Context: an optimization exercise on an open-source flow, tuned for small area. The choices shown serve that exercise and are no tape-out recipe.
At most, simulation tests tie the RTL to the original design; equivalence was not proved.
The series may have gaps, and a smaller design here may also do less where the tests do not look.
Function not checked in runs 4 to 6: the RTL went through the layout flow alone.

$ cat flow/run.sh
#!/bin/bash
# synth_recipe.tcl (not shown) runs the flow's synth.tcl, then flattens the netlist and writes it again
# the make line also repeats each setting of config.mk as NAME=value (left out here)
make -C /OpenROAD-flow-scripts/flow DESIGN_CONFIG=/design/flow/config.mk WORK_HOME=/design/flow/orfs CLKGATE_MAP_FILE= SYNTH_SCRIPT=/design/flow/synth_recipe.tcl finish
$ cat flow/config.mk
export PLATFORM = sky130hd
export DESIGN_NAME = OLED_interface
export DESIGN_NICKNAME = OLED_interface
export VERILOG_FILES = /design/flow/design.v
export SDC_FILE = /design/flow/constraint.sdc
export NUM_CORES = 4
export LEC_CHECK = 0
export CAP_MARGIN = 20
export CORE_MARGIN = 2
export CORE_UTILIZATION = 40
export SLEW_MARGIN = 20
export SYNTH_MEMORY_MAX_BITS = 20000
$ cat flow/constraint.sdc
create_clock -name core_clock -period 10.0 [get_ports {i_CLK}]
set_input_delay 2.0000 -clock core_clock [delete_from_list [all_inputs] [get_ports {i_CLK}]]
set_output_delay 2.0000 -clock core_clock [all_outputs]
set_load 0.01 [all_outputs]
$ cat flow/design.v
module ascii_font_8x8 (input [7:0] i_ASCII,        
                       output [63:0] o_PIXEL  
                       );
reg [63:0] s_PIXEL;
always @*
begin
case(i_ASCII)
    8'h00: s_PIXEL   = {8'h00, 8'h00, 8'h00, 8'h00, 8'h00, 8'h00, 8'h00, 8'h00};    
    8'h01: s_PIXEL   = {8'h00, 8'h00, 8'h00, 8'h00, 8'h00, 8'h00, 8'h00, 8'h00};    
    8'h02: s_PIXEL   = {8'h00, 8'h00, 8'h00, 8'h00, 8'h00, 8'h00, 8'h00, 8'h00};    
    8'h03: s_PIXEL   = {8'h00, 8'h00, 8'h00, 8'h00, 8'h00, 8'h00, 8'h00, 8'h00};    
    8'h04: s_PIXEL   = {8'h00, 8'h00, 8'h00, 8'h00, 8'h00, 8'h00, 8'h00, 8'h00};    
    8'h05: s_PIXEL   = {8'h00, 8'h00, 8'h00, 8'h00, 8'h00, 8'h00, 8'h00, 8'h00};    
    8'h06: s_PIXEL   = {8'h00, 8'h00, 8'h00, 8'h00, 8'h00, 8'h00, 8'h00, 8'h00};    
    8'h07: s_PIXEL   = {8'h00, 8'h00, 8'h00, 8'h00, 8'h00, 8'h00, 8'h00, 8'h00};    
    8'h08: s_PIXEL   = {8'h00, 8'h00, 8'h00, 8'h00, 8'h00, 8'h00, 8'h00, 8'h00};    
    8'h09: s_PIXEL   = {8'h00, 8'h00, 8'h00, 8'h00, 8'h00, 8'h00, 8'h00, 8'h00};    
    8'h0A: s_PIXEL   = {8'h00, 8'h00, 8'h00, 8'h00, 8'h00, 8'h00, 8'h00, 8'h00};    
    8'h0B: s_PIXEL   = {8'h00, 8'h00, 8'h00, 8'h00, 8'h00, 8'h00, 8'h00, 8'h00};    
    8'h0C: s_PIXEL   = {8'h00, 8'h00, 8'h00, 8'h00, 8'h00, 8'h00, 8'h00, 8'h00};    
    8'h0D: s_PIXEL   = {8'h00, 8'h00, 8'h00, 8'h00, 8'h00, 8'h00, 8'h00, 8'h00};    
    8'h0E: s_PIXEL   = {8'h00, 8'h00, 8'h00, 8'h00, 8'h00, 8'h00, 8'h00, 8'h00};    
    8'h0F: s_PIXEL   = {8'h00, 8'h00, 8'h00, 8'h00, 8'h00, 8'h00, 8'h00, 8'h00};    
    8'h10: s_PIXEL   = {8'h00, 8'h00, 8'h00, 8'h00, 8'h00, 8'h00, 8'h00, 8'h00};    
    8'h11: s_PIXEL   = {8'h00, 8'h00, 8'h00, 8'h00, 8'h00, 8'h00, 8'h00, 8'h00};    
    8'h12: s_PIXEL   = {8'h00, 8'h00, 8'h00, 8'h00, 8'h00, 8'h00, 8'h00, 8'h00};    
    8'h13: s_PIXEL   = {8'h00, 8'h00, 8'h00, 8'h00, 8'h00, 8'h00, 8'h00, 8'h00};    
    8'h14: s_PIXEL   = {8'h00, 8'h00, 8'h00, 8'h00, 8'h00, 8'h00, 8'h00, 8'h00};    
    8'h15: s_PIXEL   = {8'h00, 8'h00, 8'h00, 8'h00, 8'h00, 8'h00, 8'h00, 8'h00};    
    8'h16: s_PIXEL   = {8'h00, 8'h00, 8'h00, 8'h00, 8'h00, 8'h00, 8'h00, 8'h00};    
    8'h17: s_PIXEL   = {8'h00, 8'h00, 8'h00, 8'h00, 8'h00, 8'h00, 8'h00, 8'h00};    
    8'h18: s_PIXEL   = {8'h00, 8'h00, 8'h00, 8'h00, 8'h00, 8'h00, 8'h00, 8'h00};    
    8'h19: s_PIXEL   = {8'h00, 8'h00, 8'h00, 8'h00, 8'h00, 8'h00, 8'h00, 8'h00};    
    8'h1A: s_PIXEL   = {8'h00, 8'h00, 8'h00, 8'h00, 8'h00, 8'h00, 8'h00, 8'h00};    
    8'h1B: s_PIXEL   = {8'h00, 8'h00, 8'h00, 8'h00, 8'h00, 8'h00, 8'h00, 8'h00};    
    8'h1C: s_PIXEL   = {8'h00, 8'h00, 8'h00, 8'h00, 8'h00, 8'h00, 8'h00, 8'h00};    
    8'h1D: s_PIXEL   = {8'h00, 8'h00, 8'h00, 8'h00, 8'h00, 8'h00, 8'h00, 8'h00};    
    8'h1E: s_PIXEL   = {8'h00, 8'h00, 8'h00, 8'h00, 8'h00, 8'h00, 8'h00, 8'h00};    
    8'h1F: s_PIXEL   = {8'h00, 8'h00, 8'h00, 8'h00, 8'h00, 8'h00, 8'h00, 8'h00};    
    8'h20: s_PIXEL   = {8'h00, 8'h00, 8'h00, 8'h00, 8'h00, 8'h00, 8'h00, 8'h00};    
    8'h21: s_PIXEL   = {8'h18, 8'h3C, 8'h3C, 8'h18, 8'h18, 8'h00, 8'h18, 8'h00};    
    8'h22: s_PIXEL   = {8'h36, 8'h36, 8'h00, 8'h00, 8'h00, 8'h00, 8'h00, 8'h00};    
    8'h23: s_PIXEL   = {8'h36, 8'h36, 8'h7F, 8'h36, 8'h7F, 8'h36, 8'h36, 8'h00};    
    8'h24: s_PIXEL   = {8'h0C, 8'h3E, 8'h03, 8'h1E, 8'h30, 8'h1F, 8'h0C, 8'h00};    
    8'h25: s_PIXEL   = {8'h00, 8'h63, 8'h33, 8'h18, 8'h0C, 8'h66, 8'h63, 8'h00};    
    8'h26: s_PIXEL   = {8'h1C, 8'h36, 8'h1C, 8'h6E, 8'h3B, 8'h33, 8'h6E, 8'h00};    
    8'h27: s_PIXEL   = {8'h06, 8'h06, 8'h03, 8'h00, 8'h00, 8'h00, 8'h00, 8'h00};    
    8'h28: s_PIXEL   = {8'h18, 8'h0C, 8'h06, 8'h06, 8'h06, 8'h0C, 8'h18, 8'h00};    
    8'h29: s_PIXEL   = {8'h06, 8'h0C, 8'h18, 8'h18, 8'h18, 8'h0C, 8'h06, 8'h00};    
    8'h2A: s_PIXEL   = {8'h00, 8'h66, 8'h3C, 8'hFF, 8'h3C, 8'h66, 8'h00, 8'h00};    
    8'h2B: s_PIXEL   = {8'h00, 8'h0C, 8'h0C, 8'h3F, 8'h0C, 8'h0C, 8'h00, 8'h00};    
    8'h2C: s_PIXEL   = {8'h00, 8'h00, 8'h00, 8'h00, 8'h00, 8'h0C, 8'h0C, 8'h06};    
    8'h2D: s_PIXEL   = {8'h00, 8'h00, 8'h00, 8'h3F, 8'h00, 8'h00, 8'h00, 8'h00};    
    8'h2E: s_PIXEL   = {8'h00, 8'h00, 8'h00, 8'h00, 8'h00, 8'h0C, 8'h0C, 8'h00};    
    8'h2F: s_PIXEL   = {8'h60, 8'h30, 8'h18, 8'h0C, 8'h06, 8'h03, 8'h01, 8'h00};    
    8'h30: s_PIXEL   = {8'h3E, 8'h63, 8'h73, 8'h7B, 8'h6F, 8'h67, 8'h3E, 8'h00};    
    8'h31: s_PIXEL   = {8'h0C, 8'h0E, 8'h0C, 8'h0C, 8'h0C, 8'h0C, 8'h3F, 8'h00};    
    8'h32: s_PIXEL   = {8'h1E, 8'h33, 8'h30, 8'h1C, 8'h06, 8'h33, 8'h3F, 8'h00};    
    8'h33: s_PIXEL   = {8'h1E, 8'h33, 8'h30, 8'h1C, 8'h30, 8'h33, 8'h1E, 8'h00};    
    8'h34: s_PIXEL   = {8'h38, 8'h3C, 8'h36, 8'h33, 8'h7F, 8'h30, 8'h78, 8'h00};    
    8'h35: s_PIXEL   = {8'h3F, 8'h03, 8'h1F, 8'h30, 8'h30, 8'h33, 8'h1E, 8'h00};    
    8'h36: s_PIXEL   = {8'h1C, 8'h06, 8'h03, 8'h1F, 8'h33, 8'h33, 8'h1E, 8'h00};    
    8'h37: s_PIXEL   = {8'h3F, 8'h33, 8'h30, 8'h18, 8'h0C, 8'h0C, 8'h0C, 8'h00};    
    8'h38: s_PIXEL   = {8'h1E, 8'h33, 8'h33, 8'h1E, 8'h33, 8'h33, 8'h1E, 8'h00};    
    8'h39: s_PIXEL   = {8'h1E, 8'h33, 8'h33, 8'h3E, 8'h30, 8'h18, 8'h0E, 8'h00};    
    8'h3A: s_PIXEL   = {8'h00, 8'h0C, 8'h0C, 8'h00, 8'h00, 8'h0C, 8'h0C, 8'h00};    
    8'h3B: s_PIXEL   = {8'h00, 8'h0C, 8'h0C, 8'h00, 8'h00, 8'h0C, 8'h0C, 8'h06};    
    8'h3C: s_PIXEL   = {8'h18, 8'h0C, 8'h06, 8'h03, 8'h06, 8'h0C, 8'h18, 8'h00};    
    8'h3D: s_PIXEL   = {8'h00, 8'h00, 8'h3F, 8'h00, 8'h00, 8'h3F, 8'h00, 8'h00};    
    8'h3E: s_PIXEL   = {8'h06, 8'h0C, 8'h18, 8'h30, 8'h18, 8'h0C, 8'h06, 8'h00};    
    8'h3F: s_PIXEL   = {8'h1E, 8'h33, 8'h30, 8'h18, 8'h0C, 8'h00, 8'h0C, 8'h00};    
    8'h40: s_PIXEL   = {8'h3E, 8'h63, 8'h7B, 8'h7B, 8'h7B, 8'h03, 8'h1E, 8'h00};    
    8'h41: s_PIXEL   = {8'h0C, 8'h1E, 8'h33, 8'h33, 8'h3F, 8'h33, 8'h33, 8'h00};    
    8'h42: s_PIXEL   = {8'h3F, 8'h66, 8'h66, 8'h3E, 8'h66, 8'h66, 8'h3F, 8'h00};    
    8'h43: s_PIXEL   = {8'h3C, 8'h66, 8'h03, 8'h03, 8'h03, 8'h66, 8'h3C, 8'h00};    
    8'h44: s_PIXEL   = {8'h1F, 8'h36, 8'h66, 8'h66, 8'h66, 8'h36, 8'h1F, 8'h00};    
    8'h45: s_PIXEL   = {8'h7F, 8'h46, 8'h16, 8'h1E, 8'h16, 8'h46, 8'h7F, 8'h00};    
    8'h46: s_PIXEL   = {8'h7F, 8'h46, 8'h16, 8'h1E, 8'h16, 8'h06, 8'h0F, 8'h00};    
    8'h47: s_PIXEL   = {8'h3C, 8'h66, 8'h03, 8'h03, 8'h73, 8'h66, 8'h7C, 8'h00};    
    8'h48: s_PIXEL   = {8'h33, 8'h33, 8'h33, 8'h3F, 8'h33, 8'h33, 8'h33, 8'h00};    
    8'h49: s_PIXEL   = {8'h1E, 8'h0C, 8'h0C, 8'h0C, 8'h0C, 8'h0C, 8'h1E, 8'h00};    
    8'h4A: s_PIXEL   = {8'h78, 8'h30, 8'h30, 8'h30, 8'h33, 8'h33, 8'h1E, 8'h00};    
    8'h4B: s_PIXEL   = {8'h67, 8'h66, 8'h36, 8'h1E, 8'h36, 8'h66, 8'h67, 8'h00};    
    8'h4C: s_PIXEL   = {8'h0F, 8'h06, 8'h06, 8'h06, 8'h46, 8'h66, 8'h7F, 8'h00};    
    8'h4D: s_PIXEL   = {8'h63, 8'h77, 8'h7F, 8'h7F, 8'h6B, 8'h63, 8'h63, 8'h00};    
    8'h4E: s_PIXEL   = {8'h63, 8'h67, 8'h6F, 8'h7B, 8'h73, 8'h63, 8'h63, 8'h00};    
    8'h4F: s_PIXEL   = {8'h1C, 8'h36, 8'h63, 8'h63, 8'h63, 8'h36, 8'h1C, 8'h00};    
    8'h50: s_PIXEL   = {8'h3F, 8'h66, 8'h66, 8'h3E, 8'h06, 8'h06, 8'h0F, 8'h00};    
    8'h51: s_PIXEL   = {8'h1E, 8'h33, 8'h33, 8'h33, 8'h3B, 8'h1E, 8'h38, 8'h00};    
    8'h52: s_PIXEL   = {8'h3F, 8'h66, 8'h66, 8'h3E, 8'h36, 8'h66, 8'h67, 8'h00};    
    8'h53: s_PIXEL   = {8'h1E, 8'h33, 8'h07, 8'h0E, 8'h38, 8'h33, 8'h1E, 8'h00};    
    8'h54: s_PIXEL   = {8'h3F, 8'h2D, 8'h0C, 8'h0C, 8'h0C, 8'h0C, 8'h1E, 8'h00};    
    8'h55: s_PIXEL   = {8'h33, 8'h33, 8'h33, 8'h33, 8'h33, 8'h33, 8'h3F, 8'h00};    
    8'h56: s_PIXEL   = {8'h33, 8'h33, 8'h33, 8'h33, 8'h33, 8'h1E, 8'h0C, 8'h00};    
    8'h57: s_PIXEL   = {8'h63, 8'h63, 8'h63, 8'h6B, 8'h7F, 8'h77, 8'h63, 8'h00};    
    8'h58: s_PIXEL   = {8'h63, 8'h63, 8'h36, 8'h1C, 8'h1C, 8'h36, 8'h63, 8'h00};    
    8'h59: s_PIXEL   = {8'h33, 8'h33, 8'h33, 8'h1E, 8'h0C, 8'h0C, 8'h1E, 8'h00};    
    8'h5A: s_PIXEL   = {8'h7F, 8'h63, 8'h31, 8'h18, 8'h4C, 8'h66, 8'h7F, 8'h00};    
    8'h5B: s_PIXEL   = {8'h1E, 8'h06, 8'h06, 8'h06, 8'h06, 8'h06, 8'h1E, 8'h00};    
    8'h5C: s_PIXEL   = {8'h03, 8'h06, 8'h0C, 8'h18, 8'h30, 8'h60, 8'h40, 8'h00};    
    8'h5D: s_PIXEL   = {8'h1E, 8'h18, 8'h18, 8'h18, 8'h18, 8'h18, 8'h1E, 8'h00};    
    8'h5E: s_PIXEL   = {8'h08, 8'h1C, 8'h36, 8'h63, 8'h00, 8'h00, 8'h00, 8'h00};    
    8'h5F: s_PIXEL   = {8'h00, 8'h00, 8'h00, 8'h00, 8'h00, 8'h00, 8'h00, 8'hFF};    
    8'h60: s_PIXEL   = {8'h0C, 8'h0C, 8'h18, 8'h00, 8'h00, 8'h00, 8'h00, 8'h00};    
    8'h61: s_PIXEL   = {8'h00, 8'h00, 8'h1E, 8'h30, 8'h3E, 8'h33, 8'h6E, 8'h00};    
    8'h62: s_PIXEL   = {8'h07, 8'h06, 8'h06, 8'h3E, 8'h66, 8'h66, 8'h3B, 8'h00};    
    8'h63: s_PIXEL   = {8'h00, 8'h00, 8'h1E, 8'h33, 8'h03, 8'h33, 8'h1E, 8'h00};    
    8'h64: s_PIXEL   = {8'h38, 8'h30, 8'h30, 8'h3e, 8'h33, 8'h33, 8'h6E, 8'h00};    
    8'h65: s_PIXEL   = {8'h00, 8'h00, 8'h1E, 8'h33, 8'h3f, 8'h03, 8'h1E, 8'h00};    
    8'h66: s_PIXEL   = {8'h1C, 8'h36, 8'h06, 8'h0f, 8'h06, 8'h06, 8'h0F, 8'h00};    
    8'h67: s_PIXEL   = {8'h00, 8'h00, 8'h6E, 8'h33, 8'h33, 8'h3E, 8'h30, 8'h1F};    
    8'h68: s_PIXEL   = {8'h07, 8'h06, 8'h36, 8'h6E, 8'h66, 8'h66, 8'h67, 8'h00};    
    8'h69: s_PIXEL   = {8'h0C, 8'h00, 8'h0E, 8'h0C, 8'h0C, 8'h0C, 8'h1E, 8'h00};    
    8'h6A: s_PIXEL   = {8'h30, 8'h00, 8'h30, 8'h30, 8'h30, 8'h33, 8'h33, 8'h1E};    
    8'h6B: s_PIXEL   = {8'h07, 8'h06, 8'h66, 8'h36, 8'h1E, 8'h36, 8'h67, 8'h00};    
    8'h6C: s_PIXEL   = {8'h0E, 8'h0C, 8'h0C, 8'h0C, 8'h0C, 8'h0C, 8'h1E, 8'h00};    
    8'h6D: s_PIXEL   = {8'h00, 8'h00, 8'h33, 8'h7F, 8'h7F, 8'h6B, 8'h63, 8'h00};    
    8'h6E: s_PIXEL   = {8'h00, 8'h00, 8'h1F, 8'h33, 8'h33, 8'h33, 8'h33, 8'h00};    
    8'h6F: s_PIXEL   = {8'h00, 8'h00, 8'h1E, 8'h33, 8'h33, 8'h33, 8'h1E, 8'h00};    
    8'h70: s_PIXEL   = {8'h00, 8'h00, 8'h3B, 8'h66, 8'h66, 8'h3E, 8'h06, 8'h0F};    
    8'h71: s_PIXEL   = {8'h00, 8'h00, 8'h6E, 8'h33, 8'h33, 8'h3E, 8'h30, 8'h78};    
    8'h72: s_PIXEL   = {8'h00, 8'h00, 8'h3B, 8'h6E, 8'h66, 8'h06, 8'h0F, 8'h00};    
    8'h73: s_PIXEL   = {8'h00, 8'h00, 8'h3E, 8'h03, 8'h1E, 8'h30, 8'h1F, 8'h00};    
    8'h74: s_PIXEL   = {8'h08, 8'h0C, 8'h3E, 8'h0C, 8'h0C, 8'h2C, 8'h18, 8'h00};    
    8'h75: s_PIXEL   = {8'h00, 8'h00, 8'h33, 8'h33, 8'h33, 8'h33, 8'h6E, 8'h00};    
    8'h76: s_PIXEL   = {8'h00, 8'h00, 8'h33, 8'h33, 8'h33, 8'h1E, 8'h0C, 8'h00};    
    8'h77: s_PIXEL   = {8'h00, 8'h00, 8'h63, 8'h6B, 8'h7F, 8'h7F, 8'h36, 8'h00};    
    8'h78: s_PIXEL   = {8'h00, 8'h00, 8'h63, 8'h36, 8'h1C, 8'h36, 8'h63, 8'h00};    
    8'h79: s_PIXEL   = {8'h00, 8'h00, 8'h33, 8'h33, 8'h33, 8'h3E, 8'h30, 8'h1F};    
    8'h7A: s_PIXEL   = {8'h00, 8'h00, 8'h3F, 8'h19, 8'h0C, 8'h26, 8'h3F, 8'h00};    
    8'h7B: s_PIXEL   = {8'h38, 8'h0C, 8'h0C, 8'h07, 8'h0C, 8'h0C, 8'h38, 8'h00};    
    8'h7C: s_PIXEL   = {8'h18, 8'h18, 8'h18, 8'h00, 8'h18, 8'h18, 8'h18, 8'h00};    
    8'h7D: s_PIXEL   = {8'h07, 8'h0C, 8'h0C, 8'h38, 8'h0C, 8'h0C, 8'h07, 8'h00};    
    8'h7E: s_PIXEL   = {8'h6E, 8'h3B, 8'h00, 8'h00, 8'h00, 8'h00, 8'h00, 8'h00};    
    8'h7F: s_PIXEL   = {8'h00, 8'h00, 8'h00, 8'h00, 8'h00, 8'h00, 8'h00, 8'h00};     
    default: s_PIXEL = {8'h00, 8'h00, 8'h00, 8'h00, 8'h00, 8'h00, 8'h00, 8'h00};  
endcase
end
assign o_PIXEL[7:0] = {s_PIXEL[0], s_PIXEL[1], s_PIXEL[2], s_PIXEL[3], s_PIXEL[4], s_PIXEL[5], s_PIXEL[6], s_PIXEL[7]};
assign o_PIXEL[15:8] = {s_PIXEL[8], s_PIXEL[9], s_PIXEL[10], s_PIXEL[11], s_PIXEL[12], s_PIXEL[13], s_PIXEL[14], s_PIXEL[15]};
assign o_PIXEL[23:16] = {s_PIXEL[16], s_PIXEL[17], s_PIXEL[18], s_PIXEL[19], s_PIXEL[20], s_PIXEL[21], s_PIXEL[22], s_PIXEL[23]};
assign o_PIXEL[31:24] = {s_PIXEL[24], s_PIXEL[25], s_PIXEL[26], s_PIXEL[27], s_PIXEL[28], s_PIXEL[29], s_PIXEL[30], s_PIXEL[31]};
assign o_PIXEL[39:32] = {s_PIXEL[32], s_PIXEL[33], s_PIXEL[34], s_PIXEL[35], s_PIXEL[36], s_PIXEL[37], s_PIXEL[38], s_PIXEL[39]};
assign o_PIXEL[47:40] = {s_PIXEL[40], s_PIXEL[41], s_PIXEL[42], s_PIXEL[43], s_PIXEL[44], s_PIXEL[45], s_PIXEL[46], s_PIXEL[47]};
assign o_PIXEL[55:48] = {s_PIXEL[48], s_PIXEL[49], s_PIXEL[50], s_PIXEL[51], s_PIXEL[52], s_PIXEL[53], s_PIXEL[54], s_PIXEL[55]};
assign o_PIXEL[63:56] = {s_PIXEL[56], s_PIXEL[57], s_PIXEL[58], s_PIXEL[59], s_PIXEL[60], s_PIXEL[61], s_PIXEL[62], s_PIXEL[63]};
endmodule
module clock_divider(
    input i_CLK,
    input i_RST,
    input i_EN,
    output reg o_CLK_DIV,
    output o_RISE,
    output o_FALL
    );
    parameter DVSR = 100;  
    reg [31:0] s_ms_reg;
    wire [31:0] s_ms_next;
    wire s_toggle;
    always @(posedge i_CLK, posedge i_RST)
        if(i_RST)
        begin
            s_ms_reg <= 0;
            o_CLK_DIV <= 1'b0;
        end
        else if (i_EN && DVSR != 0)
        begin
            s_ms_reg <= s_ms_next;
            if(s_ms_reg == (DVSR-1)/2)
                o_CLK_DIV <= ~o_CLK_DIV;
        end
    assign s_ms_next = (i_RST || ((s_ms_reg == (DVSR-1)/2) && i_EN)) ? 0 :
                       (i_EN) ?   s_ms_reg + 1 :
                                  s_ms_reg;
    assign s_toggle = i_EN && (DVSR != 0) && (s_ms_reg == (DVSR-1)/2);
    assign o_RISE   = s_toggle && !o_CLK_DIV;
    assign o_FALL   = s_toggle && o_CLK_DIV;
endmodule
module Nbit_MOSI_SPI (input i_CLK,
                      input i_FALL,
                      input i_RST,
                      input [8-1: 0] i_DATA,
                      input i_START,                
                      input i_DC,                   
                      output reg o_MOSI,            
                      output reg o_CS,
                      output reg o_DC,              
                      output reg o_MOSI_FINAL_TX);  
    parameter WIDTH = 8;  
    localparam idle = 1'b0,
    transmit = 1'b1;
    reg      s_state_reg;   
    reg [WIDTH-1:0] s_data_reg;    
    reg [4:0] s_bit_reg;  
    reg s_MOSI_LSB;  
    always @(posedge i_CLK)
        if (i_FALL && !i_RST)
        begin
            if (s_state_reg == idle)
            begin
                if (i_START)
                    s_MOSI_LSB <= i_DATA[0];
            end
            else if (s_bit_reg >= WIDTH - 1 && i_START == 1'b1)
                s_MOSI_LSB <= i_DATA[0];
        end
    always @(posedge i_CLK, posedge i_RST)
        if (i_RST)
        begin
            s_state_reg     <= idle;
            s_data_reg      <= 0;
            o_MOSI          <= 1'b0;
            o_CS            <= 1'b1;
            o_DC            <= 1'b0;
            o_MOSI_FINAL_TX <= 1'b0;
            s_bit_reg       <= 0;
        end
    else if (i_FALL)
    begin
    case(s_state_reg)
        idle:
        begin
            o_MOSI_FINAL_TX <= 1'b0;
            if (i_START)
            begin
                s_state_reg <= transmit;
                o_MOSI <= i_DATA[WIDTH-1];
                o_CS   <= 1'b0;
                o_DC   <= i_DC;
                s_bit_reg  <= 1;  
                s_data_reg <= i_DATA << 1;
            end
            else
                o_CS <= 1'b1;
        end
        transmit:
        begin
            if (s_bit_reg == 0)  
            begin
                o_DC <= i_DC;  
                o_MOSI_FINAL_TX <= 1'b0;
            end
            else if (s_bit_reg == WIDTH - 2)  
            begin
                o_MOSI_FINAL_TX <= 1'b1;  
            end
            if (s_bit_reg >= WIDTH - 1)  
            begin
                o_MOSI          <= s_MOSI_LSB;
                o_MOSI_FINAL_TX <= 1'b0;
                if (i_START == 1'b1)  
                begin
                    s_bit_reg  <= 0;
                    s_data_reg <= i_DATA;
                end
                else  
                    s_state_reg <= idle;
            end
            else  
            begin
                o_MOSI          <= s_data_reg[WIDTH-1];
                s_data_reg      <= s_data_reg << 1;  
                s_bit_reg       <= s_bit_reg + 1;
            end
        end
    endcase
    end
endmodule
module Nbit_MOSI_SPI_Buffer (input i_CLK,
                             input i_RISE,
                             input i_RST,
                             input [(8*8)-1:0]i_DATA,  
                             input [8-1:0] i_DC,                
                             input i_START,                     
                             input [4:0] i_N_transmit,          
                             input i_MOSI_FINAL_BIT,  
                             output reg [8-1:0] o_DATA,     
                             output reg o_START,                
                             output reg o_DC,                   
                             output reg o_MOSI_FINAL_BYTE);       
    parameter WIDTH = 8;  
    parameter N     = 8;  
    localparam idle = 1'b0,
    transmit = 1'b1;
    reg s_state_reg;   
    reg [(WIDTH*N)-1:0] s_data_reg;    
    reg [4:0] s_N_transmit_reg;  
    reg [4:0] s_byte_reg;  
    reg [N-1:0] s_DC_reg; 
    always @(posedge i_CLK)
        if (i_RISE && !i_RST)
        begin
            if (s_state_reg == idle)
            begin
                if (i_START == 1'b1 && i_N_transmit > 0)
                begin
                    s_DC_reg         <= i_DC;
                    s_N_transmit_reg <= i_N_transmit;
                end
            end
            else if (i_MOSI_FINAL_BIT == 1'b1 && s_byte_reg >= s_N_transmit_reg &&
                     i_START == 1'b1 && (i_N_transmit > 0))
            begin
                s_DC_reg         <= i_DC;
                s_N_transmit_reg <= i_N_transmit;
            end
        end
    always @(posedge i_CLK, posedge i_RST)
        if (i_RST)
        begin
            s_state_reg     <= idle;
            s_data_reg      <= 0;
            s_byte_reg      <= 0;  
            o_DATA          <= 0;
            o_START         <= 1'b0;
            o_DC            <= 1'b0;
            o_MOSI_FINAL_BYTE <= 1'b0;
        end
    else if (i_RISE)
    begin
    case(s_state_reg)
        idle:
        begin
            if(i_START == 1'b1)
            begin
                if (i_N_transmit == 1)
                    o_MOSI_FINAL_BYTE <= 1'b1;
                else
                    o_MOSI_FINAL_BYTE <= 1'b0;
                if (i_N_transmit > 0)
                begin
                    s_state_reg <= transmit;
                    s_data_reg <= i_DATA >> 8;  
                    o_START <= 1'b1;  
                    o_DC    <= i_DC[0];  
                    o_DATA  <= i_DATA[WIDTH-1:0];  
                    s_byte_reg <= 1;  
                end
            end
            else
                o_MOSI_FINAL_BYTE <= 1'b0;
        end
        transmit:
        begin
            if (i_MOSI_FINAL_BIT == 1'b1)  
            begin
                if (s_byte_reg == 0)  
                begin
                    o_MOSI_FINAL_BYTE <= 1'b0;
                end
                else if (s_byte_reg == s_N_transmit_reg - 1)  
                begin
                    o_MOSI_FINAL_BYTE <= 1'b1;
                end
                if(s_byte_reg >= s_N_transmit_reg)  
                begin
                    if (i_START == 1'b1 && (i_N_transmit > 0))  
                    begin
                        s_state_reg <= idle;
                        o_START <= 1'b1;  
                        o_DC    <= i_DC[0];  
                        o_DATA  <= i_DATA[WIDTH-1:0];  
                        s_byte_reg <= 1;  
                    end
                    else  
                    begin
                        s_state_reg <= idle;
                        o_START <= 1'b0;  
                    end
                end
                else  
                begin
                    o_DATA          <= s_data_reg[WIDTH-1:0];  
                    o_DC            <= s_DC_reg[s_byte_reg];
                    s_byte_reg      <= s_byte_reg + 1;  
                end
                s_data_reg <= s_data_reg >> 8;  
            end
        end
    endcase
    end
endmodule
module Nbit_MOSI_SPI_Buffer_Combined (input i_CLK,
                                    input i_RISE,
                                    input i_FALL,
                                    input i_RST,
                                    input [(8*8)-1:0]i_DATA,  
                                    input [8-1:0] i_DC,                
                                    input i_START,                     
                                    input [4:0] i_N_transmit,                
                                    output o_MOSI_FINAL_BYTE,
                                    output o_MOSI,
                                    output o_CS,
                                    output o_DC,
                                    output o_MOSI_FINAL_BIT
                                    );       
    parameter WIDTH = 8;  
    parameter N     = 8;  
    wire [WIDTH-1:0] s_BYTE;
    wire s_start_mosi;
    wire s_DC_mosi;
    Nbit_MOSI_SPI_Buffer #(.WIDTH(WIDTH), .N(N)) g_Nbit_MOSI_SPI_Buffer
    (.i_CLK(i_CLK),
    .i_RISE(i_RISE),
    .i_RST(i_RST),
    .i_DATA(i_DATA),
    .i_DC(i_DC),
    .i_START(i_START),
    .i_N_transmit(i_N_transmit),
    .i_MOSI_FINAL_BIT(o_MOSI_FINAL_BIT),
    .o_DATA(s_BYTE),  
    .o_START(s_start_mosi),  
    .o_DC(s_DC_mosi),
    .o_MOSI_FINAL_BYTE(o_MOSI_FINAL_BYTE)
    );
    Nbit_MOSI_SPI #(.WIDTH(WIDTH)) g_Nbit_MOSI_SPI
    (.i_CLK(i_CLK),
    .i_FALL(i_FALL),
    .i_RST(i_RST),
    .i_DATA(s_BYTE),
    .i_START(s_start_mosi),
    .i_DC(s_DC_mosi),
    .o_MOSI(o_MOSI),
    .o_CS(o_CS),
    .o_DC(o_DC),
    .o_MOSI_FINAL_TX(o_MOSI_FINAL_BIT)
    );
endmodule
module OLED_interface (input i_CLK,
                       input i_RST,
                       input [1:0] i_MODE,
                       input i_START,
                       input [8-1:0] i_TEXT_COLOR,
                       input [8-1:0] i_BACKGROUND_COLOR,
                       input [12 * 8 * 8 - 1:0] i_ASCII,  
                       output reg o_READY,                                       
                       output o_CS,
                       output o_MOSI,
                       output o_SCK,
                       output o_DC,
                       output reg o_RES,                                         
                       output reg o_VCCEN,                                       
                       output reg o_PMODEN,
                       output o_MOSI_FINAL_BIT,
                       output o_MOSI_FINAL_BYTE);
    parameter WIDTH        = 8;  
    parameter N            = 8;  
    parameter SCLK_DIVIDER = 4;  
    parameter WAIT_3_US   = 20;  
    parameter WAIT_100_MS = 1000;  
    parameter [31:0] NUM_COL = 96;  
    parameter [31:0] NUM_ROW = 64;  
    parameter [7:0] ASCII_COL_SIZE = 8;  
    parameter [7:0] ASCII_ROW_SIZE = 8;  
    parameter [7:0] NUM_ASCII_COL  = NUM_COL / ASCII_COL_SIZE;  
    parameter [7:0] NUM_ASCII_ROW  = NUM_ROW / ASCII_ROW_SIZE;  
    parameter N_COLOR_BITS = WIDTH;
    localparam idle = 4'b0000,
    turnon_1 = 4'b0001,
    turnon_2 = 4'b0010,
    turnon_3 = 4'b0011,
    turnon_4 = 4'b0100,
    fill_screen_1 = 4'b0101,
    pixel_display_1 = 4'b0110,  
    pixel_display_2 = 4'b0111;  
    localparam turnon = 2'b00,
    fill_screen = 2'b01,
    pixel_display = 2'b10;
    reg [3:0] s_state_reg;   
    reg [31:0] s_count_reg;  
    reg s_buffer_start_reg;
    reg s_init_reg;  
    reg [N_COLOR_BITS - 1:0] s_TEXT_COLOR_reg;
    reg [N_COLOR_BITS - 1:0] s_BACKGROUND_COLOR_reg;
    reg [7:0] s_PIXEL_COUNT_reg;  
    reg [7:0] s_ASCII_col_reg;
    reg [7:0] s_ASCII_row_reg;
    wire [7:0] s_ASCII_first_col, s_ASCII_last_col;
    wire [7:0] s_ASCII_first_row, s_ASCII_last_row;
    reg [NUM_ASCII_COL * NUM_ASCII_ROW * 8 - 1:0] s_ASCII;  
    wire [7:0] s_ASCII_current;  
    wire [ASCII_COL_SIZE*ASCII_ROW_SIZE - 1:0] s_ASCII_PIXEL;  
    wire s_SCK;
    wire s_SCK_RISE;  
    wire s_SCK_FALL;  
    reg [(WIDTH*N)-1:0] s_DATA;  
    reg [N-1:0] s_DC;
    reg [4:0] s_N_transmit;
    wire s_MOSI_FINAL_BYTE;
    wire s_MOSI_FINAL_BIT;
    Nbit_MOSI_SPI_Buffer_Combined #(.WIDTH(WIDTH), .N(N)) g_Nbit_MOSI_SPI_Buffer_Combined
    (.i_CLK(i_CLK),
    .i_RISE(s_SCK_RISE),
    .i_FALL(s_SCK_FALL),
    .i_RST(i_RST),
    .i_DATA(s_DATA),
    .i_DC(s_DC),
    .i_START(s_buffer_start_reg),
    .i_N_transmit(s_N_transmit),
    .o_MOSI_FINAL_BYTE(s_MOSI_FINAL_BYTE),
    .o_MOSI(o_MOSI),
    .o_CS(o_CS),
    .o_DC(o_DC),
    .o_MOSI_FINAL_BIT(s_MOSI_FINAL_BIT)
    );
    clock_divider #(.DVSR(SCLK_DIVIDER)) SCLK_clock_divider
    (
    .i_CLK(i_CLK),
    .i_RST(i_RST),
    .i_EN(1'b1),  
    .o_CLK_DIV(s_SCK),
    .o_RISE(s_SCK_RISE),
    .o_FALL(s_SCK_FALL)
    );
    ascii_font_8x8 font(
    .i_ASCII(s_ASCII_current),  
    .o_PIXEL(s_ASCII_PIXEL)  
    );
    assign s_ASCII_first_col = s_ASCII_col_reg * 8;
    assign s_ASCII_last_col  = s_ASCII_col_reg*8 + 7;
    assign s_ASCII_first_row = s_ASCII_row_reg*8;
    assign s_ASCII_last_row  = s_ASCII_row_reg*8 + 7;
    assign s_ASCII_current = s_ASCII[NUM_ASCII_COL * NUM_ASCII_ROW * 8 - 1 : NUM_ASCII_COL * NUM_ASCII_ROW * 8 - 8];
    always @(posedge i_CLK, posedge i_RST)
        if (i_RST)
        begin
            s_state_reg            <= idle;
            s_buffer_start_reg     <= 1'b0;
            s_count_reg            <= 0;
            s_DATA                 <= 0;
            s_DC                   <= 0;
            s_N_transmit           <= 0;
            s_init_reg             <= 1'b0;
            s_PIXEL_COUNT_reg      <= 0;
            s_ASCII_col_reg        <= 0;
            s_ASCII_row_reg        <= 0;
            s_ASCII                <= 0;
            s_TEXT_COLOR_reg       <= 0;
            s_BACKGROUND_COLOR_reg <= 0;
            o_RES                  <= 1'b1;
            o_VCCEN                <= 1'b0;
            o_PMODEN               <= 1'b0;
            o_READY                <= 1'b0;
        end
    else if (s_SCK_RISE)
    begin
    case(s_state_reg)
        idle:
        begin
            s_buffer_start_reg <= 1'b0;
            s_count_reg        <= 0;
            s_DATA             <= 0;
            s_DC               <= 0;
            s_N_transmit       <= 0;
            o_RES              <= 1'b1;
            if (s_init_reg == 1'b0)
            begin
                s_state_reg <= turnon_1;
                o_READY     <= 1'b0;
            end
            else if (i_START == 1'b1)  
            begin
                o_READY <= 1'b0;  
                case(i_MODE)
                    turnon:
                    begin
                        s_state_reg <= turnon_1;
                    end
                    fill_screen:
                    begin
                        s_state_reg            <= fill_screen_1;
                        s_BACKGROUND_COLOR_reg <= i_BACKGROUND_COLOR;
                    end
                    pixel_display:
                    begin
                        s_state_reg            <= pixel_display_1;
                        s_TEXT_COLOR_reg       <= i_TEXT_COLOR;
                        s_BACKGROUND_COLOR_reg <= i_BACKGROUND_COLOR;
                        s_PIXEL_COUNT_reg      <= 0;
                        s_ASCII_col_reg        <= 0;
                        s_ASCII_row_reg        <= 0;
                        s_ASCII                <= i_ASCII;
                    end
                endcase
            end
            else
                o_READY <= 1'b1;
        end
        turnon_1:  
        begin
            o_RES <= 1'b0;
            if (s_count_reg >= WAIT_3_US - 1)  
            begin
                s_state_reg <= turnon_2;
                s_count_reg <= 0;  
            end
            else  
                s_count_reg <= s_count_reg + 1;
        end
        turnon_2:  
        begin
            o_RES    <= 1'b1;
            o_VCCEN  <= 1'b1;
            o_PMODEN <= 1'b1;
            if (s_count_reg >= WAIT_3_US - 1)  
            begin
                s_state_reg <= turnon_3;
                s_count_reg <= 0;  
            end
            else  
                s_count_reg <= s_count_reg + 1;
        end
        turnon_3:  
        begin
            s_DATA[(WIDTH-1)+WIDTH*2:0] <= {8'h20, 8'hA0, 8'hAF};  
            s_DC[2:0]                   <= 3'b000;  
            s_N_transmit                <= 3;  
            s_buffer_start_reg          <= 1'b1;
            s_state_reg <= turnon_4;
        end
        turnon_4:  
        begin
            s_buffer_start_reg <= 1'b0;  
            if (s_count_reg >= WAIT_100_MS - 1)  
            begin
                s_state_reg <= idle;
                s_count_reg <= 0;  
                s_init_reg  <= 1'b1;  
            end
            else  
                s_count_reg <= s_count_reg + 1;
        end
        fill_screen_1:
        begin
            s_DATA[WIDTH-1:0]  <= s_BACKGROUND_COLOR_reg;  
            s_DC[0]            <= 1'b1;  
            s_N_transmit       <= 1;  
            s_buffer_start_reg <= 1'b1;
            s_state_reg <= idle;
        end
        pixel_display_1:  
        begin
            s_DATA[(WIDTH-1)+WIDTH*5:0] <= {s_ASCII_last_row, s_ASCII_first_row, 8'h75, s_ASCII_last_col, s_ASCII_first_col, 8'h15};  
            s_DC[5:0]                   <= 6'b000000;  
            s_N_transmit                <= 6;  
            s_buffer_start_reg          <= 1'b1;
            s_state_reg       <= pixel_display_2;
            s_PIXEL_COUNT_reg <= 0;  
        end
        pixel_display_2:  
        begin
            if (s_MOSI_FINAL_BYTE == 1'b1 && s_MOSI_FINAL_BIT == 1'b1)  
            begin
                if (s_PIXEL_COUNT_reg >= ASCII_COL_SIZE * ASCII_ROW_SIZE)  
                begin
                    if ((s_ASCII_row_reg >= NUM_ASCII_ROW - 1) && (s_ASCII_col_reg >= NUM_ASCII_COL - 1))  
                    begin
                        s_state_reg <= idle;
                    end
                    else if (s_ASCII_col_reg >= NUM_ASCII_COL - 1)  
                    begin
                        s_ASCII_col_reg <= 0;
                        s_ASCII_row_reg <= s_ASCII_row_reg + 1;
                        s_state_reg     <= pixel_display_1;  
                    end
                    else  
                    begin
                        s_ASCII_col_reg <= s_ASCII_col_reg + 1;
                        s_state_reg     <= pixel_display_1;  
                    end
                    s_ASCII <= s_ASCII << 8;  
                    s_buffer_start_reg <= 1'b0;
                end
                else
                begin
                    if (s_ASCII_PIXEL[ASCII_COL_SIZE * ASCII_ROW_SIZE - 1 - s_PIXEL_COUNT_reg] == 1'b0)   
                        s_DATA[WIDTH-1:0] <= s_BACKGROUND_COLOR_reg;  
                    else   
                        s_DATA[WIDTH-1:0] <= s_TEXT_COLOR_reg;  
                    s_DC[0]      <= 1'b1;  
                    s_N_transmit <= 1;  
                    s_PIXEL_COUNT_reg <= s_PIXEL_COUNT_reg + 1;
                    s_buffer_start_reg <= 1'b1;
                end
            end
            else
                s_buffer_start_reg <= 1'b0;
        end
    endcase
    end
    assign o_SCK             = s_SCK;
    assign o_MOSI_FINAL_BIT  = s_MOSI_FINAL_BIT;
    assign o_MOSI_FINAL_BYTE = s_MOSI_FINAL_BYTE;
endmodule
Run 1, met1 routing:
Supply wires on this layer in gray. Cells faint in the background.
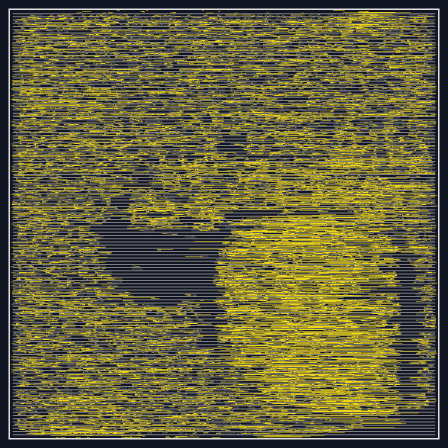
nets with wire on the layer: 6262
main direction: horizontal
longest straight run: 94.8 µm

Run 1, I/O pins on the die edge:
Pins as bars across the die edge, other pins in gray.
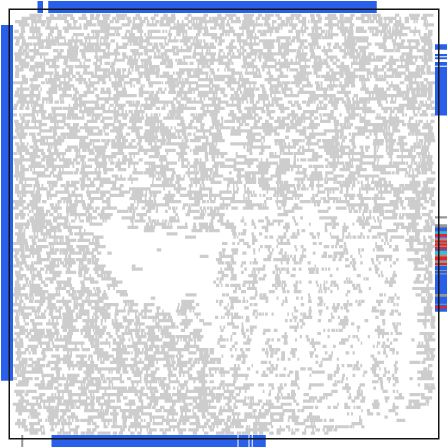
legend:
  blue:
    port: i_ASCII
    pins: 768
    direction: input
    edge: 299 top, 221 left, 186 bottom, 62 right
  cyan:
    port: i_MODE
    pins: 2
    direction: input
    edge: right
  purple:
    port: o_PMODEN
    pins: 1
    direction: output
    edge: right
  red:
    port: i_BACKGROUND_COLOR
    pins: 8
    direction: input
    edge: right
Die X: 362 µm
height of the die: 362 µm
# port buffers: 798

==> out/metrics.yaml, run 1 <==
clocking:
  hold_buffers: 0
  numCtsBuffers: 108
  cts_tree: "done"
  clock-root-buffer: "clkbuf_16"
synthesis:
  synth-compound-area-share_pct: 17.1
  synth_ff_type: "dfrtp_1"
  synth_cell_types: 96
  synth_commonest_cells: "dfrtp_1, nand2_1, o21ai_0"
  synth_cells: 5414
cells_and_area:
  nFlopsAndLatches: 979
  largest_reg_flops: 768
  clk_share_pct: 5.63
  layout.cells.most_common: "dfrtp_1"
  seq_share_pct: 38.3
  multi_input_area_share_pct: 38.6
  inverters: 43
worst_setup_path:
  slowest_delay_ns: 0.77
  end_kind: "flop"
  path_common_cell: "buf_4"
  cp.depth: 12
  worstPathMaxFanout: 64
  arrival_ns: 6.14
sta:
  finalMaxSlewViolations: 0
  setup_viol: 0
  worst_slew_pin_slew_ns: 1.18
placed_design:
  dpl_worst_slack_ns: 4.46
grt:
  grt_pass1_vias: 42500
  grt_use_met1_pct: 38.4
  grtUsageMet3_pct: 8.00
  grt_busiest_layer: "met2"
run:
  maxCapViolations: 0
routing:
  wl_met2_mm: 89.6
  drtIter0Drc: 4133
  wl_mm: 195
  m1WireLength_mm: 81.9
outcome:
  status: "complete, no violations"
die:
  start_util_pct: 40.3
Run 1, where the registers sit:
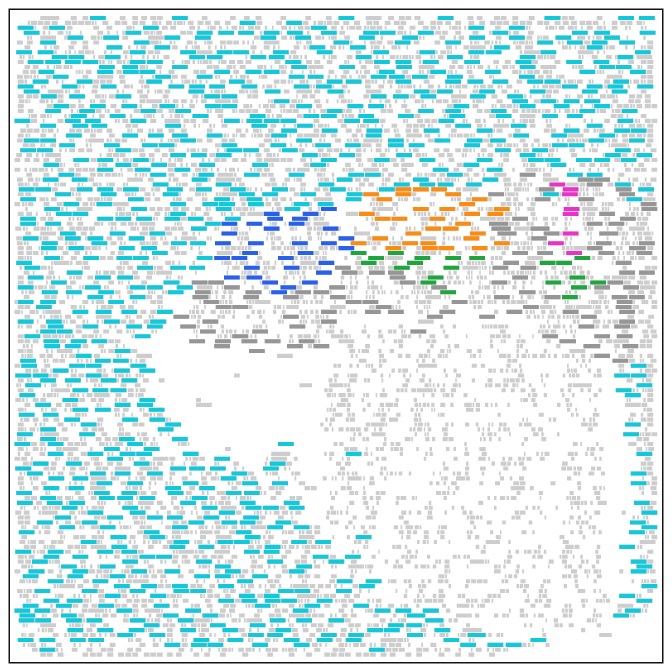
legend:
  magenta:
    name_in_the_netlist: g_Nbit_MOSI_SPI_Buffer_Combined.g_Nbit_MOSI_SPI_Buffer.o_DATA
    placed_flops: 8
  green:
    name_in_the_netlist: g_Nbit_MOSI_SPI_Buffer_Combined.g_Nbit_MOSI_SPI_Buffer.i_DATA
    placed_flops: 21
  orange:
    name_in_the_netlist: g_Nbit_MOSI_SPI_Buffer_Combined.g_Nbit_MOSI_SPI_Buffer.s_data_reg
    placed_flops: 33
  cyan:
    name_in_the_netlist: s_ASCII
    placed_flops: 768
    where: widely spread
  blue:
    name_in_the_netlist: SCLK_clock_divider.s_ms_reg
    placed_flops: 32

==> run 2: a larger rewrite; changed files in full <==
==> flow/design.v <==
module ascii_font_8x8 (input [6:0] i_CODE,
                       input [2:0] i_ROW,
                       output reg [7:0] o_ROW);
always @*
    case ({i_CODE, i_ROW})
    10'h108: o_ROW = 8'h18;
    10'h109: o_ROW = 8'h3c;
    10'h10a: o_ROW = 8'h3c;
    10'h10b: o_ROW = 8'h18;
    10'h10c: o_ROW = 8'h18;
    10'h10e: o_ROW = 8'h18;
    10'h110: o_ROW = 8'h36;
    10'h111: o_ROW = 8'h36;
    10'h118: o_ROW = 8'h36;
    10'h119: o_ROW = 8'h36;
    10'h11a: o_ROW = 8'h7f;
    10'h11b: o_ROW = 8'h36;
    10'h11c: o_ROW = 8'h7f;
    10'h11d: o_ROW = 8'h36;
    10'h11e: o_ROW = 8'h36;
    10'h120: o_ROW = 8'h0c;
    10'h121: o_ROW = 8'h3e;
    10'h122: o_ROW = 8'h03;
    10'h123: o_ROW = 8'h1e;
    10'h124: o_ROW = 8'h30;
    10'h125: o_ROW = 8'h1f;
    10'h126: o_ROW = 8'h0c;
    10'h129: o_ROW = 8'h63;
    10'h12a: o_ROW = 8'h33;
    10'h12b: o_ROW = 8'h18;
    10'h12c: o_ROW = 8'h0c;
    10'h12d: o_ROW = 8'h66;
    10'h12e: o_ROW = 8'h63;
    10'h130: o_ROW = 8'h1c;
    10'h131: o_ROW = 8'h36;
    10'h132: o_ROW = 8'h1c;
    10'h133: o_ROW = 8'h6e;
    10'h134: o_ROW = 8'h3b;
    10'h135: o_ROW = 8'h33;
    10'h136: o_ROW = 8'h6e;
    10'h138: o_ROW = 8'h06;
    10'h139: o_ROW = 8'h06;
    10'h13a: o_ROW = 8'h03;
    10'h140: o_ROW = 8'h18;
    10'h141: o_ROW = 8'h0c;
    10'h142: o_ROW = 8'h06;
    10'h143: o_ROW = 8'h06;
    10'h144: o_ROW = 8'h06;
    10'h145: o_ROW = 8'h0c;
    10'h146: o_ROW = 8'h18;
    10'h148: o_ROW = 8'h06;
    10'h149: o_ROW = 8'h0c;
    10'h14a: o_ROW = 8'h18;
    10'h14b: o_ROW = 8'h18;
    10'h14c: o_ROW = 8'h18;
    10'h14d: o_ROW = 8'h0c;
    10'h14e: o_ROW = 8'h06;
    10'h151: o_ROW = 8'h66;
    10'h152: o_ROW = 8'h3c;
    10'h153: o_ROW = 8'hff;
    10'h154: o_ROW = 8'h3c;
    10'h155: o_ROW = 8'h66;
    10'h159: o_ROW = 8'h0c;
    10'h15a: o_ROW = 8'h0c;
    10'h15b: o_ROW = 8'h3f;
    10'h15c: o_ROW = 8'h0c;
    10'h15d: o_ROW = 8'h0c;
    10'h165: o_ROW = 8'h0c;
    10'h166: o_ROW = 8'h0c;
    10'h167: o_ROW = 8'h06;
    10'h16b: o_ROW = 8'h3f;
    10'h175: o_ROW = 8'h0c;
    10'h176: o_ROW = 8'h0c;
    10'h178: o_ROW = 8'h60;
    10'h179: o_ROW = 8'h30;
    10'h17a: o_ROW = 8'h18;
    10'h17b: o_ROW = 8'h0c;
    10'h17c: o_ROW = 8'h06;
    10'h17d: o_ROW = 8'h03;
    10'h17e: o_ROW = 8'h01;
    10'h180: o_ROW = 8'h3e;
    10'h181: o_ROW = 8'h63;
    10'h182: o_ROW = 8'h73;
    10'h183: o_ROW = 8'h7b;
    10'h184: o_ROW = 8'h6f;
    10'h185: o_ROW = 8'h67;
    10'h186: o_ROW = 8'h3e;
    10'h188: o_ROW = 8'h0c;
    10'h189: o_ROW = 8'h0e;
    10'h18a: o_ROW = 8'h0c;
    10'h18b: o_ROW = 8'h0c;
    10'h18c: o_ROW = 8'h0c;
    10'h18d: o_ROW = 8'h0c;
    10'h18e: o_ROW = 8'h3f;
    10'h190: o_ROW = 8'h1e;
    10'h191: o_ROW = 8'h33;
    10'h192: o_ROW = 8'h30;
    10'h193: o_ROW = 8'h1c;
    10'h194: o_ROW = 8'h06;
    10'h195: o_ROW = 8'h33;
    10'h196: o_ROW = 8'h3f;
    10'h198: o_ROW = 8'h1e;
    10'h199: o_ROW = 8'h33;
    10'h19a: o_ROW = 8'h30;
    10'h19b: o_ROW = 8'h1c;
    10'h19c: o_ROW = 8'h30;
    10'h19d: o_ROW = 8'h33;
    10'h19e: o_ROW = 8'h1e;
    10'h1a0: o_ROW = 8'h38;
    10'h1a1: o_ROW = 8'h3c;
    10'h1a2: o_ROW = 8'h36;
    10'h1a3: o_ROW = 8'h33;
    10'h1a4: o_ROW = 8'h7f;
    10'h1a5: o_ROW = 8'h30;
    10'h1a6: o_ROW = 8'h78;
    10'h1a8: o_ROW = 8'h3f;
    10'h1a9: o_ROW = 8'h03;
    10'h1aa: o_ROW = 8'h1f;
    10'h1ab: o_ROW = 8'h30;
    10'h1ac: o_ROW = 8'h30;
    10'h1ad: o_ROW = 8'h33;
    10'h1ae: o_ROW = 8'h1e;
    10'h1b0: o_ROW = 8'h1c;
    10'h1b1: o_ROW = 8'h06;
    10'h1b2: o_ROW = 8'h03;
    10'h1b3: o_ROW = 8'h1f;
    10'h1b4: o_ROW = 8'h33;
    10'h1b5: o_ROW = 8'h33;
    10'h1b6: o_ROW = 8'h1e;
    10'h1b8: o_ROW = 8'h3f;
    10'h1b9: o_ROW = 8'h33;
    10'h1ba: o_ROW = 8'h30;
    10'h1bb: o_ROW = 8'h18;
    10'h1bc: o_ROW = 8'h0c;
    10'h1bd: o_ROW = 8'h0c;
    10'h1be: o_ROW = 8'h0c;
    10'h1c0: o_ROW = 8'h1e;
    10'h1c1: o_ROW = 8'h33;
    10'h1c2: o_ROW = 8'h33;
    10'h1c3: o_ROW = 8'h1e;
    10'h1c4: o_ROW = 8'h33;
    10'h1c5: o_ROW = 8'h33;
    10'h1c6: o_ROW = 8'h1e;
    10'h1c8: o_ROW = 8'h1e;
    10'h1c9: o_ROW = 8'h33;
    10'h1ca: o_ROW = 8'h33;
    10'h1cb: o_ROW = 8'h3e;
    10'h1cc: o_ROW = 8'h30;
    10'h1cd: o_ROW = 8'h18;
    10'h1ce: o_ROW = 8'h0e;
    10'h1d1: o_ROW = 8'h0c;
    10'h1d2: o_ROW = 8'h0c;
    10'h1d5: o_ROW = 8'h0c;
    10'h1d6: o_ROW = 8'h0c;
    10'h1d9: o_ROW = 8'h0c;
    10'h1da: o_ROW = 8'h0c;
    10'h1dd: o_ROW = 8'h0c;
    10'h1de: o_ROW = 8'h0c;
    10'h1df: o_ROW = 8'h06;
    10'h1e0: o_ROW = 8'h18;
    10'h1e1: o_ROW = 8'h0c;
    10'h1e2: o_ROW = 8'h06;
    10'h1e3: o_ROW = 8'h03;
    10'h1e4: o_ROW = 8'h06;
    10'h1e5: o_ROW = 8'h0c;
    10'h1e6: o_ROW = 8'h18;
    10'h1ea: o_ROW = 8'h3f;
    10'h1ed: o_ROW = 8'h3f;
    10'h1f0: o_ROW = 8'h06;
    10'h1f1: o_ROW = 8'h0c;
    10'h1f2: o_ROW = 8'h18;
    10'h1f3: o_ROW = 8'h30;
    10'h1f4: o_ROW = 8'h18;
    10'h1f5: o_ROW = 8'h0c;
    10'h1f6: o_ROW = 8'h06;
    10'h1f8: o_ROW = 8'h1e;
    10'h1f9: o_ROW = 8'h33;
    10'h1fa: o_ROW = 8'h30;
    10'h1fb: o_ROW = 8'h18;
    10'h1fc: o_ROW = 8'h0c;
    10'h1fe: o_ROW = 8'h0c;
    10'h200: o_ROW = 8'h3e;
    10'h201: o_ROW = 8'h63;
    10'h202: o_ROW = 8'h7b;
    10'h203: o_ROW = 8'h7b;
    10'h204: o_ROW = 8'h7b;
    10'h205: o_ROW = 8'h03;
    10'h206: o_ROW = 8'h1e;
    10'h208: o_ROW = 8'h0c;
    10'h209: o_ROW = 8'h1e;
    10'h20a: o_ROW = 8'h33;
    10'h20b: o_ROW = 8'h33;
    10'h20c: o_ROW = 8'h3f;
    10'h20d: o_ROW = 8'h33;
    10'h20e: o_ROW = 8'h33;
    10'h210: o_ROW = 8'h3f;
    10'h211: o_ROW = 8'h66;
    10'h212: o_ROW = 8'h66;
    10'h213: o_ROW = 8'h3e;
    10'h214: o_ROW = 8'h66;
    10'h215: o_ROW = 8'h66;
    10'h216: o_ROW = 8'h3f;
    10'h218: o_ROW = 8'h3c;
    10'h219: o_ROW = 8'h66;
    10'h21a: o_ROW = 8'h03;
    10'h21b: o_ROW = 8'h03;
    10'h21c: o_ROW = 8'h03;
    10'h21d: o_ROW = 8'h66;
    10'h21e: o_ROW = 8'h3c;
    10'h220: o_ROW = 8'h1f;
    10'h221: o_ROW = 8'h36;
    10'h222: o_ROW = 8'h66;
    10'h223: o_ROW = 8'h66;
    10'h224: o_ROW = 8'h66;
    10'h225: o_ROW = 8'h36;
    10'h226: o_ROW = 8'h1f;
    10'h228: o_ROW = 8'h7f;
    10'h229: o_ROW = 8'h46;
    10'h22a: o_ROW = 8'h16;
    10'h22b: o_ROW = 8'h1e;
    10'h22c: o_ROW = 8'h16;
    10'h22d: o_ROW = 8'h46;
    10'h22e: o_ROW = 8'h7f;
    10'h230: o_ROW = 8'h7f;
    10'h231: o_ROW = 8'h46;
    10'h232: o_ROW = 8'h16;
    10'h233: o_ROW = 8'h1e;
    10'h234: o_ROW = 8'h16;
    10'h235: o_ROW = 8'h06;
    10'h236: o_ROW = 8'h0f;
    10'h238: o_ROW = 8'h3c;
    10'h239: o_ROW = 8'h66;
    10'h23a: o_ROW = 8'h03;
    10'h23b: o_ROW = 8'h03;
    10'h23c: o_ROW = 8'h73;
    10'h23d: o_ROW = 8'h66;
    10'h23e: o_ROW = 8'h7c;
    10'h240: o_ROW = 8'h33;
    10'h241: o_ROW = 8'h33;
    10'h242: o_ROW = 8'h33;
    10'h243: o_ROW = 8'h3f;
    10'h244: o_ROW = 8'h33;
    10'h245: o_ROW = 8'h33;
    10'h246: o_ROW = 8'h33;
    10'h248: o_ROW = 8'h1e;
    10'h249: o_ROW = 8'h0c;
    10'h24a: o_ROW = 8'h0c;
    10'h24b: o_ROW = 8'h0c;
    10'h24c: o_ROW = 8'h0c;
    10'h24d: o_ROW = 8'h0c;
    10'h24e: o_ROW = 8'h1e;
    10'h250: o_ROW = 8'h78;
    10'h251: o_ROW = 8'h30;
    10'h252: o_ROW = 8'h30;
    10'h253: o_ROW = 8'h30;
    10'h254: o_ROW = 8'h33;
    10'h255: o_ROW = 8'h33;
    10'h256: o_ROW = 8'h1e;
    10'h258: o_ROW = 8'h67;
    10'h259: o_ROW = 8'h66;
    10'h25a: o_ROW = 8'h36;
    10'h25b: o_ROW = 8'h1e;
    10'h25c: o_ROW = 8'h36;
    10'h25d: o_ROW = 8'h66;
    10'h25e: o_ROW = 8'h67;
    10'h260: o_ROW = 8'h0f;
    10'h261: o_ROW = 8'h06;
    10'h262: o_ROW = 8'h06;
    10'h263: o_ROW = 8'h06;
    10'h264: o_ROW = 8'h46;
    10'h265: o_ROW = 8'h66;
    10'h266: o_ROW = 8'h7f;
    10'h268: o_ROW = 8'h63;
    10'h269: o_ROW = 8'h77;
    10'h26a: o_ROW = 8'h7f;
    10'h26b: o_ROW = 8'h7f;
    10'h26c: o_ROW = 8'h6b;
    10'h26d: o_ROW = 8'h63;
    10'h26e: o_ROW = 8'h63;
    10'h270: o_ROW = 8'h63;
    10'h271: o_ROW = 8'h67;
    10'h272: o_ROW = 8'h6f;
    10'h273: o_ROW = 8'h7b;
    10'h274: o_ROW = 8'h73;
    10'h275: o_ROW = 8'h63;
    10'h276: o_ROW = 8'h63;
    10'h278: o_ROW = 8'h1c;
    10'h279: o_ROW = 8'h36;
    10'h27a: o_ROW = 8'h63;
    10'h27b: o_ROW = 8'h63;
    10'h27c: o_ROW = 8'h63;
    10'h27d: o_ROW = 8'h36;
    10'h27e: o_ROW = 8'h1c;
    10'h280: o_ROW = 8'h3f;
    10'h281: o_ROW = 8'h66;
    10'h282: o_ROW = 8'h66;
    10'h283: o_ROW = 8'h3e;
    10'h284: o_ROW = 8'h06;
    10'h285: o_ROW = 8'h06;
    10'h286: o_ROW = 8'h0f;
    10'h288: o_ROW = 8'h1e;
    10'h289: o_ROW = 8'h33;
    10'h28a: o_ROW = 8'h33;
    10'h28b: o_ROW = 8'h33;
    10'h28c: o_ROW = 8'h3b;
    10'h28d: o_ROW = 8'h1e;
    10'h28e: o_ROW = 8'h38;
    10'h290: o_ROW = 8'h3f;
    10'h291: o_ROW = 8'h66;
    10'h292: o_ROW = 8'h66;
    10'h293: o_ROW = 8'h3e;
    10'h294: o_ROW = 8'h36;
    10'h295: o_ROW = 8'h66;
    10'h296: o_ROW = 8'h67;
    10'h298: o_ROW = 8'h1e;
    10'h299: o_ROW = 8'h33;
    10'h29a: o_ROW = 8'h07;
    10'h29b: o_ROW = 8'h0e;
    10'h29c: o_ROW = 8'h38;
    10'h29d: o_ROW = 8'h33;
    10'h29e: o_ROW = 8'h1e;
    10'h2a0: o_ROW = 8'h3f;
    10'h2a1: o_ROW = 8'h2d;
    10'h2a2: o_ROW = 8'h0c;
    10'h2a3: o_ROW = 8'h0c;
    10'h2a4: o_ROW = 8'h0c;
    10'h2a5: o_ROW = 8'h0c;
    10'h2a6: o_ROW = 8'h1e;
    10'h2a8: o_ROW = 8'h33;
    10'h2a9: o_ROW = 8'h33;
    10'h2aa: o_ROW = 8'h33;
    10'h2ab: o_ROW = 8'h33;
    10'h2ac: o_ROW = 8'h33;
    10'h2ad: o_ROW = 8'h33;
    10'h2ae: o_ROW = 8'h3f;
    10'h2b0: o_ROW = 8'h33;
    10'h2b1: o_ROW = 8'h33;
    10'h2b2: o_ROW = 8'h33;
    10'h2b3: o_ROW = 8'h33;
    10'h2b4: o_ROW = 8'h33;
    10'h2b5: o_ROW = 8'h1e;
    10'h2b6: o_ROW = 8'h0c;
    10'h2b8: o_ROW = 8'h63;
    10'h2b9: o_ROW = 8'h63;
    10'h2ba: o_ROW = 8'h63;
    10'h2bb: o_ROW = 8'h6b;
    10'h2bc: o_ROW = 8'h7f;
    10'h2bd: o_ROW = 8'h77;
    10'h2be: o_ROW = 8'h63;
    10'h2c0: o_ROW = 8'h63;
    10'h2c1: o_ROW = 8'h63;
    10'h2c2: o_ROW = 8'h36;
    10'h2c3: o_ROW = 8'h1c;
    10'h2c4: o_ROW = 8'h1c;
    10'h2c5: o_ROW = 8'h36;
    10'h2c6: o_ROW = 8'h63;
    10'h2c8: o_ROW = 8'h33;
    10'h2c9: o_ROW = 8'h33;
    10'h2ca: o_ROW = 8'h33;
    10'h2cb: o_ROW = 8'h1e;
    10'h2cc: o_ROW = 8'h0c;
    10'h2cd: o_ROW = 8'h0c;
    10'h2ce: o_ROW = 8'h1e;
    10'h2d0: o_ROW = 8'h7f;
    10'h2d1: o_ROW = 8'h63;
    10'h2d2: o_ROW = 8'h31;
    10'h2d3: o_ROW = 8'h18;
    10'h2d4: o_ROW = 8'h4c;
    10'h2d5: o_ROW = 8'h66;
    10'h2d6: o_ROW = 8'h7f;
    10'h2d8: o_ROW = 8'h1e;
    10'h2d9: o_ROW = 8'h06;
    10'h2da: o_ROW = 8'h06;
    10'h2db: o_ROW = 8'h06;
    10'h2dc: o_ROW = 8'h06;
    10'h2dd: o_ROW = 8'h06;
    10'h2de: o_ROW = 8'h1e;
    10'h2e0: o_ROW = 8'h03;
    10'h2e1: o_ROW = 8'h06;
    10'h2e2: o_ROW = 8'h0c;
    10'h2e3: o_ROW = 8'h18;
    10'h2e4: o_ROW = 8'h30;
    10'h2e5: o_ROW = 8'h60;
    10'h2e6: o_ROW = 8'h40;
    10'h2e8: o_ROW = 8'h1e;
    10'h2e9: o_ROW = 8'h18;
    10'h2ea: o_ROW = 8'h18;
    10'h2eb: o_ROW = 8'h18;
    10'h2ec: o_ROW = 8'h18;
    10'h2ed: o_ROW = 8'h18;
    10'h2ee: o_ROW = 8'h1e;
    10'h2f0: o_ROW = 8'h08;
    10'h2f1: o_ROW = 8'h1c;
    10'h2f2: o_ROW = 8'h36;
    10'h2f3: o_ROW = 8'h63;
    10'h2ff: o_ROW = 8'hff;
    10'h300: o_ROW = 8'h0c;
    10'h301: o_ROW = 8'h0c;
    10'h302: o_ROW = 8'h18;
    10'h30a: o_ROW = 8'h1e;
    10'h30b: o_ROW = 8'h30;
    10'h30c: o_ROW = 8'h3e;
    10'h30d: o_ROW = 8'h33;
    10'h30e: o_ROW = 8'h6e;
    10'h310: o_ROW = 8'h07;
    10'h311: o_ROW = 8'h06;
    10'h312: o_ROW = 8'h06;
    10'h313: o_ROW = 8'h3e;
    10'h314: o_ROW = 8'h66;
    10'h315: o_ROW = 8'h66;
    10'h316: o_ROW = 8'h3b;
    10'h31a: o_ROW = 8'h1e;
    10'h31b: o_ROW = 8'h33;
    10'h31c: o_ROW = 8'h03;
    10'h31d: o_ROW = 8'h33;
    10'h31e: o_ROW = 8'h1e;
    10'h320: o_ROW = 8'h38;
    10'h321: o_ROW = 8'h30;
    10'h322: o_ROW = 8'h30;
    10'h323: o_ROW = 8'h3e;
    10'h324: o_ROW = 8'h33;
    10'h325: o_ROW = 8'h33;
    10'h326: o_ROW = 8'h6e;
    10'h32a: o_ROW = 8'h1e;
    10'h32b: o_ROW = 8'h33;
    10'h32c: o_ROW = 8'h3f;
    10'h32d: o_ROW = 8'h03;
    10'h32e: o_ROW = 8'h1e;
    10'h330: o_ROW = 8'h1c;
    10'h331: o_ROW = 8'h36;
    10'h332: o_ROW = 8'h06;
    10'h333: o_ROW = 8'h0f;
    10'h334: o_ROW = 8'h06;
    10'h335: o_ROW = 8'h06;
    10'h336: o_ROW = 8'h0f;
    10'h33a: o_ROW = 8'h6e;
    10'h33b: o_ROW = 8'h33;
    10'h33c: o_ROW = 8'h33;
    10'h33d: o_ROW = 8'h3e;
    10'h33e: o_ROW = 8'h30;
    10'h33f: o_ROW = 8'h1f;
    10'h340: o_ROW = 8'h07;
    10'h341: o_ROW = 8'h06;
    10'h342: o_ROW = 8'h36;
    10'h343: o_ROW = 8'h6e;
    10'h344: o_ROW = 8'h66;
    10'h345: o_ROW = 8'h66;
    10'h346: o_ROW = 8'h67;
    10'h348: o_ROW = 8'h0c;
    10'h34a: o_ROW = 8'h0e;
    10'h34b: o_ROW = 8'h0c;
    10'h34c: o_ROW = 8'h0c;
    10'h34d: o_ROW = 8'h0c;
    10'h34e: o_ROW = 8'h1e;
    10'h350: o_ROW = 8'h30;
    10'h352: o_ROW = 8'h30;
    10'h353: o_ROW = 8'h30;
    10'h354: o_ROW = 8'h30;
    10'h355: o_ROW = 8'h33;
    10'h356: o_ROW = 8'h33;
    10'h357: o_ROW = 8'h1e;
    10'h358: o_ROW = 8'h07;
    10'h359: o_ROW = 8'h06;
    10'h35a: o_ROW = 8'h66;
    10'h35b: o_ROW = 8'h36;
    10'h35c: o_ROW = 8'h1e;
    10'h35d: o_ROW = 8'h36;
    10'h35e: o_ROW = 8'h67;
    10'h360: o_ROW = 8'h0e;
    10'h361: o_ROW = 8'h0c;
    10'h362: o_ROW = 8'h0c;
    10'h363: o_ROW = 8'h0c;
    10'h364: o_ROW = 8'h0c;
    10'h365: o_ROW = 8'h0c;
    10'h366: o_ROW = 8'h1e;
    10'h36a: o_ROW = 8'h33;
    10'h36b: o_ROW = 8'h7f;
    10'h36c: o_ROW = 8'h7f;
    10'h36d: o_ROW = 8'h6b;
    10'h36e: o_ROW = 8'h63;
    10'h372: o_ROW = 8'h1f;
    10'h373: o_ROW = 8'h33;
    10'h374: o_ROW = 8'h33;
    10'h375: o_ROW = 8'h33;
    10'h376: o_ROW = 8'h33;
    10'h37a: o_ROW = 8'h1e;
    10'h37b: o_ROW = 8'h33;
    10'h37c: o_ROW = 8'h33;
    10'h37d: o_ROW = 8'h33;
    10'h37e: o_ROW = 8'h1e;
    10'h382: o_ROW = 8'h3b;
    10'h383: o_ROW = 8'h66;
    10'h384: o_ROW = 8'h66;
    10'h385: o_ROW = 8'h3e;
    10'h386: o_ROW = 8'h06;
    10'h387: o_ROW = 8'h0f;
    10'h38a: o_ROW = 8'h6e;
    10'h38b: o_ROW = 8'h33;
    10'h38c: o_ROW = 8'h33;
    10'h38d: o_ROW = 8'h3e;
    10'h38e: o_ROW = 8'h30;
    10'h38f: o_ROW = 8'h78;
    10'h392: o_ROW = 8'h3b;
    10'h393: o_ROW = 8'h6e;
    10'h394: o_ROW = 8'h66;
    10'h395: o_ROW = 8'h06;
    10'h396: o_ROW = 8'h0f;
    10'h39a: o_ROW = 8'h3e;
    10'h39b: o_ROW = 8'h03;
    10'h39c: o_ROW = 8'h1e;
    10'h39d: o_ROW = 8'h30;
    10'h39e: o_ROW = 8'h1f;
    10'h3a0: o_ROW = 8'h08;
    10'h3a1: o_ROW = 8'h0c;
    10'h3a2: o_ROW = 8'h3e;
    10'h3a3: o_ROW = 8'h0c;
    10'h3a4: o_ROW = 8'h0c;
    10'h3a5: o_ROW = 8'h2c;
    10'h3a6: o_ROW = 8'h18;
    10'h3aa: o_ROW = 8'h33;
    10'h3ab: o_ROW = 8'h33;
    10'h3ac: o_ROW = 8'h33;
    10'h3ad: o_ROW = 8'h33;
    10'h3ae: o_ROW = 8'h6e;
    10'h3b2: o_ROW = 8'h33;
    10'h3b3: o_ROW = 8'h33;
    10'h3b4: o_ROW = 8'h33;
    10'h3b5: o_ROW = 8'h1e;
    10'h3b6: o_ROW = 8'h0c;
    10'h3ba: o_ROW = 8'h63;
    10'h3bb: o_ROW = 8'h6b;
    10'h3bc: o_ROW = 8'h7f;
    10'h3bd: o_ROW = 8'h7f;
    10'h3be: o_ROW = 8'h36;
    10'h3c2: o_ROW = 8'h63;
    10'h3c3: o_ROW = 8'h36;
    10'h3c4: o_ROW = 8'h1c;
    10'h3c5: o_ROW = 8'h36;
    10'h3c6: o_ROW = 8'h63;
    10'h3ca: o_ROW = 8'h33;
    10'h3cb: o_ROW = 8'h33;
    10'h3cc: o_ROW = 8'h33;
    10'h3cd: o_ROW = 8'h3e;
    10'h3ce: o_ROW = 8'h30;
    10'h3cf: o_ROW = 8'h1f;
    10'h3d2: o_ROW = 8'h3f;
    10'h3d3: o_ROW = 8'h19;
    10'h3d4: o_ROW = 8'h0c;
    10'h3d5: o_ROW = 8'h26;
    10'h3d6: o_ROW = 8'h3f;
    10'h3d8: o_ROW = 8'h38;
    10'h3d9: o_ROW = 8'h0c;
    10'h3da: o_ROW = 8'h0c;
    10'h3db: o_ROW = 8'h07;
    10'h3dc: o_ROW = 8'h0c;
    10'h3dd: o_ROW = 8'h0c;
    10'h3de: o_ROW = 8'h38;
    10'h3e0: o_ROW = 8'h18;
    10'h3e1: o_ROW = 8'h18;
    10'h3e2: o_ROW = 8'h18;
    10'h3e4: o_ROW = 8'h18;
    10'h3e5: o_ROW = 8'h18;
    10'h3e6: o_ROW = 8'h18;
    10'h3e8: o_ROW = 8'h07;
    10'h3e9: o_ROW = 8'h0c;
    10'h3ea: o_ROW = 8'h0c;
    10'h3eb: o_ROW = 8'h38;
    10'h3ec: o_ROW = 8'h0c;
    10'h3ed: o_ROW = 8'h0c;
    10'h3ee: o_ROW = 8'h07;
    10'h3f0: o_ROW = 8'h6e;
    10'h3f1: o_ROW = 8'h3b;
    default: o_ROW = 8'h00;
    endcase
endmodule
module OLED_interface (input i_CLK,
                       input i_RST,
                       input [1:0] i_MODE,
                       input i_START,
                       input [7:0] i_TEXT_COLOR,
                       input [7:0] i_BACKGROUND_COLOR,
                       input [767:0] i_ASCII,
                       output reg o_READY,
                       output o_CS,
                       output o_MOSI,
                       output o_SCK,
                       output o_DC,
                       output reg o_RES,
                       output reg o_VCCEN,
                       output reg o_PMODEN,
                       output o_MOSI_FINAL_BIT,
                       output o_MOSI_FINAL_BYTE);
    localparam [2:0] idle            = 3'd0,
                     turnon_1        = 3'd1,
                     turnon_2        = 3'd2,
                     turnon_3        = 3'd3,
                     turnon_4        = 3'd4,
                     fill_screen_1   = 3'd5,
                     pixel_display_1 = 3'd6,
                     pixel_display_2 = 3'd7;
    localparam [1:0] k_turnon = 2'd0,  
                     k_header = 2'd1,  
                     k_bg     = 2'd2,  
                     k_text   = 2'd3;  
    reg s_ms, s_SCK;
    always @(posedge i_CLK, posedge i_RST)
        if (i_RST) begin
            s_ms  <= 1'b0;
            s_SCK <= 1'b0;
        end else begin
            s_ms <= ~s_ms;
            if (s_ms)
                s_SCK <= ~s_SCK;
        end
    wire s_rise = s_ms & ~s_SCK;
    wire s_fall = s_ms & s_SCK;
    assign o_SCK = s_SCK;
    reg [2:0] s_state;
    reg       s_bstart;      
    reg       s_init;
    reg [9:0] s_count;
    reg [7:0] s_text, s_bg;
    reg [6:0] s_pix;         
    reg [3:0] s_col;         
    reg [2:0] s_row;         
    reg [1:0] s_kind;        
    wire s_fbyte, s_fbit;
    wire s_go   = (s_state == idle) & s_init & i_START;
    wire s_load = s_rise & s_go & (i_MODE == 2'b10);
    reg  [671:0] s_ring;
    wire [671:0] s_ring_in;
    genvar j;
    generate
        for (j = 0; j < 96; j = j + 1) begin : g_ring
            wire [7:0] c = i_ASCII[8*(95-j) +: 8];
            assign s_ring_in[7*j +: 7] = {c[6] & ~c[7], c[5] & ~c[7], c[4:0]};
        end
    endgenerate
    wire [671:0] s_ring_rot = {s_ring[6:0], s_ring[671:7]};
    always @(posedge i_CLK)
        s_ring <= ~(s_load ? s_ring_in : s_ring_rot);
    reg [3:0] s_pcol;
    reg [2:0] s_prow;
    always @(posedge i_CLK)
        if (s_load) begin
            s_pcol <= 4'd0;
            s_prow <= 3'd0;
        end else if (s_pcol == 4'd11) begin
            s_pcol <= 4'd0;
            s_prow <= s_prow + 3'd1;
        end else
            s_pcol <= s_pcol + 4'd1;
    reg [6:0] s_char;        
    always @(posedge i_CLK)
        if (s_pcol == s_col && s_prow == s_row)
            s_char <= s_pcol[0] ? s_ring[6:0] : ~s_ring[6:0];
    wire [7:0] s_font_row;
    ascii_font_8x8 font (.i_CODE(s_char), .i_ROW(s_pix[5:3]), .o_ROW(s_font_row));
    wire s_pixel = s_font_row[s_pix[2:0]];
    always @(posedge i_CLK, posedge i_RST)
        if (i_RST) begin
            s_state  <= idle;
            s_bstart <= 1'b0;
            s_init   <= 1'b0;
            o_RES    <= 1'b1;
            o_VCCEN  <= 1'b0;
            o_PMODEN <= 1'b0;
            o_READY  <= 1'b0;
        end else if (s_rise) begin
            case (s_state)
                idle: begin
                    s_bstart <= 1'b0;
                    o_RES    <= 1'b1;
                    if (!s_init) begin
                        s_state <= turnon_1;
                        o_READY <= 1'b0;
                    end else if (i_START) begin
                        o_READY <= 1'b0;
                        case (i_MODE)
                            2'b00: s_state <= turnon_1;
                            2'b01: s_state <= fill_screen_1;
                            2'b10: s_state <= pixel_display_1;
                            default: ;
                        endcase
                    end else
                        o_READY <= 1'b1;
                end
                turnon_1: begin
                    o_RES <= 1'b0;
                    if (s_count >= 10'd19)
                        s_state <= turnon_2;
                end
                turnon_2: begin
                    o_RES    <= 1'b1;
                    o_VCCEN  <= 1'b1;
                    o_PMODEN <= 1'b1;
                    if (s_count >= 10'd19)
                        s_state <= turnon_3;
                end
                turnon_3: begin
                    s_bstart <= 1'b1;
                    s_state  <= turnon_4;
                end
                turnon_4: begin
                    s_bstart <= 1'b0;
                    if (s_count >= 10'd999) begin
                        s_state <= idle;
                        s_init  <= 1'b1;
                    end
                end
                fill_screen_1: begin
                    s_bstart <= 1'b1;
                    s_state  <= idle;
                end
                pixel_display_1: begin
                    s_bstart <= 1'b1;
                    s_state  <= pixel_display_2;
                end
                pixel_display_2: begin
                    if (s_fbyte && s_fbit) begin
                        if (s_pix[6]) begin
                            if (s_row == 3'd7 && s_col == 4'd11)
                                s_state <= idle;
                            else
                                s_state <= pixel_display_1;
                            s_bstart <= 1'b0;
                        end else
                            s_bstart <= 1'b1;
                    end else
                        s_bstart <= 1'b0;
                end
            endcase
        end
    always @(posedge i_CLK)
        if (s_rise)
            case (s_state)
                idle: begin
                    s_count <= 10'd0;
                    if (s_init && i_START) begin
                        if (i_MODE == 2'b01)
                            s_bg <= i_BACKGROUND_COLOR;
                        if (i_MODE == 2'b10) begin
                            s_text <= i_TEXT_COLOR;
                            s_bg   <= i_BACKGROUND_COLOR;
                            s_col  <= 4'd0;
                            s_row  <= 3'd0;
                        end
                    end
                end
                turnon_1, turnon_2, turnon_4:
                    s_count <= (s_count >= (s_state == turnon_4 ? 10'd999 : 10'd19)) ? 10'd0 : s_count + 10'd1;
                turnon_3:
                    s_kind <= k_turnon;
                fill_screen_1:
                    s_kind <= k_bg;
                pixel_display_1: begin
                    s_kind <= k_header;
                    s_pix  <= 7'd0;
                end
                pixel_display_2:
                    if (s_fbyte && s_fbit) begin
                        if (s_pix[6]) begin
                            if (s_col == 4'd11) begin
                                s_col <= 4'd0;
                                s_row <= s_row + 3'd1;
                            end else
                                s_col <= s_col + 4'd1;
                        end else begin
                            s_kind <= s_pixel ? k_text : k_bg;
                            s_pix  <= s_pix + 7'd1;
                        end
                    end
                default: ;
            endcase
    reg       b_state;       
    reg       b_start;       
    reg       b_dc;
    reg       b_fbyte;
    reg [7:0] b_data;
    reg [2:0] b_byte;
    reg [1:0] b_kind;
    wire [7:0] s_byte0 = (s_kind == k_turnon) ? 8'hAF :
                         (s_kind == k_header) ? 8'h15 :
                         (s_kind == k_bg)     ? s_bg  : s_text;
    reg [7:0] b_next;
    always @*
        if (b_kind == k_turnon)
            b_next = (b_byte == 3'd1) ? 8'hA0 : 8'h20;
        else
            case (b_byte)
                3'd1:    b_next = {1'b0, s_col, 3'b000};
                3'd2:    b_next = {1'b0, s_col, 3'b111};
                3'd3:    b_next = 8'h75;
                3'd4:    b_next = {2'b00, s_row, 3'b000};
                default: b_next = {2'b00, s_row, 3'b111};
            endcase
    wire b_done = b_kind[1] | (b_kind == k_turnon ? (b_byte == 3'd3) : (b_byte == 3'd6));
    wire b_penu = ~b_kind[1] & (b_kind == k_turnon ? (b_byte == 3'd2) : (b_byte == 3'd5));
    always @(posedge i_CLK, posedge i_RST)
        if (i_RST) begin
            b_state <= 1'b0;
            b_start <= 1'b0;
            b_dc    <= 1'b0;
            b_fbyte <= 1'b0;
        end else if (s_rise) begin
            if (!b_state) begin
                if (s_bstart) begin
                    b_fbyte <= s_kind[1];
                    b_state <= 1'b1;
                    b_start <= 1'b1;
                    b_dc    <= s_kind[1];
                end else
                    b_fbyte <= 1'b0;
            end else if (s_fbit) begin
                if (b_penu)
                    b_fbyte <= 1'b1;
                if (b_done) begin
                    b_state <= 1'b0;
                    if (s_bstart) begin
                        b_start <= 1'b1;
                        b_dc    <= s_kind[1];
                    end else
                        b_start <= 1'b0;
                end else
                    b_dc <= 1'b0;
            end
        end
    always @(posedge i_CLK)
        if (s_rise) begin
            if (!b_state) begin
                if (s_bstart) begin
                    b_data <= s_byte0;
                    b_byte <= 3'd1;
                    b_kind <= s_kind;
                end
            end else if (s_fbit) begin
                if (b_done) begin
                    if (s_bstart) begin
                        b_data <= s_byte0;
                        b_byte <= 3'd1;
                    end
                end else begin
                    b_data <= b_next;
                    b_byte <= b_byte + 3'd1;
                end
            end
        end
    reg       m_state;
    reg       m_mosi, m_cs, m_dc, m_fbit;
    reg [7:0] m_data;
    reg [2:0] m_bit;
    always @(posedge i_CLK, posedge i_RST)
        if (i_RST) begin
            m_state <= 1'b0;
            m_mosi  <= 1'b0;
            m_cs    <= 1'b1;
            m_dc    <= 1'b0;
            m_fbit  <= 1'b0;
        end else if (s_fall) begin
            if (!m_state) begin
                m_fbit <= 1'b0;
                if (b_start) begin
                    m_state <= 1'b1;
                    m_mosi  <= b_data[7];
                    m_cs    <= 1'b0;
                    m_dc    <= b_dc;
                end else
                    m_cs <= 1'b1;
            end else begin
                m_mosi <= m_data[7];
                if (m_bit == 3'd0) begin
                    m_dc   <= b_dc;
                    m_fbit <= 1'b0;
                end else if (m_bit == 3'd6)
                    m_fbit <= 1'b1;
                else if (m_bit == 3'd7) begin
                    m_fbit <= 1'b0;
                    if (!b_start)
                        m_state <= 1'b0;
                end
            end
        end
    always @(posedge i_CLK)
        if (s_fall) begin
            if (!m_state) begin
                if (b_start) begin
                    m_bit  <= 3'd1;
                    m_data <= {b_data[6:0], 1'b0};
                end
            end else if (m_bit == 3'd7) begin
                if (b_start) begin
                    m_bit  <= 3'd0;
                    m_data <= b_data;
                end
            end else begin
                m_bit  <= m_bit + 3'd1;
                m_data <= {m_data[6:0], 1'b0};
            end
        end
    assign o_MOSI            = m_mosi;
    assign o_CS              = m_cs;
    assign o_DC              = m_dc;
    assign o_MOSI_FINAL_BIT  = m_fbit;
    assign o_MOSI_FINAL_BYTE = b_fbyte;
    assign s_fbit            = m_fbit;
    assign s_fbyte           = b_fbyte;
endmodule
==> flow/config.mk <==
export PLATFORM = sky130hd
export DESIGN_NAME = OLED_interface
export DESIGN_NICKNAME = OLED_interface
export VERILOG_FILES = /design/flow/design.v
export SDC_FILE = /design/flow/constraint.sdc
export NUM_CORES = 4
export LEC_CHECK = 0
export ABC_AREA = 1
export CAP_MARGIN = 20
export CORE_MARGIN = 2
export CORE_UTILIZATION = 80
export SLEW_MARGIN = 20
export SYNTH_MEMORY_MAX_BITS = 20000
==> run 2 against run 1 <==
Net effect:
- the flow now stops in I/O pin placement
- synthesized cell count fell by 36%
- area after synthesis fell by 39%
==> out/metrics.yaml, run 2 <==
synthesis:
  synth_top_family_by_area: "multiplexers"
  synth_warnings: 2
  ys_top_cells_by_area: "dfxtp_1, mux2i_1, edfxtp_1, o21ai_0, nand2_1"
  synth_cells: 3454
  yosysSeqAreaShare_pct: 52.0
  synth.net_count: 4284
  synth_cell_types: 49
  netlist_area_um2: 31300
  synth_top_area_share_pct: 43.4
  yosysMostFrequentCell: "dfxtp_1"
  synth_commonest_cells: "dfxtp_1, nand2_1, mux2i_1"
  synth_ff_type: "dfxtp_1"
  ys_async_sr_fraction_pct: 2.46
  synth-compound-area-share_pct: 10.0
  yosys.area_share.simple_pct: 13.7
  synth_xor_area_share_pct: 0.672
  synth_seq_cells: 771
  syn_area_per_cell_um2: 9.06
  synth_area_leader_cell: "dfxtp_1"
  synth_adder_area_share_pct: 1.64
  synth-edff-count: 73
  synthMuxAreaShare_pct: 15.4
die:
  die_x_um: 202
  start_util_pct: 81.0
  rows: 72
  fp.dieH_um: 202
outcome:
  error: "[ERROR PPL-0024] Number of IO pins (799) exceeds maximum number of available positions (726). Increase the die perimeter from 807.16um to 1086.64um."
  status: "did not finish"
  haltStage: "I/O pin placement"
==> inputs of run 3 (changes only) <==
--- a/flow/config.mk
+++ b/flow/config.mk
@@ -7,7 +7,7 @@
 export LEC_CHECK = 0
 export ABC_AREA = 1
 export CAP_MARGIN = 20
-export CORE_MARGIN = 2
-export CORE_UTILIZATION = 80
+export CORE_AREA = 2 2 278 278
+export DIE_AREA = 0 0 280 280
 export SLEW_MARGIN = 20
 export SYNTH_MEMORY_MAX_BITS = 20000
Run 3, met1 routing:
Supply wires on this layer in gray. Cells faint in the background.
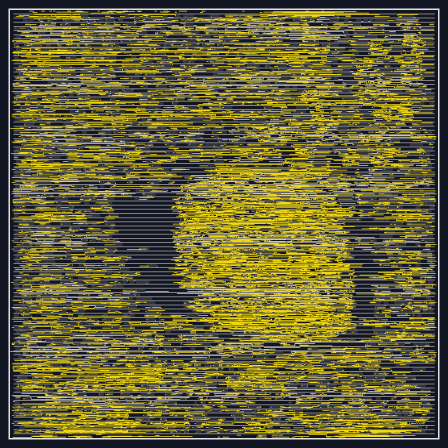
main direction: horizontal
share of all routed wire: 41%
wire length on this layer: 49.1 mm
nets with wire on the layer: 4671

Run 3, where the registers sit:
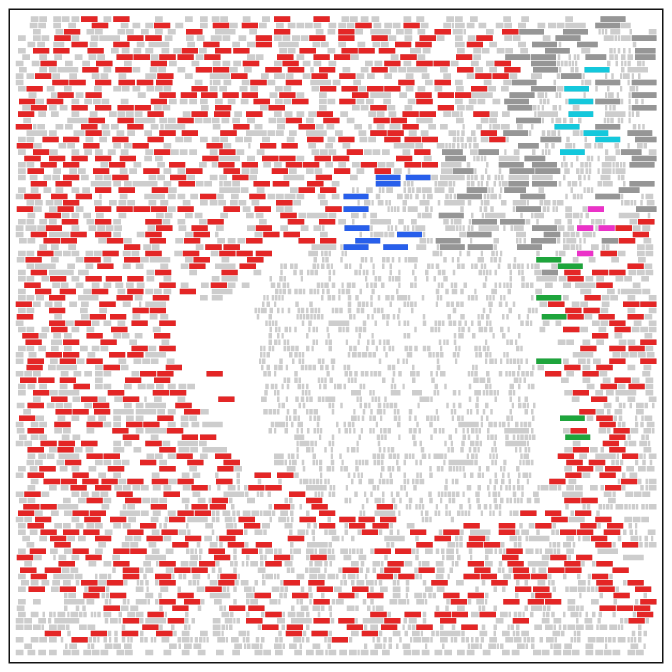
legend:
  blue:
    name_in_the_netlist: s_count
    placed_flops: 10
  magenta:
    name_in_the_netlist: s_pcol
    placed_flops: 4
  cyan:
    name_in_the_netlist: b_data
    placed_flops: 8
    where: top right
  green:
    name_in_the_netlist: s_char
    placed_flops: 7
    where: right middle
  red:
    name_in_the_netlist: s_ring
    placed_flops: 672
    where: widely spread
not colored: 70
sequential cell area share: 38.0%

Run 3, I/O pins on the die edge:
Pins as bars across the die edge, other pins in gray.
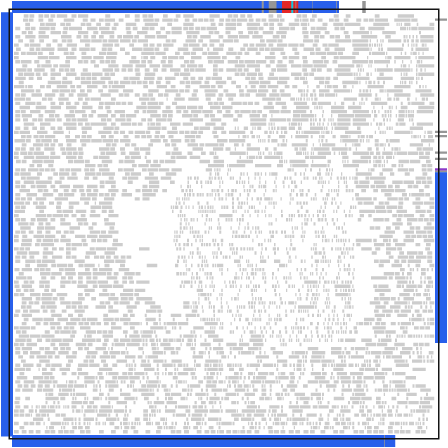
legend:
  red:
    port: i_BACKGROUND_COLOR
    pins: 8
    direction: input
    edge: top
  blue:
    port: i_ASCII
    pins: 768
    direction: input
    edge: 271 bottom, 211 top, 204 left, 82 right
  purple:
    port: o_PMODEN
    pins: 1
    direction: output
    edge: right
  cyan:
    port: i_MODE
    pins: 2
    direction: input
    edge: top
Die X: 280 µm
height of the die: 280 µm

==> run 3 against run 2 <==
Net effect:
- area after synthesis unchanged
- synthesized cell count unchanged
- the run now finishes clean
==> out/metrics.yaml, run 3 <==
worst_setup_path:
  arrival_ns: 5.67
  cp.depth: 8
  end_kind: "flop"
  path_common_cell: "buf_4"
  worstPathMaxFanout: 130
  slowest_delay_ns: 0.91
grt:
  grt_busiest_layer: "met2"
  grtUsageMet3_pct: 10.0
  grt_use_met1_pct: 37.5
  grt_pass1_vias: 26300
  grt.overflow.total: 0
clocking:
  numCtsBuffers: 83
  cts_tree: "done"
  clock-root-buffer: "clkbuf_16"
synthesis:
  synth-compound-area-share_pct: 10.0
  yosys.area_share.simple_pct: 13.7
  ys_async_sr_fraction_pct: 2.46
  ys_top_cells_by_area: "dfxtp_1, mux2i_1, edfxtp_1, o21ai_0, nand2_1"
  synth.net_count: 4284
  netlist_area_um2: 31300
  yosysMostFrequentCell: "dfxtp_1"
  synth-edff-count: 73
  synth_xor_area_share_pct: 0.672
  syn_area_per_cell_um2: 9.06
  synth_cell_types: 49
  synthMuxAreaShare_pct: 15.4
  synth_ff_type: "dfxtp_1"
  synth_top_family_by_area: "multiplexers"
  synth_top_area_share_pct: 43.4
  yosysSeqAreaShare_pct: 52.0
  synth_adder_area_share_pct: 1.64
sta:
  finalMaxSlewViolations: 0
  worst_slew_pin_slew_ns: 1.20
  fin_crit_ns: 5.12
  setup_viol: 0
placed_design:
  dpl_worst_slack_ns: 4.33
routing:
  drtIter0Drc: 2748
  m1WireLength_mm: 49.1
  wl_mm: 119
die:
  rows: 101
cells_and_area:
  inverters: 335
  layout.cells.most_common: "clkdlybuf4s50_1"
  clk_share_pct: 6.61
  largest_reg_flops: 672
  nFlopsAndLatches: 771
outcome:
  status: "complete, no violations"
run:
  maxCapViolations: 0
Run 3, met2 routing:
The bar under the picture is 100 µm long.
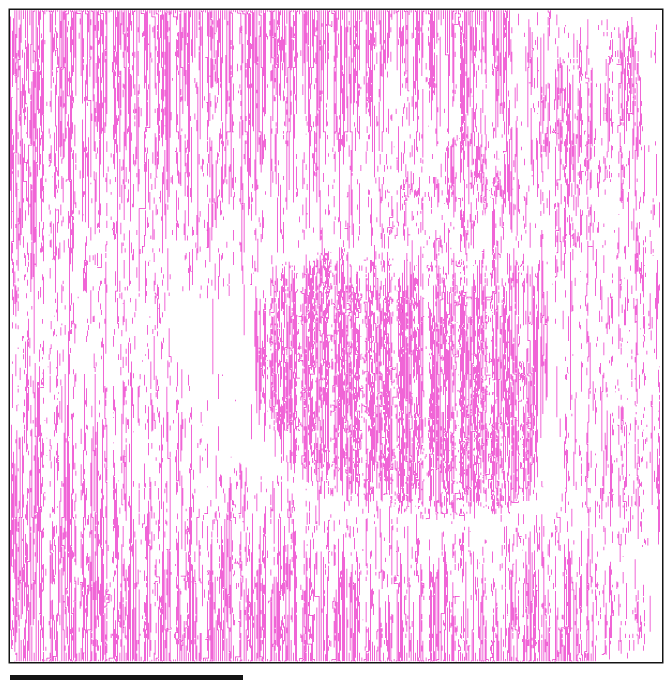

==> inputs of run 4 (changes only) <==
--- a/flow/design.v
+++ b/flow/design.v
@@ -618,11 +618,13 @@
     reg [2:0] s_state;
     reg       s_bstart;      
     reg       s_init;
-    reg [9:0] s_count;
     reg [7:0] s_text, s_bg;
-    reg [6:0] s_pix;         
-    reg [3:0] s_col;         
-    reg [2:0] s_row;         
+    reg [13:0] s_cnt;
+    wire [9:0] s_count = s_cnt[9:0];
+    wire [6:0] s_pix   = s_cnt[6:0];    
+    wire [3:0] s_col   = s_cnt[10:7];   
+    wire [2:0] s_row   = s_cnt[13:11];  
+    wire [9:0] s_inc   = s_cnt[9:0] + 10'd1;
     reg [1:0] s_kind;        
     wire s_fbyte, s_fbit;
     wire s_go   = (s_state == idle) & s_init & i_START;
@@ -735,39 +737,37 @@
         if (s_rise)
             case (s_state)
                 idle: begin
-                    s_count <= 10'd0;
+                    s_cnt <= 14'd0;
                     if (s_init && i_START) begin
                         if (i_MODE == 2'b01)
                             s_bg <= i_BACKGROUND_COLOR;
                         if (i_MODE == 2'b10) begin
                             s_text <= i_TEXT_COLOR;
                             s_bg   <= i_BACKGROUND_COLOR;
-                            s_col  <= 4'd0;
-                            s_row  <= 3'd0;
                         end
                     end
                 end
                 turnon_1, turnon_2, turnon_4:
-                    s_count <= (s_count >= (s_state == turnon_4 ? 10'd999 : 10'd19)) ? 10'd0 : s_count + 10'd1;
+                    s_cnt[9:0] <= (s_count >= (s_state == turnon_4 ? 10'd999 : 10'd19)) ? 10'd0 : s_inc;
                 turnon_3:
                     s_kind <= k_turnon;
                 fill_screen_1:
                     s_kind <= k_bg;
                 pixel_display_1: begin
-                    s_kind <= k_header;
-                    s_pix  <= 7'd0;
+                    s_kind     <= k_header;
+                    s_cnt[6:0] <= 7'd0;
                 end
                 pixel_display_2:
                     if (s_fbyte && s_fbit) begin
                         if (s_pix[6]) begin
                             if (s_col == 4'd11) begin
-                                s_col <= 4'd0;
-                                s_row <= s_row + 3'd1;
+                                s_cnt[10:7]  <= 4'd0;
+                                s_cnt[13:11] <= s_row + 3'd1;
                             end else
-                                s_col <= s_col + 4'd1;
+                                s_cnt[10:7]  <= s_col + 4'd1;
                         end else begin
-                            s_kind <= s_pixel ? k_text : k_bg;
-                            s_pix  <= s_pix + 7'd1;
+                            s_kind     <= s_pixel ? k_text : k_bg;
+                            s_cnt[6:0] <= s_inc[6:0];
                         end
                     end
                 default: ;
==> flow/flow/run.sh (new file) <==
#!/bin/bash
# Own layout flow: the standard flow (standard.sh, unchanged synthesis,
# floorplan, power grid, tap cells, placement, CTS and routing), with the
# port buffers that global placement inserts made of sky130_fd_sc_hd__buf_1
# instead of the cell buffer_ports picks by itself. Every input and output
# port still gets its own buffer.
set -euo pipefail
export BUFFER_PORTS_ARGS="-buffer_cell sky130_fd_sc_hd__buf_1"
bash standard.sh finish > standard_flow.log 2>&1
==> flow/standard.sh (new file) <==
#!/bin/bash
# synth_recipe.tcl (not shown) runs the flow's synth.tcl, then flattens the netlist and writes it again
# the make line also repeats each setting of config.mk as NAME=value (left out here)
make -C /OpenROAD-flow-scripts/flow DESIGN_CONFIG=/design/flow/config.mk WORK_HOME=/design/flow/orfs CLKGATE_MAP_FILE= SYNTH_SCRIPT=/design/flow/synth_recipe.tcl "${@:-finish}"
removed: flow/run.sh
Run 4, met2 routing:
The bar under the picture is 100 µm long.
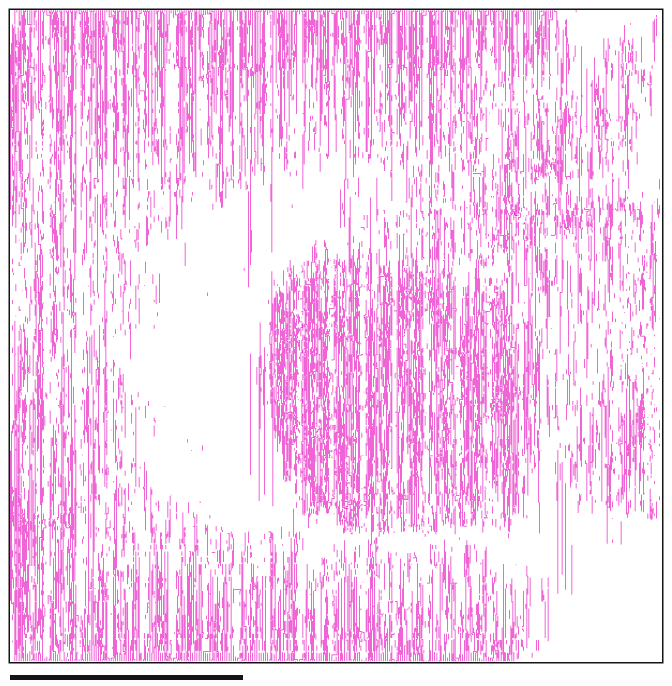
nets with wire on the layer: 3966
main direction: vertical
wire length on this layer: 50.1 mm
routed via count: 26900
drt total wl: 112 mm
met2 Use GR: 43.1%

Run 4, where the registers sit:
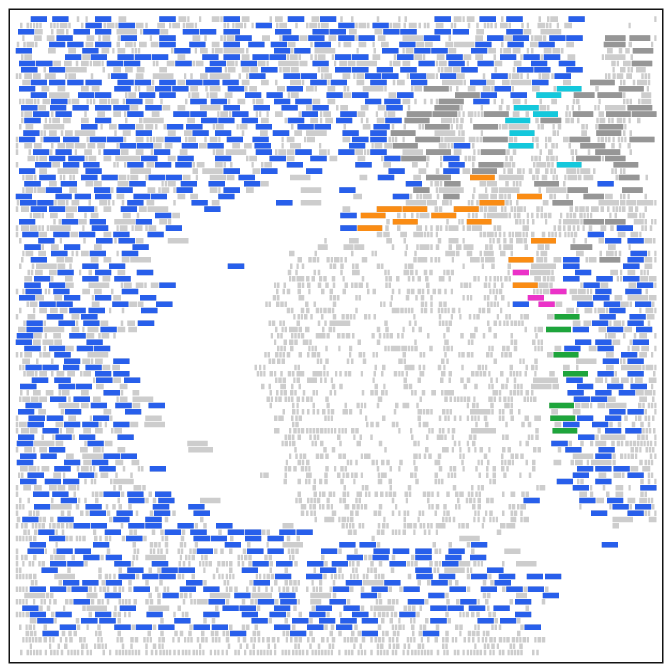
legend:
  green:
    name_in_the_netlist: s_char
    placed_flops: 7
    where: right middle
  magenta:
    name_in_the_netlist: s_pcol
    placed_flops: 4
    where: right middle
  blue:
    name_in_the_netlist: s_ring
    placed_flops: 672
    where: widely spread
  orange:
    name_in_the_netlist: s_cnt
    placed_flops: 14
  cyan:
    name_in_the_netlist: b_data
    placed_flops: 8
    where: top right

==> run 4 against run 3 <==
Net effect:
- via count shrank 1.3%
- still clean on timing, DRC and antenna
- final area shrank 13%
- synthesized cell count shrank 1.8%
- critical path depth is the same
- non-clock buffer count grew 2
- first-iteration DRC count shrank 4.1%
- clock skew grew 0.018 ns
- fmax grew 5.0%
- worst hold slack lost 0.011 ns
- register-to-register slack gained 0.57 ns
==> out/metrics.yaml, run 4 <==
synthesis:
  synth-compound-area-share_pct: 10.1
  synth.net_count: 4224
  synth_cell_types: 50
  synth_area_leader_cell: "dfxtp_1"
  ys_async_sr_fraction_pct: 2.50
  synth_cells: 3393
  netlist_area_um2: 30900
  synth_xor_area_share_pct: 0.624
  syn_area_per_cell_um2: 9.10
  synth_adder_area_share_pct: 1.73
  yosys.area_share.simple_pct: 13.6
  synth_top_area_share_pct: 44.0
  synth_top_family_by_area: "multiplexers"
  synth_commonest_cells: "dfxtp_1, nand2_1, mux2i_1"
  yosysSeqAreaShare_pct: 51.7
  synth-edff-count: 63
sta:
  finalMaxSlewViolations: 0
  worst_slew_pin_slew_ns: 1.16
  setup_viol: 0
routing:
  drtIter0Drc: 2635
  m1WireLength_mm: 46.5
grt:
  grt_use_met1_pct: 35.9
  grt.overflow.total: 0
  grt_busiest_layer: "met2"
  grt_pass1_vias: 26200
clocking:
  hold_buffers: 0
  clock-root-buffer: "clkbuf_16"
  cts_tree: "done"
  numCtsBuffers: 81
worst_setup_path:
  end_kind: "flop"
  arrival_ns: 5.45
  slowest_delay_ns: 0.95
  path_common_cell: "buf_4"
cells_and_area:
  nFlopsAndLatches: 761
  largest_reg_flops: 672
  multi_input_area_share_pct: 34.5
  layout.cells.most_common: "buf_1"
  clk_share_pct: 7.41
  inverters: 325
outcome:
  status: "complete, no violations"
die:
  fp.dieH_um: 280
placed_design:
  portBuffers: 798
  dpl_worst_slack_ns: 4.50
Run 4, I/O pins on the die edge:
Pins as bars across the die edge, other pins in gray.
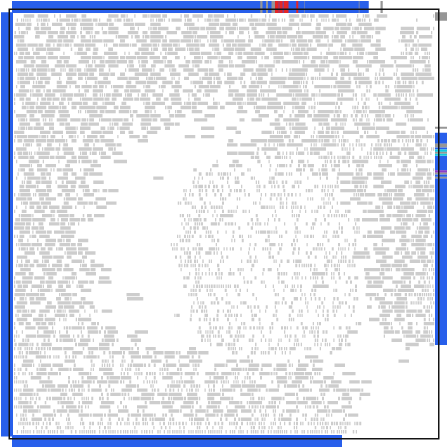
legend:
  purple:
    port: o_PMODEN
    pins: 1
    direction: output
    edge: right
  red:
    port: i_BACKGROUND_COLOR
    pins: 8
    direction: input
    edge: top
  blue:
    port: i_ASCII
    pins: 768
    direction: input
    edge: 236 top, 234 bottom, 204 left, 94 right
  cyan:
    port: i_MODE
    pins: 2
    direction: input
    edge: right
all pins by edge: 254 top, 234 bottom, 204 left, 107 right

==> run 5: a larger rewrite; changed files in full <==
==> flow/design.v <==
module ascii_font_8x8 (input [6:0] i_CODE, input [5:0] i_PIX, output o_PIXEL);
reg b;
always @* case ({i_CODE, i_PIX[2:0], i_PIX[5:3]})
  13'd2136: b = 1'b1;
  13'd2144: b = 1'b1;
  13'd2129: b = 1'b1;
  13'd2137: b = 1'b1;
  13'd2145: b = 1'b1;
  13'd2153: b = 1'b1;
  13'd2130: b = 1'b1;
  13'd2138: b = 1'b1;
  13'd2146: b = 1'b1;
  13'd2154: b = 1'b1;
  13'd2139: b = 1'b1;
  13'd2147: b = 1'b1;
  13'd2140: b = 1'b1;
  13'd2148: b = 1'b1;
  13'd2142: b = 1'b1;
  13'd2150: b = 1'b1;
  13'd2184: b = 1'b1;
  13'd2192: b = 1'b1;
  13'd2208: b = 1'b1;
  13'd2216: b = 1'b1;
  13'd2185: b = 1'b1;
  13'd2193: b = 1'b1;
  13'd2209: b = 1'b1;
  13'd2217: b = 1'b1;
  13'd2248: b = 1'b1;
  13'd2256: b = 1'b1;
  13'd2272: b = 1'b1;
  13'd2280: b = 1'b1;
  13'd2249: b = 1'b1;
  13'd2257: b = 1'b1;
  13'd2273: b = 1'b1;
  13'd2281: b = 1'b1;
  13'd2242: b = 1'b1;
  13'd2250: b = 1'b1;
  13'd2258: b = 1'b1;
  13'd2266: b = 1'b1;
  13'd2274: b = 1'b1;
  13'd2282: b = 1'b1;
  13'd2290: b = 1'b1;
  13'd2251: b = 1'b1;
  13'd2259: b = 1'b1;
  13'd2275: b = 1'b1;
  13'd2283: b = 1'b1;
  13'd2244: b = 1'b1;
  13'd2252: b = 1'b1;
  13'd2260: b = 1'b1;
  13'd2268: b = 1'b1;
  13'd2276: b = 1'b1;
  13'd2284: b = 1'b1;
  13'd2292: b = 1'b1;
  13'd2253: b = 1'b1;
  13'd2261: b = 1'b1;
  13'd2277: b = 1'b1;
  13'd2285: b = 1'b1;
  13'd2254: b = 1'b1;
  13'd2262: b = 1'b1;
  13'd2278: b = 1'b1;
  13'd2286: b = 1'b1;
  13'd2320: b = 1'b1;
  13'd2328: b = 1'b1;
  13'd2313: b = 1'b1;
  13'd2321: b = 1'b1;
  13'd2329: b = 1'b1;
  13'd2337: b = 1'b1;
  13'd2345: b = 1'b1;
  13'd2306: b = 1'b1;
  13'd2314: b = 1'b1;
  13'd2315: b = 1'b1;
  13'd2323: b = 1'b1;
  13'd2331: b = 1'b1;
  13'd2339: b = 1'b1;
  13'd2340: b = 1'b1;
  13'd2348: b = 1'b1;
  13'd2309: b = 1'b1;
  13'd2317: b = 1'b1;
  13'd2325: b = 1'b1;
  13'd2333: b = 1'b1;
  13'd2341: b = 1'b1;
  13'd2326: b = 1'b1;
  13'd2334: b = 1'b1;
  13'd2369: b = 1'b1;
  13'd2377: b = 1'b1;
  13'd2409: b = 1'b1;
  13'd2417: b = 1'b1;
  13'd2370: b = 1'b1;
  13'd2378: b = 1'b1;
  13'd2402: b = 1'b1;
  13'd2410: b = 1'b1;
  13'd2395: b = 1'b1;
  13'd2403: b = 1'b1;
  13'd2388: b = 1'b1;
  13'd2396: b = 1'b1;
  13'd2381: b = 1'b1;
  13'd2389: b = 1'b1;
  13'd2413: b = 1'b1;
  13'd2421: b = 1'b1;
  13'd2374: b = 1'b1;
  13'd2382: b = 1'b1;
  13'd2414: b = 1'b1;
  13'd2422: b = 1'b1;
  13'd2448: b = 1'b1;
  13'd2456: b = 1'b1;
  13'd2464: b = 1'b1;
  13'd2441: b = 1'b1;
  13'd2449: b = 1'b1;
  13'd2465: b = 1'b1;
  13'd2473: b = 1'b1;
  13'd2450: b = 1'b1;
  13'd2458: b = 1'b1;
  13'd2466: b = 1'b1;
  13'd2443: b = 1'b1;
  13'd2451: b = 1'b1;
  13'd2459: b = 1'b1;
  13'd2475: b = 1'b1;
  13'd2483: b = 1'b1;
  13'd2436: b = 1'b1;
  13'd2444: b = 1'b1;
  13'd2460: b = 1'b1;
  13'd2468: b = 1'b1;
  13'd2476: b = 1'b1;
  13'd2437: b = 1'b1;
  13'd2445: b = 1'b1;
  13'd2469: b = 1'b1;
  13'd2477: b = 1'b1;
  13'd2446: b = 1'b1;
  13'd2454: b = 1'b1;
  13'd2462: b = 1'b1;
  13'd2478: b = 1'b1;
  13'd2486: b = 1'b1;
  13'd2504: b = 1'b1;
  13'd2512: b = 1'b1;
  13'd2505: b = 1'b1;
  13'd2513: b = 1'b1;
  13'd2498: b = 1'b1;
  13'd2506: b = 1'b1;
  13'd2584: b = 1'b1;
  13'd2592: b = 1'b1;
  13'd2577: b = 1'b1;
  13'd2585: b = 1'b1;
  13'd2570: b = 1'b1;
  13'd2578: b = 1'b1;
  13'd2571: b = 1'b1;
  13'd2579: b = 1'b1;
  13'd2572: b = 1'b1;
  13'd2580: b = 1'b1;
  13'd2581: b = 1'b1;
  13'd2589: b = 1'b1;
  13'd2590: b = 1'b1;
  13'd2598: b = 1'b1;
  13'd2632: b = 1'b1;
  13'd2640: b = 1'b1;
  13'd2641: b = 1'b1;
  13'd2649: b = 1'b1;
  13'd2650: b = 1'b1;
  13'd2658: b = 1'b1;
  13'd2651: b = 1'b1;
  13'd2659: b = 1'b1;
  13'd2652: b = 1'b1;
  13'd2660: b = 1'b1;
  13'd2645: b = 1'b1;
  13'd2653: b = 1'b1;
  13'd2638: b = 1'b1;
  13'd2646: b = 1'b1;
  13'd2697: b = 1'b1;
  13'd2705: b = 1'b1;
  13'd2729: b = 1'b1;
  13'd2737: b = 1'b1;
  13'd2706: b = 1'b1;
  13'd2714: b = 1'b1;
  13'd2722: b = 1'b1;
  13'd2730: b = 1'b1;
  13'd2691: b = 1'b1;
  13'd2699: b = 1'b1;
  13'd2707: b = 1'b1;
  13'd2715: b = 1'b1;
  13'd2723: b = 1'b1;
  13'd2731: b = 1'b1;
  13'd2739: b = 1'b1;
  13'd2747: b = 1'b1;
  13'd2708: b = 1'b1;
  13'd2716: b = 1'b1;
  13'd2724: b = 1'b1;
  13'd2732: b = 1'b1;
  13'd2701: b = 1'b1;
  13'd2709: b = 1'b1;
  13'd2733: b = 1'b1;
  13'd2741: b = 1'b1;
  13'd2769: b = 1'b1;
  13'd2777: b = 1'b1;
  13'd2770: b = 1'b1;
  13'd2778: b = 1'b1;
  13'd2755: b = 1'b1;
  13'd2763: b = 1'b1;
  13'd2771: b = 1'b1;
  13'd2779: b = 1'b1;
  13'd2787: b = 1'b1;
  13'd2795: b = 1'b1;
  13'd2772: b = 1'b1;
  13'd2780: b = 1'b1;
  13'd2773: b = 1'b1;
  13'd2781: b = 1'b1;
  13'd2837: b = 1'b1;
  13'd2845: b = 1'b1;
  13'd2838: b = 1'b1;
  13'd2846: b = 1'b1;
  13'd2831: b = 1'b1;
  13'd2839: b = 1'b1;
  13'd2883: b = 1'b1;
  13'd2891: b = 1'b1;
  13'd2899: b = 1'b1;
  13'd2907: b = 1'b1;
  13'd2915: b = 1'b1;
  13'd2923: b = 1'b1;
  13'd2965: b = 1'b1;
  13'd2973: b = 1'b1;
  13'd2966: b = 1'b1;
  13'd2974: b = 1'b1;
  13'd3048: b = 1'b1;
  13'd3056: b = 1'b1;
  13'd3041: b = 1'b1;
  13'd3049: b = 1'b1;
  13'd3034: b = 1'b1;
  13'd3042: b = 1'b1;
  13'd3027: b = 1'b1;
  13'd3035: b = 1'b1;
  13'd3020: b = 1'b1;
  13'd3028: b = 1'b1;
  13'd3013: b = 1'b1;
  13'd3021: b = 1'b1;
  13'd3014: b = 1'b1;
  13'd3080: b = 1'b1;
  13'd3088: b = 1'b1;
  13'd3096: b = 1'b1;
  13'd3104: b = 1'b1;
  13'd3112: b = 1'b1;
  13'd3073: b = 1'b1;
  13'd3081: b = 1'b1;
  13'd3113: b = 1'b1;
  13'd3121: b = 1'b1;
  13'd3074: b = 1'b1;
  13'd3082: b = 1'b1;
  13'd3106: b = 1'b1;
  13'd3114: b = 1'b1;
  13'd3122: b = 1'b1;
  13'd3075: b = 1'b1;
  13'd3083: b = 1'b1;
  13'd3099: b = 1'b1;
  13'd3107: b = 1'b1;
  13'd3115: b = 1'b1;
  13'd3123: b = 1'b1;
  13'd3076: b = 1'b1;
  13'd3084: b = 1'b1;
  13'd3092: b = 1'b1;
  13'd3100: b = 1'b1;
  13'd3116: b = 1'b1;
  13'd3124: b = 1'b1;
  13'd3077: b = 1'b1;
  13'd3085: b = 1'b1;
  13'd3093: b = 1'b1;
  13'd3117: b = 1'b1;
  13'd3125: b = 1'b1;
  13'd3086: b = 1'b1;
  13'd3094: b = 1'b1;
  13'd3102: b = 1'b1;
  13'd3110: b = 1'b1;
  13'd3118: b = 1'b1;
  13'd3152: b = 1'b1;
  13'd3160: b = 1'b1;
  13'd3145: b = 1'b1;
  13'd3153: b = 1'b1;
  13'd3161: b = 1'b1;
  13'd3154: b = 1'b1;
  13'd3162: b = 1'b1;
  13'd3155: b = 1'b1;
  13'd3163: b = 1'b1;
  13'd3156: b = 1'b1;
  13'd3164: b = 1'b1;
  13'd3157: b = 1'b1;
  13'd3165: b = 1'b1;
  13'd3142: b = 1'b1;
  13'd3150: b = 1'b1;
  13'd3158: b = 1'b1;
  13'd3166: b = 1'b1;
  13'd3174: b = 1'b1;
  13'd3182: b = 1'b1;
  13'd3208: b = 1'b1;
  13'd3216: b = 1'b1;
  13'd3224: b = 1'b1;
  13'd3232: b = 1'b1;
  13'd3201: b = 1'b1;
  13'd3209: b = 1'b1;
  13'd3233: b = 1'b1;
  13'd3241: b = 1'b1;
  13'd3234: b = 1'b1;
  13'd3242: b = 1'b1;
  13'd3219: b = 1'b1;
  13'd3227: b = 1'b1;
  13'd3235: b = 1'b1;
  13'd3212: b = 1'b1;
  13'd3220: b = 1'b1;
  13'd3205: b = 1'b1;
  13'd3213: b = 1'b1;
  13'd3237: b = 1'b1;
  13'd3245: b = 1'b1;
  13'd3206: b = 1'b1;
  13'd3214: b = 1'b1;
  13'd3222: b = 1'b1;
  13'd3230: b = 1'b1;
  13'd3238: b = 1'b1;
  13'd3246: b = 1'b1;
  13'd3272: b = 1'b1;
  13'd3280: b = 1'b1;
  13'd3288: b = 1'b1;
  13'd3296: b = 1'b1;
  13'd3265: b = 1'b1;
  13'd3273: b = 1'b1;
  13'd3297: b = 1'b1;
  13'd3305: b = 1'b1;
  13'd3298: b = 1'b1;
  13'd3306: b = 1'b1;
  13'd3283: b = 1'b1;
  13'd3291: b = 1'b1;
  13'd3299: b = 1'b1;
  13'd3300: b = 1'b1;
  13'd3308: b = 1'b1;
  13'd3269: b = 1'b1;
  13'd3277: b = 1'b1;
  13'd3301: b = 1'b1;
  13'd3309: b = 1'b1;
  13'd3278: b = 1'b1;
  13'd3286: b = 1'b1;
  13'd3294: b = 1'b1;
  13'd3302: b = 1'b1;
  13'd3352: b = 1'b1;
  13'd3360: b = 1'b1;
  13'd3368: b = 1'b1;
  13'd3345: b = 1'b1;
  13'd3353: b = 1'b1;
  13'd3361: b = 1'b1;
  13'd3369: b = 1'b1;
  13'd3338: b = 1'b1;
  13'd3346: b = 1'b1;
  13'd3362: b = 1'b1;
  13'd3370: b = 1'b1;
  13'd3331: b = 1'b1;
  13'd3339: b = 1'b1;
  13'd3363: b = 1'b1;
  13'd3371: b = 1'b1;
  13'd3332: b = 1'b1;
  13'd3340: b = 1'b1;
  13'd3348: b = 1'b1;
  13'd3356: b = 1'b1;
  13'd3364: b = 1'b1;
  13'd3372: b = 1'b1;
  13'd3380: b = 1'b1;
  13'd3365: b = 1'b1;
  13'd3373: b = 1'b1;
  13'd3358: b = 1'b1;
  13'd3366: b = 1'b1;
  13'd3374: b = 1'b1;
  13'd3382: b = 1'b1;
  13'd3392: b = 1'b1;
  13'd3400: b = 1'b1;
  13'd3408: b = 1'b1;
  13'd3416: b = 1'b1;
  13'd3424: b = 1'b1;
  13'd3432: b = 1'b1;
  13'd3393: b = 1'b1;
  13'd3401: b = 1'b1;
  13'd3394: b = 1'b1;
  13'd3402: b = 1'b1;
  13'd3410: b = 1'b1;
  13'd3418: b = 1'b1;
  13'd3426: b = 1'b1;
  13'd3427: b = 1'b1;
  13'd3435: b = 1'b1;
  13'd3428: b = 1'b1;
  13'd3436: b = 1'b1;
  13'd3397: b = 1'b1;
  13'd3405: b = 1'b1;
  13'd3429: b = 1'b1;
  13'd3437: b = 1'b1;
  13'd3406: b = 1'b1;
  13'd3414: b = 1'b1;
  13'd3422: b = 1'b1;
  13'd3430: b = 1'b1;
  13'd3472: b = 1'b1;
  13'd3480: b = 1'b1;
  13'd3488: b = 1'b1;
  13'd3465: b = 1'b1;
  13'd3473: b = 1'b1;
  13'd3458: b = 1'b1;
  13'd3466: b = 1'b1;
  13'd3459: b = 1'b1;
  13'd3467: b = 1'b1;
  13'd3475: b = 1'b1;
  13'd3483: b = 1'b1;
  13'd3491: b = 1'b1;
  13'd3460: b = 1'b1;
  13'd3468: b = 1'b1;
  13'd3492: b = 1'b1;
  13'd3500: b = 1'b1;
  13'd3461: b = 1'b1;
  13'd3469: b = 1'b1;
  13'd3493: b = 1'b1;
  13'd3501: b = 1'b1;
  13'd3470: b = 1'b1;
  13'd3478: b = 1'b1;
  13'd3486: b = 1'b1;
  13'd3494: b = 1'b1;
  13'd3520: b = 1'b1;
  13'd3528: b = 1'b1;
  13'd3536: b = 1'b1;
  13'd3544: b = 1'b1;
  13'd3552: b = 1'b1;
  13'd3560: b = 1'b1;
  13'd3521: b = 1'b1;
  13'd3529: b = 1'b1;
  13'd3553: b = 1'b1;
  13'd3561: b = 1'b1;
  13'd3554: b = 1'b1;
  13'd3562: b = 1'b1;
  13'd3547: b = 1'b1;
  13'd3555: b = 1'b1;
  13'd3540: b = 1'b1;
  13'd3548: b = 1'b1;
  13'd3541: b = 1'b1;
  13'd3549: b = 1'b1;
  13'd3542: b = 1'b1;
  13'd3550: b = 1'b1;
  13'd3592: b = 1'b1;
  13'd3600: b = 1'b1;
  13'd3608: b = 1'b1;
  13'd3616: b = 1'b1;
  13'd3585: b = 1'b1;
  13'd3593: b = 1'b1;
  13'd3617: b = 1'b1;
  13'd3625: b = 1'b1;
  13'd3586: b = 1'b1;
  13'd3594: b = 1'b1;
  13'd3618: b = 1'b1;
  13'd3626: b = 1'b1;
  13'd3595: b = 1'b1;
  13'd3603: b = 1'b1;
  13'd3611: b = 1'b1;
  13'd3619: b = 1'b1;
  13'd3588: b = 1'b1;
  13'd3596: b = 1'b1;
  13'd3620: b = 1'b1;
  13'd3628: b = 1'b1;
  13'd3589: b = 1'b1;
  13'd3597: b = 1'b1;
  13'd3621: b = 1'b1;
  13'd3629: b = 1'b1;
  13'd3598: b = 1'b1;
  13'd3606: b = 1'b1;
  13'd3614: b = 1'b1;
  13'd3622: b = 1'b1;
  13'd3656: b = 1'b1;
  13'd3664: b = 1'b1;
  13'd3672: b = 1'b1;
  13'd3680: b = 1'b1;
  13'd3649: b = 1'b1;
  13'd3657: b = 1'b1;
  13'd3681: b = 1'b1;
  13'd3689: b = 1'b1;
  13'd3650: b = 1'b1;
  13'd3658: b = 1'b1;
  13'd3682: b = 1'b1;
  13'd3690: b = 1'b1;
  13'd3659: b = 1'b1;
  13'd3667: b = 1'b1;
  13'd3675: b = 1'b1;
  13'd3683: b = 1'b1;
  13'd3691: b = 1'b1;
  13'd3684: b = 1'b1;
  13'd3692: b = 1'b1;
  13'd3677: b = 1'b1;
  13'd3685: b = 1'b1;
  13'd3662: b = 1'b1;
  13'd3670: b = 1'b1;
  13'd3678: b = 1'b1;
  13'd3729: b = 1'b1;
  13'd3737: b = 1'b1;
  13'd3730: b = 1'b1;
  13'd3738: b = 1'b1;
  13'd3733: b = 1'b1;
  13'd3741: b = 1'b1;
  13'd3734: b = 1'b1;
  13'd3742: b = 1'b1;
  13'd3793: b = 1'b1;
  13'd3801: b = 1'b1;
  13'd3794: b = 1'b1;
  13'd3802: b = 1'b1;
  13'd3797: b = 1'b1;
  13'd3805: b = 1'b1;
  13'd3798: b = 1'b1;
  13'd3806: b = 1'b1;
  13'd3791: b = 1'b1;
  13'd3799: b = 1'b1;
  13'd3864: b = 1'b1;
  13'd3872: b = 1'b1;
  13'd3857: b = 1'b1;
  13'd3865: b = 1'b1;
  13'd3850: b = 1'b1;
  13'd3858: b = 1'b1;
  13'd3843: b = 1'b1;
  13'd3851: b = 1'b1;
  13'd3852: b = 1'b1;
  13'd3860: b = 1'b1;
  13'd3861: b = 1'b1;
  13'd3869: b = 1'b1;
  13'd3870: b = 1'b1;
  13'd3878: b = 1'b1;
  13'd3906: b = 1'b1;
  13'd3914: b = 1'b1;
  13'd3922: b = 1'b1;
  13'd3930: b = 1'b1;
  13'd3938: b = 1'b1;
  13'd3946: b = 1'b1;
  13'd3909: b = 1'b1;
  13'd3917: b = 1'b1;
  13'd3925: b = 1'b1;
  13'd3933: b = 1'b1;
  13'd3941: b = 1'b1;
  13'd3949: b = 1'b1;
  13'd3976: b = 1'b1;
  13'd3984: b = 1'b1;
  13'd3985: b = 1'b1;
  13'd3993: b = 1'b1;
  13'd3994: b = 1'b1;
  13'd4002: b = 1'b1;
  13'd4003: b = 1'b1;
  13'd4011: b = 1'b1;
  13'd3996: b = 1'b1;
  13'd4004: b = 1'b1;
  13'd3989: b = 1'b1;
  13'd3997: b = 1'b1;
  13'd3982: b = 1'b1;
  13'd3990: b = 1'b1;
  13'd4040: b = 1'b1;
  13'd4048: b = 1'b1;
  13'd4056: b = 1'b1;
  13'd4064: b = 1'b1;
  13'd4033: b = 1'b1;
  13'd4041: b = 1'b1;
  13'd4065: b = 1'b1;
  13'd4073: b = 1'b1;
  13'd4066: b = 1'b1;
  13'd4074: b = 1'b1;
  13'd4059: b = 1'b1;
  13'd4067: b = 1'b1;
  13'd4052: b = 1'b1;
  13'd4060: b = 1'b1;
  13'd4054: b = 1'b1;
  13'd4062: b = 1'b1;
  13'd4104: b = 1'b1;
  13'd4112: b = 1'b1;
  13'd4120: b = 1'b1;
  13'd4128: b = 1'b1;
  13'd4136: b = 1'b1;
  13'd4097: b = 1'b1;
  13'd4105: b = 1'b1;
  13'd4137: b = 1'b1;
  13'd4145: b = 1'b1;
  13'd4098: b = 1'b1;
  13'd4106: b = 1'b1;
  13'd4122: b = 1'b1;
  13'd4130: b = 1'b1;
  13'd4138: b = 1'b1;
  13'd4146: b = 1'b1;
  13'd4099: b = 1'b1;
  13'd4107: b = 1'b1;
  13'd4123: b = 1'b1;
  13'd4131: b = 1'b1;
  13'd4139: b = 1'b1;
  13'd4147: b = 1'b1;
  13'd4100: b = 1'b1;
  13'd4108: b = 1'b1;
  13'd4124: b = 1'b1;
  13'd4132: b = 1'b1;
  13'd4140: b = 1'b1;
  13'd4148: b = 1'b1;
  13'd4101: b = 1'b1;
  13'd4109: b = 1'b1;
  13'd4110: b = 1'b1;
  13'd4118: b = 1'b1;
  13'd4126: b = 1'b1;
  13'd4134: b = 1'b1;
  13'd4176: b = 1'b1;
  13'd4184: b = 1'b1;
  13'd4169: b = 1'b1;
  13'd4177: b = 1'b1;
  13'd4185: b = 1'b1;
  13'd4193: b = 1'b1;
  13'd4162: b = 1'b1;
  13'd4170: b = 1'b1;
  13'd4194: b = 1'b1;
  13'd4202: b = 1'b1;
  13'd4163: b = 1'b1;
  13'd4171: b = 1'b1;
  13'd4195: b = 1'b1;
  13'd4203: b = 1'b1;
  13'd4164: b = 1'b1;
  13'd4172: b = 1'b1;
  13'd4180: b = 1'b1;
  13'd4188: b = 1'b1;
  13'd4196: b = 1'b1;
  13'd4204: b = 1'b1;
  13'd4165: b = 1'b1;
  13'd4173: b = 1'b1;
  13'd4197: b = 1'b1;
  13'd4205: b = 1'b1;
  13'd4166: b = 1'b1;
  13'd4174: b = 1'b1;
  13'd4198: b = 1'b1;
  13'd4206: b = 1'b1;
  13'd4224: b = 1'b1;
  13'd4232: b = 1'b1;
  13'd4240: b = 1'b1;
  13'd4248: b = 1'b1;
  13'd4256: b = 1'b1;
  13'd4264: b = 1'b1;
  13'd4233: b = 1'b1;
  13'd4241: b = 1'b1;
  13'd4265: b = 1'b1;
  13'd4273: b = 1'b1;
  13'd4234: b = 1'b1;
  13'd4242: b = 1'b1;
  13'd4266: b = 1'b1;
  13'd4274: b = 1'b1;
  13'd4235: b = 1'b1;
  13'd4243: b = 1'b1;
  13'd4251: b = 1'b1;
  13'd4259: b = 1'b1;
  13'd4267: b = 1'b1;
  13'd4236: b = 1'b1;
  13'd4244: b = 1'b1;
  13'd4268: b = 1'b1;
  13'd4276: b = 1'b1;
  13'd4237: b = 1'b1;
  13'd4245: b = 1'b1;
  13'd4269: b = 1'b1;
  13'd4277: b = 1'b1;
  13'd4230: b = 1'b1;
  13'd4238: b = 1'b1;
  13'd4246: b = 1'b1;
  13'd4254: b = 1'b1;
  13'd4262: b = 1'b1;
  13'd4270: b = 1'b1;
  13'd4304: b = 1'b1;
  13'd4312: b = 1'b1;
  13'd4320: b = 1'b1;
  13'd4328: b = 1'b1;
  13'd4297: b = 1'b1;
  13'd4305: b = 1'b1;
  13'd4329: b = 1'b1;
  13'd4337: b = 1'b1;
  13'd4290: b = 1'b1;
  13'd4298: b = 1'b1;
  13'd4291: b = 1'b1;
  13'd4299: b = 1'b1;
  13'd4292: b = 1'b1;
  13'd4300: b = 1'b1;
  13'd4301: b = 1'b1;
  13'd4309: b = 1'b1;
  13'd4333: b = 1'b1;
  13'd4341: b = 1'b1;
  13'd4310: b = 1'b1;
  13'd4318: b = 1'b1;
  13'd4326: b = 1'b1;
  13'd4334: b = 1'b1;
  13'd4352: b = 1'b1;
  13'd4360: b = 1'b1;
  13'd4368: b = 1'b1;
  13'd4376: b = 1'b1;
  13'd4384: b = 1'b1;
  13'd4361: b = 1'b1;
  13'd4369: b = 1'b1;
  13'd4385: b = 1'b1;
  13'd4393: b = 1'b1;
  13'd4362: b = 1'b1;
  13'd4370: b = 1'b1;
  13'd4394: b = 1'b1;
  13'd4402: b = 1'b1;
  13'd4363: b = 1'b1;
  13'd4371: b = 1'b1;
  13'd4395: b = 1'b1;
  13'd4403: b = 1'b1;
  13'd4364: b = 1'b1;
  13'd4372: b = 1'b1;
  13'd4396: b = 1'b1;
  13'd4404: b = 1'b1;
  13'd4365: b = 1'b1;
  13'd4373: b = 1'b1;
  13'd4389: b = 1'b1;
  13'd4397: b = 1'b1;
  13'd4358: b = 1'b1;
  13'd4366: b = 1'b1;
  13'd4374: b = 1'b1;
  13'd4382: b = 1'b1;
  13'd4390: b = 1'b1;
  13'd4416: b = 1'b1;
  13'd4424: b = 1'b1;
  13'd4432: b = 1'b1;
  13'd4440: b = 1'b1;
  13'd4448: b = 1'b1;
  13'd4456: b = 1'b1;
  13'd4464: b = 1'b1;
  13'd4425: b = 1'b1;
  13'd4433: b = 1'b1;
  13'd4465: b = 1'b1;
  13'd4426: b = 1'b1;
  13'd4434: b = 1'b1;
  13'd4450: b = 1'b1;
  13'd4427: b = 1'b1;
  13'd4435: b = 1'b1;
  13'd4443: b = 1'b1;
  13'd4451: b = 1'b1;
  13'd4428: b = 1'b1;
  13'd4436: b = 1'b1;
  13'd4452: b = 1'b1;
  13'd4429: b = 1'b1;
  13'd4437: b = 1'b1;
  13'd4469: b = 1'b1;
  13'd4422: b = 1'b1;
  13'd4430: b = 1'b1;
  13'd4438: b = 1'b1;
  13'd4446: b = 1'b1;
  13'd4454: b = 1'b1;
  13'd4462: b = 1'b1;
  13'd4470: b = 1'b1;
  13'd4480: b = 1'b1;
  13'd4488: b = 1'b1;
  13'd4496: b = 1'b1;
  13'd4504: b = 1'b1;
  13'd4512: b = 1'b1;
  13'd4520: b = 1'b1;
  13'd4528: b = 1'b1;
  13'd4489: b = 1'b1;
  13'd4497: b = 1'b1;
  13'd4529: b = 1'b1;
  13'd4490: b = 1'b1;
  13'd4498: b = 1'b1;
  13'd4514: b = 1'b1;
  13'd4491: b = 1'b1;
  13'd4499: b = 1'b1;
  13'd4507: b = 1'b1;
  13'd4515: b = 1'b1;
  13'd4492: b = 1'b1;
  13'd4500: b = 1'b1;
  13'd4516: b = 1'b1;
  13'd4493: b = 1'b1;
  13'd4501: b = 1'b1;
  13'd4486: b = 1'b1;
  13'd4494: b = 1'b1;
  13'd4502: b = 1'b1;
  13'd4510: b = 1'b1;
  13'd4560: b = 1'b1;
  13'd4568: b = 1'b1;
  13'd4576: b = 1'b1;
  13'd4584: b = 1'b1;
  13'd4553: b = 1'b1;
  13'd4561: b = 1'b1;
  13'd4585: b = 1'b1;
  13'd4593: b = 1'b1;
  13'd4546: b = 1'b1;
  13'd4554: b = 1'b1;
  13'd4547: b = 1'b1;
  13'd4555: b = 1'b1;
  13'd4548: b = 1'b1;
  13'd4556: b = 1'b1;
  13'd4580: b = 1'b1;
  13'd4588: b = 1'b1;
  13'd4596: b = 1'b1;
  13'd4557: b = 1'b1;
  13'd4565: b = 1'b1;
  13'd4589: b = 1'b1;
  13'd4597: b = 1'b1;
  13'd4566: b = 1'b1;
  13'd4574: b = 1'b1;
  13'd4582: b = 1'b1;
  13'd4590: b = 1'b1;
  13'd4598: b = 1'b1;
  13'd4608: b = 1'b1;
  13'd4616: b = 1'b1;
  13'd4640: b = 1'b1;
  13'd4648: b = 1'b1;
  13'd4609: b = 1'b1;
  13'd4617: b = 1'b1;
  13'd4641: b = 1'b1;
  13'd4649: b = 1'b1;
  13'd4610: b = 1'b1;
  13'd4618: b = 1'b1;
  13'd4642: b = 1'b1;
  13'd4650: b = 1'b1;
  13'd4611: b = 1'b1;
  13'd4619: b = 1'b1;
  13'd4627: b = 1'b1;
  13'd4635: b = 1'b1;
  13'd4643: b = 1'b1;
  13'd4651: b = 1'b1;
  13'd4612: b = 1'b1;
  13'd4620: b = 1'b1;
  13'd4644: b = 1'b1;
  13'd4652: b = 1'b1;
  13'd4613: b = 1'b1;
  13'd4621: b = 1'b1;
  13'd4645: b = 1'b1;
  13'd4653: b = 1'b1;
  13'd4614: b = 1'b1;
  13'd4622: b = 1'b1;
  13'd4646: b = 1'b1;
  13'd4654: b = 1'b1;
  13'd4680: b = 1'b1;
  13'd4688: b = 1'b1;
  13'd4696: b = 1'b1;
  13'd4704: b = 1'b1;
  13'd4689: b = 1'b1;
  13'd4697: b = 1'b1;
  13'd4690: b = 1'b1;
  13'd4698: b = 1'b1;
  13'd4691: b = 1'b1;
  13'd4699: b = 1'b1;
  13'd4692: b = 1'b1;
  13'd4700: b = 1'b1;
  13'd4693: b = 1'b1;
  13'd4701: b = 1'b1;
  13'd4686: b = 1'b1;
  13'd4694: b = 1'b1;
  13'd4702: b = 1'b1;
  13'd4710: b = 1'b1;
  13'd4760: b = 1'b1;
  13'd4768: b = 1'b1;
  13'd4776: b = 1'b1;
  13'd4784: b = 1'b1;
  13'd4769: b = 1'b1;
  13'd4777: b = 1'b1;
  13'd4770: b = 1'b1;
  13'd4778: b = 1'b1;
  13'd4771: b = 1'b1;
  13'd4779: b = 1'b1;
  13'd4740: b = 1'b1;
  13'd4748: b = 1'b1;
  13'd4772: b = 1'b1;
  13'd4780: b = 1'b1;
  13'd4741: b = 1'b1;
  13'd4749: b = 1'b1;
  13'd4773: b = 1'b1;
  13'd4781: b = 1'b1;
  13'd4750: b = 1'b1;
  13'd4758: b = 1'b1;
  13'd4766: b = 1'b1;
  13'd4774: b = 1'b1;
  13'd4800: b = 1'b1;
  13'd4808: b = 1'b1;
  13'd4816: b = 1'b1;
  13'd4840: b = 1'b1;
  13'd4848: b = 1'b1;
  13'd4809: b = 1'b1;
  13'd4817: b = 1'b1;
  13'd4841: b = 1'b1;
  13'd4849: b = 1'b1;
  13'd4810: b = 1'b1;
  13'd4818: b = 1'b1;
  13'd4834: b = 1'b1;
  13'd4842: b = 1'b1;
  13'd4811: b = 1'b1;
  13'd4819: b = 1'b1;
  13'd4827: b = 1'b1;
  13'd4835: b = 1'b1;
  13'd4812: b = 1'b1;
  13'd4820: b = 1'b1;
  13'd4836: b = 1'b1;
  13'd4844: b = 1'b1;
  13'd4813: b = 1'b1;
  13'd4821: b = 1'b1;
  13'd4845: b = 1'b1;
  13'd4853: b = 1'b1;
  13'd4806: b = 1'b1;
  13'd4814: b = 1'b1;
  13'd4822: b = 1'b1;
  13'd4846: b = 1'b1;
  13'd4854: b = 1'b1;
  13'd4864: b = 1'b1;
  13'd4872: b = 1'b1;
  13'd4880: b = 1'b1;
  13'd4888: b = 1'b1;
  13'd4873: b = 1'b1;
  13'd4881: b = 1'b1;
  13'd4874: b = 1'b1;
  13'd4882: b = 1'b1;
  13'd4875: b = 1'b1;
  13'd4883: b = 1'b1;
  13'd4876: b = 1'b1;
  13'd4884: b = 1'b1;
  13'd4916: b = 1'b1;
  13'd4877: b = 1'b1;
  13'd4885: b = 1'b1;
  13'd4909: b = 1'b1;
  13'd4917: b = 1'b1;
  13'd4870: b = 1'b1;
  13'd4878: b = 1'b1;
  13'd4886: b = 1'b1;
  13'd4894: b = 1'b1;
  13'd4902: b = 1'b1;
  13'd4910: b = 1'b1;
  13'd4918: b = 1'b1;
  13'd4928: b = 1'b1;
  13'd4936: b = 1'b1;
  13'd4968: b = 1'b1;
  13'd4976: b = 1'b1;
  13'd4929: b = 1'b1;
  13'd4937: b = 1'b1;
  13'd4945: b = 1'b1;
  13'd4961: b = 1'b1;
  13'd4969: b = 1'b1;
  13'd4977: b = 1'b1;
  13'd4930: b = 1'b1;
  13'd4938: b = 1'b1;
  13'd4946: b = 1'b1;
  13'd4954: b = 1'b1;
  13'd4962: b = 1'b1;
  13'd4970: b = 1'b1;
  13'd4978: b = 1'b1;
  13'd4931: b = 1'b1;
  13'd4939: b = 1'b1;
  13'd4947: b = 1'b1;
  13'd4955: b = 1'b1;
  13'd4963: b = 1'b1;
  13'd4971: b = 1'b1;
  13'd4979: b = 1'b1;
  13'd4932: b = 1'b1;
  13'd4940: b = 1'b1;
  13'd4956: b = 1'b1;
  13'd4972: b = 1'b1;
  13'd4980: b = 1'b1;
  13'd4933: b = 1'b1;
  13'd4941: b = 1'b1;
  13'd4973: b = 1'b1;
  13'd4981: b = 1'b1;
  13'd4934: b = 1'b1;
  13'd4942: b = 1'b1;
  13'd4974: b = 1'b1;
  13'd4982: b = 1'b1;
  13'd4992: b = 1'b1;
  13'd5000: b = 1'b1;
  13'd5032: b = 1'b1;
  13'd5040: b = 1'b1;
  13'd4993: b = 1'b1;
  13'd5001: b = 1'b1;
  13'd5009: b = 1'b1;
  13'd5033: b = 1'b1;
  13'd5041: b = 1'b1;
  13'd4994: b = 1'b1;
  13'd5002: b = 1'b1;
  13'd5010: b = 1'b1;
  13'd5018: b = 1'b1;
  13'd5034: b = 1'b1;
  13'd5042: b = 1'b1;
  13'd4995: b = 1'b1;
  13'd5003: b = 1'b1;
  13'd5019: b = 1'b1;
  13'd5027: b = 1'b1;
  13'd5035: b = 1'b1;
  13'd5043: b = 1'b1;
  13'd4996: b = 1'b1;
  13'd5004: b = 1'b1;
  13'd5028: b = 1'b1;
  13'd5036: b = 1'b1;
  13'd5044: b = 1'b1;
  13'd4997: b = 1'b1;
  13'd5005: b = 1'b1;
  13'd5037: b = 1'b1;
  13'd5045: b = 1'b1;
  13'd4998: b = 1'b1;
  13'd5006: b = 1'b1;
  13'd5038: b = 1'b1;
  13'd5046: b = 1'b1;
  13'd5072: b = 1'b1;
  13'd5080: b = 1'b1;
  13'd5088: b = 1'b1;
  13'd5065: b = 1'b1;
  13'd5073: b = 1'b1;
  13'd5089: b = 1'b1;
  13'd5097: b = 1'b1;
  13'd5058: b = 1'b1;
  13'd5066: b = 1'b1;
  13'd5098: b = 1'b1;
  13'd5106: b = 1'b1;
  13'd5059: b = 1'b1;
  13'd5067: b = 1'b1;
  13'd5099: b = 1'b1;
  13'd5107: b = 1'b1;
  13'd5060: b = 1'b1;
  13'd5068: b = 1'b1;
  13'd5100: b = 1'b1;
  13'd5108: b = 1'b1;
  13'd5069: b = 1'b1;
  13'd5077: b = 1'b1;
  13'd5093: b = 1'b1;
  13'd5101: b = 1'b1;
  13'd5078: b = 1'b1;
  13'd5086: b = 1'b1;
  13'd5094: b = 1'b1;
  13'd5120: b = 1'b1;
  13'd5128: b = 1'b1;
  13'd5136: b = 1'b1;
  13'd5144: b = 1'b1;
  13'd5152: b = 1'b1;
  13'd5160: b = 1'b1;
  13'd5129: b = 1'b1;
  13'd5137: b = 1'b1;
  13'd5161: b = 1'b1;
  13'd5169: b = 1'b1;
  13'd5130: b = 1'b1;
  13'd5138: b = 1'b1;
  13'd5162: b = 1'b1;
  13'd5170: b = 1'b1;
  13'd5131: b = 1'b1;
  13'd5139: b = 1'b1;
  13'd5147: b = 1'b1;
  13'd5155: b = 1'b1;
  13'd5163: b = 1'b1;
  13'd5132: b = 1'b1;
  13'd5140: b = 1'b1;
  13'd5133: b = 1'b1;
  13'd5141: b = 1'b1;
  13'd5126: b = 1'b1;
  13'd5134: b = 1'b1;
  13'd5142: b = 1'b1;
  13'd5150: b = 1'b1;
  13'd5192: b = 1'b1;
  13'd5200: b = 1'b1;
  13'd5208: b = 1'b1;
  13'd5216: b = 1'b1;
  13'd5185: b = 1'b1;
  13'd5193: b = 1'b1;
  13'd5217: b = 1'b1;
  13'd5225: b = 1'b1;
  13'd5186: b = 1'b1;
  13'd5194: b = 1'b1;
  13'd5218: b = 1'b1;
  13'd5226: b = 1'b1;
  13'd5187: b = 1'b1;
  13'd5195: b = 1'b1;
  13'd5219: b = 1'b1;
  13'd5227: b = 1'b1;
  13'd5188: b = 1'b1;
  13'd5196: b = 1'b1;
  13'd5212: b = 1'b1;
  13'd5220: b = 1'b1;
  13'd5228: b = 1'b1;
  13'd5197: b = 1'b1;
  13'd5205: b = 1'b1;
  13'd5213: b = 1'b1;
  13'd5221: b = 1'b1;
  13'd5214: b = 1'b1;
  13'd5222: b = 1'b1;
  13'd5230: b = 1'b1;
  13'd5248: b = 1'b1;
  13'd5256: b = 1'b1;
  13'd5264: b = 1'b1;
  13'd5272: b = 1'b1;
  13'd5280: b = 1'b1;
  13'd5288: b = 1'b1;
  13'd5257: b = 1'b1;
  13'd5265: b = 1'b1;
  13'd5289: b = 1'b1;
  13'd5297: b = 1'b1;
  13'd5258: b = 1'b1;
  13'd5266: b = 1'b1;
  13'd5290: b = 1'b1;
  13'd5298: b = 1'b1;
  13'd5259: b = 1'b1;
  13'd5267: b = 1'b1;
  13'd5275: b = 1'b1;
  13'd5283: b = 1'b1;
  13'd5291: b = 1'b1;
  13'd5260: b = 1'b1;
  13'd5268: b = 1'b1;
  13'd5284: b = 1'b1;
  13'd5292: b = 1'b1;
  13'd5261: b = 1'b1;
  13'd5269: b = 1'b1;
  13'd5293: b = 1'b1;
  13'd5301: b = 1'b1;
  13'd5254: b = 1'b1;
  13'd5262: b = 1'b1;
  13'd5270: b = 1'b1;
  13'd5294: b = 1'b1;
  13'd5302: b = 1'b1;
  13'd5320: b = 1'b1;
  13'd5328: b = 1'b1;
  13'd5336: b = 1'b1;
  13'd5344: b = 1'b1;
  13'd5313: b = 1'b1;
  13'd5321: b = 1'b1;
  13'd5345: b = 1'b1;
  13'd5353: b = 1'b1;
  13'd5314: b = 1'b1;
  13'd5322: b = 1'b1;
  13'd5330: b = 1'b1;
  13'd5323: b = 1'b1;
  13'd5331: b = 1'b1;
  13'd5339: b = 1'b1;
  13'd5340: b = 1'b1;
  13'd5348: b = 1'b1;
  13'd5356: b = 1'b1;
  13'd5317: b = 1'b1;
  13'd5325: b = 1'b1;
  13'd5349: b = 1'b1;
  13'd5357: b = 1'b1;
  13'd5326: b = 1'b1;
  13'd5334: b = 1'b1;
  13'd5342: b = 1'b1;
  13'd5350: b = 1'b1;
  13'd5376: b = 1'b1;
  13'd5384: b = 1'b1;
  13'd5392: b = 1'b1;
  13'd5400: b = 1'b1;
  13'd5408: b = 1'b1;
  13'd5416: b = 1'b1;
  13'd5377: b = 1'b1;
  13'd5393: b = 1'b1;
  13'd5401: b = 1'b1;
  13'd5417: b = 1'b1;
  13'd5394: b = 1'b1;
  13'd5402: b = 1'b1;
  13'd5395: b = 1'b1;
  13'd5403: b = 1'b1;
  13'd5396: b = 1'b1;
  13'd5404: b = 1'b1;
  13'd5397: b = 1'b1;
  13'd5405: b = 1'b1;
  13'd5390: b = 1'b1;
  13'd5398: b = 1'b1;
  13'd5406: b = 1'b1;
  13'd5414: b = 1'b1;
  13'd5440: b = 1'b1;
  13'd5448: b = 1'b1;
  13'd5472: b = 1'b1;
  13'd5480: b = 1'b1;
  13'd5441: b = 1'b1;
  13'd5449: b = 1'b1;
  13'd5473: b = 1'b1;
  13'd5481: b = 1'b1;
  13'd5442: b = 1'b1;
  13'd5450: b = 1'b1;
  13'd5474: b = 1'b1;
  13'd5482: b = 1'b1;
  13'd5443: b = 1'b1;
  13'd5451: b = 1'b1;
  13'd5475: b = 1'b1;
  13'd5483: b = 1'b1;
  13'd5444: b = 1'b1;
  13'd5452: b = 1'b1;
  13'd5476: b = 1'b1;
  13'd5484: b = 1'b1;
  13'd5445: b = 1'b1;
  13'd5453: b = 1'b1;
  13'd5477: b = 1'b1;
  13'd5485: b = 1'b1;
  13'd5446: b = 1'b1;
  13'd5454: b = 1'b1;
  13'd5462: b = 1'b1;
  13'd5470: b = 1'b1;
  13'd5478: b = 1'b1;
  13'd5486: b = 1'b1;
  13'd5504: b = 1'b1;
  13'd5512: b = 1'b1;
  13'd5536: b = 1'b1;
  13'd5544: b = 1'b1;
  13'd5505: b = 1'b1;
  13'd5513: b = 1'b1;
  13'd5537: b = 1'b1;
  13'd5545: b = 1'b1;
  13'd5506: b = 1'b1;
  13'd5514: b = 1'b1;
  13'd5538: b = 1'b1;
  13'd5546: b = 1'b1;
  13'd5507: b = 1'b1;
  13'd5515: b = 1'b1;
  13'd5539: b = 1'b1;
  13'd5547: b = 1'b1;
  13'd5508: b = 1'b1;
  13'd5516: b = 1'b1;
  13'd5540: b = 1'b1;
  13'd5548: b = 1'b1;
  13'd5517: b = 1'b1;
  13'd5525: b = 1'b1;
  13'd5533: b = 1'b1;
  13'd5541: b = 1'b1;
  13'd5526: b = 1'b1;
  13'd5534: b = 1'b1;
  13'd5568: b = 1'b1;
  13'd5576: b = 1'b1;
  13'd5608: b = 1'b1;
  13'd5616: b = 1'b1;
  13'd5569: b = 1'b1;
  13'd5577: b = 1'b1;
  13'd5609: b = 1'b1;
  13'd5617: b = 1'b1;
  13'd5570: b = 1'b1;
  13'd5578: b = 1'b1;
  13'd5610: b = 1'b1;
  13'd5618: b = 1'b1;
  13'd5571: b = 1'b1;
  13'd5579: b = 1'b1;
  13'd5595: b = 1'b1;
  13'd5611: b = 1'b1;
  13'd5619: b = 1'b1;
  13'd5572: b = 1'b1;
  13'd5580: b = 1'b1;
  13'd5588: b = 1'b1;
  13'd5596: b = 1'b1;
  13'd5604: b = 1'b1;
  13'd5612: b = 1'b1;
  13'd5620: b = 1'b1;
  13'd5573: b = 1'b1;
  13'd5581: b = 1'b1;
  13'd5589: b = 1'b1;
  13'd5605: b = 1'b1;
  13'd5613: b = 1'b1;
  13'd5621: b = 1'b1;
  13'd5574: b = 1'b1;
  13'd5582: b = 1'b1;
  13'd5614: b = 1'b1;
  13'd5622: b = 1'b1;
  13'd5632: b = 1'b1;
  13'd5640: b = 1'b1;
  13'd5672: b = 1'b1;
  13'd5680: b = 1'b1;
  13'd5633: b = 1'b1;
  13'd5641: b = 1'b1;
  13'd5673: b = 1'b1;
  13'd5681: b = 1'b1;
  13'd5642: b = 1'b1;
  13'd5650: b = 1'b1;
  13'd5666: b = 1'b1;
  13'd5674: b = 1'b1;
  13'd5651: b = 1'b1;
  13'd5659: b = 1'b1;
  13'd5667: b = 1'b1;
  13'd5652: b = 1'b1;
  13'd5660: b = 1'b1;
  13'd5668: b = 1'b1;
  13'd5645: b = 1'b1;
  13'd5653: b = 1'b1;
  13'd5669: b = 1'b1;
  13'd5677: b = 1'b1;
  13'd5638: b = 1'b1;
  13'd5646: b = 1'b1;
  13'd5678: b = 1'b1;
  13'd5686: b = 1'b1;
  13'd5696: b = 1'b1;
  13'd5704: b = 1'b1;
  13'd5728: b = 1'b1;
  13'd5736: b = 1'b1;
  13'd5697: b = 1'b1;
  13'd5705: b = 1'b1;
  13'd5729: b = 1'b1;
  13'd5737: b = 1'b1;
  13'd5698: b = 1'b1;
  13'd5706: b = 1'b1;
  13'd5730: b = 1'b1;
  13'd5738: b = 1'b1;
  13'd5707: b = 1'b1;
  13'd5715: b = 1'b1;
  13'd5723: b = 1'b1;
  13'd5731: b = 1'b1;
  13'd5716: b = 1'b1;
  13'd5724: b = 1'b1;
  13'd5717: b = 1'b1;
  13'd5725: b = 1'b1;
  13'd5710: b = 1'b1;
  13'd5718: b = 1'b1;
  13'd5726: b = 1'b1;
  13'd5734: b = 1'b1;
  13'd5760: b = 1'b1;
  13'd5768: b = 1'b1;
  13'd5776: b = 1'b1;
  13'd5784: b = 1'b1;
  13'd5792: b = 1'b1;
  13'd5800: b = 1'b1;
  13'd5808: b = 1'b1;
  13'd5761: b = 1'b1;
  13'd5769: b = 1'b1;
  13'd5801: b = 1'b1;
  13'd5809: b = 1'b1;
  13'd5762: b = 1'b1;
  13'd5794: b = 1'b1;
  13'd5802: b = 1'b1;
  13'd5787: b = 1'b1;
  13'd5795: b = 1'b1;
  13'd5780: b = 1'b1;
  13'd5788: b = 1'b1;
  13'd5812: b = 1'b1;
  13'd5773: b = 1'b1;
  13'd5781: b = 1'b1;
  13'd5805: b = 1'b1;
  13'd5813: b = 1'b1;
  13'd5766: b = 1'b1;
  13'd5774: b = 1'b1;
  13'd5782: b = 1'b1;
  13'd5790: b = 1'b1;
  13'd5798: b = 1'b1;
  13'd5806: b = 1'b1;
  13'd5814: b = 1'b1;
  13'd5832: b = 1'b1;
  13'd5840: b = 1'b1;
  13'd5848: b = 1'b1;
  13'd5856: b = 1'b1;
  13'd5833: b = 1'b1;
  13'd5841: b = 1'b1;
  13'd5834: b = 1'b1;
  13'd5842: b = 1'b1;
  13'd5835: b = 1'b1;
  13'd5843: b = 1'b1;
  13'd5836: b = 1'b1;
  13'd5844: b = 1'b1;
  13'd5837: b = 1'b1;
  13'd5845: b = 1'b1;
  13'd5838: b = 1'b1;
  13'd5846: b = 1'b1;
  13'd5854: b = 1'b1;
  13'd5862: b = 1'b1;
  13'd5888: b = 1'b1;
  13'd5896: b = 1'b1;
  13'd5897: b = 1'b1;
  13'd5905: b = 1'b1;
  13'd5906: b = 1'b1;
  13'd5914: b = 1'b1;
  13'd5915: b = 1'b1;
  13'd5923: b = 1'b1;
  13'd5924: b = 1'b1;
  13'd5932: b = 1'b1;
  13'd5933: b = 1'b1;
  13'd5941: b = 1'b1;
  13'd5942: b = 1'b1;
  13'd5960: b = 1'b1;
  13'd5968: b = 1'b1;
  13'd5976: b = 1'b1;
  13'd5984: b = 1'b1;
  13'd5977: b = 1'b1;
  13'd5985: b = 1'b1;
  13'd5978: b = 1'b1;
  13'd5986: b = 1'b1;
  13'd5979: b = 1'b1;
  13'd5987: b = 1'b1;
  13'd5980: b = 1'b1;
  13'd5988: b = 1'b1;
  13'd5981: b = 1'b1;
  13'd5989: b = 1'b1;
  13'd5966: b = 1'b1;
  13'd5974: b = 1'b1;
  13'd5982: b = 1'b1;
  13'd5990: b = 1'b1;
  13'd6040: b = 1'b1;
  13'd6033: b = 1'b1;
  13'd6041: b = 1'b1;
  13'd6049: b = 1'b1;
  13'd6026: b = 1'b1;
  13'd6034: b = 1'b1;
  13'd6050: b = 1'b1;
  13'd6058: b = 1'b1;
  13'd6019: b = 1'b1;
  13'd6027: b = 1'b1;
  13'd6059: b = 1'b1;
  13'd6067: b = 1'b1;
  13'd6087: b = 1'b1;
  13'd6095: b = 1'b1;
  13'd6103: b = 1'b1;
  13'd6111: b = 1'b1;
  13'd6119: b = 1'b1;
  13'd6127: b = 1'b1;
  13'd6135: b = 1'b1;
  13'd6143: b = 1'b1;
  13'd6160: b = 1'b1;
  13'd6168: b = 1'b1;
  13'd6161: b = 1'b1;
  13'd6169: b = 1'b1;
  13'd6170: b = 1'b1;
  13'd6178: b = 1'b1;
  13'd6218: b = 1'b1;
  13'd6226: b = 1'b1;
  13'd6234: b = 1'b1;
  13'd6242: b = 1'b1;
  13'd6243: b = 1'b1;
  13'd6251: b = 1'b1;
  13'd6220: b = 1'b1;
  13'd6228: b = 1'b1;
  13'd6236: b = 1'b1;
  13'd6244: b = 1'b1;
  13'd6252: b = 1'b1;
  13'd6213: b = 1'b1;
  13'd6221: b = 1'b1;
  13'd6245: b = 1'b1;
  13'd6253: b = 1'b1;
  13'd6222: b = 1'b1;
  13'd6230: b = 1'b1;
  13'd6238: b = 1'b1;
  13'd6254: b = 1'b1;
  13'd6262: b = 1'b1;
  13'd6272: b = 1'b1;
  13'd6280: b = 1'b1;
  13'd6288: b = 1'b1;
  13'd6281: b = 1'b1;
  13'd6289: b = 1'b1;
  13'd6282: b = 1'b1;
  13'd6290: b = 1'b1;
  13'd6283: b = 1'b1;
  13'd6291: b = 1'b1;
  13'd6299: b = 1'b1;
  13'd6307: b = 1'b1;
  13'd6315: b = 1'b1;
  13'd6284: b = 1'b1;
  13'd6292: b = 1'b1;
  13'd6316: b = 1'b1;
  13'd6324: b = 1'b1;
  13'd6285: b = 1'b1;
  13'd6293: b = 1'b1;
  13'd6317: b = 1'b1;
  13'd6325: b = 1'b1;
  13'd6278: b = 1'b1;
  13'd6286: b = 1'b1;
  13'd6302: b = 1'b1;
  13'd6310: b = 1'b1;
  13'd6318: b = 1'b1;
  13'd6346: b = 1'b1;
  13'd6354: b = 1'b1;
  13'd6362: b = 1'b1;
  13'd6370: b = 1'b1;
  13'd6339: b = 1'b1;
  13'd6347: b = 1'b1;
  13'd6371: b = 1'b1;
  13'd6379: b = 1'b1;
  13'd6340: b = 1'b1;
  13'd6348: b = 1'b1;
  13'd6341: b = 1'b1;
  13'd6349: b = 1'b1;
  13'd6373: b = 1'b1;
  13'd6381: b = 1'b1;
  13'd6350: b = 1'b1;
  13'd6358: b = 1'b1;
  13'd6366: b = 1'b1;
  13'd6374: b = 1'b1;
  13'd6424: b = 1'b1;
  13'd6432: b = 1'b1;
  13'd6440: b = 1'b1;
  13'd6433: b = 1'b1;
  13'd6441: b = 1'b1;
  13'd6434: b = 1'b1;
  13'd6442: b = 1'b1;
  13'd6411: b = 1'b1;
  13'd6419: b = 1'b1;
  13'd6427: b = 1'b1;
  13'd6435: b = 1'b1;
  13'd6443: b = 1'b1;
  13'd6404: b = 1'b1;
  13'd6412: b = 1'b1;
  13'd6436: b = 1'b1;
  13'd6444: b = 1'b1;
  13'd6405: b = 1'b1;
  13'd6413: b = 1'b1;
  13'd6437: b = 1'b1;
  13'd6445: b = 1'b1;
  13'd6414: b = 1'b1;
  13'd6422: b = 1'b1;
  13'd6430: b = 1'b1;
  13'd6446: b = 1'b1;
  13'd6454: b = 1'b1;
  13'd6474: b = 1'b1;
  13'd6482: b = 1'b1;
  13'd6490: b = 1'b1;
  13'd6498: b = 1'b1;
  13'd6467: b = 1'b1;
  13'd6475: b = 1'b1;
  13'd6499: b = 1'b1;
  13'd6507: b = 1'b1;
  13'd6468: b = 1'b1;
  13'd6476: b = 1'b1;
  13'd6484: b = 1'b1;
  13'd6492: b = 1'b1;
  13'd6500: b = 1'b1;
  13'd6508: b = 1'b1;
  13'd6469: b = 1'b1;
  13'd6477: b = 1'b1;
  13'd6478: b = 1'b1;
  13'd6486: b = 1'b1;
  13'd6494: b = 1'b1;
  13'd6502: b = 1'b1;
  13'd6544: b = 1'b1;
  13'd6552: b = 1'b1;
  13'd6560: b = 1'b1;
  13'd6537: b = 1'b1;
  13'd6545: b = 1'b1;
  13'd6561: b = 1'b1;
  13'd6569: b = 1'b1;
  13'd6538: b = 1'b1;
  13'd6546: b = 1'b1;
  13'd6531: b = 1'b1;
  13'd6539: b = 1'b1;
  13'd6547: b = 1'b1;
  13'd6555: b = 1'b1;
  13'd6540: b = 1'b1;
  13'd6548: b = 1'b1;
  13'd6541: b = 1'b1;
  13'd6549: b = 1'b1;
  13'd6534: b = 1'b1;
  13'd6542: b = 1'b1;
  13'd6550: b = 1'b1;
  13'd6558: b = 1'b1;
  13'd6602: b = 1'b1;
  13'd6610: b = 1'b1;
  13'd6618: b = 1'b1;
  13'd6634: b = 1'b1;
  13'd6642: b = 1'b1;
  13'd6595: b = 1'b1;
  13'd6603: b = 1'b1;
  13'd6627: b = 1'b1;
  13'd6635: b = 1'b1;
  13'd6596: b = 1'b1;
  13'd6604: b = 1'b1;
  13'd6628: b = 1'b1;
  13'd6636: b = 1'b1;
  13'd6605: b = 1'b1;
  13'd6613: b = 1'b1;
  13'd6621: b = 1'b1;
  13'd6629: b = 1'b1;
  13'd6637: b = 1'b1;
  13'd6630: b = 1'b1;
  13'd6638: b = 1'b1;
  13'd6599: b = 1'b1;
  13'd6607: b = 1'b1;
  13'd6615: b = 1'b1;
  13'd6623: b = 1'b1;
  13'd6631: b = 1'b1;
  13'd6656: b = 1'b1;
  13'd6664: b = 1'b1;
  13'd6672: b = 1'b1;
  13'd6665: b = 1'b1;
  13'd6673: b = 1'b1;
  13'd6666: b = 1'b1;
  13'd6674: b = 1'b1;
  13'd6690: b = 1'b1;
  13'd6698: b = 1'b1;
  13'd6667: b = 1'b1;
  13'd6675: b = 1'b1;
  13'd6683: b = 1'b1;
  13'd6699: b = 1'b1;
  13'd6707: b = 1'b1;
  13'd6668: b = 1'b1;
  13'd6676: b = 1'b1;
  13'd6700: b = 1'b1;
  13'd6708: b = 1'b1;
  13'd6669: b = 1'b1;
  13'd6677: b = 1'b1;
  13'd6701: b = 1'b1;
  13'd6709: b = 1'b1;
  13'd6662: b = 1'b1;
  13'd6670: b = 1'b1;
  13'd6678: b = 1'b1;
  13'd6702: b = 1'b1;
  13'd6710: b = 1'b1;
  13'd6736: b = 1'b1;
  13'd6744: b = 1'b1;
  13'd6730: b = 1'b1;
  13'd6738: b = 1'b1;
  13'd6746: b = 1'b1;
  13'd6739: b = 1'b1;
  13'd6747: b = 1'b1;
  13'd6740: b = 1'b1;
  13'd6748: b = 1'b1;
  13'd6741: b = 1'b1;
  13'd6749: b = 1'b1;
  13'd6734: b = 1'b1;
  13'd6742: b = 1'b1;
  13'd6750: b = 1'b1;
  13'd6758: b = 1'b1;
  13'd6816: b = 1'b1;
  13'd6824: b = 1'b1;
  13'd6818: b = 1'b1;
  13'd6826: b = 1'b1;
  13'd6819: b = 1'b1;
  13'd6827: b = 1'b1;
  13'd6820: b = 1'b1;
  13'd6828: b = 1'b1;
  13'd6789: b = 1'b1;
  13'd6797: b = 1'b1;
  13'd6821: b = 1'b1;
  13'd6829: b = 1'b1;
  13'd6790: b = 1'b1;
  13'd6798: b = 1'b1;
  13'd6822: b = 1'b1;
  13'd6830: b = 1'b1;
  13'd6799: b = 1'b1;
  13'd6807: b = 1'b1;
  13'd6815: b = 1'b1;
  13'd6823: b = 1'b1;
  13'd6848: b = 1'b1;
  13'd6856: b = 1'b1;
  13'd6864: b = 1'b1;
  13'd6857: b = 1'b1;
  13'd6865: b = 1'b1;
  13'd6858: b = 1'b1;
  13'd6866: b = 1'b1;
  13'd6890: b = 1'b1;
  13'd6898: b = 1'b1;
  13'd6859: b = 1'b1;
  13'd6867: b = 1'b1;
  13'd6883: b = 1'b1;
  13'd6891: b = 1'b1;
  13'd6860: b = 1'b1;
  13'd6868: b = 1'b1;
  13'd6876: b = 1'b1;
  13'd6884: b = 1'b1;
  13'd6861: b = 1'b1;
  13'd6869: b = 1'b1;
  13'd6885: b = 1'b1;
  13'd6893: b = 1'b1;
  13'd6854: b = 1'b1;
  13'd6862: b = 1'b1;
  13'd6870: b = 1'b1;
  13'd6894: b = 1'b1;
  13'd6902: b = 1'b1;
  13'd6920: b = 1'b1;
  13'd6928: b = 1'b1;
  13'd6936: b = 1'b1;
  13'd6929: b = 1'b1;
  13'd6937: b = 1'b1;
  13'd6930: b = 1'b1;
  13'd6938: b = 1'b1;
  13'd6931: b = 1'b1;
  13'd6939: b = 1'b1;
  13'd6932: b = 1'b1;
  13'd6940: b = 1'b1;
  13'd6933: b = 1'b1;
  13'd6941: b = 1'b1;
  13'd6926: b = 1'b1;
  13'd6934: b = 1'b1;
  13'd6942: b = 1'b1;
  13'd6950: b = 1'b1;
  13'd6978: b = 1'b1;
  13'd6986: b = 1'b1;
  13'd7010: b = 1'b1;
  13'd7018: b = 1'b1;
  13'd6979: b = 1'b1;
  13'd6987: b = 1'b1;
  13'd6995: b = 1'b1;
  13'd7003: b = 1'b1;
  13'd7011: b = 1'b1;
  13'd7019: b = 1'b1;
  13'd7027: b = 1'b1;
  13'd6980: b = 1'b1;
  13'd6988: b = 1'b1;
  13'd6996: b = 1'b1;
  13'd7004: b = 1'b1;
  13'd7012: b = 1'b1;
  13'd7020: b = 1'b1;
  13'd7028: b = 1'b1;
  13'd6981: b = 1'b1;
  13'd6989: b = 1'b1;
  13'd7005: b = 1'b1;
  13'd7021: b = 1'b1;
  13'd7029: b = 1'b1;
  13'd6982: b = 1'b1;
  13'd6990: b = 1'b1;
  13'd7022: b = 1'b1;
  13'd7030: b = 1'b1;
  13'd7042: b = 1'b1;
  13'd7050: b = 1'b1;
  13'd7058: b = 1'b1;
  13'd7066: b = 1'b1;
  13'd7074: b = 1'b1;
  13'd7043: b = 1'b1;
  13'd7051: b = 1'b1;
  13'd7075: b = 1'b1;
  13'd7083: b = 1'b1;
  13'd7044: b = 1'b1;
  13'd7052: b = 1'b1;
  13'd7076: b = 1'b1;
  13'd7084: b = 1'b1;
  13'd7045: b = 1'b1;
  13'd7053: b = 1'b1;
  13'd7077: b = 1'b1;
  13'd7085: b = 1'b1;
  13'd7046: b = 1'b1;
  13'd7054: b = 1'b1;
  13'd7078: b = 1'b1;
  13'd7086: b = 1'b1;
  13'd7114: b = 1'b1;
  13'd7122: b = 1'b1;
  13'd7130: b = 1'b1;
  13'd7138: b = 1'b1;
  13'd7107: b = 1'b1;
  13'd7115: b = 1'b1;
  13'd7139: b = 1'b1;
  13'd7147: b = 1'b1;
  13'd7108: b = 1'b1;
  13'd7116: b = 1'b1;
  13'd7140: b = 1'b1;
  13'd7148: b = 1'b1;
  13'd7109: b = 1'b1;
  13'd7117: b = 1'b1;
  13'd7141: b = 1'b1;
  13'd7149: b = 1'b1;
  13'd7118: b = 1'b1;
  13'd7126: b = 1'b1;
  13'd7134: b = 1'b1;
  13'd7142: b = 1'b1;
  13'd7170: b = 1'b1;
  13'd7178: b = 1'b1;
  13'd7194: b = 1'b1;
  13'd7202: b = 1'b1;
  13'd7210: b = 1'b1;
  13'd7179: b = 1'b1;
  13'd7187: b = 1'b1;
  13'd7211: b = 1'b1;
  13'd7219: b = 1'b1;
  13'd7180: b = 1'b1;
  13'd7188: b = 1'b1;
  13'd7212: b = 1'b1;
  13'd7220: b = 1'b1;
  13'd7181: b = 1'b1;
  13'd7189: b = 1'b1;
  13'd7197: b = 1'b1;
  13'd7205: b = 1'b1;
  13'd7213: b = 1'b1;
  13'd7182: b = 1'b1;
  13'd7190: b = 1'b1;
  13'd7175: b = 1'b1;
  13'd7183: b = 1'b1;
  13'd7191: b = 1'b1;
  13'd7199: b = 1'b1;
  13'd7242: b = 1'b1;
  13'd7250: b = 1'b1;
  13'd7258: b = 1'b1;
  13'd7274: b = 1'b1;
  13'd7282: b = 1'b1;
  13'd7235: b = 1'b1;
  13'd7243: b = 1'b1;
  13'd7267: b = 1'b1;
  13'd7275: b = 1'b1;
  13'd7236: b = 1'b1;
  13'd7244: b = 1'b1;
  13'd7268: b = 1'b1;
  13'd7276: b = 1'b1;
  13'd7245: b = 1'b1;
  13'd7253: b = 1'b1;
  13'd7261: b = 1'b1;
  13'd7269: b = 1'b1;
  13'd7277: b = 1'b1;
  13'd7270: b = 1'b1;
  13'd7278: b = 1'b1;
  13'd7263: b = 1'b1;
  13'd7271: b = 1'b1;
  13'd7279: b = 1'b1;
  13'd7287: b = 1'b1;
  13'd7298: b = 1'b1;
  13'd7306: b = 1'b1;
  13'd7322: b = 1'b1;
  13'd7330: b = 1'b1;
  13'd7338: b = 1'b1;
  13'd7307: b = 1'b1;
  13'd7315: b = 1'b1;
  13'd7323: b = 1'b1;
  13'd7339: b = 1'b1;
  13'd7347: b = 1'b1;
  13'd7308: b = 1'b1;
  13'd7316: b = 1'b1;
  13'd7340: b = 1'b1;
  13'd7348: b = 1'b1;
  13'd7309: b = 1'b1;
  13'd7317: b = 1'b1;
  13'd7302: b = 1'b1;
  13'd7310: b = 1'b1;
  13'd7318: b = 1'b1;
  13'd7326: b = 1'b1;
  13'd7370: b = 1'b1;
  13'd7378: b = 1'b1;
  13'd7386: b = 1'b1;
  13'd7394: b = 1'b1;
  13'd7402: b = 1'b1;
  13'd7363: b = 1'b1;
  13'd7371: b = 1'b1;
  13'd7372: b = 1'b1;
  13'd7380: b = 1'b1;
  13'd7388: b = 1'b1;
  13'd7396: b = 1'b1;
  13'd7397: b = 1'b1;
  13'd7405: b = 1'b1;
  13'd7366: b = 1'b1;
  13'd7374: b = 1'b1;
  13'd7382: b = 1'b1;
  13'd7390: b = 1'b1;
  13'd7398: b = 1'b1;
  13'd7448: b = 1'b1;
  13'd7441: b = 1'b1;
  13'd7449: b = 1'b1;
  13'd7434: b = 1'b1;
  13'd7442: b = 1'b1;
  13'd7450: b = 1'b1;
  13'd7458: b = 1'b1;
  13'd7466: b = 1'b1;
  13'd7443: b = 1'b1;
  13'd7451: b = 1'b1;
  13'd7444: b = 1'b1;
  13'd7452: b = 1'b1;
  13'd7445: b = 1'b1;
  13'd7453: b = 1'b1;
  13'd7469: b = 1'b1;
  13'd7454: b = 1'b1;
  13'd7462: b = 1'b1;
  13'd7490: b = 1'b1;
  13'd7498: b = 1'b1;
  13'd7522: b = 1'b1;
  13'd7530: b = 1'b1;
  13'd7491: b = 1'b1;
  13'd7499: b = 1'b1;
  13'd7523: b = 1'b1;
  13'd7531: b = 1'b1;
  13'd7492: b = 1'b1;
  13'd7500: b = 1'b1;
  13'd7524: b = 1'b1;
  13'd7532: b = 1'b1;
  13'd7493: b = 1'b1;
  13'd7501: b = 1'b1;
  13'd7525: b = 1'b1;
  13'd7533: b = 1'b1;
  13'd7502: b = 1'b1;
  13'd7510: b = 1'b1;
  13'd7518: b = 1'b1;
  13'd7534: b = 1'b1;
  13'd7542: b = 1'b1;
  13'd7554: b = 1'b1;
  13'd7562: b = 1'b1;
  13'd7586: b = 1'b1;
  13'd7594: b = 1'b1;
  13'd7555: b = 1'b1;
  13'd7563: b = 1'b1;
  13'd7587: b = 1'b1;
  13'd7595: b = 1'b1;
  13'd7556: b = 1'b1;
  13'd7564: b = 1'b1;
  13'd7588: b = 1'b1;
  13'd7596: b = 1'b1;
  13'd7565: b = 1'b1;
  13'd7573: b = 1'b1;
  13'd7581: b = 1'b1;
  13'd7589: b = 1'b1;
  13'd7574: b = 1'b1;
  13'd7582: b = 1'b1;
  13'd7618: b = 1'b1;
  13'd7626: b = 1'b1;
  13'd7658: b = 1'b1;
  13'd7666: b = 1'b1;
  13'd7619: b = 1'b1;
  13'd7627: b = 1'b1;
  13'd7643: b = 1'b1;
  13'd7659: b = 1'b1;
  13'd7667: b = 1'b1;
  13'd7620: b = 1'b1;
  13'd7628: b = 1'b1;
  13'd7636: b = 1'b1;
  13'd7644: b = 1'b1;
  13'd7652: b = 1'b1;
  13'd7660: b = 1'b1;
  13'd7668: b = 1'b1;
  13'd7621: b = 1'b1;
  13'd7629: b = 1'b1;
  13'd7637: b = 1'b1;
  13'd7645: b = 1'b1;
  13'd7653: b = 1'b1;
  13'd7661: b = 1'b1;
  13'd7669: b = 1'b1;
  13'd7630: b = 1'b1;
  13'd7638: b = 1'b1;
  13'd7654: b = 1'b1;
  13'd7662: b = 1'b1;
  13'd7682: b = 1'b1;
  13'd7690: b = 1'b1;
  13'd7722: b = 1'b1;
  13'd7730: b = 1'b1;
  13'd7691: b = 1'b1;
  13'd7699: b = 1'b1;
  13'd7715: b = 1'b1;
  13'd7723: b = 1'b1;
  13'd7700: b = 1'b1;
  13'd7708: b = 1'b1;
  13'd7716: b = 1'b1;
  13'd7693: b = 1'b1;
  13'd7701: b = 1'b1;
  13'd7717: b = 1'b1;
  13'd7725: b = 1'b1;
  13'd7686: b = 1'b1;
  13'd7694: b = 1'b1;
  13'd7726: b = 1'b1;
  13'd7734: b = 1'b1;
  13'd7746: b = 1'b1;
  13'd7754: b = 1'b1;
  13'd7778: b = 1'b1;
  13'd7786: b = 1'b1;
  13'd7747: b = 1'b1;
  13'd7755: b = 1'b1;
  13'd7779: b = 1'b1;
  13'd7787: b = 1'b1;
  13'd7748: b = 1'b1;
  13'd7756: b = 1'b1;
  13'd7780: b = 1'b1;
  13'd7788: b = 1'b1;
  13'd7757: b = 1'b1;
  13'd7765: b = 1'b1;
  13'd7773: b = 1'b1;
  13'd7781: b = 1'b1;
  13'd7789: b = 1'b1;
  13'd7782: b = 1'b1;
  13'd7790: b = 1'b1;
  13'd7751: b = 1'b1;
  13'd7759: b = 1'b1;
  13'd7767: b = 1'b1;
  13'd7775: b = 1'b1;
  13'd7783: b = 1'b1;
  13'd7810: b = 1'b1;
  13'd7818: b = 1'b1;
  13'd7826: b = 1'b1;
  13'd7834: b = 1'b1;
  13'd7842: b = 1'b1;
  13'd7850: b = 1'b1;
  13'd7811: b = 1'b1;
  13'd7835: b = 1'b1;
  13'd7843: b = 1'b1;
  13'd7828: b = 1'b1;
  13'd7836: b = 1'b1;
  13'd7821: b = 1'b1;
  13'd7829: b = 1'b1;
  13'd7853: b = 1'b1;
  13'd7814: b = 1'b1;
  13'd7822: b = 1'b1;
  13'd7830: b = 1'b1;
  13'd7838: b = 1'b1;
  13'd7846: b = 1'b1;
  13'd7854: b = 1'b1;
  13'd7896: b = 1'b1;
  13'd7904: b = 1'b1;
  13'd7912: b = 1'b1;
  13'd7889: b = 1'b1;
  13'd7897: b = 1'b1;
  13'd7890: b = 1'b1;
  13'd7898: b = 1'b1;
  13'd7875: b = 1'b1;
  13'd7883: b = 1'b1;
  13'd7891: b = 1'b1;
  13'd7892: b = 1'b1;
  13'd7900: b = 1'b1;
  13'd7893: b = 1'b1;
  13'd7901: b = 1'b1;
  13'd7902: b = 1'b1;
  13'd7910: b = 1'b1;
  13'd7918: b = 1'b1;
  13'd7960: b = 1'b1;
  13'd7968: b = 1'b1;
  13'd7961: b = 1'b1;
  13'd7969: b = 1'b1;
  13'd7962: b = 1'b1;
  13'd7970: b = 1'b1;
  13'd7964: b = 1'b1;
  13'd7972: b = 1'b1;
  13'd7965: b = 1'b1;
  13'd7973: b = 1'b1;
  13'd7966: b = 1'b1;
  13'd7974: b = 1'b1;
  13'd8000: b = 1'b1;
  13'd8008: b = 1'b1;
  13'd8016: b = 1'b1;
  13'd8017: b = 1'b1;
  13'd8025: b = 1'b1;
  13'd8018: b = 1'b1;
  13'd8026: b = 1'b1;
  13'd8027: b = 1'b1;
  13'd8035: b = 1'b1;
  13'd8043: b = 1'b1;
  13'd8020: b = 1'b1;
  13'd8028: b = 1'b1;
  13'd8021: b = 1'b1;
  13'd8029: b = 1'b1;
  13'd8006: b = 1'b1;
  13'd8014: b = 1'b1;
  13'd8022: b = 1'b1;
  13'd8072: b = 1'b1;
  13'd8080: b = 1'b1;
  13'd8088: b = 1'b1;
  13'd8104: b = 1'b1;
  13'd8112: b = 1'b1;
  13'd8065: b = 1'b1;
  13'd8073: b = 1'b1;
  13'd8089: b = 1'b1;
  13'd8097: b = 1'b1;
  13'd8105: b = 1'b1;
  default: b = 1'b0;
endcase
assign o_PIXEL = b;
endmodule
module OLED_interface (input i_CLK,
                       input i_RST,
                       input [1:0] i_MODE,
                       input i_START,
                       input [7:0] i_TEXT_COLOR,
                       input [7:0] i_BACKGROUND_COLOR,
                       input [767:0] i_ASCII,
                       output reg o_READY,
                       output o_CS,
                       output o_MOSI,
                       output o_SCK,
                       output o_DC,
                       output reg o_RES,
                       output reg o_VCCEN,
                       output reg o_PMODEN,
                       output o_MOSI_FINAL_BIT,
                       output o_MOSI_FINAL_BYTE);
    localparam [2:0] idle            = 3'd0,
                     turnon_1        = 3'd1,
                     turnon_2        = 3'd2,
                     turnon_3        = 3'd3,
                     turnon_4        = 3'd4,
                     fill_screen_1   = 3'd5,
                     pixel_display_1 = 3'd6,
                     pixel_display_2 = 3'd7;
    localparam [1:0] k_turnon = 2'd0,  
                     k_header = 2'd1,  
                     k_bg     = 2'd2,  
                     k_text   = 2'd3;  
    reg s_ms, s_SCK;
    always @(posedge i_CLK, posedge i_RST)
        if (i_RST) begin
            s_ms  <= 1'b0;
            s_SCK <= 1'b0;
        end else begin
            s_ms <= ~s_ms;
            if (s_ms)
                s_SCK <= ~s_SCK;
        end
    wire s_rise = s_ms & ~s_SCK;
    wire s_fall = s_ms & s_SCK;
    assign o_SCK = s_SCK;
    reg [2:0] s_state;
    reg       s_bstart;      
    reg       s_init;
    reg [7:0] s_text, s_bg;
    reg [13:0] s_cnt;
    wire [9:0] s_count = s_cnt[9:0];
    wire [6:0] s_pix   = s_cnt[6:0];    
    wire [3:0] s_col   = s_cnt[10:7];   
    wire [2:0] s_row   = s_cnt[13:11];  
    wire [9:0] s_inc   = s_cnt[9:0] + 10'd1;
    reg [1:0] s_kind;        
    wire s_fbyte, s_fbit;
    wire s_go   = (s_state == idle) & s_init & i_START;
    wire s_load = s_rise & s_go & (i_MODE == 2'b10);
    reg  [671:0] s_ring;
    wire [671:0] s_ring_in;
    genvar j;
    generate
        for (j = 0; j < 96; j = j + 1) begin : g_ring
            wire [7:0] c = i_ASCII[8*(95-j) +: 8];
            assign s_ring_in[7*j +: 7] = {c[6] & ~c[7], c[5] & ~c[7], c[4:0]};
        end
    endgenerate
    wire [671:0] s_ring_rot = {s_ring[6:0], s_ring[671:7]};
    always @(posedge i_CLK)
        s_ring <= ~(s_load ? s_ring_in : s_ring_rot);
    reg [3:0] s_pcol;
    reg [2:0] s_prow;
    always @(posedge i_CLK)
        if (s_load) begin
            s_pcol <= 4'd0;
            s_prow <= 3'd0;
        end else if (s_pcol == 4'd11) begin
            s_pcol <= 4'd0;
            s_prow <= s_prow + 3'd1;
        end else
            s_pcol <= s_pcol + 4'd1;
    reg [6:0] s_char;        
    always @(posedge i_CLK)
        if (s_pcol == s_col && s_prow == s_row)
            s_char <= s_pcol[0] ? s_ring[6:0] : ~s_ring[6:0];
    wire s_pixel;
    ascii_font_8x8 font (.i_CODE(s_char), .i_PIX(s_pix[5:0]), .o_PIXEL(s_pixel));
    always @(posedge i_CLK, posedge i_RST)
        if (i_RST) begin
            s_state  <= idle;
            s_bstart <= 1'b0;
            s_init   <= 1'b0;
            o_RES    <= 1'b1;
            o_VCCEN  <= 1'b0;
            o_PMODEN <= 1'b0;
            o_READY  <= 1'b0;
        end else if (s_rise) begin
            case (s_state)
                idle: begin
                    s_bstart <= 1'b0;
                    o_RES    <= 1'b1;
                    if (!s_init) begin
                        s_state <= turnon_1;
                        o_READY <= 1'b0;
                    end else if (i_START) begin
                        o_READY <= 1'b0;
                        case (i_MODE)
                            2'b00: s_state <= turnon_1;
                            2'b01: s_state <= fill_screen_1;
                            2'b10: s_state <= pixel_display_1;
                            default: ;
                        endcase
                    end else
                        o_READY <= 1'b1;
                end
                turnon_1: begin
                    o_RES <= 1'b0;
                    if (s_count >= 10'd19)
                        s_state <= turnon_2;
                end
                turnon_2: begin
                    o_RES    <= 1'b1;
                    o_VCCEN  <= 1'b1;
                    o_PMODEN <= 1'b1;
                    if (s_count >= 10'd19)
                        s_state <= turnon_3;
                end
                turnon_3: begin
                    s_bstart <= 1'b1;
                    s_state  <= turnon_4;
                end
                turnon_4: begin
                    s_bstart <= 1'b0;
                    if (s_count >= 10'd999) begin
                        s_state <= idle;
                        s_init  <= 1'b1;
                    end
                end
                fill_screen_1: begin
                    s_bstart <= 1'b1;
                    s_state  <= idle;
                end
                pixel_display_1: begin
                    s_bstart <= 1'b1;
                    s_state  <= pixel_display_2;
                end
                pixel_display_2: begin
                    if (s_fbyte && s_fbit) begin
                        if (s_pix[6]) begin
                            if (s_row == 3'd7 && s_col == 4'd11)
                                s_state <= idle;
                            else
                                s_state <= pixel_display_1;
                            s_bstart <= 1'b0;
                        end else
                            s_bstart <= 1'b1;
                    end else
                        s_bstart <= 1'b0;
                end
            endcase
        end
    always @(posedge i_CLK)
        if (s_rise)
            case (s_state)
                idle: begin
                    s_cnt <= 14'd0;
                    if (s_init && i_START) begin
                        if (i_MODE == 2'b01)
                            s_bg <= i_BACKGROUND_COLOR;
                        if (i_MODE == 2'b10) begin
                            s_text <= i_TEXT_COLOR;
                            s_bg   <= i_BACKGROUND_COLOR;
                        end
                    end
                end
                turnon_1, turnon_2, turnon_4:
                    s_cnt[9:0] <= (s_count >= (s_state == turnon_4 ? 10'd999 : 10'd19)) ? 10'd0 : s_inc;
                turnon_3:
                    s_kind <= k_turnon;
                fill_screen_1:
                    s_kind <= k_bg;
                pixel_display_1: begin
                    s_kind     <= k_header;
                    s_cnt[6:0] <= 7'd0;
                end
                pixel_display_2:
                    if (s_fbyte && s_fbit) begin
                        if (s_pix[6]) begin
                            if (s_col == 4'd11) begin
                                s_cnt[10:7]  <= 4'd0;
                                s_cnt[13:11] <= s_row + 3'd1;
                            end else
                                s_cnt[10:7]  <= s_col + 4'd1;
                        end else begin
                            s_kind     <= s_pixel ? k_text : k_bg;
                            s_cnt[6:0] <= s_inc[6:0];
                        end
                    end
                default: ;
            endcase
    reg       b_state;       
    reg       b_start;       
    reg       b_dc;
    reg       b_fbyte;
    reg [7:0] b_data;
    reg [2:0] b_byte;
    reg [1:0] b_kind;
    wire [7:0] s_byte0 = (s_kind == k_turnon) ? 8'hAF :
                         (s_kind == k_header) ? 8'h15 :
                         (s_kind == k_bg)     ? s_bg  : s_text;
    reg [7:0] b_next;
    always @*
        if (b_kind == k_turnon)
            b_next = (b_byte == 3'd1) ? 8'hA0 : 8'h20;
        else
            case (b_byte)
                3'd1:    b_next = {1'b0, s_col, 3'b000};
                3'd2:    b_next = {1'b0, s_col, 3'b111};
                3'd3:    b_next = 8'h75;
                3'd4:    b_next = {2'b00, s_row, 3'b000};
                default: b_next = {2'b00, s_row, 3'b111};
            endcase
    wire b_done = b_kind[1] | (b_kind == k_turnon ? (b_byte == 3'd3) : (b_byte == 3'd6));
    wire b_penu = ~b_kind[1] & (b_kind == k_turnon ? (b_byte == 3'd2) : (b_byte == 3'd5));
    always @(posedge i_CLK, posedge i_RST)
        if (i_RST) begin
            b_state <= 1'b0;
            b_start <= 1'b0;
            b_dc    <= 1'b0;
            b_fbyte <= 1'b0;
        end else if (s_rise) begin
            if (!b_state) begin
                if (s_bstart) begin
                    b_fbyte <= s_kind[1];
                    b_state <= 1'b1;
                    b_start <= 1'b1;
                    b_dc    <= s_kind[1];
                end else
                    b_fbyte <= 1'b0;
            end else if (s_fbit) begin
                if (b_penu)
                    b_fbyte <= 1'b1;
                if (b_done) begin
                    b_state <= 1'b0;
                    if (s_bstart) begin
                        b_start <= 1'b1;
                        b_dc    <= s_kind[1];
                    end else
                        b_start <= 1'b0;
                end else
                    b_dc <= 1'b0;
            end
        end
    always @(posedge i_CLK)
        if (s_rise) begin
            if (!b_state) begin
                if (s_bstart) begin
                    b_data <= s_byte0;
                    b_byte <= 3'd1;
                    b_kind <= s_kind;
                end
            end else if (s_fbit) begin
                if (b_done) begin
                    if (s_bstart) begin
                        b_data <= s_byte0;
                        b_byte <= 3'd1;
                    end
                end else begin
                    b_data <= b_next;
                    b_byte <= b_byte + 3'd1;
                end
            end
        end
    reg       m_state;
    reg       m_mosi, m_cs, m_dc, m_fbit;
    reg [7:0] m_data;
    reg [2:0] m_bit;
    always @(posedge i_CLK, posedge i_RST)
        if (i_RST) begin
            m_state <= 1'b0;
            m_mosi  <= 1'b0;
            m_cs    <= 1'b1;
            m_dc    <= 1'b0;
            m_fbit  <= 1'b0;
        end else if (s_fall) begin
            if (!m_state) begin
                m_fbit <= 1'b0;
                if (b_start) begin
                    m_state <= 1'b1;
                    m_mosi  <= b_data[7];
                    m_cs    <= 1'b0;
                    m_dc    <= b_dc;
                end else
                    m_cs <= 1'b1;
            end else begin
                m_mosi <= m_data[7];
                if (m_bit == 3'd0) begin
                    m_dc   <= b_dc;
                    m_fbit <= 1'b0;
                end else if (m_bit == 3'd6)
                    m_fbit <= 1'b1;
                else if (m_bit == 3'd7) begin
                    m_fbit <= 1'b0;
                    if (!b_start)
                        m_state <= 1'b0;
                end
            end
        end
    always @(posedge i_CLK)
        if (s_fall) begin
            if (!m_state) begin
                if (b_start) begin
                    m_bit  <= 3'd1;
                    m_data <= {b_data[6:0], 1'b0};
                end
            end else if (m_bit == 3'd7) begin
                if (b_start) begin
                    m_bit  <= 3'd0;
                    m_data <= b_data;
                end
            end else begin
                m_bit  <= m_bit + 3'd1;
                m_data <= {m_data[6:0], 1'b0};
            end
        end
    assign o_MOSI            = m_mosi;
    assign o_CS              = m_cs;
    assign o_DC              = m_dc;
    assign o_MOSI_FINAL_BIT  = m_fbit;
    assign o_MOSI_FINAL_BYTE = b_fbyte;
    assign s_fbit            = m_fbit;
    assign s_fbyte           = b_fbyte;
endmodule
==> flow/config.mk <==
export PLATFORM = sky130hd
export DESIGN_NAME = OLED_interface
export DESIGN_NICKNAME = OLED_interface
export VERILOG_FILES = /design/flow/design.v
export SDC_FILE = /design/flow/constraint.sdc
export NUM_CORES = 4
export LEC_CHECK = 0
export ABC_AREA = 1
export CAP_MARGIN = 20
export CORE_AREA = 2 2 278 278
export CTS_BUF_LIST = sky130_fd_sc_hd__clkbuf_4
export DIE_AREA = 0 0 280 280
export SLEW_MARGIN = 20
export SYNTH_MEMORY_MAX_BITS = 20000
Run 5, met1 routing:
Supply wires on this layer in gray. Cells faint in the background.
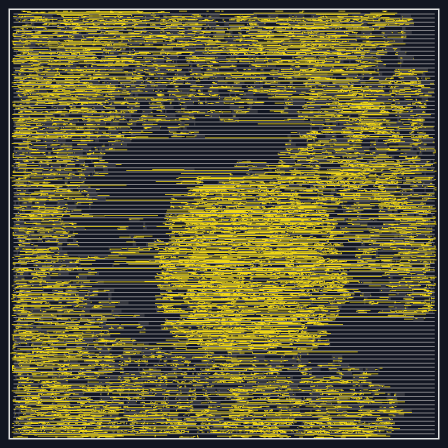
share of all routed wire: 41%
nets with wire on the layer: 4654
main direction: horizontal
longest straight run: 92.9 µm
wire length on this layer: 46.1 mm

Run 5, met2 routing:
The bar under the picture is 100 µm long.
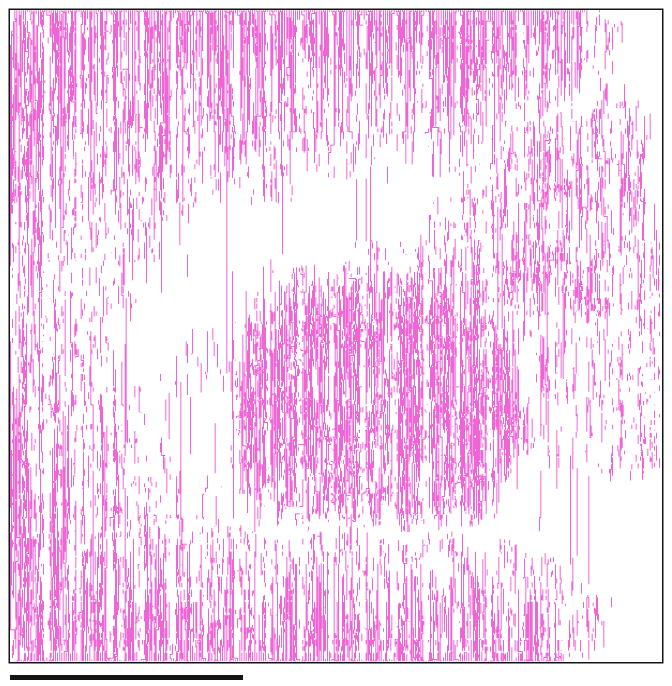
nets with wire on the layer: 3961
wire length on this layer: 50.0 mm
main direction: vertical
share of all routed wire: 45%
routed via count: 26700
met2 Use GR: 42.5%
drt total wl: 112 mm

Run 5, where the registers sit:
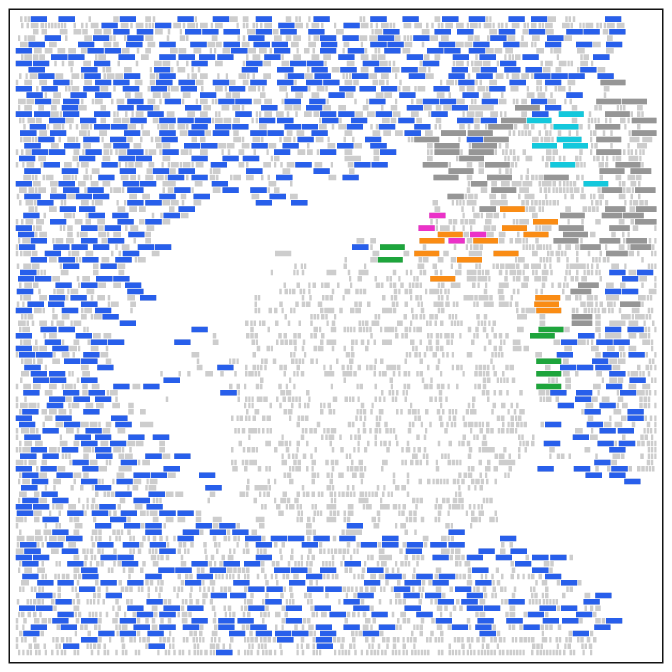
legend:
  cyan:
    name_in_the_netlist: b_data
    placed_flops: 8
    where: top right
  green:
    name_in_the_netlist: s_char
    placed_flops: 7
    where: right middle
  blue:
    name_in_the_netlist: s_ring
    placed_flops: 672
    where: widely spread
  orange:
    name_in_the_netlist: s_cnt
    placed_flops: 14
  magenta:
    name_in_the_netlist: s_pcol
    placed_flops: 4
not colored: 56

==> run 5 against run 4 <==
Net effect:
- core utilization down 0.68 points
- synthesized cell count decreased by 3.1%
- worst hold slack worse by 0.035 ns
- routed wire length decreased by 0.55%
- global-route usage is 0.18 points lower
- register-to-register slack got worse by 0.53 ns
- area after synthesis shrank 0.66%
==> out/metrics.yaml, run 5 <==
synthesis:
  synth_seq_cells: 761
  synthMuxAreaShare_pct: 15.7
  synth_xor_area_share_pct: 0.657
  synth_cells: 3288
  synth.net_count: 4123
  synth-compound-area-share_pct: 10.5
  synth_commonest_cells: "dfxtp_1, nand2_1, mux2i_1"
  yosys.area_share.simple_pct: 12.2
  synth_adder_area_share_pct: 1.90
  netlist_area_um2: 30700
  synth_top_family_by_area: "multiplexers"
  synth_cell_types: 56
  syn_area_per_cell_um2: 9.33
worst_setup_path:
  slowest_delay_ns: 0.79
  arrival_ns: 5.63
  cp.depth: 18
  path_common_cell: "nand2_1"
cells_and_area:
  largest_reg_flops: 672
  seq_share_pct: 43.4
  inverters: 324
  clk_share_pct: 6.77
grt:
  grtUsageMet3_pct: 10.1
  grt_busiest_layer: "met2"
  grt.overflow.total: 0
  grt_use_met1_pct: 34.8
placed_design:
  dpl_worst_slack_ns: 4.91
  portBuffers: 798
sta:
  finalMaxSlewViolations: 0
run:
  maxCapViolations: 0
clocking:
  cts_tree: "done"
  clock-root-buffer: "clkbuf_4"
  numCtsBuffers: 192
outcome:
  status: "complete, no violations"
==> inputs of run 6 (changes only) <==
--- a/flow/config.mk
+++ b/flow/config.mk
@@ -8,7 +8,9 @@
 export ABC_AREA = 1
 export CAP_MARGIN = 20
 export CORE_AREA = 2 2 278 278
-export CTS_BUF_LIST = sky130_fd_sc_hd__clkbuf_4
+export CTS_BUF_LIST = sky130_fd_sc_hd__clkbuf_16
+export CTS_CLUSTER_DIAMETER = 60
+export CTS_CLUSTER_SIZE = 30
 export DIE_AREA = 0 0 280 280
 export SLEW_MARGIN = 20
 export SYNTH_MEMORY_MAX_BITS = 20000
==> run 6 against run 5 <==
Net effect:
- cell count fell by 4.5%
- critical path depth unchanged
- final area shrank 1.4%
- register-to-register slack better by 0.03 ns
- non-clock buffer count stayed put
- critical path type unchanged
- largest cell class unchanged
- highest routed layer unchanged
==> out/metrics.yaml, run 6 <==
synthesis:
  synth_top_family_by_area: "multiplexers"
  synth_xor_area_share_pct: 0.657
  ys_top_cells_by_area: "dfxtp_1, mux2i_1, o21ai_0, edfxtp_1, nand2_1"
  yosysMostFrequentCell: "dfxtp_1"
  synth_commonest_cells: "dfxtp_1, nand2_1, mux2i_1"
  synth_adder_area_share_pct: 1.90
  synth_area_leader_cell: "dfxtp_1"
  ys_async_sr_fraction_pct: 2.50
  yosysSeqAreaShare_pct: 52.0
  synth_cell_types: 56
  synth.net_count: 4123
  synth_warnings: 2
  synth-compound-area-share_pct: 10.5
  synth_ff_type: "dfxtp_1"
  synth_seq_cells: 761
  yosys.area_share.simple_pct: 12.2
  syn_area_per_cell_um2: 9.33
  synthMuxAreaShare_pct: 15.7
placed_design:
  portBuffers: 798
  dpl_worst_slack_ns: 4.91
cells_and_area:
  multi_input_area_share_pct: 34.7
  layout.cells.most_common: "buf_1"
  nFlopsAndLatches: 761
  clk_share_pct: 5.38
  largest_reg_flops: 672
  seq_share_pct: 44.0
worst_setup_path:
  end_kind: "flop"
  arrival_ns: 5.20
  worstPathMaxFanout: 13
  path_common_cell: "nand2_1"
  cp.depth: 18
  slowest_delay_ns: 0.79
run:
  maxCapViolations: 0
die:
  rows: 101
  start_util_pct: 40.5
  die_x_um: 280
  fp.dieH_um: 280
clocking:
  numCtsBuffers: 53
  clock-root-buffer: "clkbuf_16"
outcome:
  status: "complete, no violations"
routing:
  wl_met2_mm: 49.0
  wl_mm: 110
  m1WireLength_mm: 45.9
  num_vias: 25900
  drtIter0Drc: 2290
grt:
  grt_use_met1_pct: 34.7
  antenna_found_initial: 25
  grt_pass1_vias: 24900
  grt_busiest_layer: "met2"
  grt.overflow.total: 0
  grtUsageMet3_pct: 8.56
sta:
  finalMaxSlewViolations: 0
  fin_crit_ns: 4.83
  setup_viol: 0
  worst_slew_pin_slew_ns: 1.20
Run 6, I/O pins on the die edge:
Pins as bars across the die edge, other pins in gray.
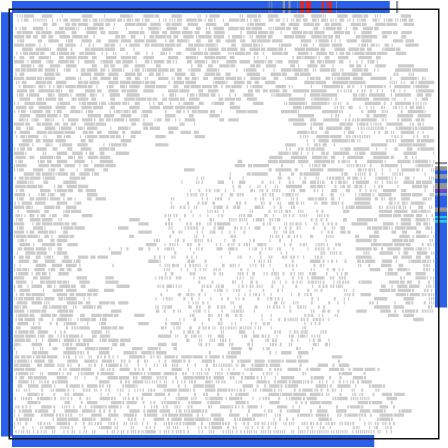
legend:
  red:
    port: i_BACKGROUND_COLOR
    pins: 8
    direction: input
    edge: top
  blue:
    port: i_ASCII
    pins: 768
    direction: input
    edge: 257 bottom, 252 top, 204 left, 55 right
  purple:
    port: o_PMODEN
    pins: 1
    direction: output
    edge: right
  cyan:
    port: i_MODE
    pins: 2
    direction: input
    edge: right

Run 6, met1 routing:
Supply wires on this layer in gray. Cells faint in the background.
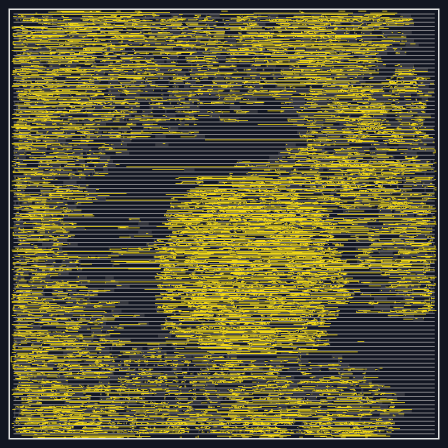
share of all routed wire: 42%
nets with wire on the layer: 4500
wire length on this layer: 45.9 mm
longest straight run: 114 µm

Run 6, where the registers sit:
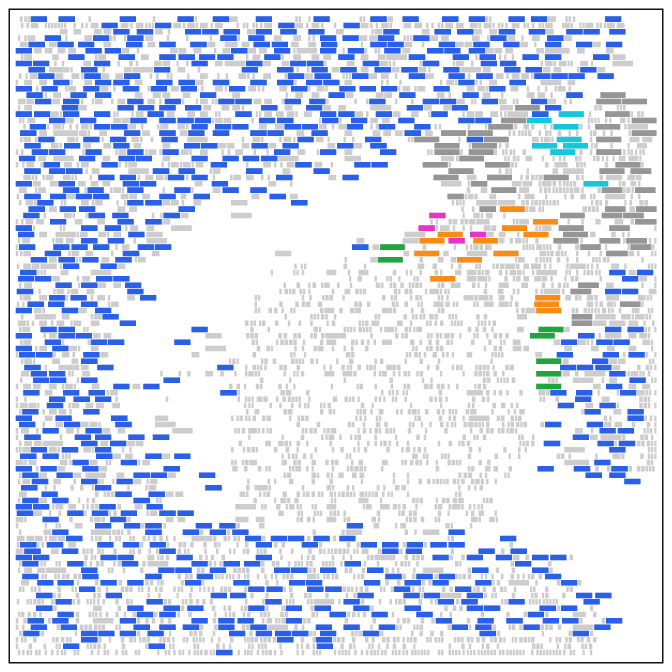
legend:
  green:
    name_in_the_netlist: s_char
    placed_flops: 7
    where: right middle
  orange:
    name_in_the_netlist: s_cnt
    placed_flops: 14
  magenta:
    name_in_the_netlist: s_pcol
    placed_flops: 4
  cyan:
    name_in_the_netlist: b_data
    placed_flops: 8
    where: top right
  blue:
    name_in_the_netlist: s_ring
    placed_flops: 672
    where: widely spread
end-of-flow core utilization: 47.9%

Run 6, met2 routing:
The bar under the picture is 100 µm long.
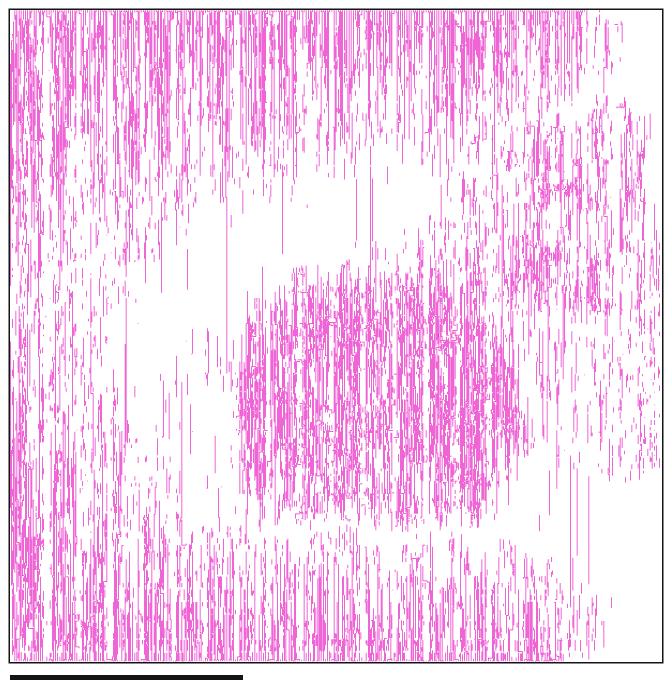

--- run 7: outline of the changes from run 6 ---
flow/design.v: 2337 -> 2333 lines; modules unchanged: 0
  ascii_font_8x8: edited, 2006 -> 2006 lines
  OLED_interface: edited, 331 -> 327 lines
==> module OLED_interface as of run 7 <==
module OLED_interface (input i_CLK,
                       input i_RST,
                       input [1:0] i_MODE,
                       input i_START,
                       input [7:0] i_TEXT_COLOR,
                       input [7:0] i_BACKGROUND_COLOR,
                       input [767:0] i_ASCII,
                       output reg o_READY,
                       output o_CS,
                       output o_MOSI,
                       output o_SCK,
                       output o_DC,
                       output reg o_RES,
                       output reg o_VCCEN,
                       output reg o_PMODEN,
                       output o_MOSI_FINAL_BIT,
                       output o_MOSI_FINAL_BYTE);
    localparam [2:0] idle            = 3'd0,
                     turnon_1        = 3'd1,
                     turnon_2        = 3'd2,
                     turnon_3        = 3'd3,
                     turnon_4        = 3'd4,
                     fill_screen_1   = 3'd5,
                     pixel_display_1 = 3'd6,
                     pixel_display_2 = 3'd7;
    localparam [1:0] k_turnon = 2'd0,  
                     k_header = 2'd1,  
                     k_bg     = 2'd2,  
                     k_text   = 2'd3;  
    reg s_ms, s_SCK;
    always @(posedge i_CLK, posedge i_RST)
        if (i_RST) begin
            s_ms  <= 1'b0;
            s_SCK <= 1'b0;
        end else begin
            s_ms <= ~s_ms;
            if (s_ms)
                s_SCK <= ~s_SCK;
        end
    wire s_rise = s_ms & ~s_SCK;
    wire s_fall = s_ms & s_SCK;
    assign o_SCK = s_SCK;
    reg [2:0] s_state;
    reg       s_bstart;      
    reg       s_init;
    reg [7:0] s_text, s_bg;
    reg [13:0] s_cnt;
    wire [9:0] s_count = s_cnt[9:0];
    wire [6:0] s_pix   = s_cnt[6:0];    
    wire [3:0] s_col   = s_cnt[10:7];   
    wire [2:0] s_row   = s_cnt[13:11];  
    wire [9:0] s_inc   = s_cnt[9:0] + 10'd1;
    reg [1:0] s_kind;        
    wire s_fbyte, s_fbit;
    wire s_go   = (s_state == idle) & s_init & i_START;
    wire s_load = s_rise & s_go & (i_MODE == 2'b10);
    reg  [671:0] s_ring;
    wire [671:0] s_ring_in;
    genvar j;
    generate
        for (j = 0; j < 96; j = j + 1) begin : g_ring
            wire [7:0] c = i_ASCII[8*(95-j) +: 8];
            assign s_ring_in[7*j +: 7] = {c[6] & ~c[7], c[5] & ~c[7], c[4:0]};
        end
    endgenerate
    wire [671:0] s_ring_rot = {s_ring[6:0], s_ring[671:7]};
    always @(posedge i_CLK)
        s_ring <= ~(s_load ? s_ring_in : s_ring_rot);
    reg [1:0] s_pa;
    reg [2:0] s_prow;
    wire [3:0] s_pcol = {s_pa, ~s_SCK, s_ms};
    always @(posedge i_CLK)
        if (s_load) begin
            s_pa   <= 2'd0;
            s_prow <= 3'd0;
        end else if (s_rise) begin
            if (s_pa == 2'd2) begin
                s_pa   <= 2'd0;
                s_prow <= s_prow + 3'd1;
            end else
                s_pa <= s_pa + 2'd1;
        end
    reg [6:0] s_char;        
    always @(posedge i_CLK)
        if (s_pcol == s_col && s_prow == s_row)
            s_char <= s_ms ? s_ring[6:0] : ~s_ring[6:0];
    wire s_pixel;
    ascii_font_8x8 font (.i_CODE(s_char), .i_PIX(s_pix[5:0]), .o_PIXEL(s_pixel));
    always @(posedge i_CLK, posedge i_RST)
        if (i_RST) begin
            s_state  <= idle;
            s_bstart <= 1'b0;
            s_init   <= 1'b0;
            o_RES    <= 1'b1;
            o_VCCEN  <= 1'b0;
            o_PMODEN <= 1'b0;
            o_READY  <= 1'b0;
        end else if (s_rise) begin
            case (s_state)
                idle: begin
                    s_bstart <= 1'b0;
                    o_RES    <= 1'b1;
                    if (!s_init) begin
                        s_state <= turnon_1;
                        o_READY <= 1'b0;
                    end else if (i_START) begin
                        o_READY <= 1'b0;
                        case (i_MODE)
                            2'b00: s_state <= turnon_1;
                            2'b01: s_state <= fill_screen_1;
                            2'b10: s_state <= pixel_display_1;
                            default: ;
                        endcase
                    end else
                        o_READY <= 1'b1;
                end
                turnon_1: begin
                    o_RES <= 1'b0;
                    if (s_count >= 10'd19)
                        s_state <= turnon_2;
                end
                turnon_2: begin
                    o_RES    <= 1'b1;
                    o_VCCEN  <= 1'b1;
                    o_PMODEN <= 1'b1;
                    if (s_count >= 10'd19)
                        s_state <= turnon_3;
                end
                turnon_3: begin
                    s_bstart <= 1'b1;
                    s_state  <= turnon_4;
                end
                turnon_4: begin
                    s_bstart <= 1'b0;
                    if (s_count >= 10'd999) begin
                        s_state <= idle;
                        s_init  <= 1'b1;
                    end
                end
                fill_screen_1: begin
                    s_bstart <= 1'b1;
                    s_state  <= idle;
                end
                pixel_display_1: begin
                    s_bstart <= 1'b1;
                    s_state  <= pixel_display_2;
                end
                pixel_display_2: begin
                    if (s_fbyte && s_fbit) begin
                        if (s_pix[6]) begin
                            if (s_row == 3'd7 && s_col == 4'd11)
                                s_state <= idle;
                            else
                                s_state <= pixel_display_1;
                            s_bstart <= 1'b0;
                        end else
                            s_bstart <= 1'b1;
                    end else
                        s_bstart <= 1'b0;
                end
            endcase
        end
    always @(posedge i_CLK)
        if (s_rise)
            case (s_state)
                idle: begin
                    s_cnt <= 14'd0;
                    if (s_init && i_START) begin
                        if (i_MODE == 2'b01)
                            s_bg <= i_BACKGROUND_COLOR;
                        if (i_MODE == 2'b10) begin
                            s_text <= i_TEXT_COLOR;
                            s_bg   <= i_BACKGROUND_COLOR;
                        end
                    end
                end
                turnon_1, turnon_2, turnon_4:
                    s_cnt[9:0] <= (s_count >= (s_state == turnon_4 ? 10'd999 : 10'd19)) ? 10'd0 : s_inc;
                turnon_3:
                    s_kind <= k_turnon;
                fill_screen_1:
                    s_kind <= k_bg;
                pixel_display_1: begin
                    s_kind     <= k_header;
                    s_cnt[6:0] <= 7'd0;
                end
                pixel_display_2:
                    if (s_fbyte && s_fbit) begin
                        if (s_pix[6]) begin
                            if (s_col == 4'd11) begin
                                s_cnt[10:7]  <= 4'd0;
                                s_cnt[13:11] <= s_row + 3'd1;
                            end else
                                s_cnt[10:7]  <= s_col + 4'd1;
                        end else begin
                            s_kind     <= s_pixel ? k_text : k_bg;
                            s_cnt[6:0] <= s_inc[6:0];
                        end
                    end
                default: ;
            endcase
    reg       b_state;       
    reg       b_start;       
    reg       b_dc;
    reg       b_fbyte;
    reg [7:0] b_data;
    reg [2:0] b_pos;
    wire [7:0] s_byte0 = (s_kind == k_turnon) ? 8'hAF :
                         (s_kind == k_header) ? 8'h15 :
                         (s_kind == k_bg)     ? s_bg  : s_text;
    reg [7:0] b_next;
    always @*
        case (b_pos)
            3'd1:    b_next = {1'b0, s_col, 3'b000};
            3'd2:    b_next = {1'b0, s_col, 3'b111};
            3'd3:    b_next = 8'h75;
            3'd4:    b_next = {2'b00, s_row, 3'b000};
            3'd5:    b_next = {2'b00, s_row, 3'b111};
            3'd6:    b_next = 8'hA0;
            default: b_next = 8'h20;
        endcase
    wire b_done = (b_pos == 3'd0);
    wire b_penu = (b_pos == 3'd5) | (b_pos == 3'd7);
    wire [2:0] b_pos0 = s_kind[1] ? 3'd0 : (s_kind == k_turnon) ? 3'd6 : 3'd1;
    always @(posedge i_CLK, posedge i_RST)
        if (i_RST) begin
            b_state <= 1'b0;
            b_start <= 1'b0;
            b_fbyte <= 1'b0;
        end else if (s_rise) begin
            if (!b_state) begin
                if (s_bstart) begin
                    b_fbyte <= s_kind[1];
                    b_state <= 1'b1;
                    b_start <= 1'b1;
                end else
                    b_fbyte <= 1'b0;
            end else if (s_fbit) begin
                if (b_penu)
                    b_fbyte <= 1'b1;
                if (b_done) begin
                    b_state <= 1'b0;
                    b_start <= s_bstart;
                end
            end
        end
    always @(posedge i_CLK)
        if (s_rise) begin
            if (!b_state) begin
                if (s_bstart) begin
                    b_data <= s_byte0;
                    b_dc   <= s_kind[1];
                    b_pos  <= b_pos0;
                end
            end else if (s_fbit) begin
                if (b_done) begin
                    if (s_bstart) begin
                        b_data <= s_byte0;
                        b_dc   <= s_kind[1];
                    end
                end else begin
                    b_data <= b_next;
                    b_dc   <= 1'b0;
                    b_pos  <= b_penu ? 3'd0 : b_pos + 3'd1;
                end
            end
        end
    reg       m_state;
    reg       m_mosi, m_cs, m_dc, m_fbit;
    reg [7:0] m_data;
    reg [2:0] m_bit;
    always @(posedge i_CLK, posedge i_RST)
        if (i_RST) begin
            m_state <= 1'b0;
            m_mosi  <= 1'b0;
            m_cs    <= 1'b1;
            m_dc    <= 1'b0;
            m_fbit  <= 1'b0;
        end else if (s_fall) begin
            if (!m_state) begin
                m_fbit <= 1'b0;
                if (b_start) begin
                    m_state <= 1'b1;
                    m_mosi  <= b_data[7];
                    m_cs    <= 1'b0;
                    m_dc    <= b_dc;
                end else
                    m_cs <= 1'b1;
            end else begin
                m_mosi <= m_data[7];
                if (m_bit == 3'd0) begin
                    m_dc   <= b_dc;
                    m_fbit <= 1'b0;
                end else if (m_bit == 3'd6)
                    m_fbit <= 1'b1;
                else if (m_bit == 3'd7) begin
                    m_fbit <= 1'b0;
                    if (!b_start)
                        m_state <= 1'b0;
                end
            end
        end
    always @(posedge i_CLK)
        if (s_fall) begin
            if (!m_state) begin
                if (b_start) begin
                    m_bit  <= 3'd1;
                    m_data <= {b_data[6:0], 1'b0};
                end
            end else if (m_bit == 3'd7) begin
                if (b_start) begin
                    m_bit  <= 3'd0;
                    m_data <= b_data;
                end
            end else begin
                m_bit  <= m_bit + 3'd1;
                m_data <= {m_data[6:0], 1'b0};
            end
        end
    assign o_MOSI            = m_mosi;
    assign o_CS              = m_cs;
    assign o_DC              = m_dc;
    assign o_MOSI_FINAL_BIT  = m_fbit;
    assign o_MOSI_FINAL_BYTE = b_fbyte;
    assign s_fbit            = m_fbit;
    assign s_fbyte           = b_fbyte;
endmodule
==> flow/flow/run.sh (replaced) <==
#!/bin/bash
# Own layout flow: the standard flow (standard.sh: unchanged synthesis,
# floorplan, power grid, tap cells, placement, CTS and routing) with two
# changes to how the layout is made:
#  - the port buffers that global placement inserts are sky130_fd_sc_hd__buf_1
#    instead of the cell buffer_ports picks by itself (every input and output
#    port still gets its own buffer);
#  - clock tree synthesis builds the tree from clkbuf_4 cells, with at most 12
#    registers per leaf buffer within 40 um, and adds no dummy loads.
# standard.sh writes each step's full log under orfs/logs; the make output
# goes to standard_flow.log here.
set -euo pipefail
export BUFFER_PORTS_ARGS="-buffer_cell sky130_fd_sc_hd__buf_1"
export CTS_ARGS="-sink_clustering_enable -repair_clock_nets -dont_use_dummy_load -buf_list sky130_fd_sc_hd__clkbuf_4 -sink_clustering_size 12 -sink_clustering_max_diameter 40"
bash standard.sh finish > standard_flow.log 2>&1
--- a/flow/config.mk
+++ b/flow/config.mk
@@ -9,7 +9,4 @@
 export CAP_MARGIN = 20
 export CORE_AREA = 2 2 278 278
-export CTS_BUF_LIST = sky130_fd_sc_hd__clkbuf_16
-export CTS_CLUSTER_DIAMETER = 60
-export CTS_CLUSTER_SIZE = 30
 export DIE_AREA = 0 0 280 280
 export SLEW_MARGIN = 20
Run 7, met2 routing:
The bar under the picture is 100 µm long.
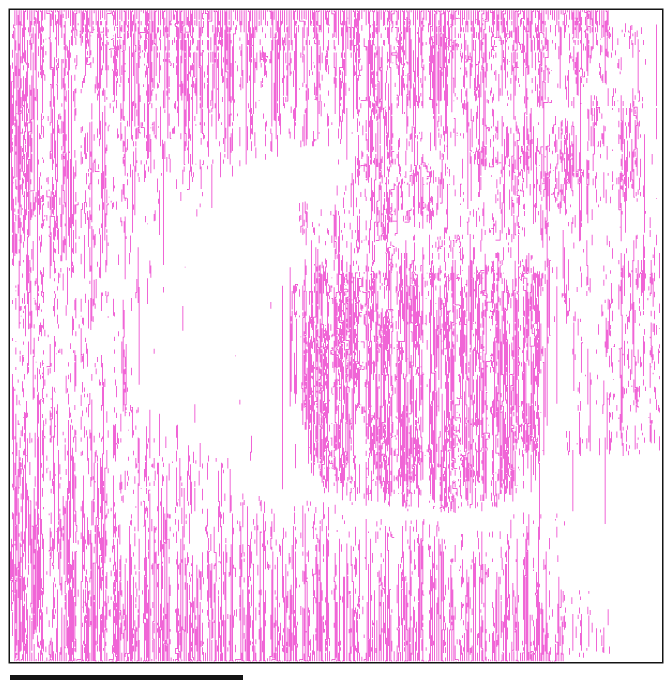
nets with wire on the layer: 3939
share of all routed wire: 45%
longest straight run: 91.5 µm
wire length on this layer: 47.0 mm
main direction: vertical

Run 7, met1 routing:
Supply wires on this layer in gray. Cells faint in the background.
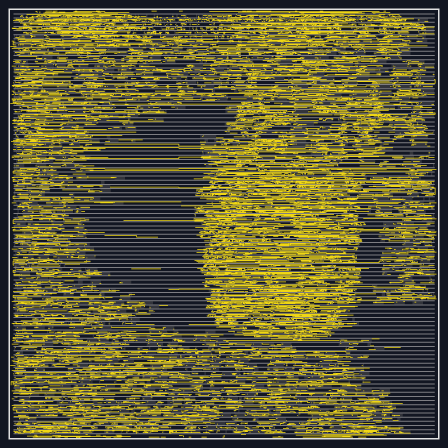
share of all routed wire: 43%
longest straight run: 111 µm
wire length on this layer: 45.1 mm
main direction: horizontal
nets with wire on the layer: 4505

==> run 7 against run 6 <==
Net effect:
- first-iteration DRC count down 10%
- core utilization down 2.2 points
- highest routed layer unchanged
- register-to-register slack better by 0.65 ns
- clock skew up 0.10 ns
- final area down 4.7%
- area after synthesis down 1.1%
- count of clock-buffer cells in the layout up 44
- largest cell class unchanged
- still clean on timing, DRC and antenna
==> out/metrics.yaml, run 7 <==
outcome:
  status: "complete, no violations"
synthesis:
  yosys.area_share.simple_pct: 16.7
  synth_top_area_share_pct: 44.7
  synth-compound-area-share_pct: 6.79
  synth_cells: 3283
  ys_top_cells_by_area: "dfxtp_1, mux2i_1, nand2_1, edfxtp_1, a21oi_1"
  synth.net_count: 4114
  synth_top_family_by_area: "simple AND/OR/NAND/NOR gates"
  yosysSeqAreaShare_pct: 52.3
  synth_adder_area_share_pct: 1.76
  synthMuxAreaShare_pct: 15.9
  syn_area_per_cell_um2: 9.24
  synth_seq_cells: 757
  synth_area_leader_cell: "dfxtp_1"
cells_and_area:
  largest_reg_flops: 672
  seq_share_pct: 45.9
  layout.cells.most_common: "buf_1"
  inverters: 227
  clk_share_pct: 2.13
grt:
  grt_pass1_vias: 24000
  grt_use_met1_pct: 34.3
  grt.overflow.total: 0
  grtUsageMet3_pct: 8.12
  use_met2_pct: 39.7
  grt_busiest_layer: "met2"
run:
  maxCapViolations: 0
sta:
  fin_crit_ns: 4.29
die:
  rows: 101
  fp.dieH_um: 280
routing:
  drtIter0Drc: 2058
  wl_mm: 105
  num_vias: 25400
worst_setup_path:
  end_kind: "flop"
  slowest_delay_ns: 0.70
  arrival_ns: 5.05
  worstPathMaxFanout: 142
  cp.depth: 8
clocking:
  clock-root-buffer: "clkbuf_4"
placed_design:
  dpl_worst_slack_ns: 4.91
Run 7, I/O pins on the die edge:
Pins as bars across the die edge, other pins in gray.
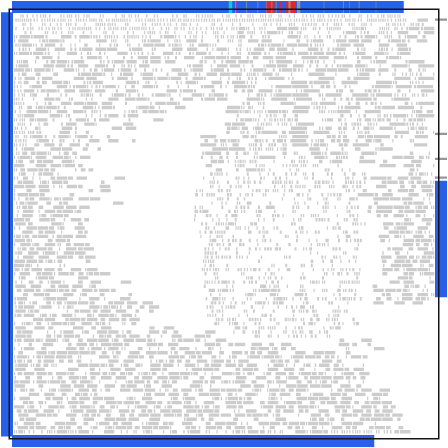
legend:
  red:
    port: i_BACKGROUND_COLOR
    pins: 8
    direction: input
    edge: top
  cyan:
    port: i_MODE
    pins: 2
    direction: input
    edge: top
  purple:
    port: o_PMODEN
    pins: 1
    direction: output
    edge: top
  blue:
    port: i_ASCII
    pins: 768
    direction: input
    edge: 257 bottom, 251 top, 204 left, 56 right
all pins by edge: 278 top, 257 bottom, 204 left, 60 right

==> inputs of run 8 (changes only) <==
==> flow/flow/run.sh (replaced) <==
#!/bin/bash
# Own layout flow: the standard flow (standard.sh: unchanged synthesis,
# floorplan, power grid, tap cells, placement, CTS and routing) with two
# changes to how the layout is made:
#  - the port buffers that global placement inserts are sky130_fd_sc_hd__buf_1
#    instead of the cell buffer_ports picks by itself (every input and output
#    port still gets its own buffer);
#  - clock tree synthesis builds the tree from clkbuf_4 cells, with at most 10
#    registers per leaf buffer within 35 um, and adds no dummy loads.
# standard.sh writes each step's full log under orfs/logs; the make output
# goes to standard_flow.log here.
set -euo pipefail
export BUFFER_PORTS_ARGS="-buffer_cell sky130_fd_sc_hd__buf_1"
export CTS_ARGS="-sink_clustering_enable -repair_clock_nets -dont_use_dummy_load -buf_list sky130_fd_sc_hd__clkbuf_4 -sink_clustering_size 10 -sink_clustering_max_diameter 35"
bash standard.sh finish > standard_flow.log 2>&1
Run 8, met1 routing:
Supply wires on this layer in gray. Cells faint in the background.
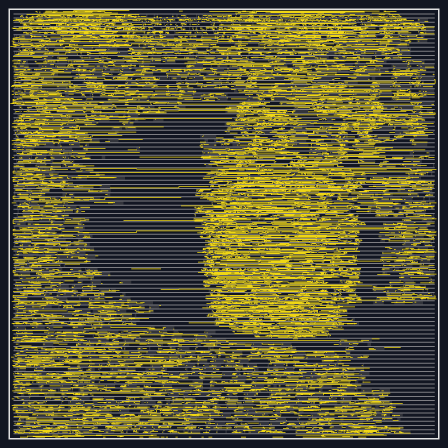
main direction: horizontal
share of all routed wire: 42%
wire length on this layer: 44.8 mm
longest straight run: 96.6 µm

Run 8, met2 routing:
The bar under the picture is 100 µm long.
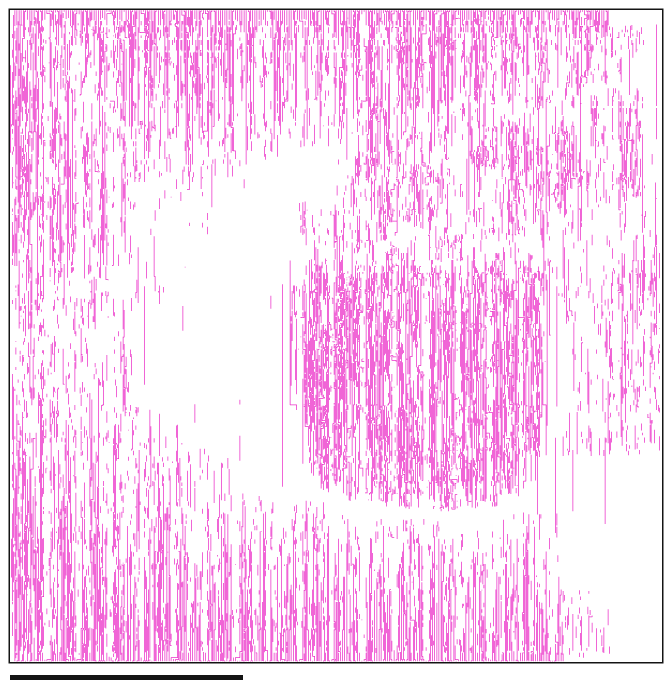
nets with wire on the layer: 3945
longest straight run: 86.9 µm
drt total wl: 105 mm
met2 Use GR: 39.9%

==> run 8 against run 7 <==
Net effect:
- synthesized cell count unchanged
- fmax down 0.29%
- final area up 0.33%
- critical path type unchanged
==> out/metrics.yaml, run 8 <==
outcome:
  status: "complete, no violations"
routing:
  drtIter0Drc: 2038
synthesis:
  synth_area_leader_cell: "dfxtp_1"
  synth_top_area_share_pct: 44.7
  yosys.area_share.simple_pct: 16.7
  synth_top_family_by_area: "simple AND/OR/NAND/NOR gates"
  synth_ff_type: "dfxtp_1"
  synth_commonest_cells: "dfxtp_1, nand2_1, mux2i_1"
  synth_warnings: 2
  synth-edff-count: 62
  synth_xor_area_share_pct: 0.548
  ys_async_sr_fraction_pct: 2.38
  synth-compound-area-share_pct: 6.79
die:
  start_util_pct: 40.1
  rows: 101
  fp.dieH_um: 280
grt:
  grt_busiest_layer: "met2"
  grtUsageMet3_pct: 8.34
  grt.overflow.total: 0
  grt_use_met1_pct: 34.2
clocking:
  clock-root-buffer: "clkbuf_4"
  hold_buffers: 0
worst_setup_path:
  end_kind: "flop"
  arrival_ns: 5.08
  cp.depth: 8
  worstPathMaxFanout: 142
sta:
  fin_crit_ns: 4.30
  setup_viol: 0
  worst_slew_pin_slew_ns: 1.18
placed_design:
  dpl_worst_slack_ns: 4.91
Run 8, I/O pins on the die edge:
Pins as bars across the die edge, other pins in gray.
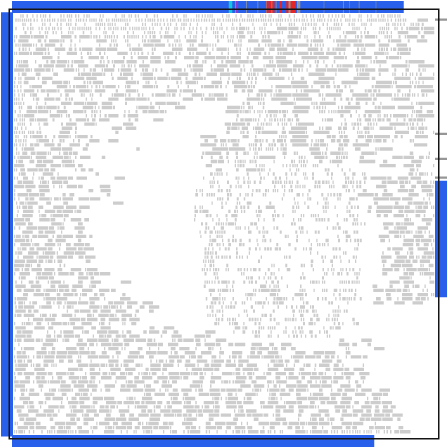
legend:
  purple:
    port: o_PMODEN
    pins: 1
    direction: output
    edge: top
  blue:
    port: i_ASCII
    pins: 768
    direction: input
    edge: 257 bottom, 251 top, 204 left, 56 right
  cyan:
    port: i_MODE
    pins: 2
    direction: input
    edge: top
  red:
    port: i_BACKGROUND_COLOR
    pins: 8
    direction: input
    edge: top
all pins by edge: 278 top, 257 bottom, 204 left, 60 right

Run 8, where the registers sit:
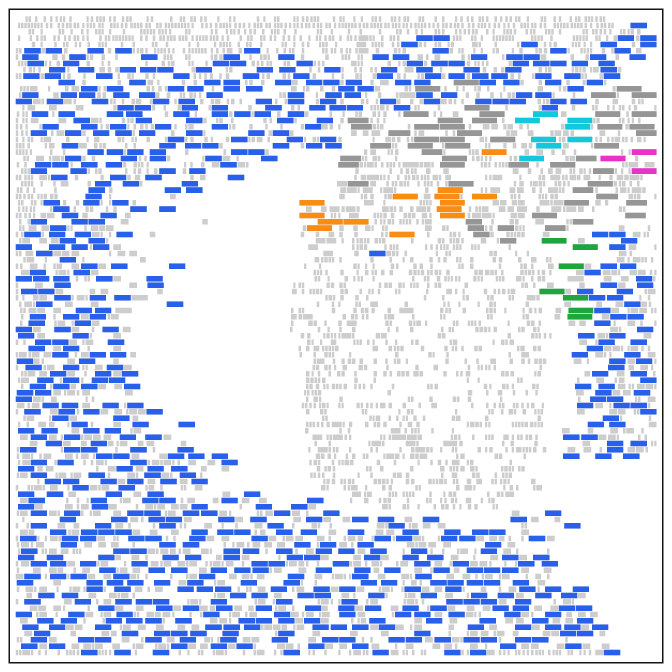

==> inputs of run 9 (changes only) <==
==> flow/flow/run.sh (replaced) <==
#!/bin/bash
# Own layout flow: the standard flow (standard.sh: unchanged synthesis,
# floorplan, power grid, tap cells, placement, CTS and routing) with two
# changes to how the layout is made:
#  - the port buffers that global placement inserts are sky130_fd_sc_hd__buf_1
#    instead of the cell buffer_ports picks by itself (every input and output
#    port still gets its own buffer);
#  - clock tree synthesis builds the tree from clkbuf_8 cells, with at most 20
#    registers per leaf buffer within 50 um, and adds no dummy loads.
# standard.sh writes each step's full log under orfs/logs; the make output
# goes to standard_flow.log here.
set -euo pipefail
export BUFFER_PORTS_ARGS="-buffer_cell sky130_fd_sc_hd__buf_1"
export CTS_ARGS="-sink_clustering_enable -repair_clock_nets -dont_use_dummy_load -buf_list sky130_fd_sc_hd__clkbuf_8 -sink_clustering_size 20 -sink_clustering_max_diameter 50"
bash standard.sh finish > standard_flow.log 2>&1
--- a/flow/config.mk
+++ b/flow/config.mk
@@ -9,5 +9,6 @@
 export CAP_MARGIN = 20
 export CORE_AREA = 2 2 278 278
 export DIE_AREA = 0 0 280 280
+export PLACE_DENSITY = 0.8
 export SLEW_MARGIN = 20
 export SYNTH_MEMORY_MAX_BITS = 20000
Run 9, where the registers sit:
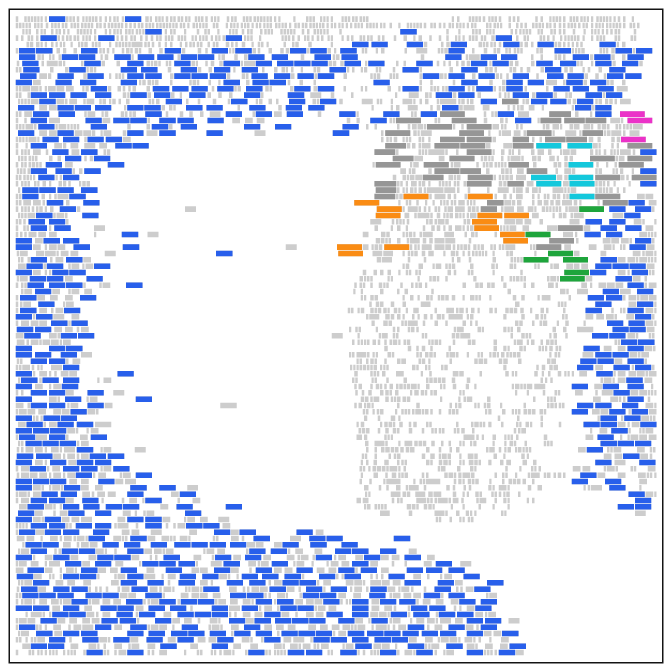
legend:
  magenta:
    name_in_the_netlist: m_bit
    placed_flops: 3
  green:
    name_in_the_netlist: s_char
    placed_flops: 7
  orange:
    name_in_the_netlist: s_cnt
    placed_flops: 14
  cyan:
    name_in_the_netlist: b_data
    placed_flops: 8
    where: top right
  blue:
    name_in_the_netlist: s_ring
    placed_flops: 672
    where: widely spread
not colored: 53
end-of-flow core utilization: 46.0%
flip-flop and latch area: 15900 µm²
sequential cell area share: 45.6%

Run 9, I/O pins on the die edge:
Pins as bars across the die edge, other pins in gray.
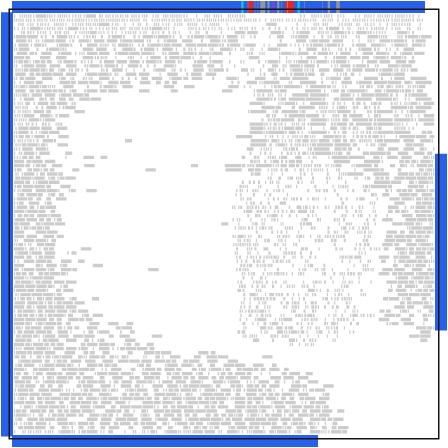
legend:
  red:
    port: i_BACKGROUND_COLOR
    pins: 8
    direction: input
    edge: top
  blue:
    port: i_ASCII
    pins: 768
    direction: input
    edge: 262 top, 217 bottom, 204 left, 85 right
  purple:
    port: o_PMODEN
    pins: 1
    direction: output
    edge: top
  cyan:
    port: i_MODE
    pins: 2
    direction: input
    edge: top
all pins by edge: 293 top, 217 bottom, 204 left, 85 right

Run 9, met1 routing:
Supply wires on this layer in gray. Cells faint in the background.
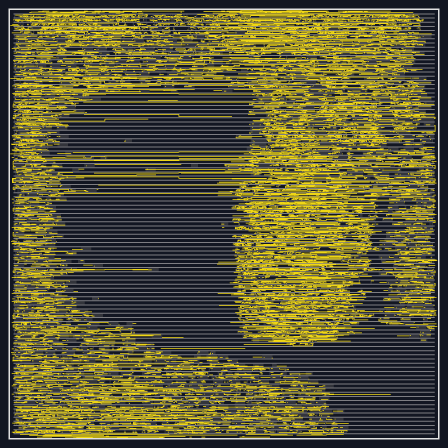
main direction: horizontal
longest straight run: 114 µm
share of all routed wire: 42%
wire length on this layer: 43.9 mm

==> run 9 against run 8 <==
Net effect:
- final area rose by 0.33%
- worst hold slack better by 0.053 ns
- register-to-register slack gained 0.14 ns
- die area stayed put
- routed wire length about the same
- flip-flop and latch count unchanged
- first-iteration DRC count up 36%
- count of clock-buffer cells in the layout shrank 43
- fmax grew 5.7%
- largest cell class unchanged
==> out/metrics.yaml, run 9 <==
outcome:
  status: "complete, no violations"
die:
  die_x_um: 280
  fp.dieH_um: 280
  start_util_pct: 40.1
synthesis:
  synth_top_area_share_pct: 44.7
  synth_ff_type: "dfxtp_1"
  syn_area_per_cell_um2: 9.24
  synth_area_leader_cell: "dfxtp_1"
  yosysSeqAreaShare_pct: 52.3
  synth_xor_area_share_pct: 0.548
  synth_top_family_by_area: "simple AND/OR/NAND/NOR gates"
  synth_commonest_cells: "dfxtp_1, nand2_1, mux2i_1"
  yosysMostFrequentCell: "dfxtp_1"
  synth_adder_area_share_pct: 1.76
  synth-compound-area-share_pct: 6.79
  synth_warnings: 2
  synth_cells: 3283
  yosys.area_share.simple_pct: 16.7
worst_setup_path:
  cp.depth: 19
  path_common_cell: "nand2_1"
  worstPathMaxFanout: 48
placed_design:
  portBuffers: 798
  dpl_worst_slack_ns: 5.47
cells_and_area:
  inverters: 227
  nFlopsAndLatches: 757
  clk_share_pct: 2.77
  layout.cells.most_common: "buf_1"
grt:
  use_met2_pct: 38.2
  grt_busiest_layer: "met2"
  antenna_found_initial: 8
  grt.overflow.total: 0
  grt_use_met1_pct: 34.3
routing:
  drtIter0Drc: 2769
  wl_mm: 105
  num_vias: 25800
sta:
  worst_slew_pin_slew_ns: 1.05
  setup_viol: 0
  finalMaxSlewViolations: 0
  fin_crit_ns: 4.07
clocking:
  clock-root-buffer: "clkbuf_8"
run:
  maxCapViolations: 0
==> inputs of run 10 (changes only) <==
--- a/flow/config.mk
+++ b/flow/config.mk
@@ -9,6 +9,5 @@
 export CAP_MARGIN = 20
 export CORE_AREA = 2 2 278 278
 export DIE_AREA = 0 0 280 280
-export PLACE_DENSITY = 0.8
 export SLEW_MARGIN = 20
 export SYNTH_MEMORY_MAX_BITS = 20000
Run 10, where the registers sit:
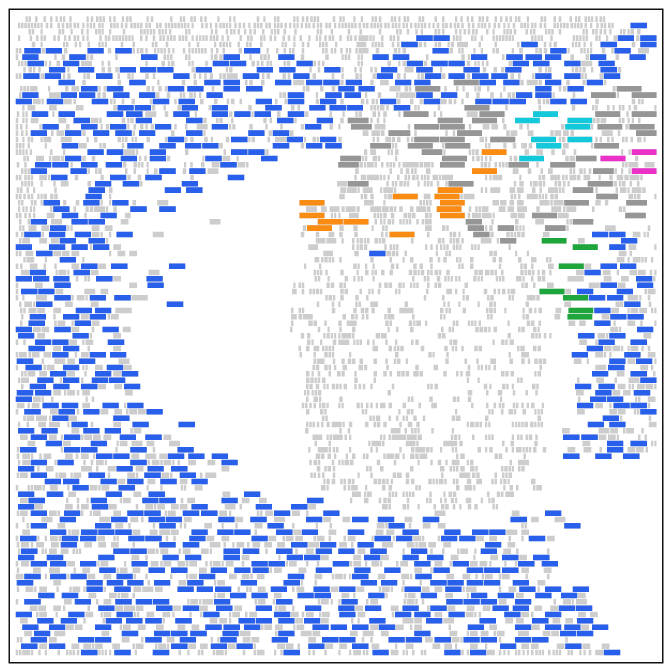
legend:
  green:
    name_in_the_netlist: s_char
    placed_flops: 7
    where: right middle
  magenta:
    name_in_the_netlist: m_bit
    placed_flops: 3
  orange:
    name_in_the_netlist: s_cnt
    placed_flops: 14
  blue:
    name_in_the_netlist: s_ring
    placed_flops: 672
    where: widely spread
  cyan:
    name_in_the_netlist: b_data
    placed_flops: 8
    where: top right
not colored: 53

Run 10, met1 routing:
Supply wires on this layer in gray. Cells faint in the background.
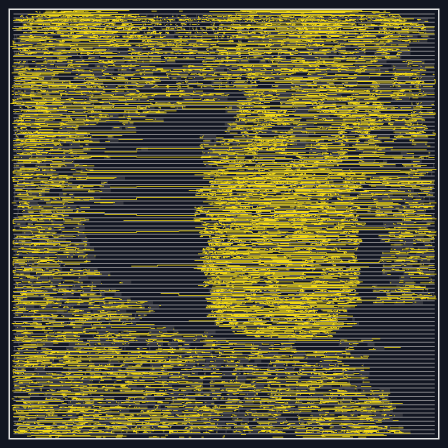
main direction: horizontal
nets with wire on the layer: 4466
wire length on this layer: 45.4 mm
share of all routed wire: 43%
longest straight run: 113 µm
GR met1 Demand/Resource: 34.3%
routed via count: 25200

Run 10, met2 routing:
The bar under the picture is 100 µm long.
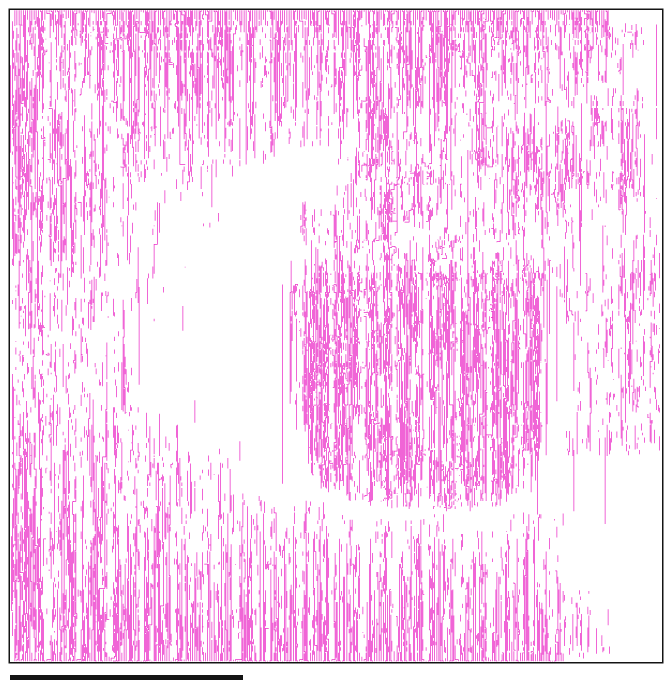
share of all routed wire: 44%
main direction: vertical

==> run 10 against run 9 <==
Net effect:
- still clean
- worst hold slack got worse by 0.0080 ns
- synthesized cell count did not move
- final area rose by 0.16%
- largest cell class unchanged
- highest routed layer unchanged
==> out/metrics.yaml, run 10 <==
outcome:
  status: "complete, no violations"
routing:
  drtIter0Drc: 2220
  wl_met2_mm: 46.5
synthesis:
  synth.net_count: 4114
  synth_commonest_cells: "dfxtp_1, nand2_1, mux2i_1"
  synth-compound-area-share_pct: 6.79
  synth_top_family_by_area: "simple AND/OR/NAND/NOR gates"
  synth_xor_area_share_pct: 0.548
  yosys.area_share.simple_pct: 16.7
  synth_area_leader_cell: "dfxtp_1"
  ys_async_sr_fraction_pct: 2.38
  synth_ff_type: "dfxtp_1"
  yosysSeqAreaShare_pct: 52.3
grt:
  use_met2_pct: 39.7
  antenna_found_initial: 21
  grtUsageMet3_pct: 7.82
  grt_busiest_layer: "met2"
cells_and_area:
  nFlopsAndLatches: 757
  clk_share_pct: 2.96
  layout.cells.most_common: "buf_1"
  inverters: 227
die:
  start_util_pct: 40.1
worst_setup_path:
  worstPathMaxFanout: 142
  arrival_ns: 5.11
placed_design:
  portBuffers: 798
  dpl_worst_slack_ns: 4.91
==> inputs of run 11 (changes only) <==
--- a/flow/design.v
+++ b/flow/design.v
@@ -2056,6 +2056,10 @@
     wire [3:0] s_col   = s_cnt[10:7];   
     wire [2:0] s_row   = s_cnt[13:11];  
     wire [9:0] s_inc   = s_cnt[9:0] + 10'd1;
+    wire s_end19  = s_cnt[4] & s_cnt[1] & s_cnt[0];
+    wire s_end999 = &{s_cnt[9:5], s_cnt[2:0]};
+    wire s_lastcol = s_col[3] & s_col[1] & s_col[0];
+    wire s_lastrow = &s_row;
     reg [1:0] s_kind;        
     wire s_fbyte, s_fbit;
     wire s_go   = (s_state == idle) & s_init & i_START;
@@ -2080,7 +2084,7 @@
             s_pa   <= 2'd0;
             s_prow <= 3'd0;
         end else if (s_rise) begin
-            if (s_pa == 2'd2) begin
+            if (s_pa[1]) begin
                 s_pa   <= 2'd0;
                 s_prow <= s_prow + 3'd1;
             end else
@@ -2122,14 +2126,14 @@
                 end
                 turnon_1: begin
                     o_RES <= 1'b0;
-                    if (s_count >= 10'd19)
+                    if (s_end19)
                         s_state <= turnon_2;
                 end
                 turnon_2: begin
                     o_RES    <= 1'b1;
                     o_VCCEN  <= 1'b1;
                     o_PMODEN <= 1'b1;
-                    if (s_count >= 10'd19)
+                    if (s_end19)
                         s_state <= turnon_3;
                 end
                 turnon_3: begin
@@ -2138,7 +2142,7 @@
                 end
                 turnon_4: begin
                     s_bstart <= 1'b0;
-                    if (s_count >= 10'd999) begin
+                    if (s_end999) begin
                         s_state <= idle;
                         s_init  <= 1'b1;
                     end
@@ -2154,7 +2158,7 @@
                 pixel_display_2: begin
                     if (s_fbyte && s_fbit) begin
                         if (s_pix[6]) begin
-                            if (s_row == 3'd7 && s_col == 4'd11)
+                            if (s_lastrow && s_lastcol)
                                 s_state <= idle;
                             else
                                 s_state <= pixel_display_1;
@@ -2181,7 +2185,7 @@
                     end
                 end
                 turnon_1, turnon_2, turnon_4:
-                    s_cnt[9:0] <= (s_count >= (s_state == turnon_4 ? 10'd999 : 10'd19)) ? 10'd0 : s_inc;
+                    s_cnt[9:0] <= (s_state == turnon_4 ? s_end999 : s_end19) ? 10'd0 : s_inc;
                 turnon_3:
                     s_kind <= k_turnon;
                 fill_screen_1:
@@ -2193,7 +2197,7 @@
                 pixel_display_2:
                     if (s_fbyte && s_fbit) begin
                         if (s_pix[6]) begin
-                            if (s_col == 4'd11) begin
+                            if (s_lastcol) begin
                                 s_cnt[10:7]  <= 4'd0;
                                 s_cnt[13:11] <= s_row + 3'd1;
                             end else
@@ -2226,7 +2230,7 @@
             default: b_next = 8'h20;
         endcase
     wire b_done = (b_pos == 3'd0);
-    wire b_penu = (b_pos == 3'd5) | (b_pos == 3'd7);
+    wire b_penu = b_pos[2] & b_pos[0];    
     wire [2:0] b_pos0 = s_kind[1] ? 3'd0 : (s_kind == k_turnon) ? 3'd6 : 3'd1;
     always @(posedge i_CLK, posedge i_RST)
         if (i_RST) begin
==> flow/flow/run.sh (replaced) <==
#!/bin/bash
# Own layout flow: the standard flow (standard.sh: unchanged synthesis,
# floorplan, power grid, tap cells, placement, CTS and routing) with two
# changes to how the layout is made:
#  - the port buffers that global placement inserts are sky130_fd_sc_hd__buf_1
#    instead of the cell buffer_ports picks by itself (every input and output
#    port still gets its own buffer);
#  - clock tree synthesis builds the tree from clkbuf_2 cells, with at most 6
#    registers per leaf buffer within 25 um, and adds no dummy loads.
# standard.sh writes each step's full log under orfs/logs; the make output
# goes to standard_flow.log here.
set -euo pipefail
export BUFFER_PORTS_ARGS="-buffer_cell sky130_fd_sc_hd__buf_1"
export CTS_ARGS="-sink_clustering_enable -repair_clock_nets -dont_use_dummy_load -buf_list sky130_fd_sc_hd__clkbuf_2 -sink_clustering_size 6 -sink_clustering_max_diameter 25"
bash standard.sh finish > standard_flow.log 2>&1
Run 11, met1 routing:
Supply wires on this layer in gray. Cells faint in the background.
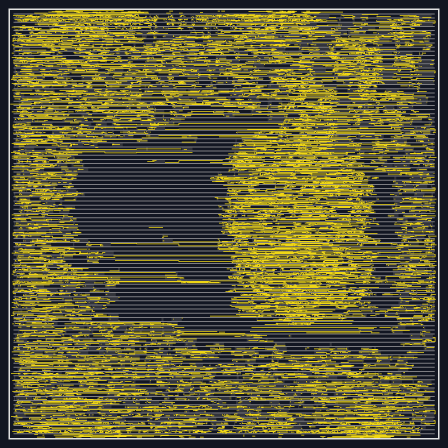
wire length on this layer: 45.4 mm
nets with wire on the layer: 4594
GR met1 Demand/Resource: 34.1%
drt total wl: 109 mm
routed via count: 25800

Run 11, I/O pins on the die edge:
Pins as bars across the die edge, other pins in gray.
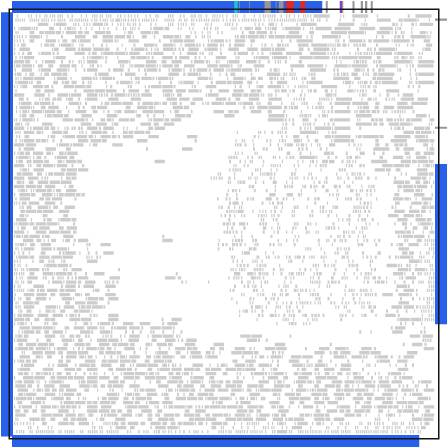
legend:
  purple:
    port: o_PMODEN
    pins: 1
    direction: output
    edge: top
  blue:
    port: i_ASCII
    pins: 768
    direction: input
    edge: 289 bottom, 204 left, 198 top, 77 right
  red:
    port: i_BACKGROUND_COLOR
    pins: 8
    direction: input
    edge: top
  cyan:
    port: i_MODE
    pins: 2
    direction: input
    edge: top

==> run 11 against run 10 <==
Net effect:
- global-route usage up 1.2 points
- die area unchanged
- synthesized cell count hardly changed
- worst hold slack got worse by 0.16 ns
- clock skew increased by 0.19 ns
- non-clock buffer count up 10
- first-iteration DRC count shrank 10%
- largest cell class unchanged
- highest routed layer unchanged
==> out/metrics.yaml, run 11 <==
worst_setup_path:
  slowest_delay_ns: 0.87
  cp.depth: 8
  worstPathMaxFanout: 142
clocking:
  hold_buffers: 0
  cts_tree: "done"
  clock-root-buffer: "clkbuf_2"
  numCtsBuffers: 191
synthesis:
  synth_ff_type: "dfxtp_1"
  ys_async_sr_fraction_pct: 2.38
  yosys.area_share.simple_pct: 16.3
  synth_adder_area_share_pct: 1.44
  synth_warnings: 2
  synth.net_count: 4107
  syn_area_per_cell_um2: 9.17
  synth_seq_cells: 757
  netlist_area_um2: 30100
  synth-compound-area-share_pct: 7.03
  synth_xor_area_share_pct: 0.494
  synth_cell_types: 52
  yosysSeqAreaShare_pct: 52.7
  ys_top_cells_by_area: "dfxtp_1, mux2i_1, nand2_1, edfxtp_1, a21oi_1"
  synth_commonest_cells: "dfxtp_1, nand2_1, mux2i_1"
cells_and_area:
  largest_reg_flops: 672
  layout.cells.most_common: "buf_1"
  multi_input_area_share_pct: 35.9
  seq_share_pct: 45.9
  inverters: 234
  clk_share_pct: 2.76
  fin_util_pct: 45.7
  seqCellArea_um2: 15900
  nFlopsAndLatches: 757
grt:
  use_met2_pct: 42.9
  grtUsageMet3_pct: 7.86
die:
  start_util_pct: 39.8
  die_x_um: 280
  fp.dieH_um: 280
  rows: 101
sta:
  setup_viol: 0
  worst_slew_pin_slew_ns: 1.08
placed_design:
  dpl_worst_slack_ns: 4.38
  portBuffers: 798
run:
  maxCapViolations: 0
routing:
  drtIter0Drc: 1998
outcome:
  status: "complete, no violations"
Run 11, where the registers sit:
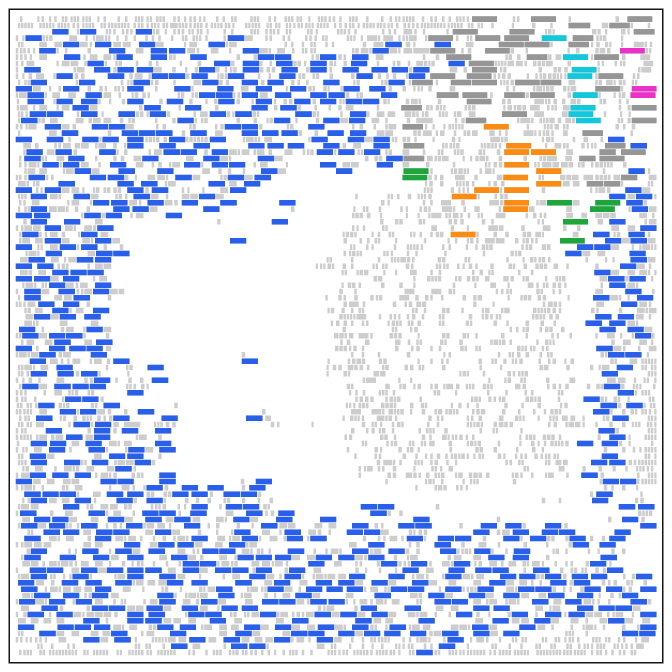
legend:
  blue:
    name_in_the_netlist: s_ring
    placed_flops: 672
    where: widely spread
  orange:
    name_in_the_netlist: s_cnt
    placed_flops: 14
    where: top right
  green:
    name_in_the_netlist: s_char
    placed_flops: 7
  cyan:
    name_in_the_netlist: b_data
    placed_flops: 8
    where: top right
  magenta:
    name_in_the_netlist: m_bit
    placed_flops: 3

==> inputs of run 12 (changes only) <==
==> flow/flow/run.sh (replaced) <==
#!/bin/bash
# Own layout flow: the standard flow (standard.sh: unchanged synthesis,
# floorplan, power grid, tap cells, placement, CTS and routing) with two
# changes to how the layout is made:
#  - the port buffers that global placement inserts are sky130_fd_sc_hd__buf_1
#    instead of the cell buffer_ports picks by itself (every input and output
#    port still gets its own buffer);
#  - clock tree synthesis builds the tree from clkbuf_4 cells, with at most 10
#    registers per leaf buffer within 35 um, and adds no dummy loads.
# standard.sh writes each step's full log under orfs/logs; the make output
# goes to standard_flow.log here.
set -euo pipefail
export BUFFER_PORTS_ARGS="-buffer_cell sky130_fd_sc_hd__buf_1"
export CTS_ARGS="-sink_clustering_enable -repair_clock_nets -dont_use_dummy_load -buf_list sky130_fd_sc_hd__clkbuf_4 -sink_clustering_size 10 -sink_clustering_max_diameter 35"
bash standard.sh finish > standard_flow.log 2>&1
Run 12, met2 routing:
The bar under the picture is 100 µm long.
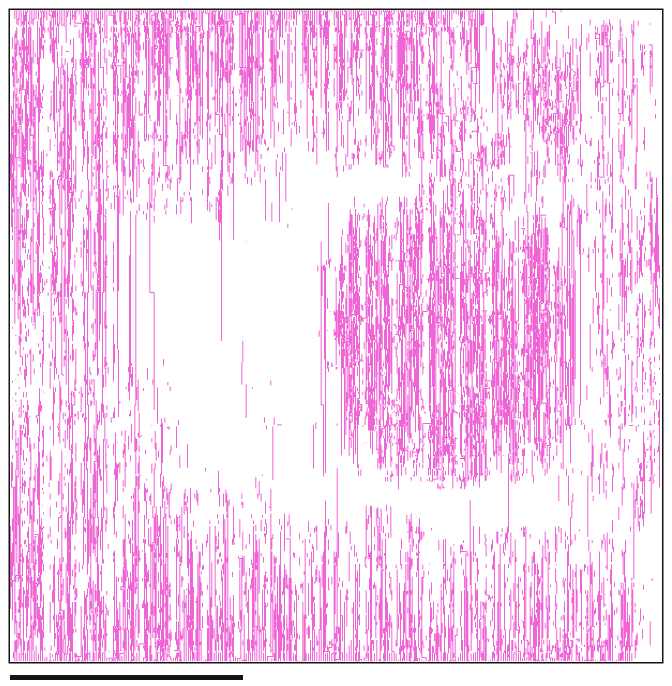
main direction: vertical
wire length on this layer: 49.6 mm
longest straight run: 118 µm
share of all routed wire: 46%
nets with wire on the layer: 3903
routed via count: 25600
drt total wl: 109 mm
met2 Use GR: 42.8%

Run 12, I/O pins on the die edge:
Pins as bars across the die edge, other pins in gray.
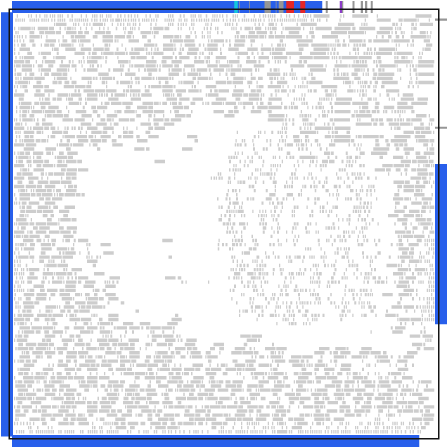
legend:
  cyan:
    port: i_MODE
    pins: 2
    direction: input
    edge: top
  blue:
    port: i_ASCII
    pins: 768
    direction: input
    edge: 289 bottom, 204 left, 198 top, 77 right
  purple:
    port: o_PMODEN
    pins: 1
    direction: output
    edge: top
  red:
    port: i_BACKGROUND_COLOR
    pins: 8
    direction: input
    edge: top
all pins by edge: 289 bottom, 227 top, 204 left, 79 right

==> run 12 against run 11 <==
Net effect:
- still clean on timing, DRC and antenna
- core utilization down 0.14 points
- final area down 0.31%
- non-clock buffer count unchanged
- register-to-register slack better by 0.08 ns
- die area unchanged
- flip-flop and latch count unchanged
- routed wire length down 0.55%
- worst hold slack better by 0.13 ns
- via count down 0.74%
- largest cell class unchanged
- highest routed layer unchanged
==> out/metrics.yaml, run 12 <==
cells_and_area:
  fin_util_pct: 45.6
  nFlopsAndLatches: 757
  layout.cells.most_common: "buf_1"
  seqCellArea_um2: 15900
  clk_share_pct: 2.48
  largest_reg_flops: 672
  inverters: 234
synthesis:
  synthMuxAreaShare_pct: 15.9
  syn_area_per_cell_um2: 9.17
  synth_warnings: 2
  synth_cells: 3284
  synth.net_count: 4107
  synth_commonest_cells: "dfxtp_1, nand2_1, mux2i_1"
  synth_adder_area_share_pct: 1.44
  synth_xor_area_share_pct: 0.494
  synth_seq_cells: 757
  synth-compound-area-share_pct: 7.03
  ys_top_cells_by_area: "dfxtp_1, mux2i_1, nand2_1, edfxtp_1, a21oi_1"
  synth-edff-count: 62
  synth_top_area_share_pct: 45.0
  yosysSeqAreaShare_pct: 52.7
  synth_area_leader_cell: "dfxtp_1"
grt:
  grt_busiest_layer: "met2"
  grt_use_met1_pct: 34.2
  grt_pass1_vias: 24300
  grt.overflow.total: 0
  antenna_found_initial: 13
die:
  rows: 101
  start_util_pct: 39.8
  die_x_um: 280
placed_design:
  dpl_worst_slack_ns: 4.38
  portBuffers: 798
worst_setup_path:
  path_common_cell: "buf_12"
  end_kind: "flop"
  slowest_delay_ns: 0.87
  cp.depth: 9
clocking:
  numCtsBuffers: 114
  hold_buffers: 0
  cts_tree: "done"
  clock-root-buffer: "clkbuf_4"
sta:
  worst_slew_pin_slew_ns: 1.07
  finalMaxSlewViolations: 0
  setup_viol: 0
outcome:
  status: "complete, no violations"
routing:
  drtIter0Drc: 1987
  m1WireLength_mm: 45.7
Run 12, met1 routing:
Supply wires on this layer in gray. Cells faint in the background.
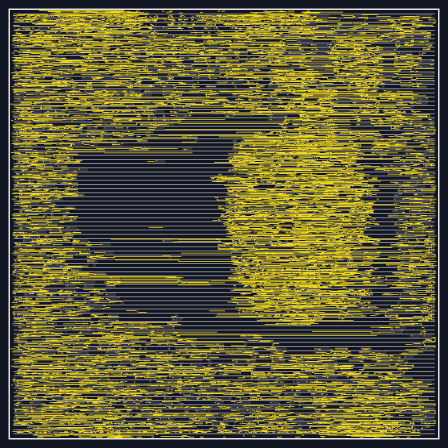
nets with wire on the layer: 4497
wire length on this layer: 45.7 mm

==> inputs of run 13 (changes only) <==
==> flow/flow/run.sh (replaced) <==
#!/bin/bash
# Own layout flow, built on the standard flow (standard.sh):
#  1. the standard synthesis, unchanged (bash standard.sh synth);
#  2. the combinational logic of that netlist is mapped again with ABC's
#     area-oriented mapper (flow/reopt.sh); every register instance is kept
#     as it is (same name, same cell), only the gates between them change;
#  3. the rest of the standard flow (floorplan, power grid, tap cells,
#     placement, CTS, routing) on that netlist, with two changes to how the
#     layout is made:
#     - the port buffers that global placement inserts are
#       sky130_fd_sc_hd__buf_1 (every input and output port still gets its
#       own buffer);
#     - clock tree synthesis builds the tree from clkbuf_4 cells, with at most
#       10 registers per leaf buffer within 35 um, and adds no dummy loads.
# Each tool's full output goes to a log file in this folder (and ORFS's own
# step logs under orfs/logs).
set -euo pipefail
export BUFFER_PORTS_ARGS="-buffer_cell sky130_fd_sc_hd__buf_1"
export CTS_ARGS="-sink_clustering_enable -repair_clock_nets -dont_use_dummy_load -buf_list sky130_fd_sc_hd__clkbuf_4 -sink_clustering_size 10 -sink_clustering_max_diameter 35"
bash standard.sh synth > standard_synth.log 2>&1
bash flow/reopt.sh > reopt.log 2>&1
bash standard.sh finish > standard_flow.log 2>&1
==> flow/flow/reopt.sh (new file) <==
#!/bin/bash
# Maps the combinational logic of the standard synthesis netlist again with
# ABC's area mapper (amap). Registers are kept as black boxes, so their
# instances, names and cells do not change.
set -euo pipefail
PLATFORM=${FLOW_PLATFORM:-sky130hd}
R=orfs/results/$PLATFORM/OLED_interface/base
LIB=$FLOW_HOME/platforms/$PLATFORM/lib/sky130_fd_sc_hd__tt_025C_1v80.lib
YOSYS=$FLOW_HOME/../tools/install/yosys/bin/yosys
[[ -x $YOSYS ]] || YOSYS=yosys
cp $R/1_2_yosys.v $R/1_2_yosys.standard.v
echo "strash; dch -f; amap; topo" > reopt.abc
cat > reopt.ys <<EOY
read_liberty -ignore_miss_func $LIB
blackbox $(cat flow/seq_cells.txt)
read_verilog $R/1_2_yosys.standard.v
hierarchy -top ${FLOW_TOP:-OLED_interface}
flatten
delete t:\$scopeinfo
opt_clean
abc -liberty $LIB -dont_use sky130_fd_sc_hd__probe_p_8 -dont_use sky130_fd_sc_hd__probec_p_8 -dont_use sky130_fd_sc_hd__lpflow_* -dont_use sky130_fd_sc_hd__fill_* -script reopt.abc
opt_clean -purge
rename -hide w:*.*
stat -liberty $LIB
write_verilog -noattr -noexpr reopt_netlist.v
EOY
$YOSYS -s reopt.ys
cp reopt_netlist.v $R/1_2_yosys.v
rm -f $R/1_synth.odb $R/1_synth.sdc
==> flow/flow/seq_cells.txt (new file) <==
sky130_fd_sc_hd__dfbbn_1 sky130_fd_sc_hd__dfbbn_2 sky130_fd_sc_hd__dfbbp_1 sky130_fd_sc_hd__dfrbp_1 sky130_fd_sc_hd__dfrbp_2 sky130_fd_sc_hd__dfrtn_1 sky130_fd_sc_hd__dfrtp_1 sky130_fd_sc_hd__dfrtp_2 sky130_fd_sc_hd__dfrtp_4 sky130_fd_sc_hd__dfsbp_1 sky130_fd_sc_hd__dfsbp_2 sky130_fd_sc_hd__dfstp_1 sky130_fd_sc_hd__dfstp_2 sky130_fd_sc_hd__dfstp_4 sky130_fd_sc_hd__dfxbp_1 sky130_fd_sc_hd__dfxbp_2 sky130_fd_sc_hd__dfxtp_1 sky130_fd_sc_hd__dfxtp_2 sky130_fd_sc_hd__dfxtp_4 sky130_fd_sc_hd__dlclkp_1 sky130_fd_sc_hd__dlclkp_2 sky130_fd_sc_hd__dlclkp_4 sky130_fd_sc_hd__dlrbn_1 sky130_fd_sc_hd__dlrbn_2 sky130_fd_sc_hd__dlrbp_1 sky130_fd_sc_hd__dlrbp_2 sky130_fd_sc_hd__dlrtn_1 sky130_fd_sc_hd__dlrtn_2 sky130_fd_sc_hd__dlrtn_4 sky130_fd_sc_hd__dlrtp_1 sky130_fd_sc_hd__dlrtp_2 sky130_fd_sc_hd__dlrtp_4 sky130_fd_sc_hd__dlxbn_1 sky130_fd_sc_hd__dlxbn_2 sky130_fd_sc_hd__dlxbp_1 sky130_fd_sc_hd__dlxtn_1 sky130_fd_sc_hd__dlxtn_2 sky130_fd_sc_hd__dlxtn_4 sky130_fd_sc_hd__dlxtp_1 sky130_fd_sc_hd__edfxbp_1 sky130_fd_sc_hd__edfxtp_1 sky130_fd_sc_hd__lpflow_inputisolatch_1 sky130_fd_sc_hd__sdfbbn_1 sky130_fd_sc_hd__sdfbbn_2 sky130_fd_sc_hd__sdfbbp_1 sky130_fd_sc_hd__sdfrbp_1 sky130_fd_sc_hd__sdfrbp_2 sky130_fd_sc_hd__sdfrtn_1 sky130_fd_sc_hd__sdfrtp_1 sky130_fd_sc_hd__sdfrtp_2 sky130_fd_sc_hd__sdfrtp_4 sky130_fd_sc_hd__sdfsbp_1 sky130_fd_sc_hd__sdfsbp_2 sky130_fd_sc_hd__sdfstp_1 sky130_fd_sc_hd__sdfstp_2 sky130_fd_sc_hd__sdfstp_4 sky130_fd_sc_hd__sdfxbp_1 sky130_fd_sc_hd__sdfxbp_2 sky130_fd_sc_hd__sdfxtp_1 sky130_fd_sc_hd__sdfxtp_2 sky130_fd_sc_hd__sdfxtp_4 sky130_fd_sc_hd__sdlclkp_1 sky130_fd_sc_hd__sdlclkp_2 sky130_fd_sc_hd__sdlclkp_4 sky130_fd_sc_hd__sedfxbp_1 sky130_fd_sc_hd__sedfxbp_2 sky130_fd_sc_hd__sedfxtp_1 sky130_fd_sc_hd__sedfxtp_2 sky130_fd_sc_hd__sedfxtp_4
Run 13, where the registers sit:
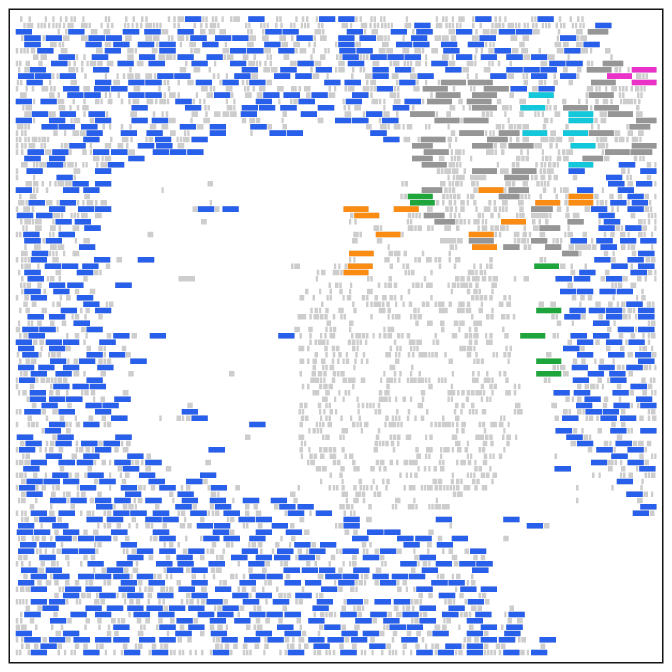
legend:
  orange:
    name_in_the_netlist: s_cnt
    placed_flops: 14
  blue:
    name_in_the_netlist: s_ring
    placed_flops: 672
    where: widely spread
  green:
    name_in_the_netlist: s_char
    placed_flops: 7
    where: right middle
  cyan:
    name_in_the_netlist: b_data
    placed_flops: 8
    where: top right
  magenta:
    name_in_the_netlist: m_bit
    placed_flops: 3
sequential cell area share: 51.2%
end-of-flow core utilization: 40.9%

Run 13, met1 routing:
Supply wires on this layer in gray. Cells faint in the background.
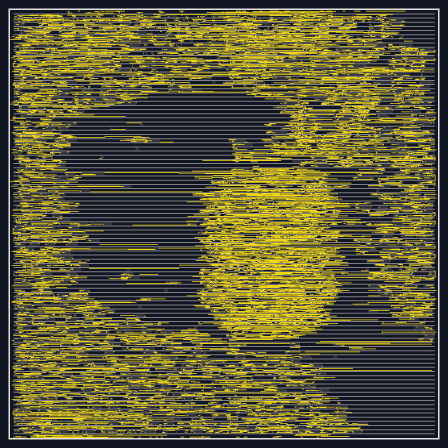
longest straight run: 110 µm
wire length on this layer: 43.5 mm
main direction: horizontal
nets with wire on the layer: 3850

Run 13, met2 routing:
The bar under the picture is 100 µm long.
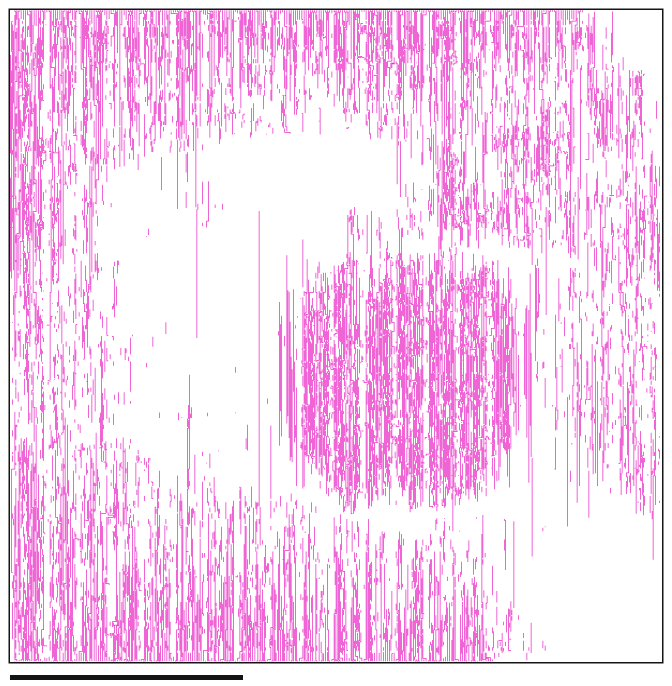
wire length on this layer: 47.3 mm
nets with wire on the layer: 3540
share of all routed wire: 45%
main direction: vertical
longest straight run: 127 µm
routed via count: 24800
met2 Use GR: 39.1%
drt total wl: 105 mm

==> run 13 against run 12 <==
Net effect:
- routed wire length decreased by 3.1%
- cell count down 13%
- non-clock buffer count unchanged
- core utilization decreased by 4.6 points
- die area unchanged
- sequential share of layout area up 5.2 points
- via count is 3.3% lower
- fmax shrank 9.3%
==> out/metrics.yaml, run 13 <==
routing:
  drtIter0Drc: 2660
  wl_met2_mm: 47.3
  final_antenna_net_count: 0
outcome:
  status: "complete, no violations"
worst_setup_path:
  cp.depth: 16
  end_kind: "flop"
  arrival_ns: 6.01
  slowest_delay_ns: 0.65
  path_common_cell: "nor2_1"
cells_and_area:
  largest_reg_flops: 672
  nFlopsAndLatches: 757
  num-multi-input-gates: 1478
  layout.cells.most_common: "buf_1"
  seqCellArea_um2: 15900
  clk_share_pct: 2.88
grt:
  grt.overflow.total: 0
  grt_pass1_vias: 23500
  grt_busiest_layer: "met2"
placed_design:
  portBuffers: 798
  dpl_worst_slack_ns: 4.71
run:
  maxCapViolations: 0
die:
  start_util_pct: 33.7
  die_x_um: 280
  rows: 101
sta:
  hold_violations: 0
  worst_slew_pin_slew_ns: 1.32
  fin_crit_ns: 5.31
  setup_viol: 0
  finalMaxSlewViolations: 0
synthesis:
  synth_cells: 2460
  synth.net_count: 3249
  syn_area_per_cell_um2: 10.4
  synth_warnings: 2
clocking:
  h-tree-depth: 3
  clock-root-buffer: "clkbuf_4"
  numCtsBuffers: 119
  hold_buffers: 0
  cts_tree: "done"
==> inputs of run 14 (changes only) <==
--- a/flow/flow/run.sh
+++ b/flow/flow/run.sh
@@ -2,8 +2,9 @@
 # Own layout flow, built on the standard flow (standard.sh):
 #  1. the standard synthesis, unchanged (bash standard.sh synth);
 #  2. the combinational logic of that netlist is mapped again with ABC's
-#     area-oriented mapper (flow/reopt.sh); every register instance is kept
-#     as it is (same name, same cell), only the gates between them change;
+#     area-oriented mapper and a local rewrite of the ring's folded bits
+#     (flow/reopt.sh, flow/fold.py); every register instance is kept as it is
+#     (same name, same cell), only the gates between them change;
 #  3. the rest of the standard flow (floorplan, power grid, tap cells,
 #     placement, CTS, routing) on that netlist, with two changes to how the
 #     layout is made:
==> flow/flow/fold.py (new file) <==
#!/usr/bin/env python3
"""Local rewrite of the ring's folded bits in a mapped netlist.

The ring bits 5 and 6 of each character compute D = ~(L & c & ~c7 | X & r),
X being the complement of the load select L. ABC maps each to an a32oi fed by
an inverter on c7 that the two bits share. This rewrite builds, once per
character, m = nor2(X, c7) = L & ~c7 and maps each bit to a22oi(m, c, X, r),
then drops inverters left without loads. The function is unchanged.
usage: fold.py in.v out.v
"""
import re, sys

src = open(sys.argv[1]).read()
cell_re = re.compile(r'^  (sky130_fd_sc_hd__\w+) (\S+)\s+\((.*?)\n  \);\n', re.S | re.M)
pin_re = re.compile(r'\.(\w+)\(([^()]*)\)')

cells = []
for m in cell_re.finditer(src):
    pins = {p: s.strip() for p, s in pin_re.findall(m.group(3))}
    cells.append({'type': m.group(1), 'name': m.group(2), 'pins': pins,
                  'span': m.span(), 'keep': True})
outs = ('X', 'Y', 'Q', 'Q_N', 'COUT', 'SUM')
drv, loads = {}, {}
for i, c in enumerate(cells):
    for p, s in c['pins'].items():
        if p in outs:
            drv[s] = i
        else:
            loads.setdefault(s, []).append(i)

def is_port(net):
    return re.match(r'^i_ASCII\[\d+\]$', net) is not None

def flop_of(net):
    i = drv.get(net)
    return i is not None and 'df' in cells[i]['type'] and 's_ring' in cells[i]['name']

new_cells, new_nets, mnet = [], [], {}
done = 0
for i, c in enumerate(cells):
    if c['type'] != 'sky130_fd_sc_hd__a32oi_1':
        continue
    y = c['pins']['Y']
    ld = loads.get(y, [])
    if len(ld) != 1 or 'df' not in cells[ld[0]]['type'] or 's_ring' not in cells[ld[0]]['name']:
        continue
    a = [c['pins'][p] for p in ('A1', 'A2', 'A3')]
    b = [c['pins'][p] for p in ('B1', 'B2')]
    inv = [n for n in a if n in drv and cells[drv[n]]['type'] in
           ('sky130_fd_sc_hd__clkinv_1', 'sky130_fd_sc_hd__inv_1')
           and is_port(cells[drv[n]]['pins']['A'])]
    prt = [n for n in a if is_port(n)]
    if len(inv) != 1 or len(prt) != 1:
        continue
    lsel = [n for n in a if n not in inv and n not in prt]
    rq = [n for n in b if flop_of(n)]
    xs = [n for n in b if not flop_of(n)]
    if len(lsel) != 1 or len(rq) != 1 or len(xs) != 1:
        continue
    c7 = cells[drv[inv[0]]]['pins']['A']
    key = (xs[0], c7)
    if key not in mnet:
        n = 'fold_m_%d' % len(mnet)
        mnet[key] = n
        new_nets.append(n)
        new_cells.append('  sky130_fd_sc_hd__nor2_1 fold_nor_%d (\n    .A(%s),\n    .B(%s),\n    .Y(%s)\n  );\n'
                         % (len(mnet) - 1, xs[0], c7, n))
    c['keep'] = False
    new_cells.append('  sky130_fd_sc_hd__a22oi_1 %s (\n    .A1(%s),\n    .A2(%s),\n    .B1(%s),\n    .B2(%s),\n    .Y(%s)\n  );\n'
                     % (c['name'], mnet[key], prt[0], xs[0], rq[0], y))
    loads[inv[0]].remove(i)
    done += 1
# inverters left without loads: their output net must now appear only in
# its declaration and on the inverter's own pin
def uses(net, text):
    return len(re.findall(r'(?<![\w\\$])' + re.escape(net) + r'(?![\w\[])', text))
kept_text = ''.join(src[c['span'][0]:c['span'][1]] for c in cells if c['keep']) + ''.join(new_cells)
rest = src[:cells[0]['span'][0]] + src[cells[-1]['span'][1]:] if cells else src
for i, c in enumerate(cells):
    if c['keep'] and c['type'] in ('sky130_fd_sc_hd__clkinv_1', 'sky130_fd_sc_hd__inv_1'):
        o = c['pins']['Y']
        if o.startswith('_') and uses(o, kept_text) == 1 and uses(o, rest) == 1:
            c['keep'] = False

out, pos = [], 0
first = cells[0]['span'][0] if cells else len(src)
for c in cells:
    s, e = c['span']
    out.append(src[pos:s])
    if c['keep']:
        out.append(src[s:e])
    pos = e
out.append(src[pos:])
text = ''.join(out)
decl = ''.join('  wire %s;\n' % n for n in new_nets)
text = text[:first] + decl + text[first:]
k = text.rfind('endmodule')
text = text[:k] + ''.join(new_cells) + text[k:]
open(sys.argv[2], 'w').write(text)
print('fold.py: rewrote %d cells, %d nor2 added, %d cells dropped' %
      (done, len(new_nets), sum(1 for c in cells if not c['keep']) - done))
--- a/flow/flow/reopt.sh
+++ b/flow/flow/reopt.sh
@@ -1,7 +1,8 @@
 #!/bin/bash
 # Maps the combinational logic of the standard synthesis netlist again with
 # ABC's area mapper (amap). Registers are kept as black boxes, so their
-# instances, names and cells do not change.
+# instances, names and cells do not change. flow/fold.py then rewrites the
+# gates of the ring's folded bits 5 and 6 (same function, fewer cells).
 set -euo pipefail
 PLATFORM=${FLOW_PLATFORM:-sky130hd}
 R=orfs/results/$PLATFORM/OLED_interface/base
@@ -25,5 +26,7 @@
 write_verilog -noattr -noexpr reopt_netlist.v
 EOY
 $YOSYS -s reopt.ys
-cp reopt_netlist.v $R/1_2_yosys.v
+# local rewrite of the ring's folded bits (see flow/fold.py)
+python3 flow/fold.py reopt_netlist.v reopt_fold.v || cp reopt_netlist.v reopt_fold.v
+cp reopt_fold.v $R/1_2_yosys.v
 rm -f $R/1_synth.odb $R/1_synth.sdc
--- a/flow/config.mk
+++ b/flow/config.mk
@@ -6,8 +6,8 @@
 export NUM_CORES = 4
 export LEC_CHECK = 0
 export ABC_AREA = 1
-export CAP_MARGIN = 20
+export CAP_MARGIN = 0
 export CORE_AREA = 2 2 278 278
 export DIE_AREA = 0 0 280 280
-export SLEW_MARGIN = 20
+export SLEW_MARGIN = 0
 export SYNTH_MEMORY_MAX_BITS = 20000
Run 14, I/O pins on the die edge:
Pins as bars across the die edge, other pins in gray.
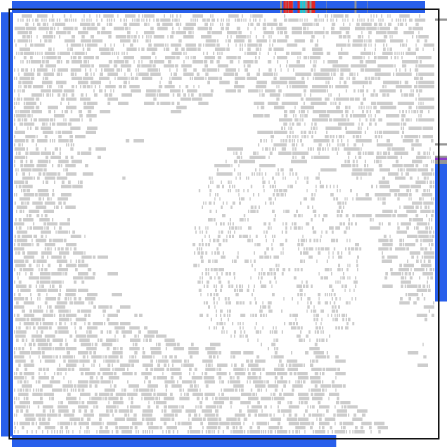
legend:
  purple:
    port: o_PMODEN
    pins: 1
    direction: output
    edge: right
  red:
    port: i_BACKGROUND_COLOR
    pins: 8
    direction: input
    edge: top
  cyan:
    port: i_MODE
    pins: 2
    direction: input
    edge: top
  blue:
    port: i_ASCII
    pins: 768
    direction: input
    edge: 268 top, 230 bottom, 204 left, 66 right
all pins by edge: 293 top, 230 bottom, 204 left, 72 right

Run 14, met2 routing:
The bar under the picture is 100 µm long.
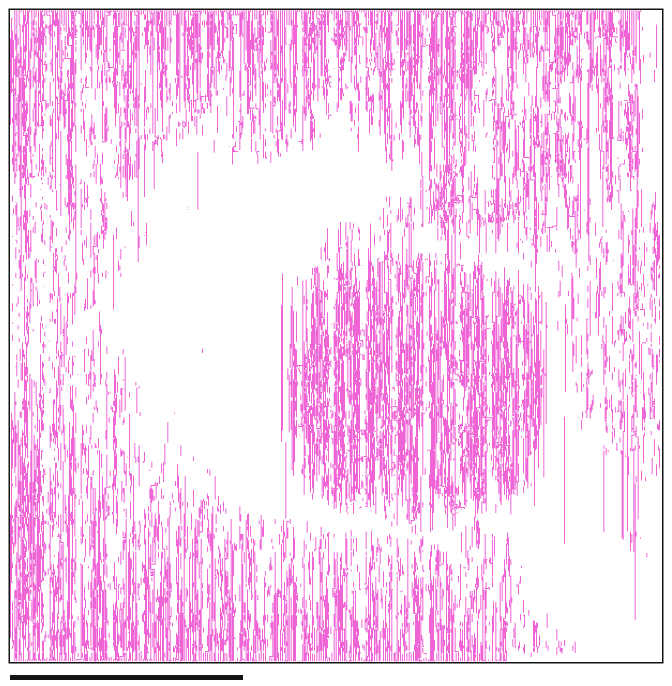
share of all routed wire: 44%
longest straight run: 105 µm
wire length on this layer: 47.8 mm

==> run 14 against run 13 <==
Net effect:
- clock skew grew 0.012 ns
- worst hold slack gained 0.024 ns
- area after synthesis shrank 0.94%
- flip-flop and latch count is the same
- cell count shrank 0.25%
- via count shrank 0.48%
- highest routed layer unchanged
- critical path depth shrank 1
- critical path type unchanged
==> out/metrics.yaml, run 14 <==
grt:
  grt_pass1_vias: 23500
  grt_busiest_layer: "met2"
  grt_use_met1_pct: 34.9
  grt.overflow.total: 0
synthesis:
  synth_warnings: 2
  netlist_area_um2: 25300
  syn_area_per_cell_um2: 10.3
  synth.net_count: 3249
routing:
  drtIter0Drc: 2422
  num_vias: 24600
  final_antenna_net_count: 0
  wl_met2_mm: 47.8
  m1WireLength_mm: 45.3
cells_and_area:
  clk_share_pct: 2.69
  inverters: 129
  seqCellArea_um2: 15900
  nFlopsAndLatches: 757
  largest_reg_flops: 672
placed_design:
  dpl_worst_slack_ns: 4.57
run:
  maxCapViolations: 0
worst_setup_path:
  path_common_cell: "nor2_1"
  arrival_ns: 6.31
  cp.depth: 15
  end_kind: "flop"
clocking:
  h-tree-depth: 3
  clock-root-buffer: "clkbuf_4"
  numCtsBuffers: 110
sta:
  hold_violations: 0
  finalMaxSlewViolations: 0
  setup_viol: 0
die:
  rows: 101
  die_x_um: 280
outcome:
  status: "complete, no violations"
Run 14, where the registers sit:
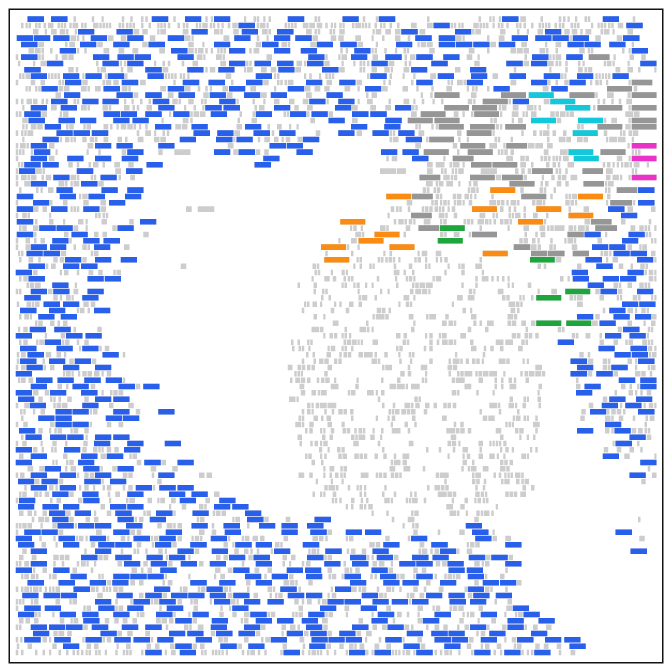
legend:
  blue:
    name_in_the_netlist: s_ring
    placed_flops: 672
    where: widely spread
  green:
    name_in_the_netlist: s_char
    placed_flops: 7
    where: right middle
  orange:
    name_in_the_netlist: s_cnt
    placed_flops: 14
  cyan:
    name_in_the_netlist: b_data
    placed_flops: 8
    where: top right
  magenta:
    name_in_the_netlist: m_bit
    placed_flops: 3


==> layout pictures side by side <==
Met2 routing.
The bar under the picture is 100 µm long.
picture 1
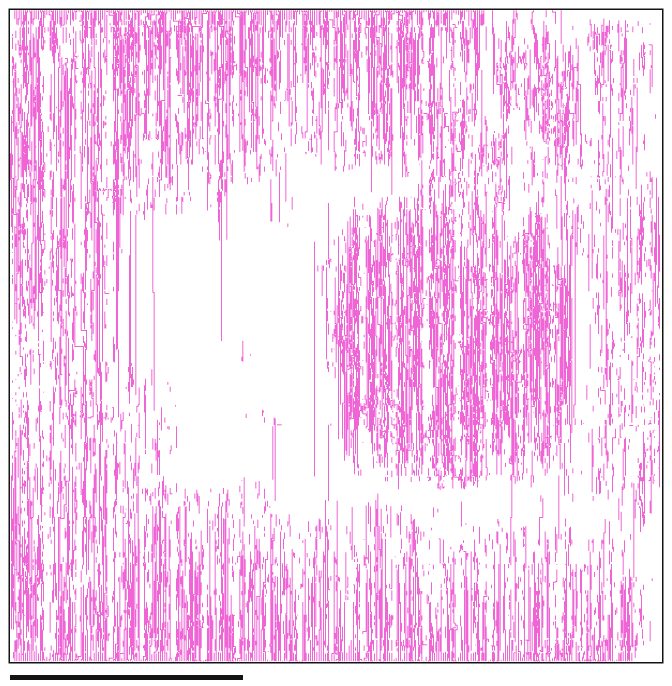
picture 2
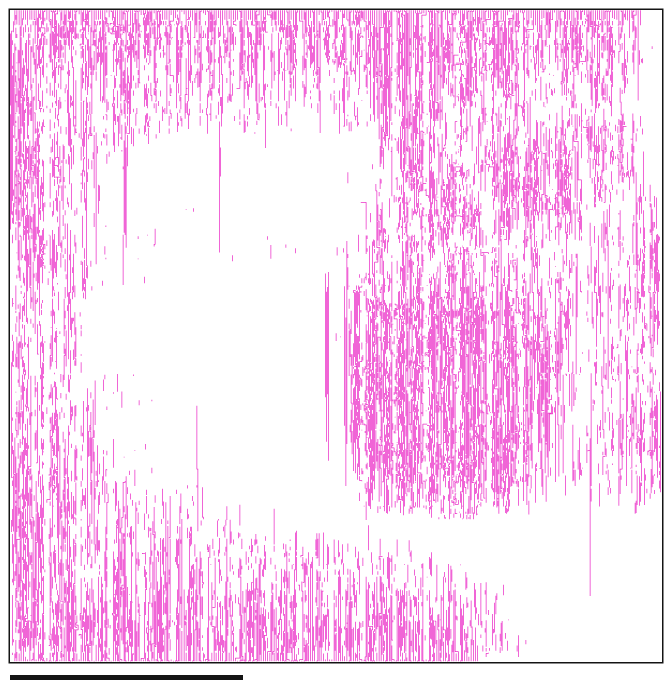
picture 3
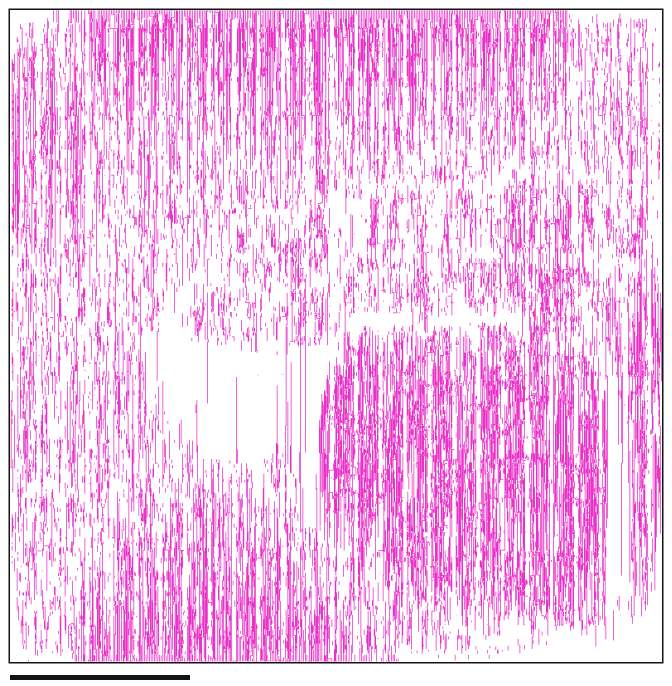
| picture | from |
|---|---|
| picture 2 | run 9 |
| picture 1 | run 11 |
| picture 3 | run 1 |
The one with the largest die is picture 3.

Key to picture 1:
longest straight run: 135 µm
wire length on this layer: 50.2 mm

-- what the ideal ports hide --
The results above use ideal ports. As a check the final layouts listed here were re-extracted and re-timed, cells and wires unchanged.
Step 1 assumes that a clkbuf_16 drives the clock port and a buf_2 every other input.
Step 2, shift: input delay + t, output delay - t, t = (earliest + latest rising clock arrival at the registers) / 2. This alone moves slack from input paths to output paths.
Three values: ideal, step 1, step 2; two values: the first two.
run	t, ns	setup WS [ns]	clock arrival spread, ns	slew at the worst register clock pin (ns)
run 1	0.800	4.448 / 4.448 / 4.432	0.044 / 0.044	0.06 / 0.06
run 3	0.706	4.882 / 4.926 / 4.220	0.036 / 0.035	0.06 / 0.06
run 4	0.713	5.127 / 5.172 / 4.459	0.052 / 0.052	0.07 / 0.07
run 5	1.062	5.146 / 5.146 / 4.832	0.105 / 0.104	0.08 / 0.08
run 6	0.689	5.171 / 5.171 / 4.789	0.047 / 0.046	0.10 / 0.10
run 7	0.931	5.713 / 5.730 / 4.799	0.162 / 0.162	0.12 / 0.12
run 8	0.943	5.701 / 5.729 / 4.786	0.213 / 0.214	0.11 / 0.11
run 9	0.701	5.933 / 5.933 / 5.369	0.139 / 0.138	0.12 / 0.12
run 10	0.721	5.434 / 5.463 / 4.742	0.160 / 0.160	0.11 / 0.11
run 11	1.325	5.151 / 5.151 / 4.262	0.350 / 0.350	0.12 / 0.12
run 12	0.916	5.189 / 5.227 / 4.314	0.194 / 0.194	0.11 / 0.11
run 13	0.928	4.693 / 4.693 / 4.574	0.212 / 0.212	0.11 / 0.11
run 14	0.930	4.329 / 4.329 / 4.329	0.191 / 0.191	0.11 / 0.11
Clock arrivals are far apart in run 11, so t is only a midpoint there and step 2 fits no single register. The setup slack of run 8, which loses most, moves by +0.028 ns with the drivers and by -0.915 ns with both steps.
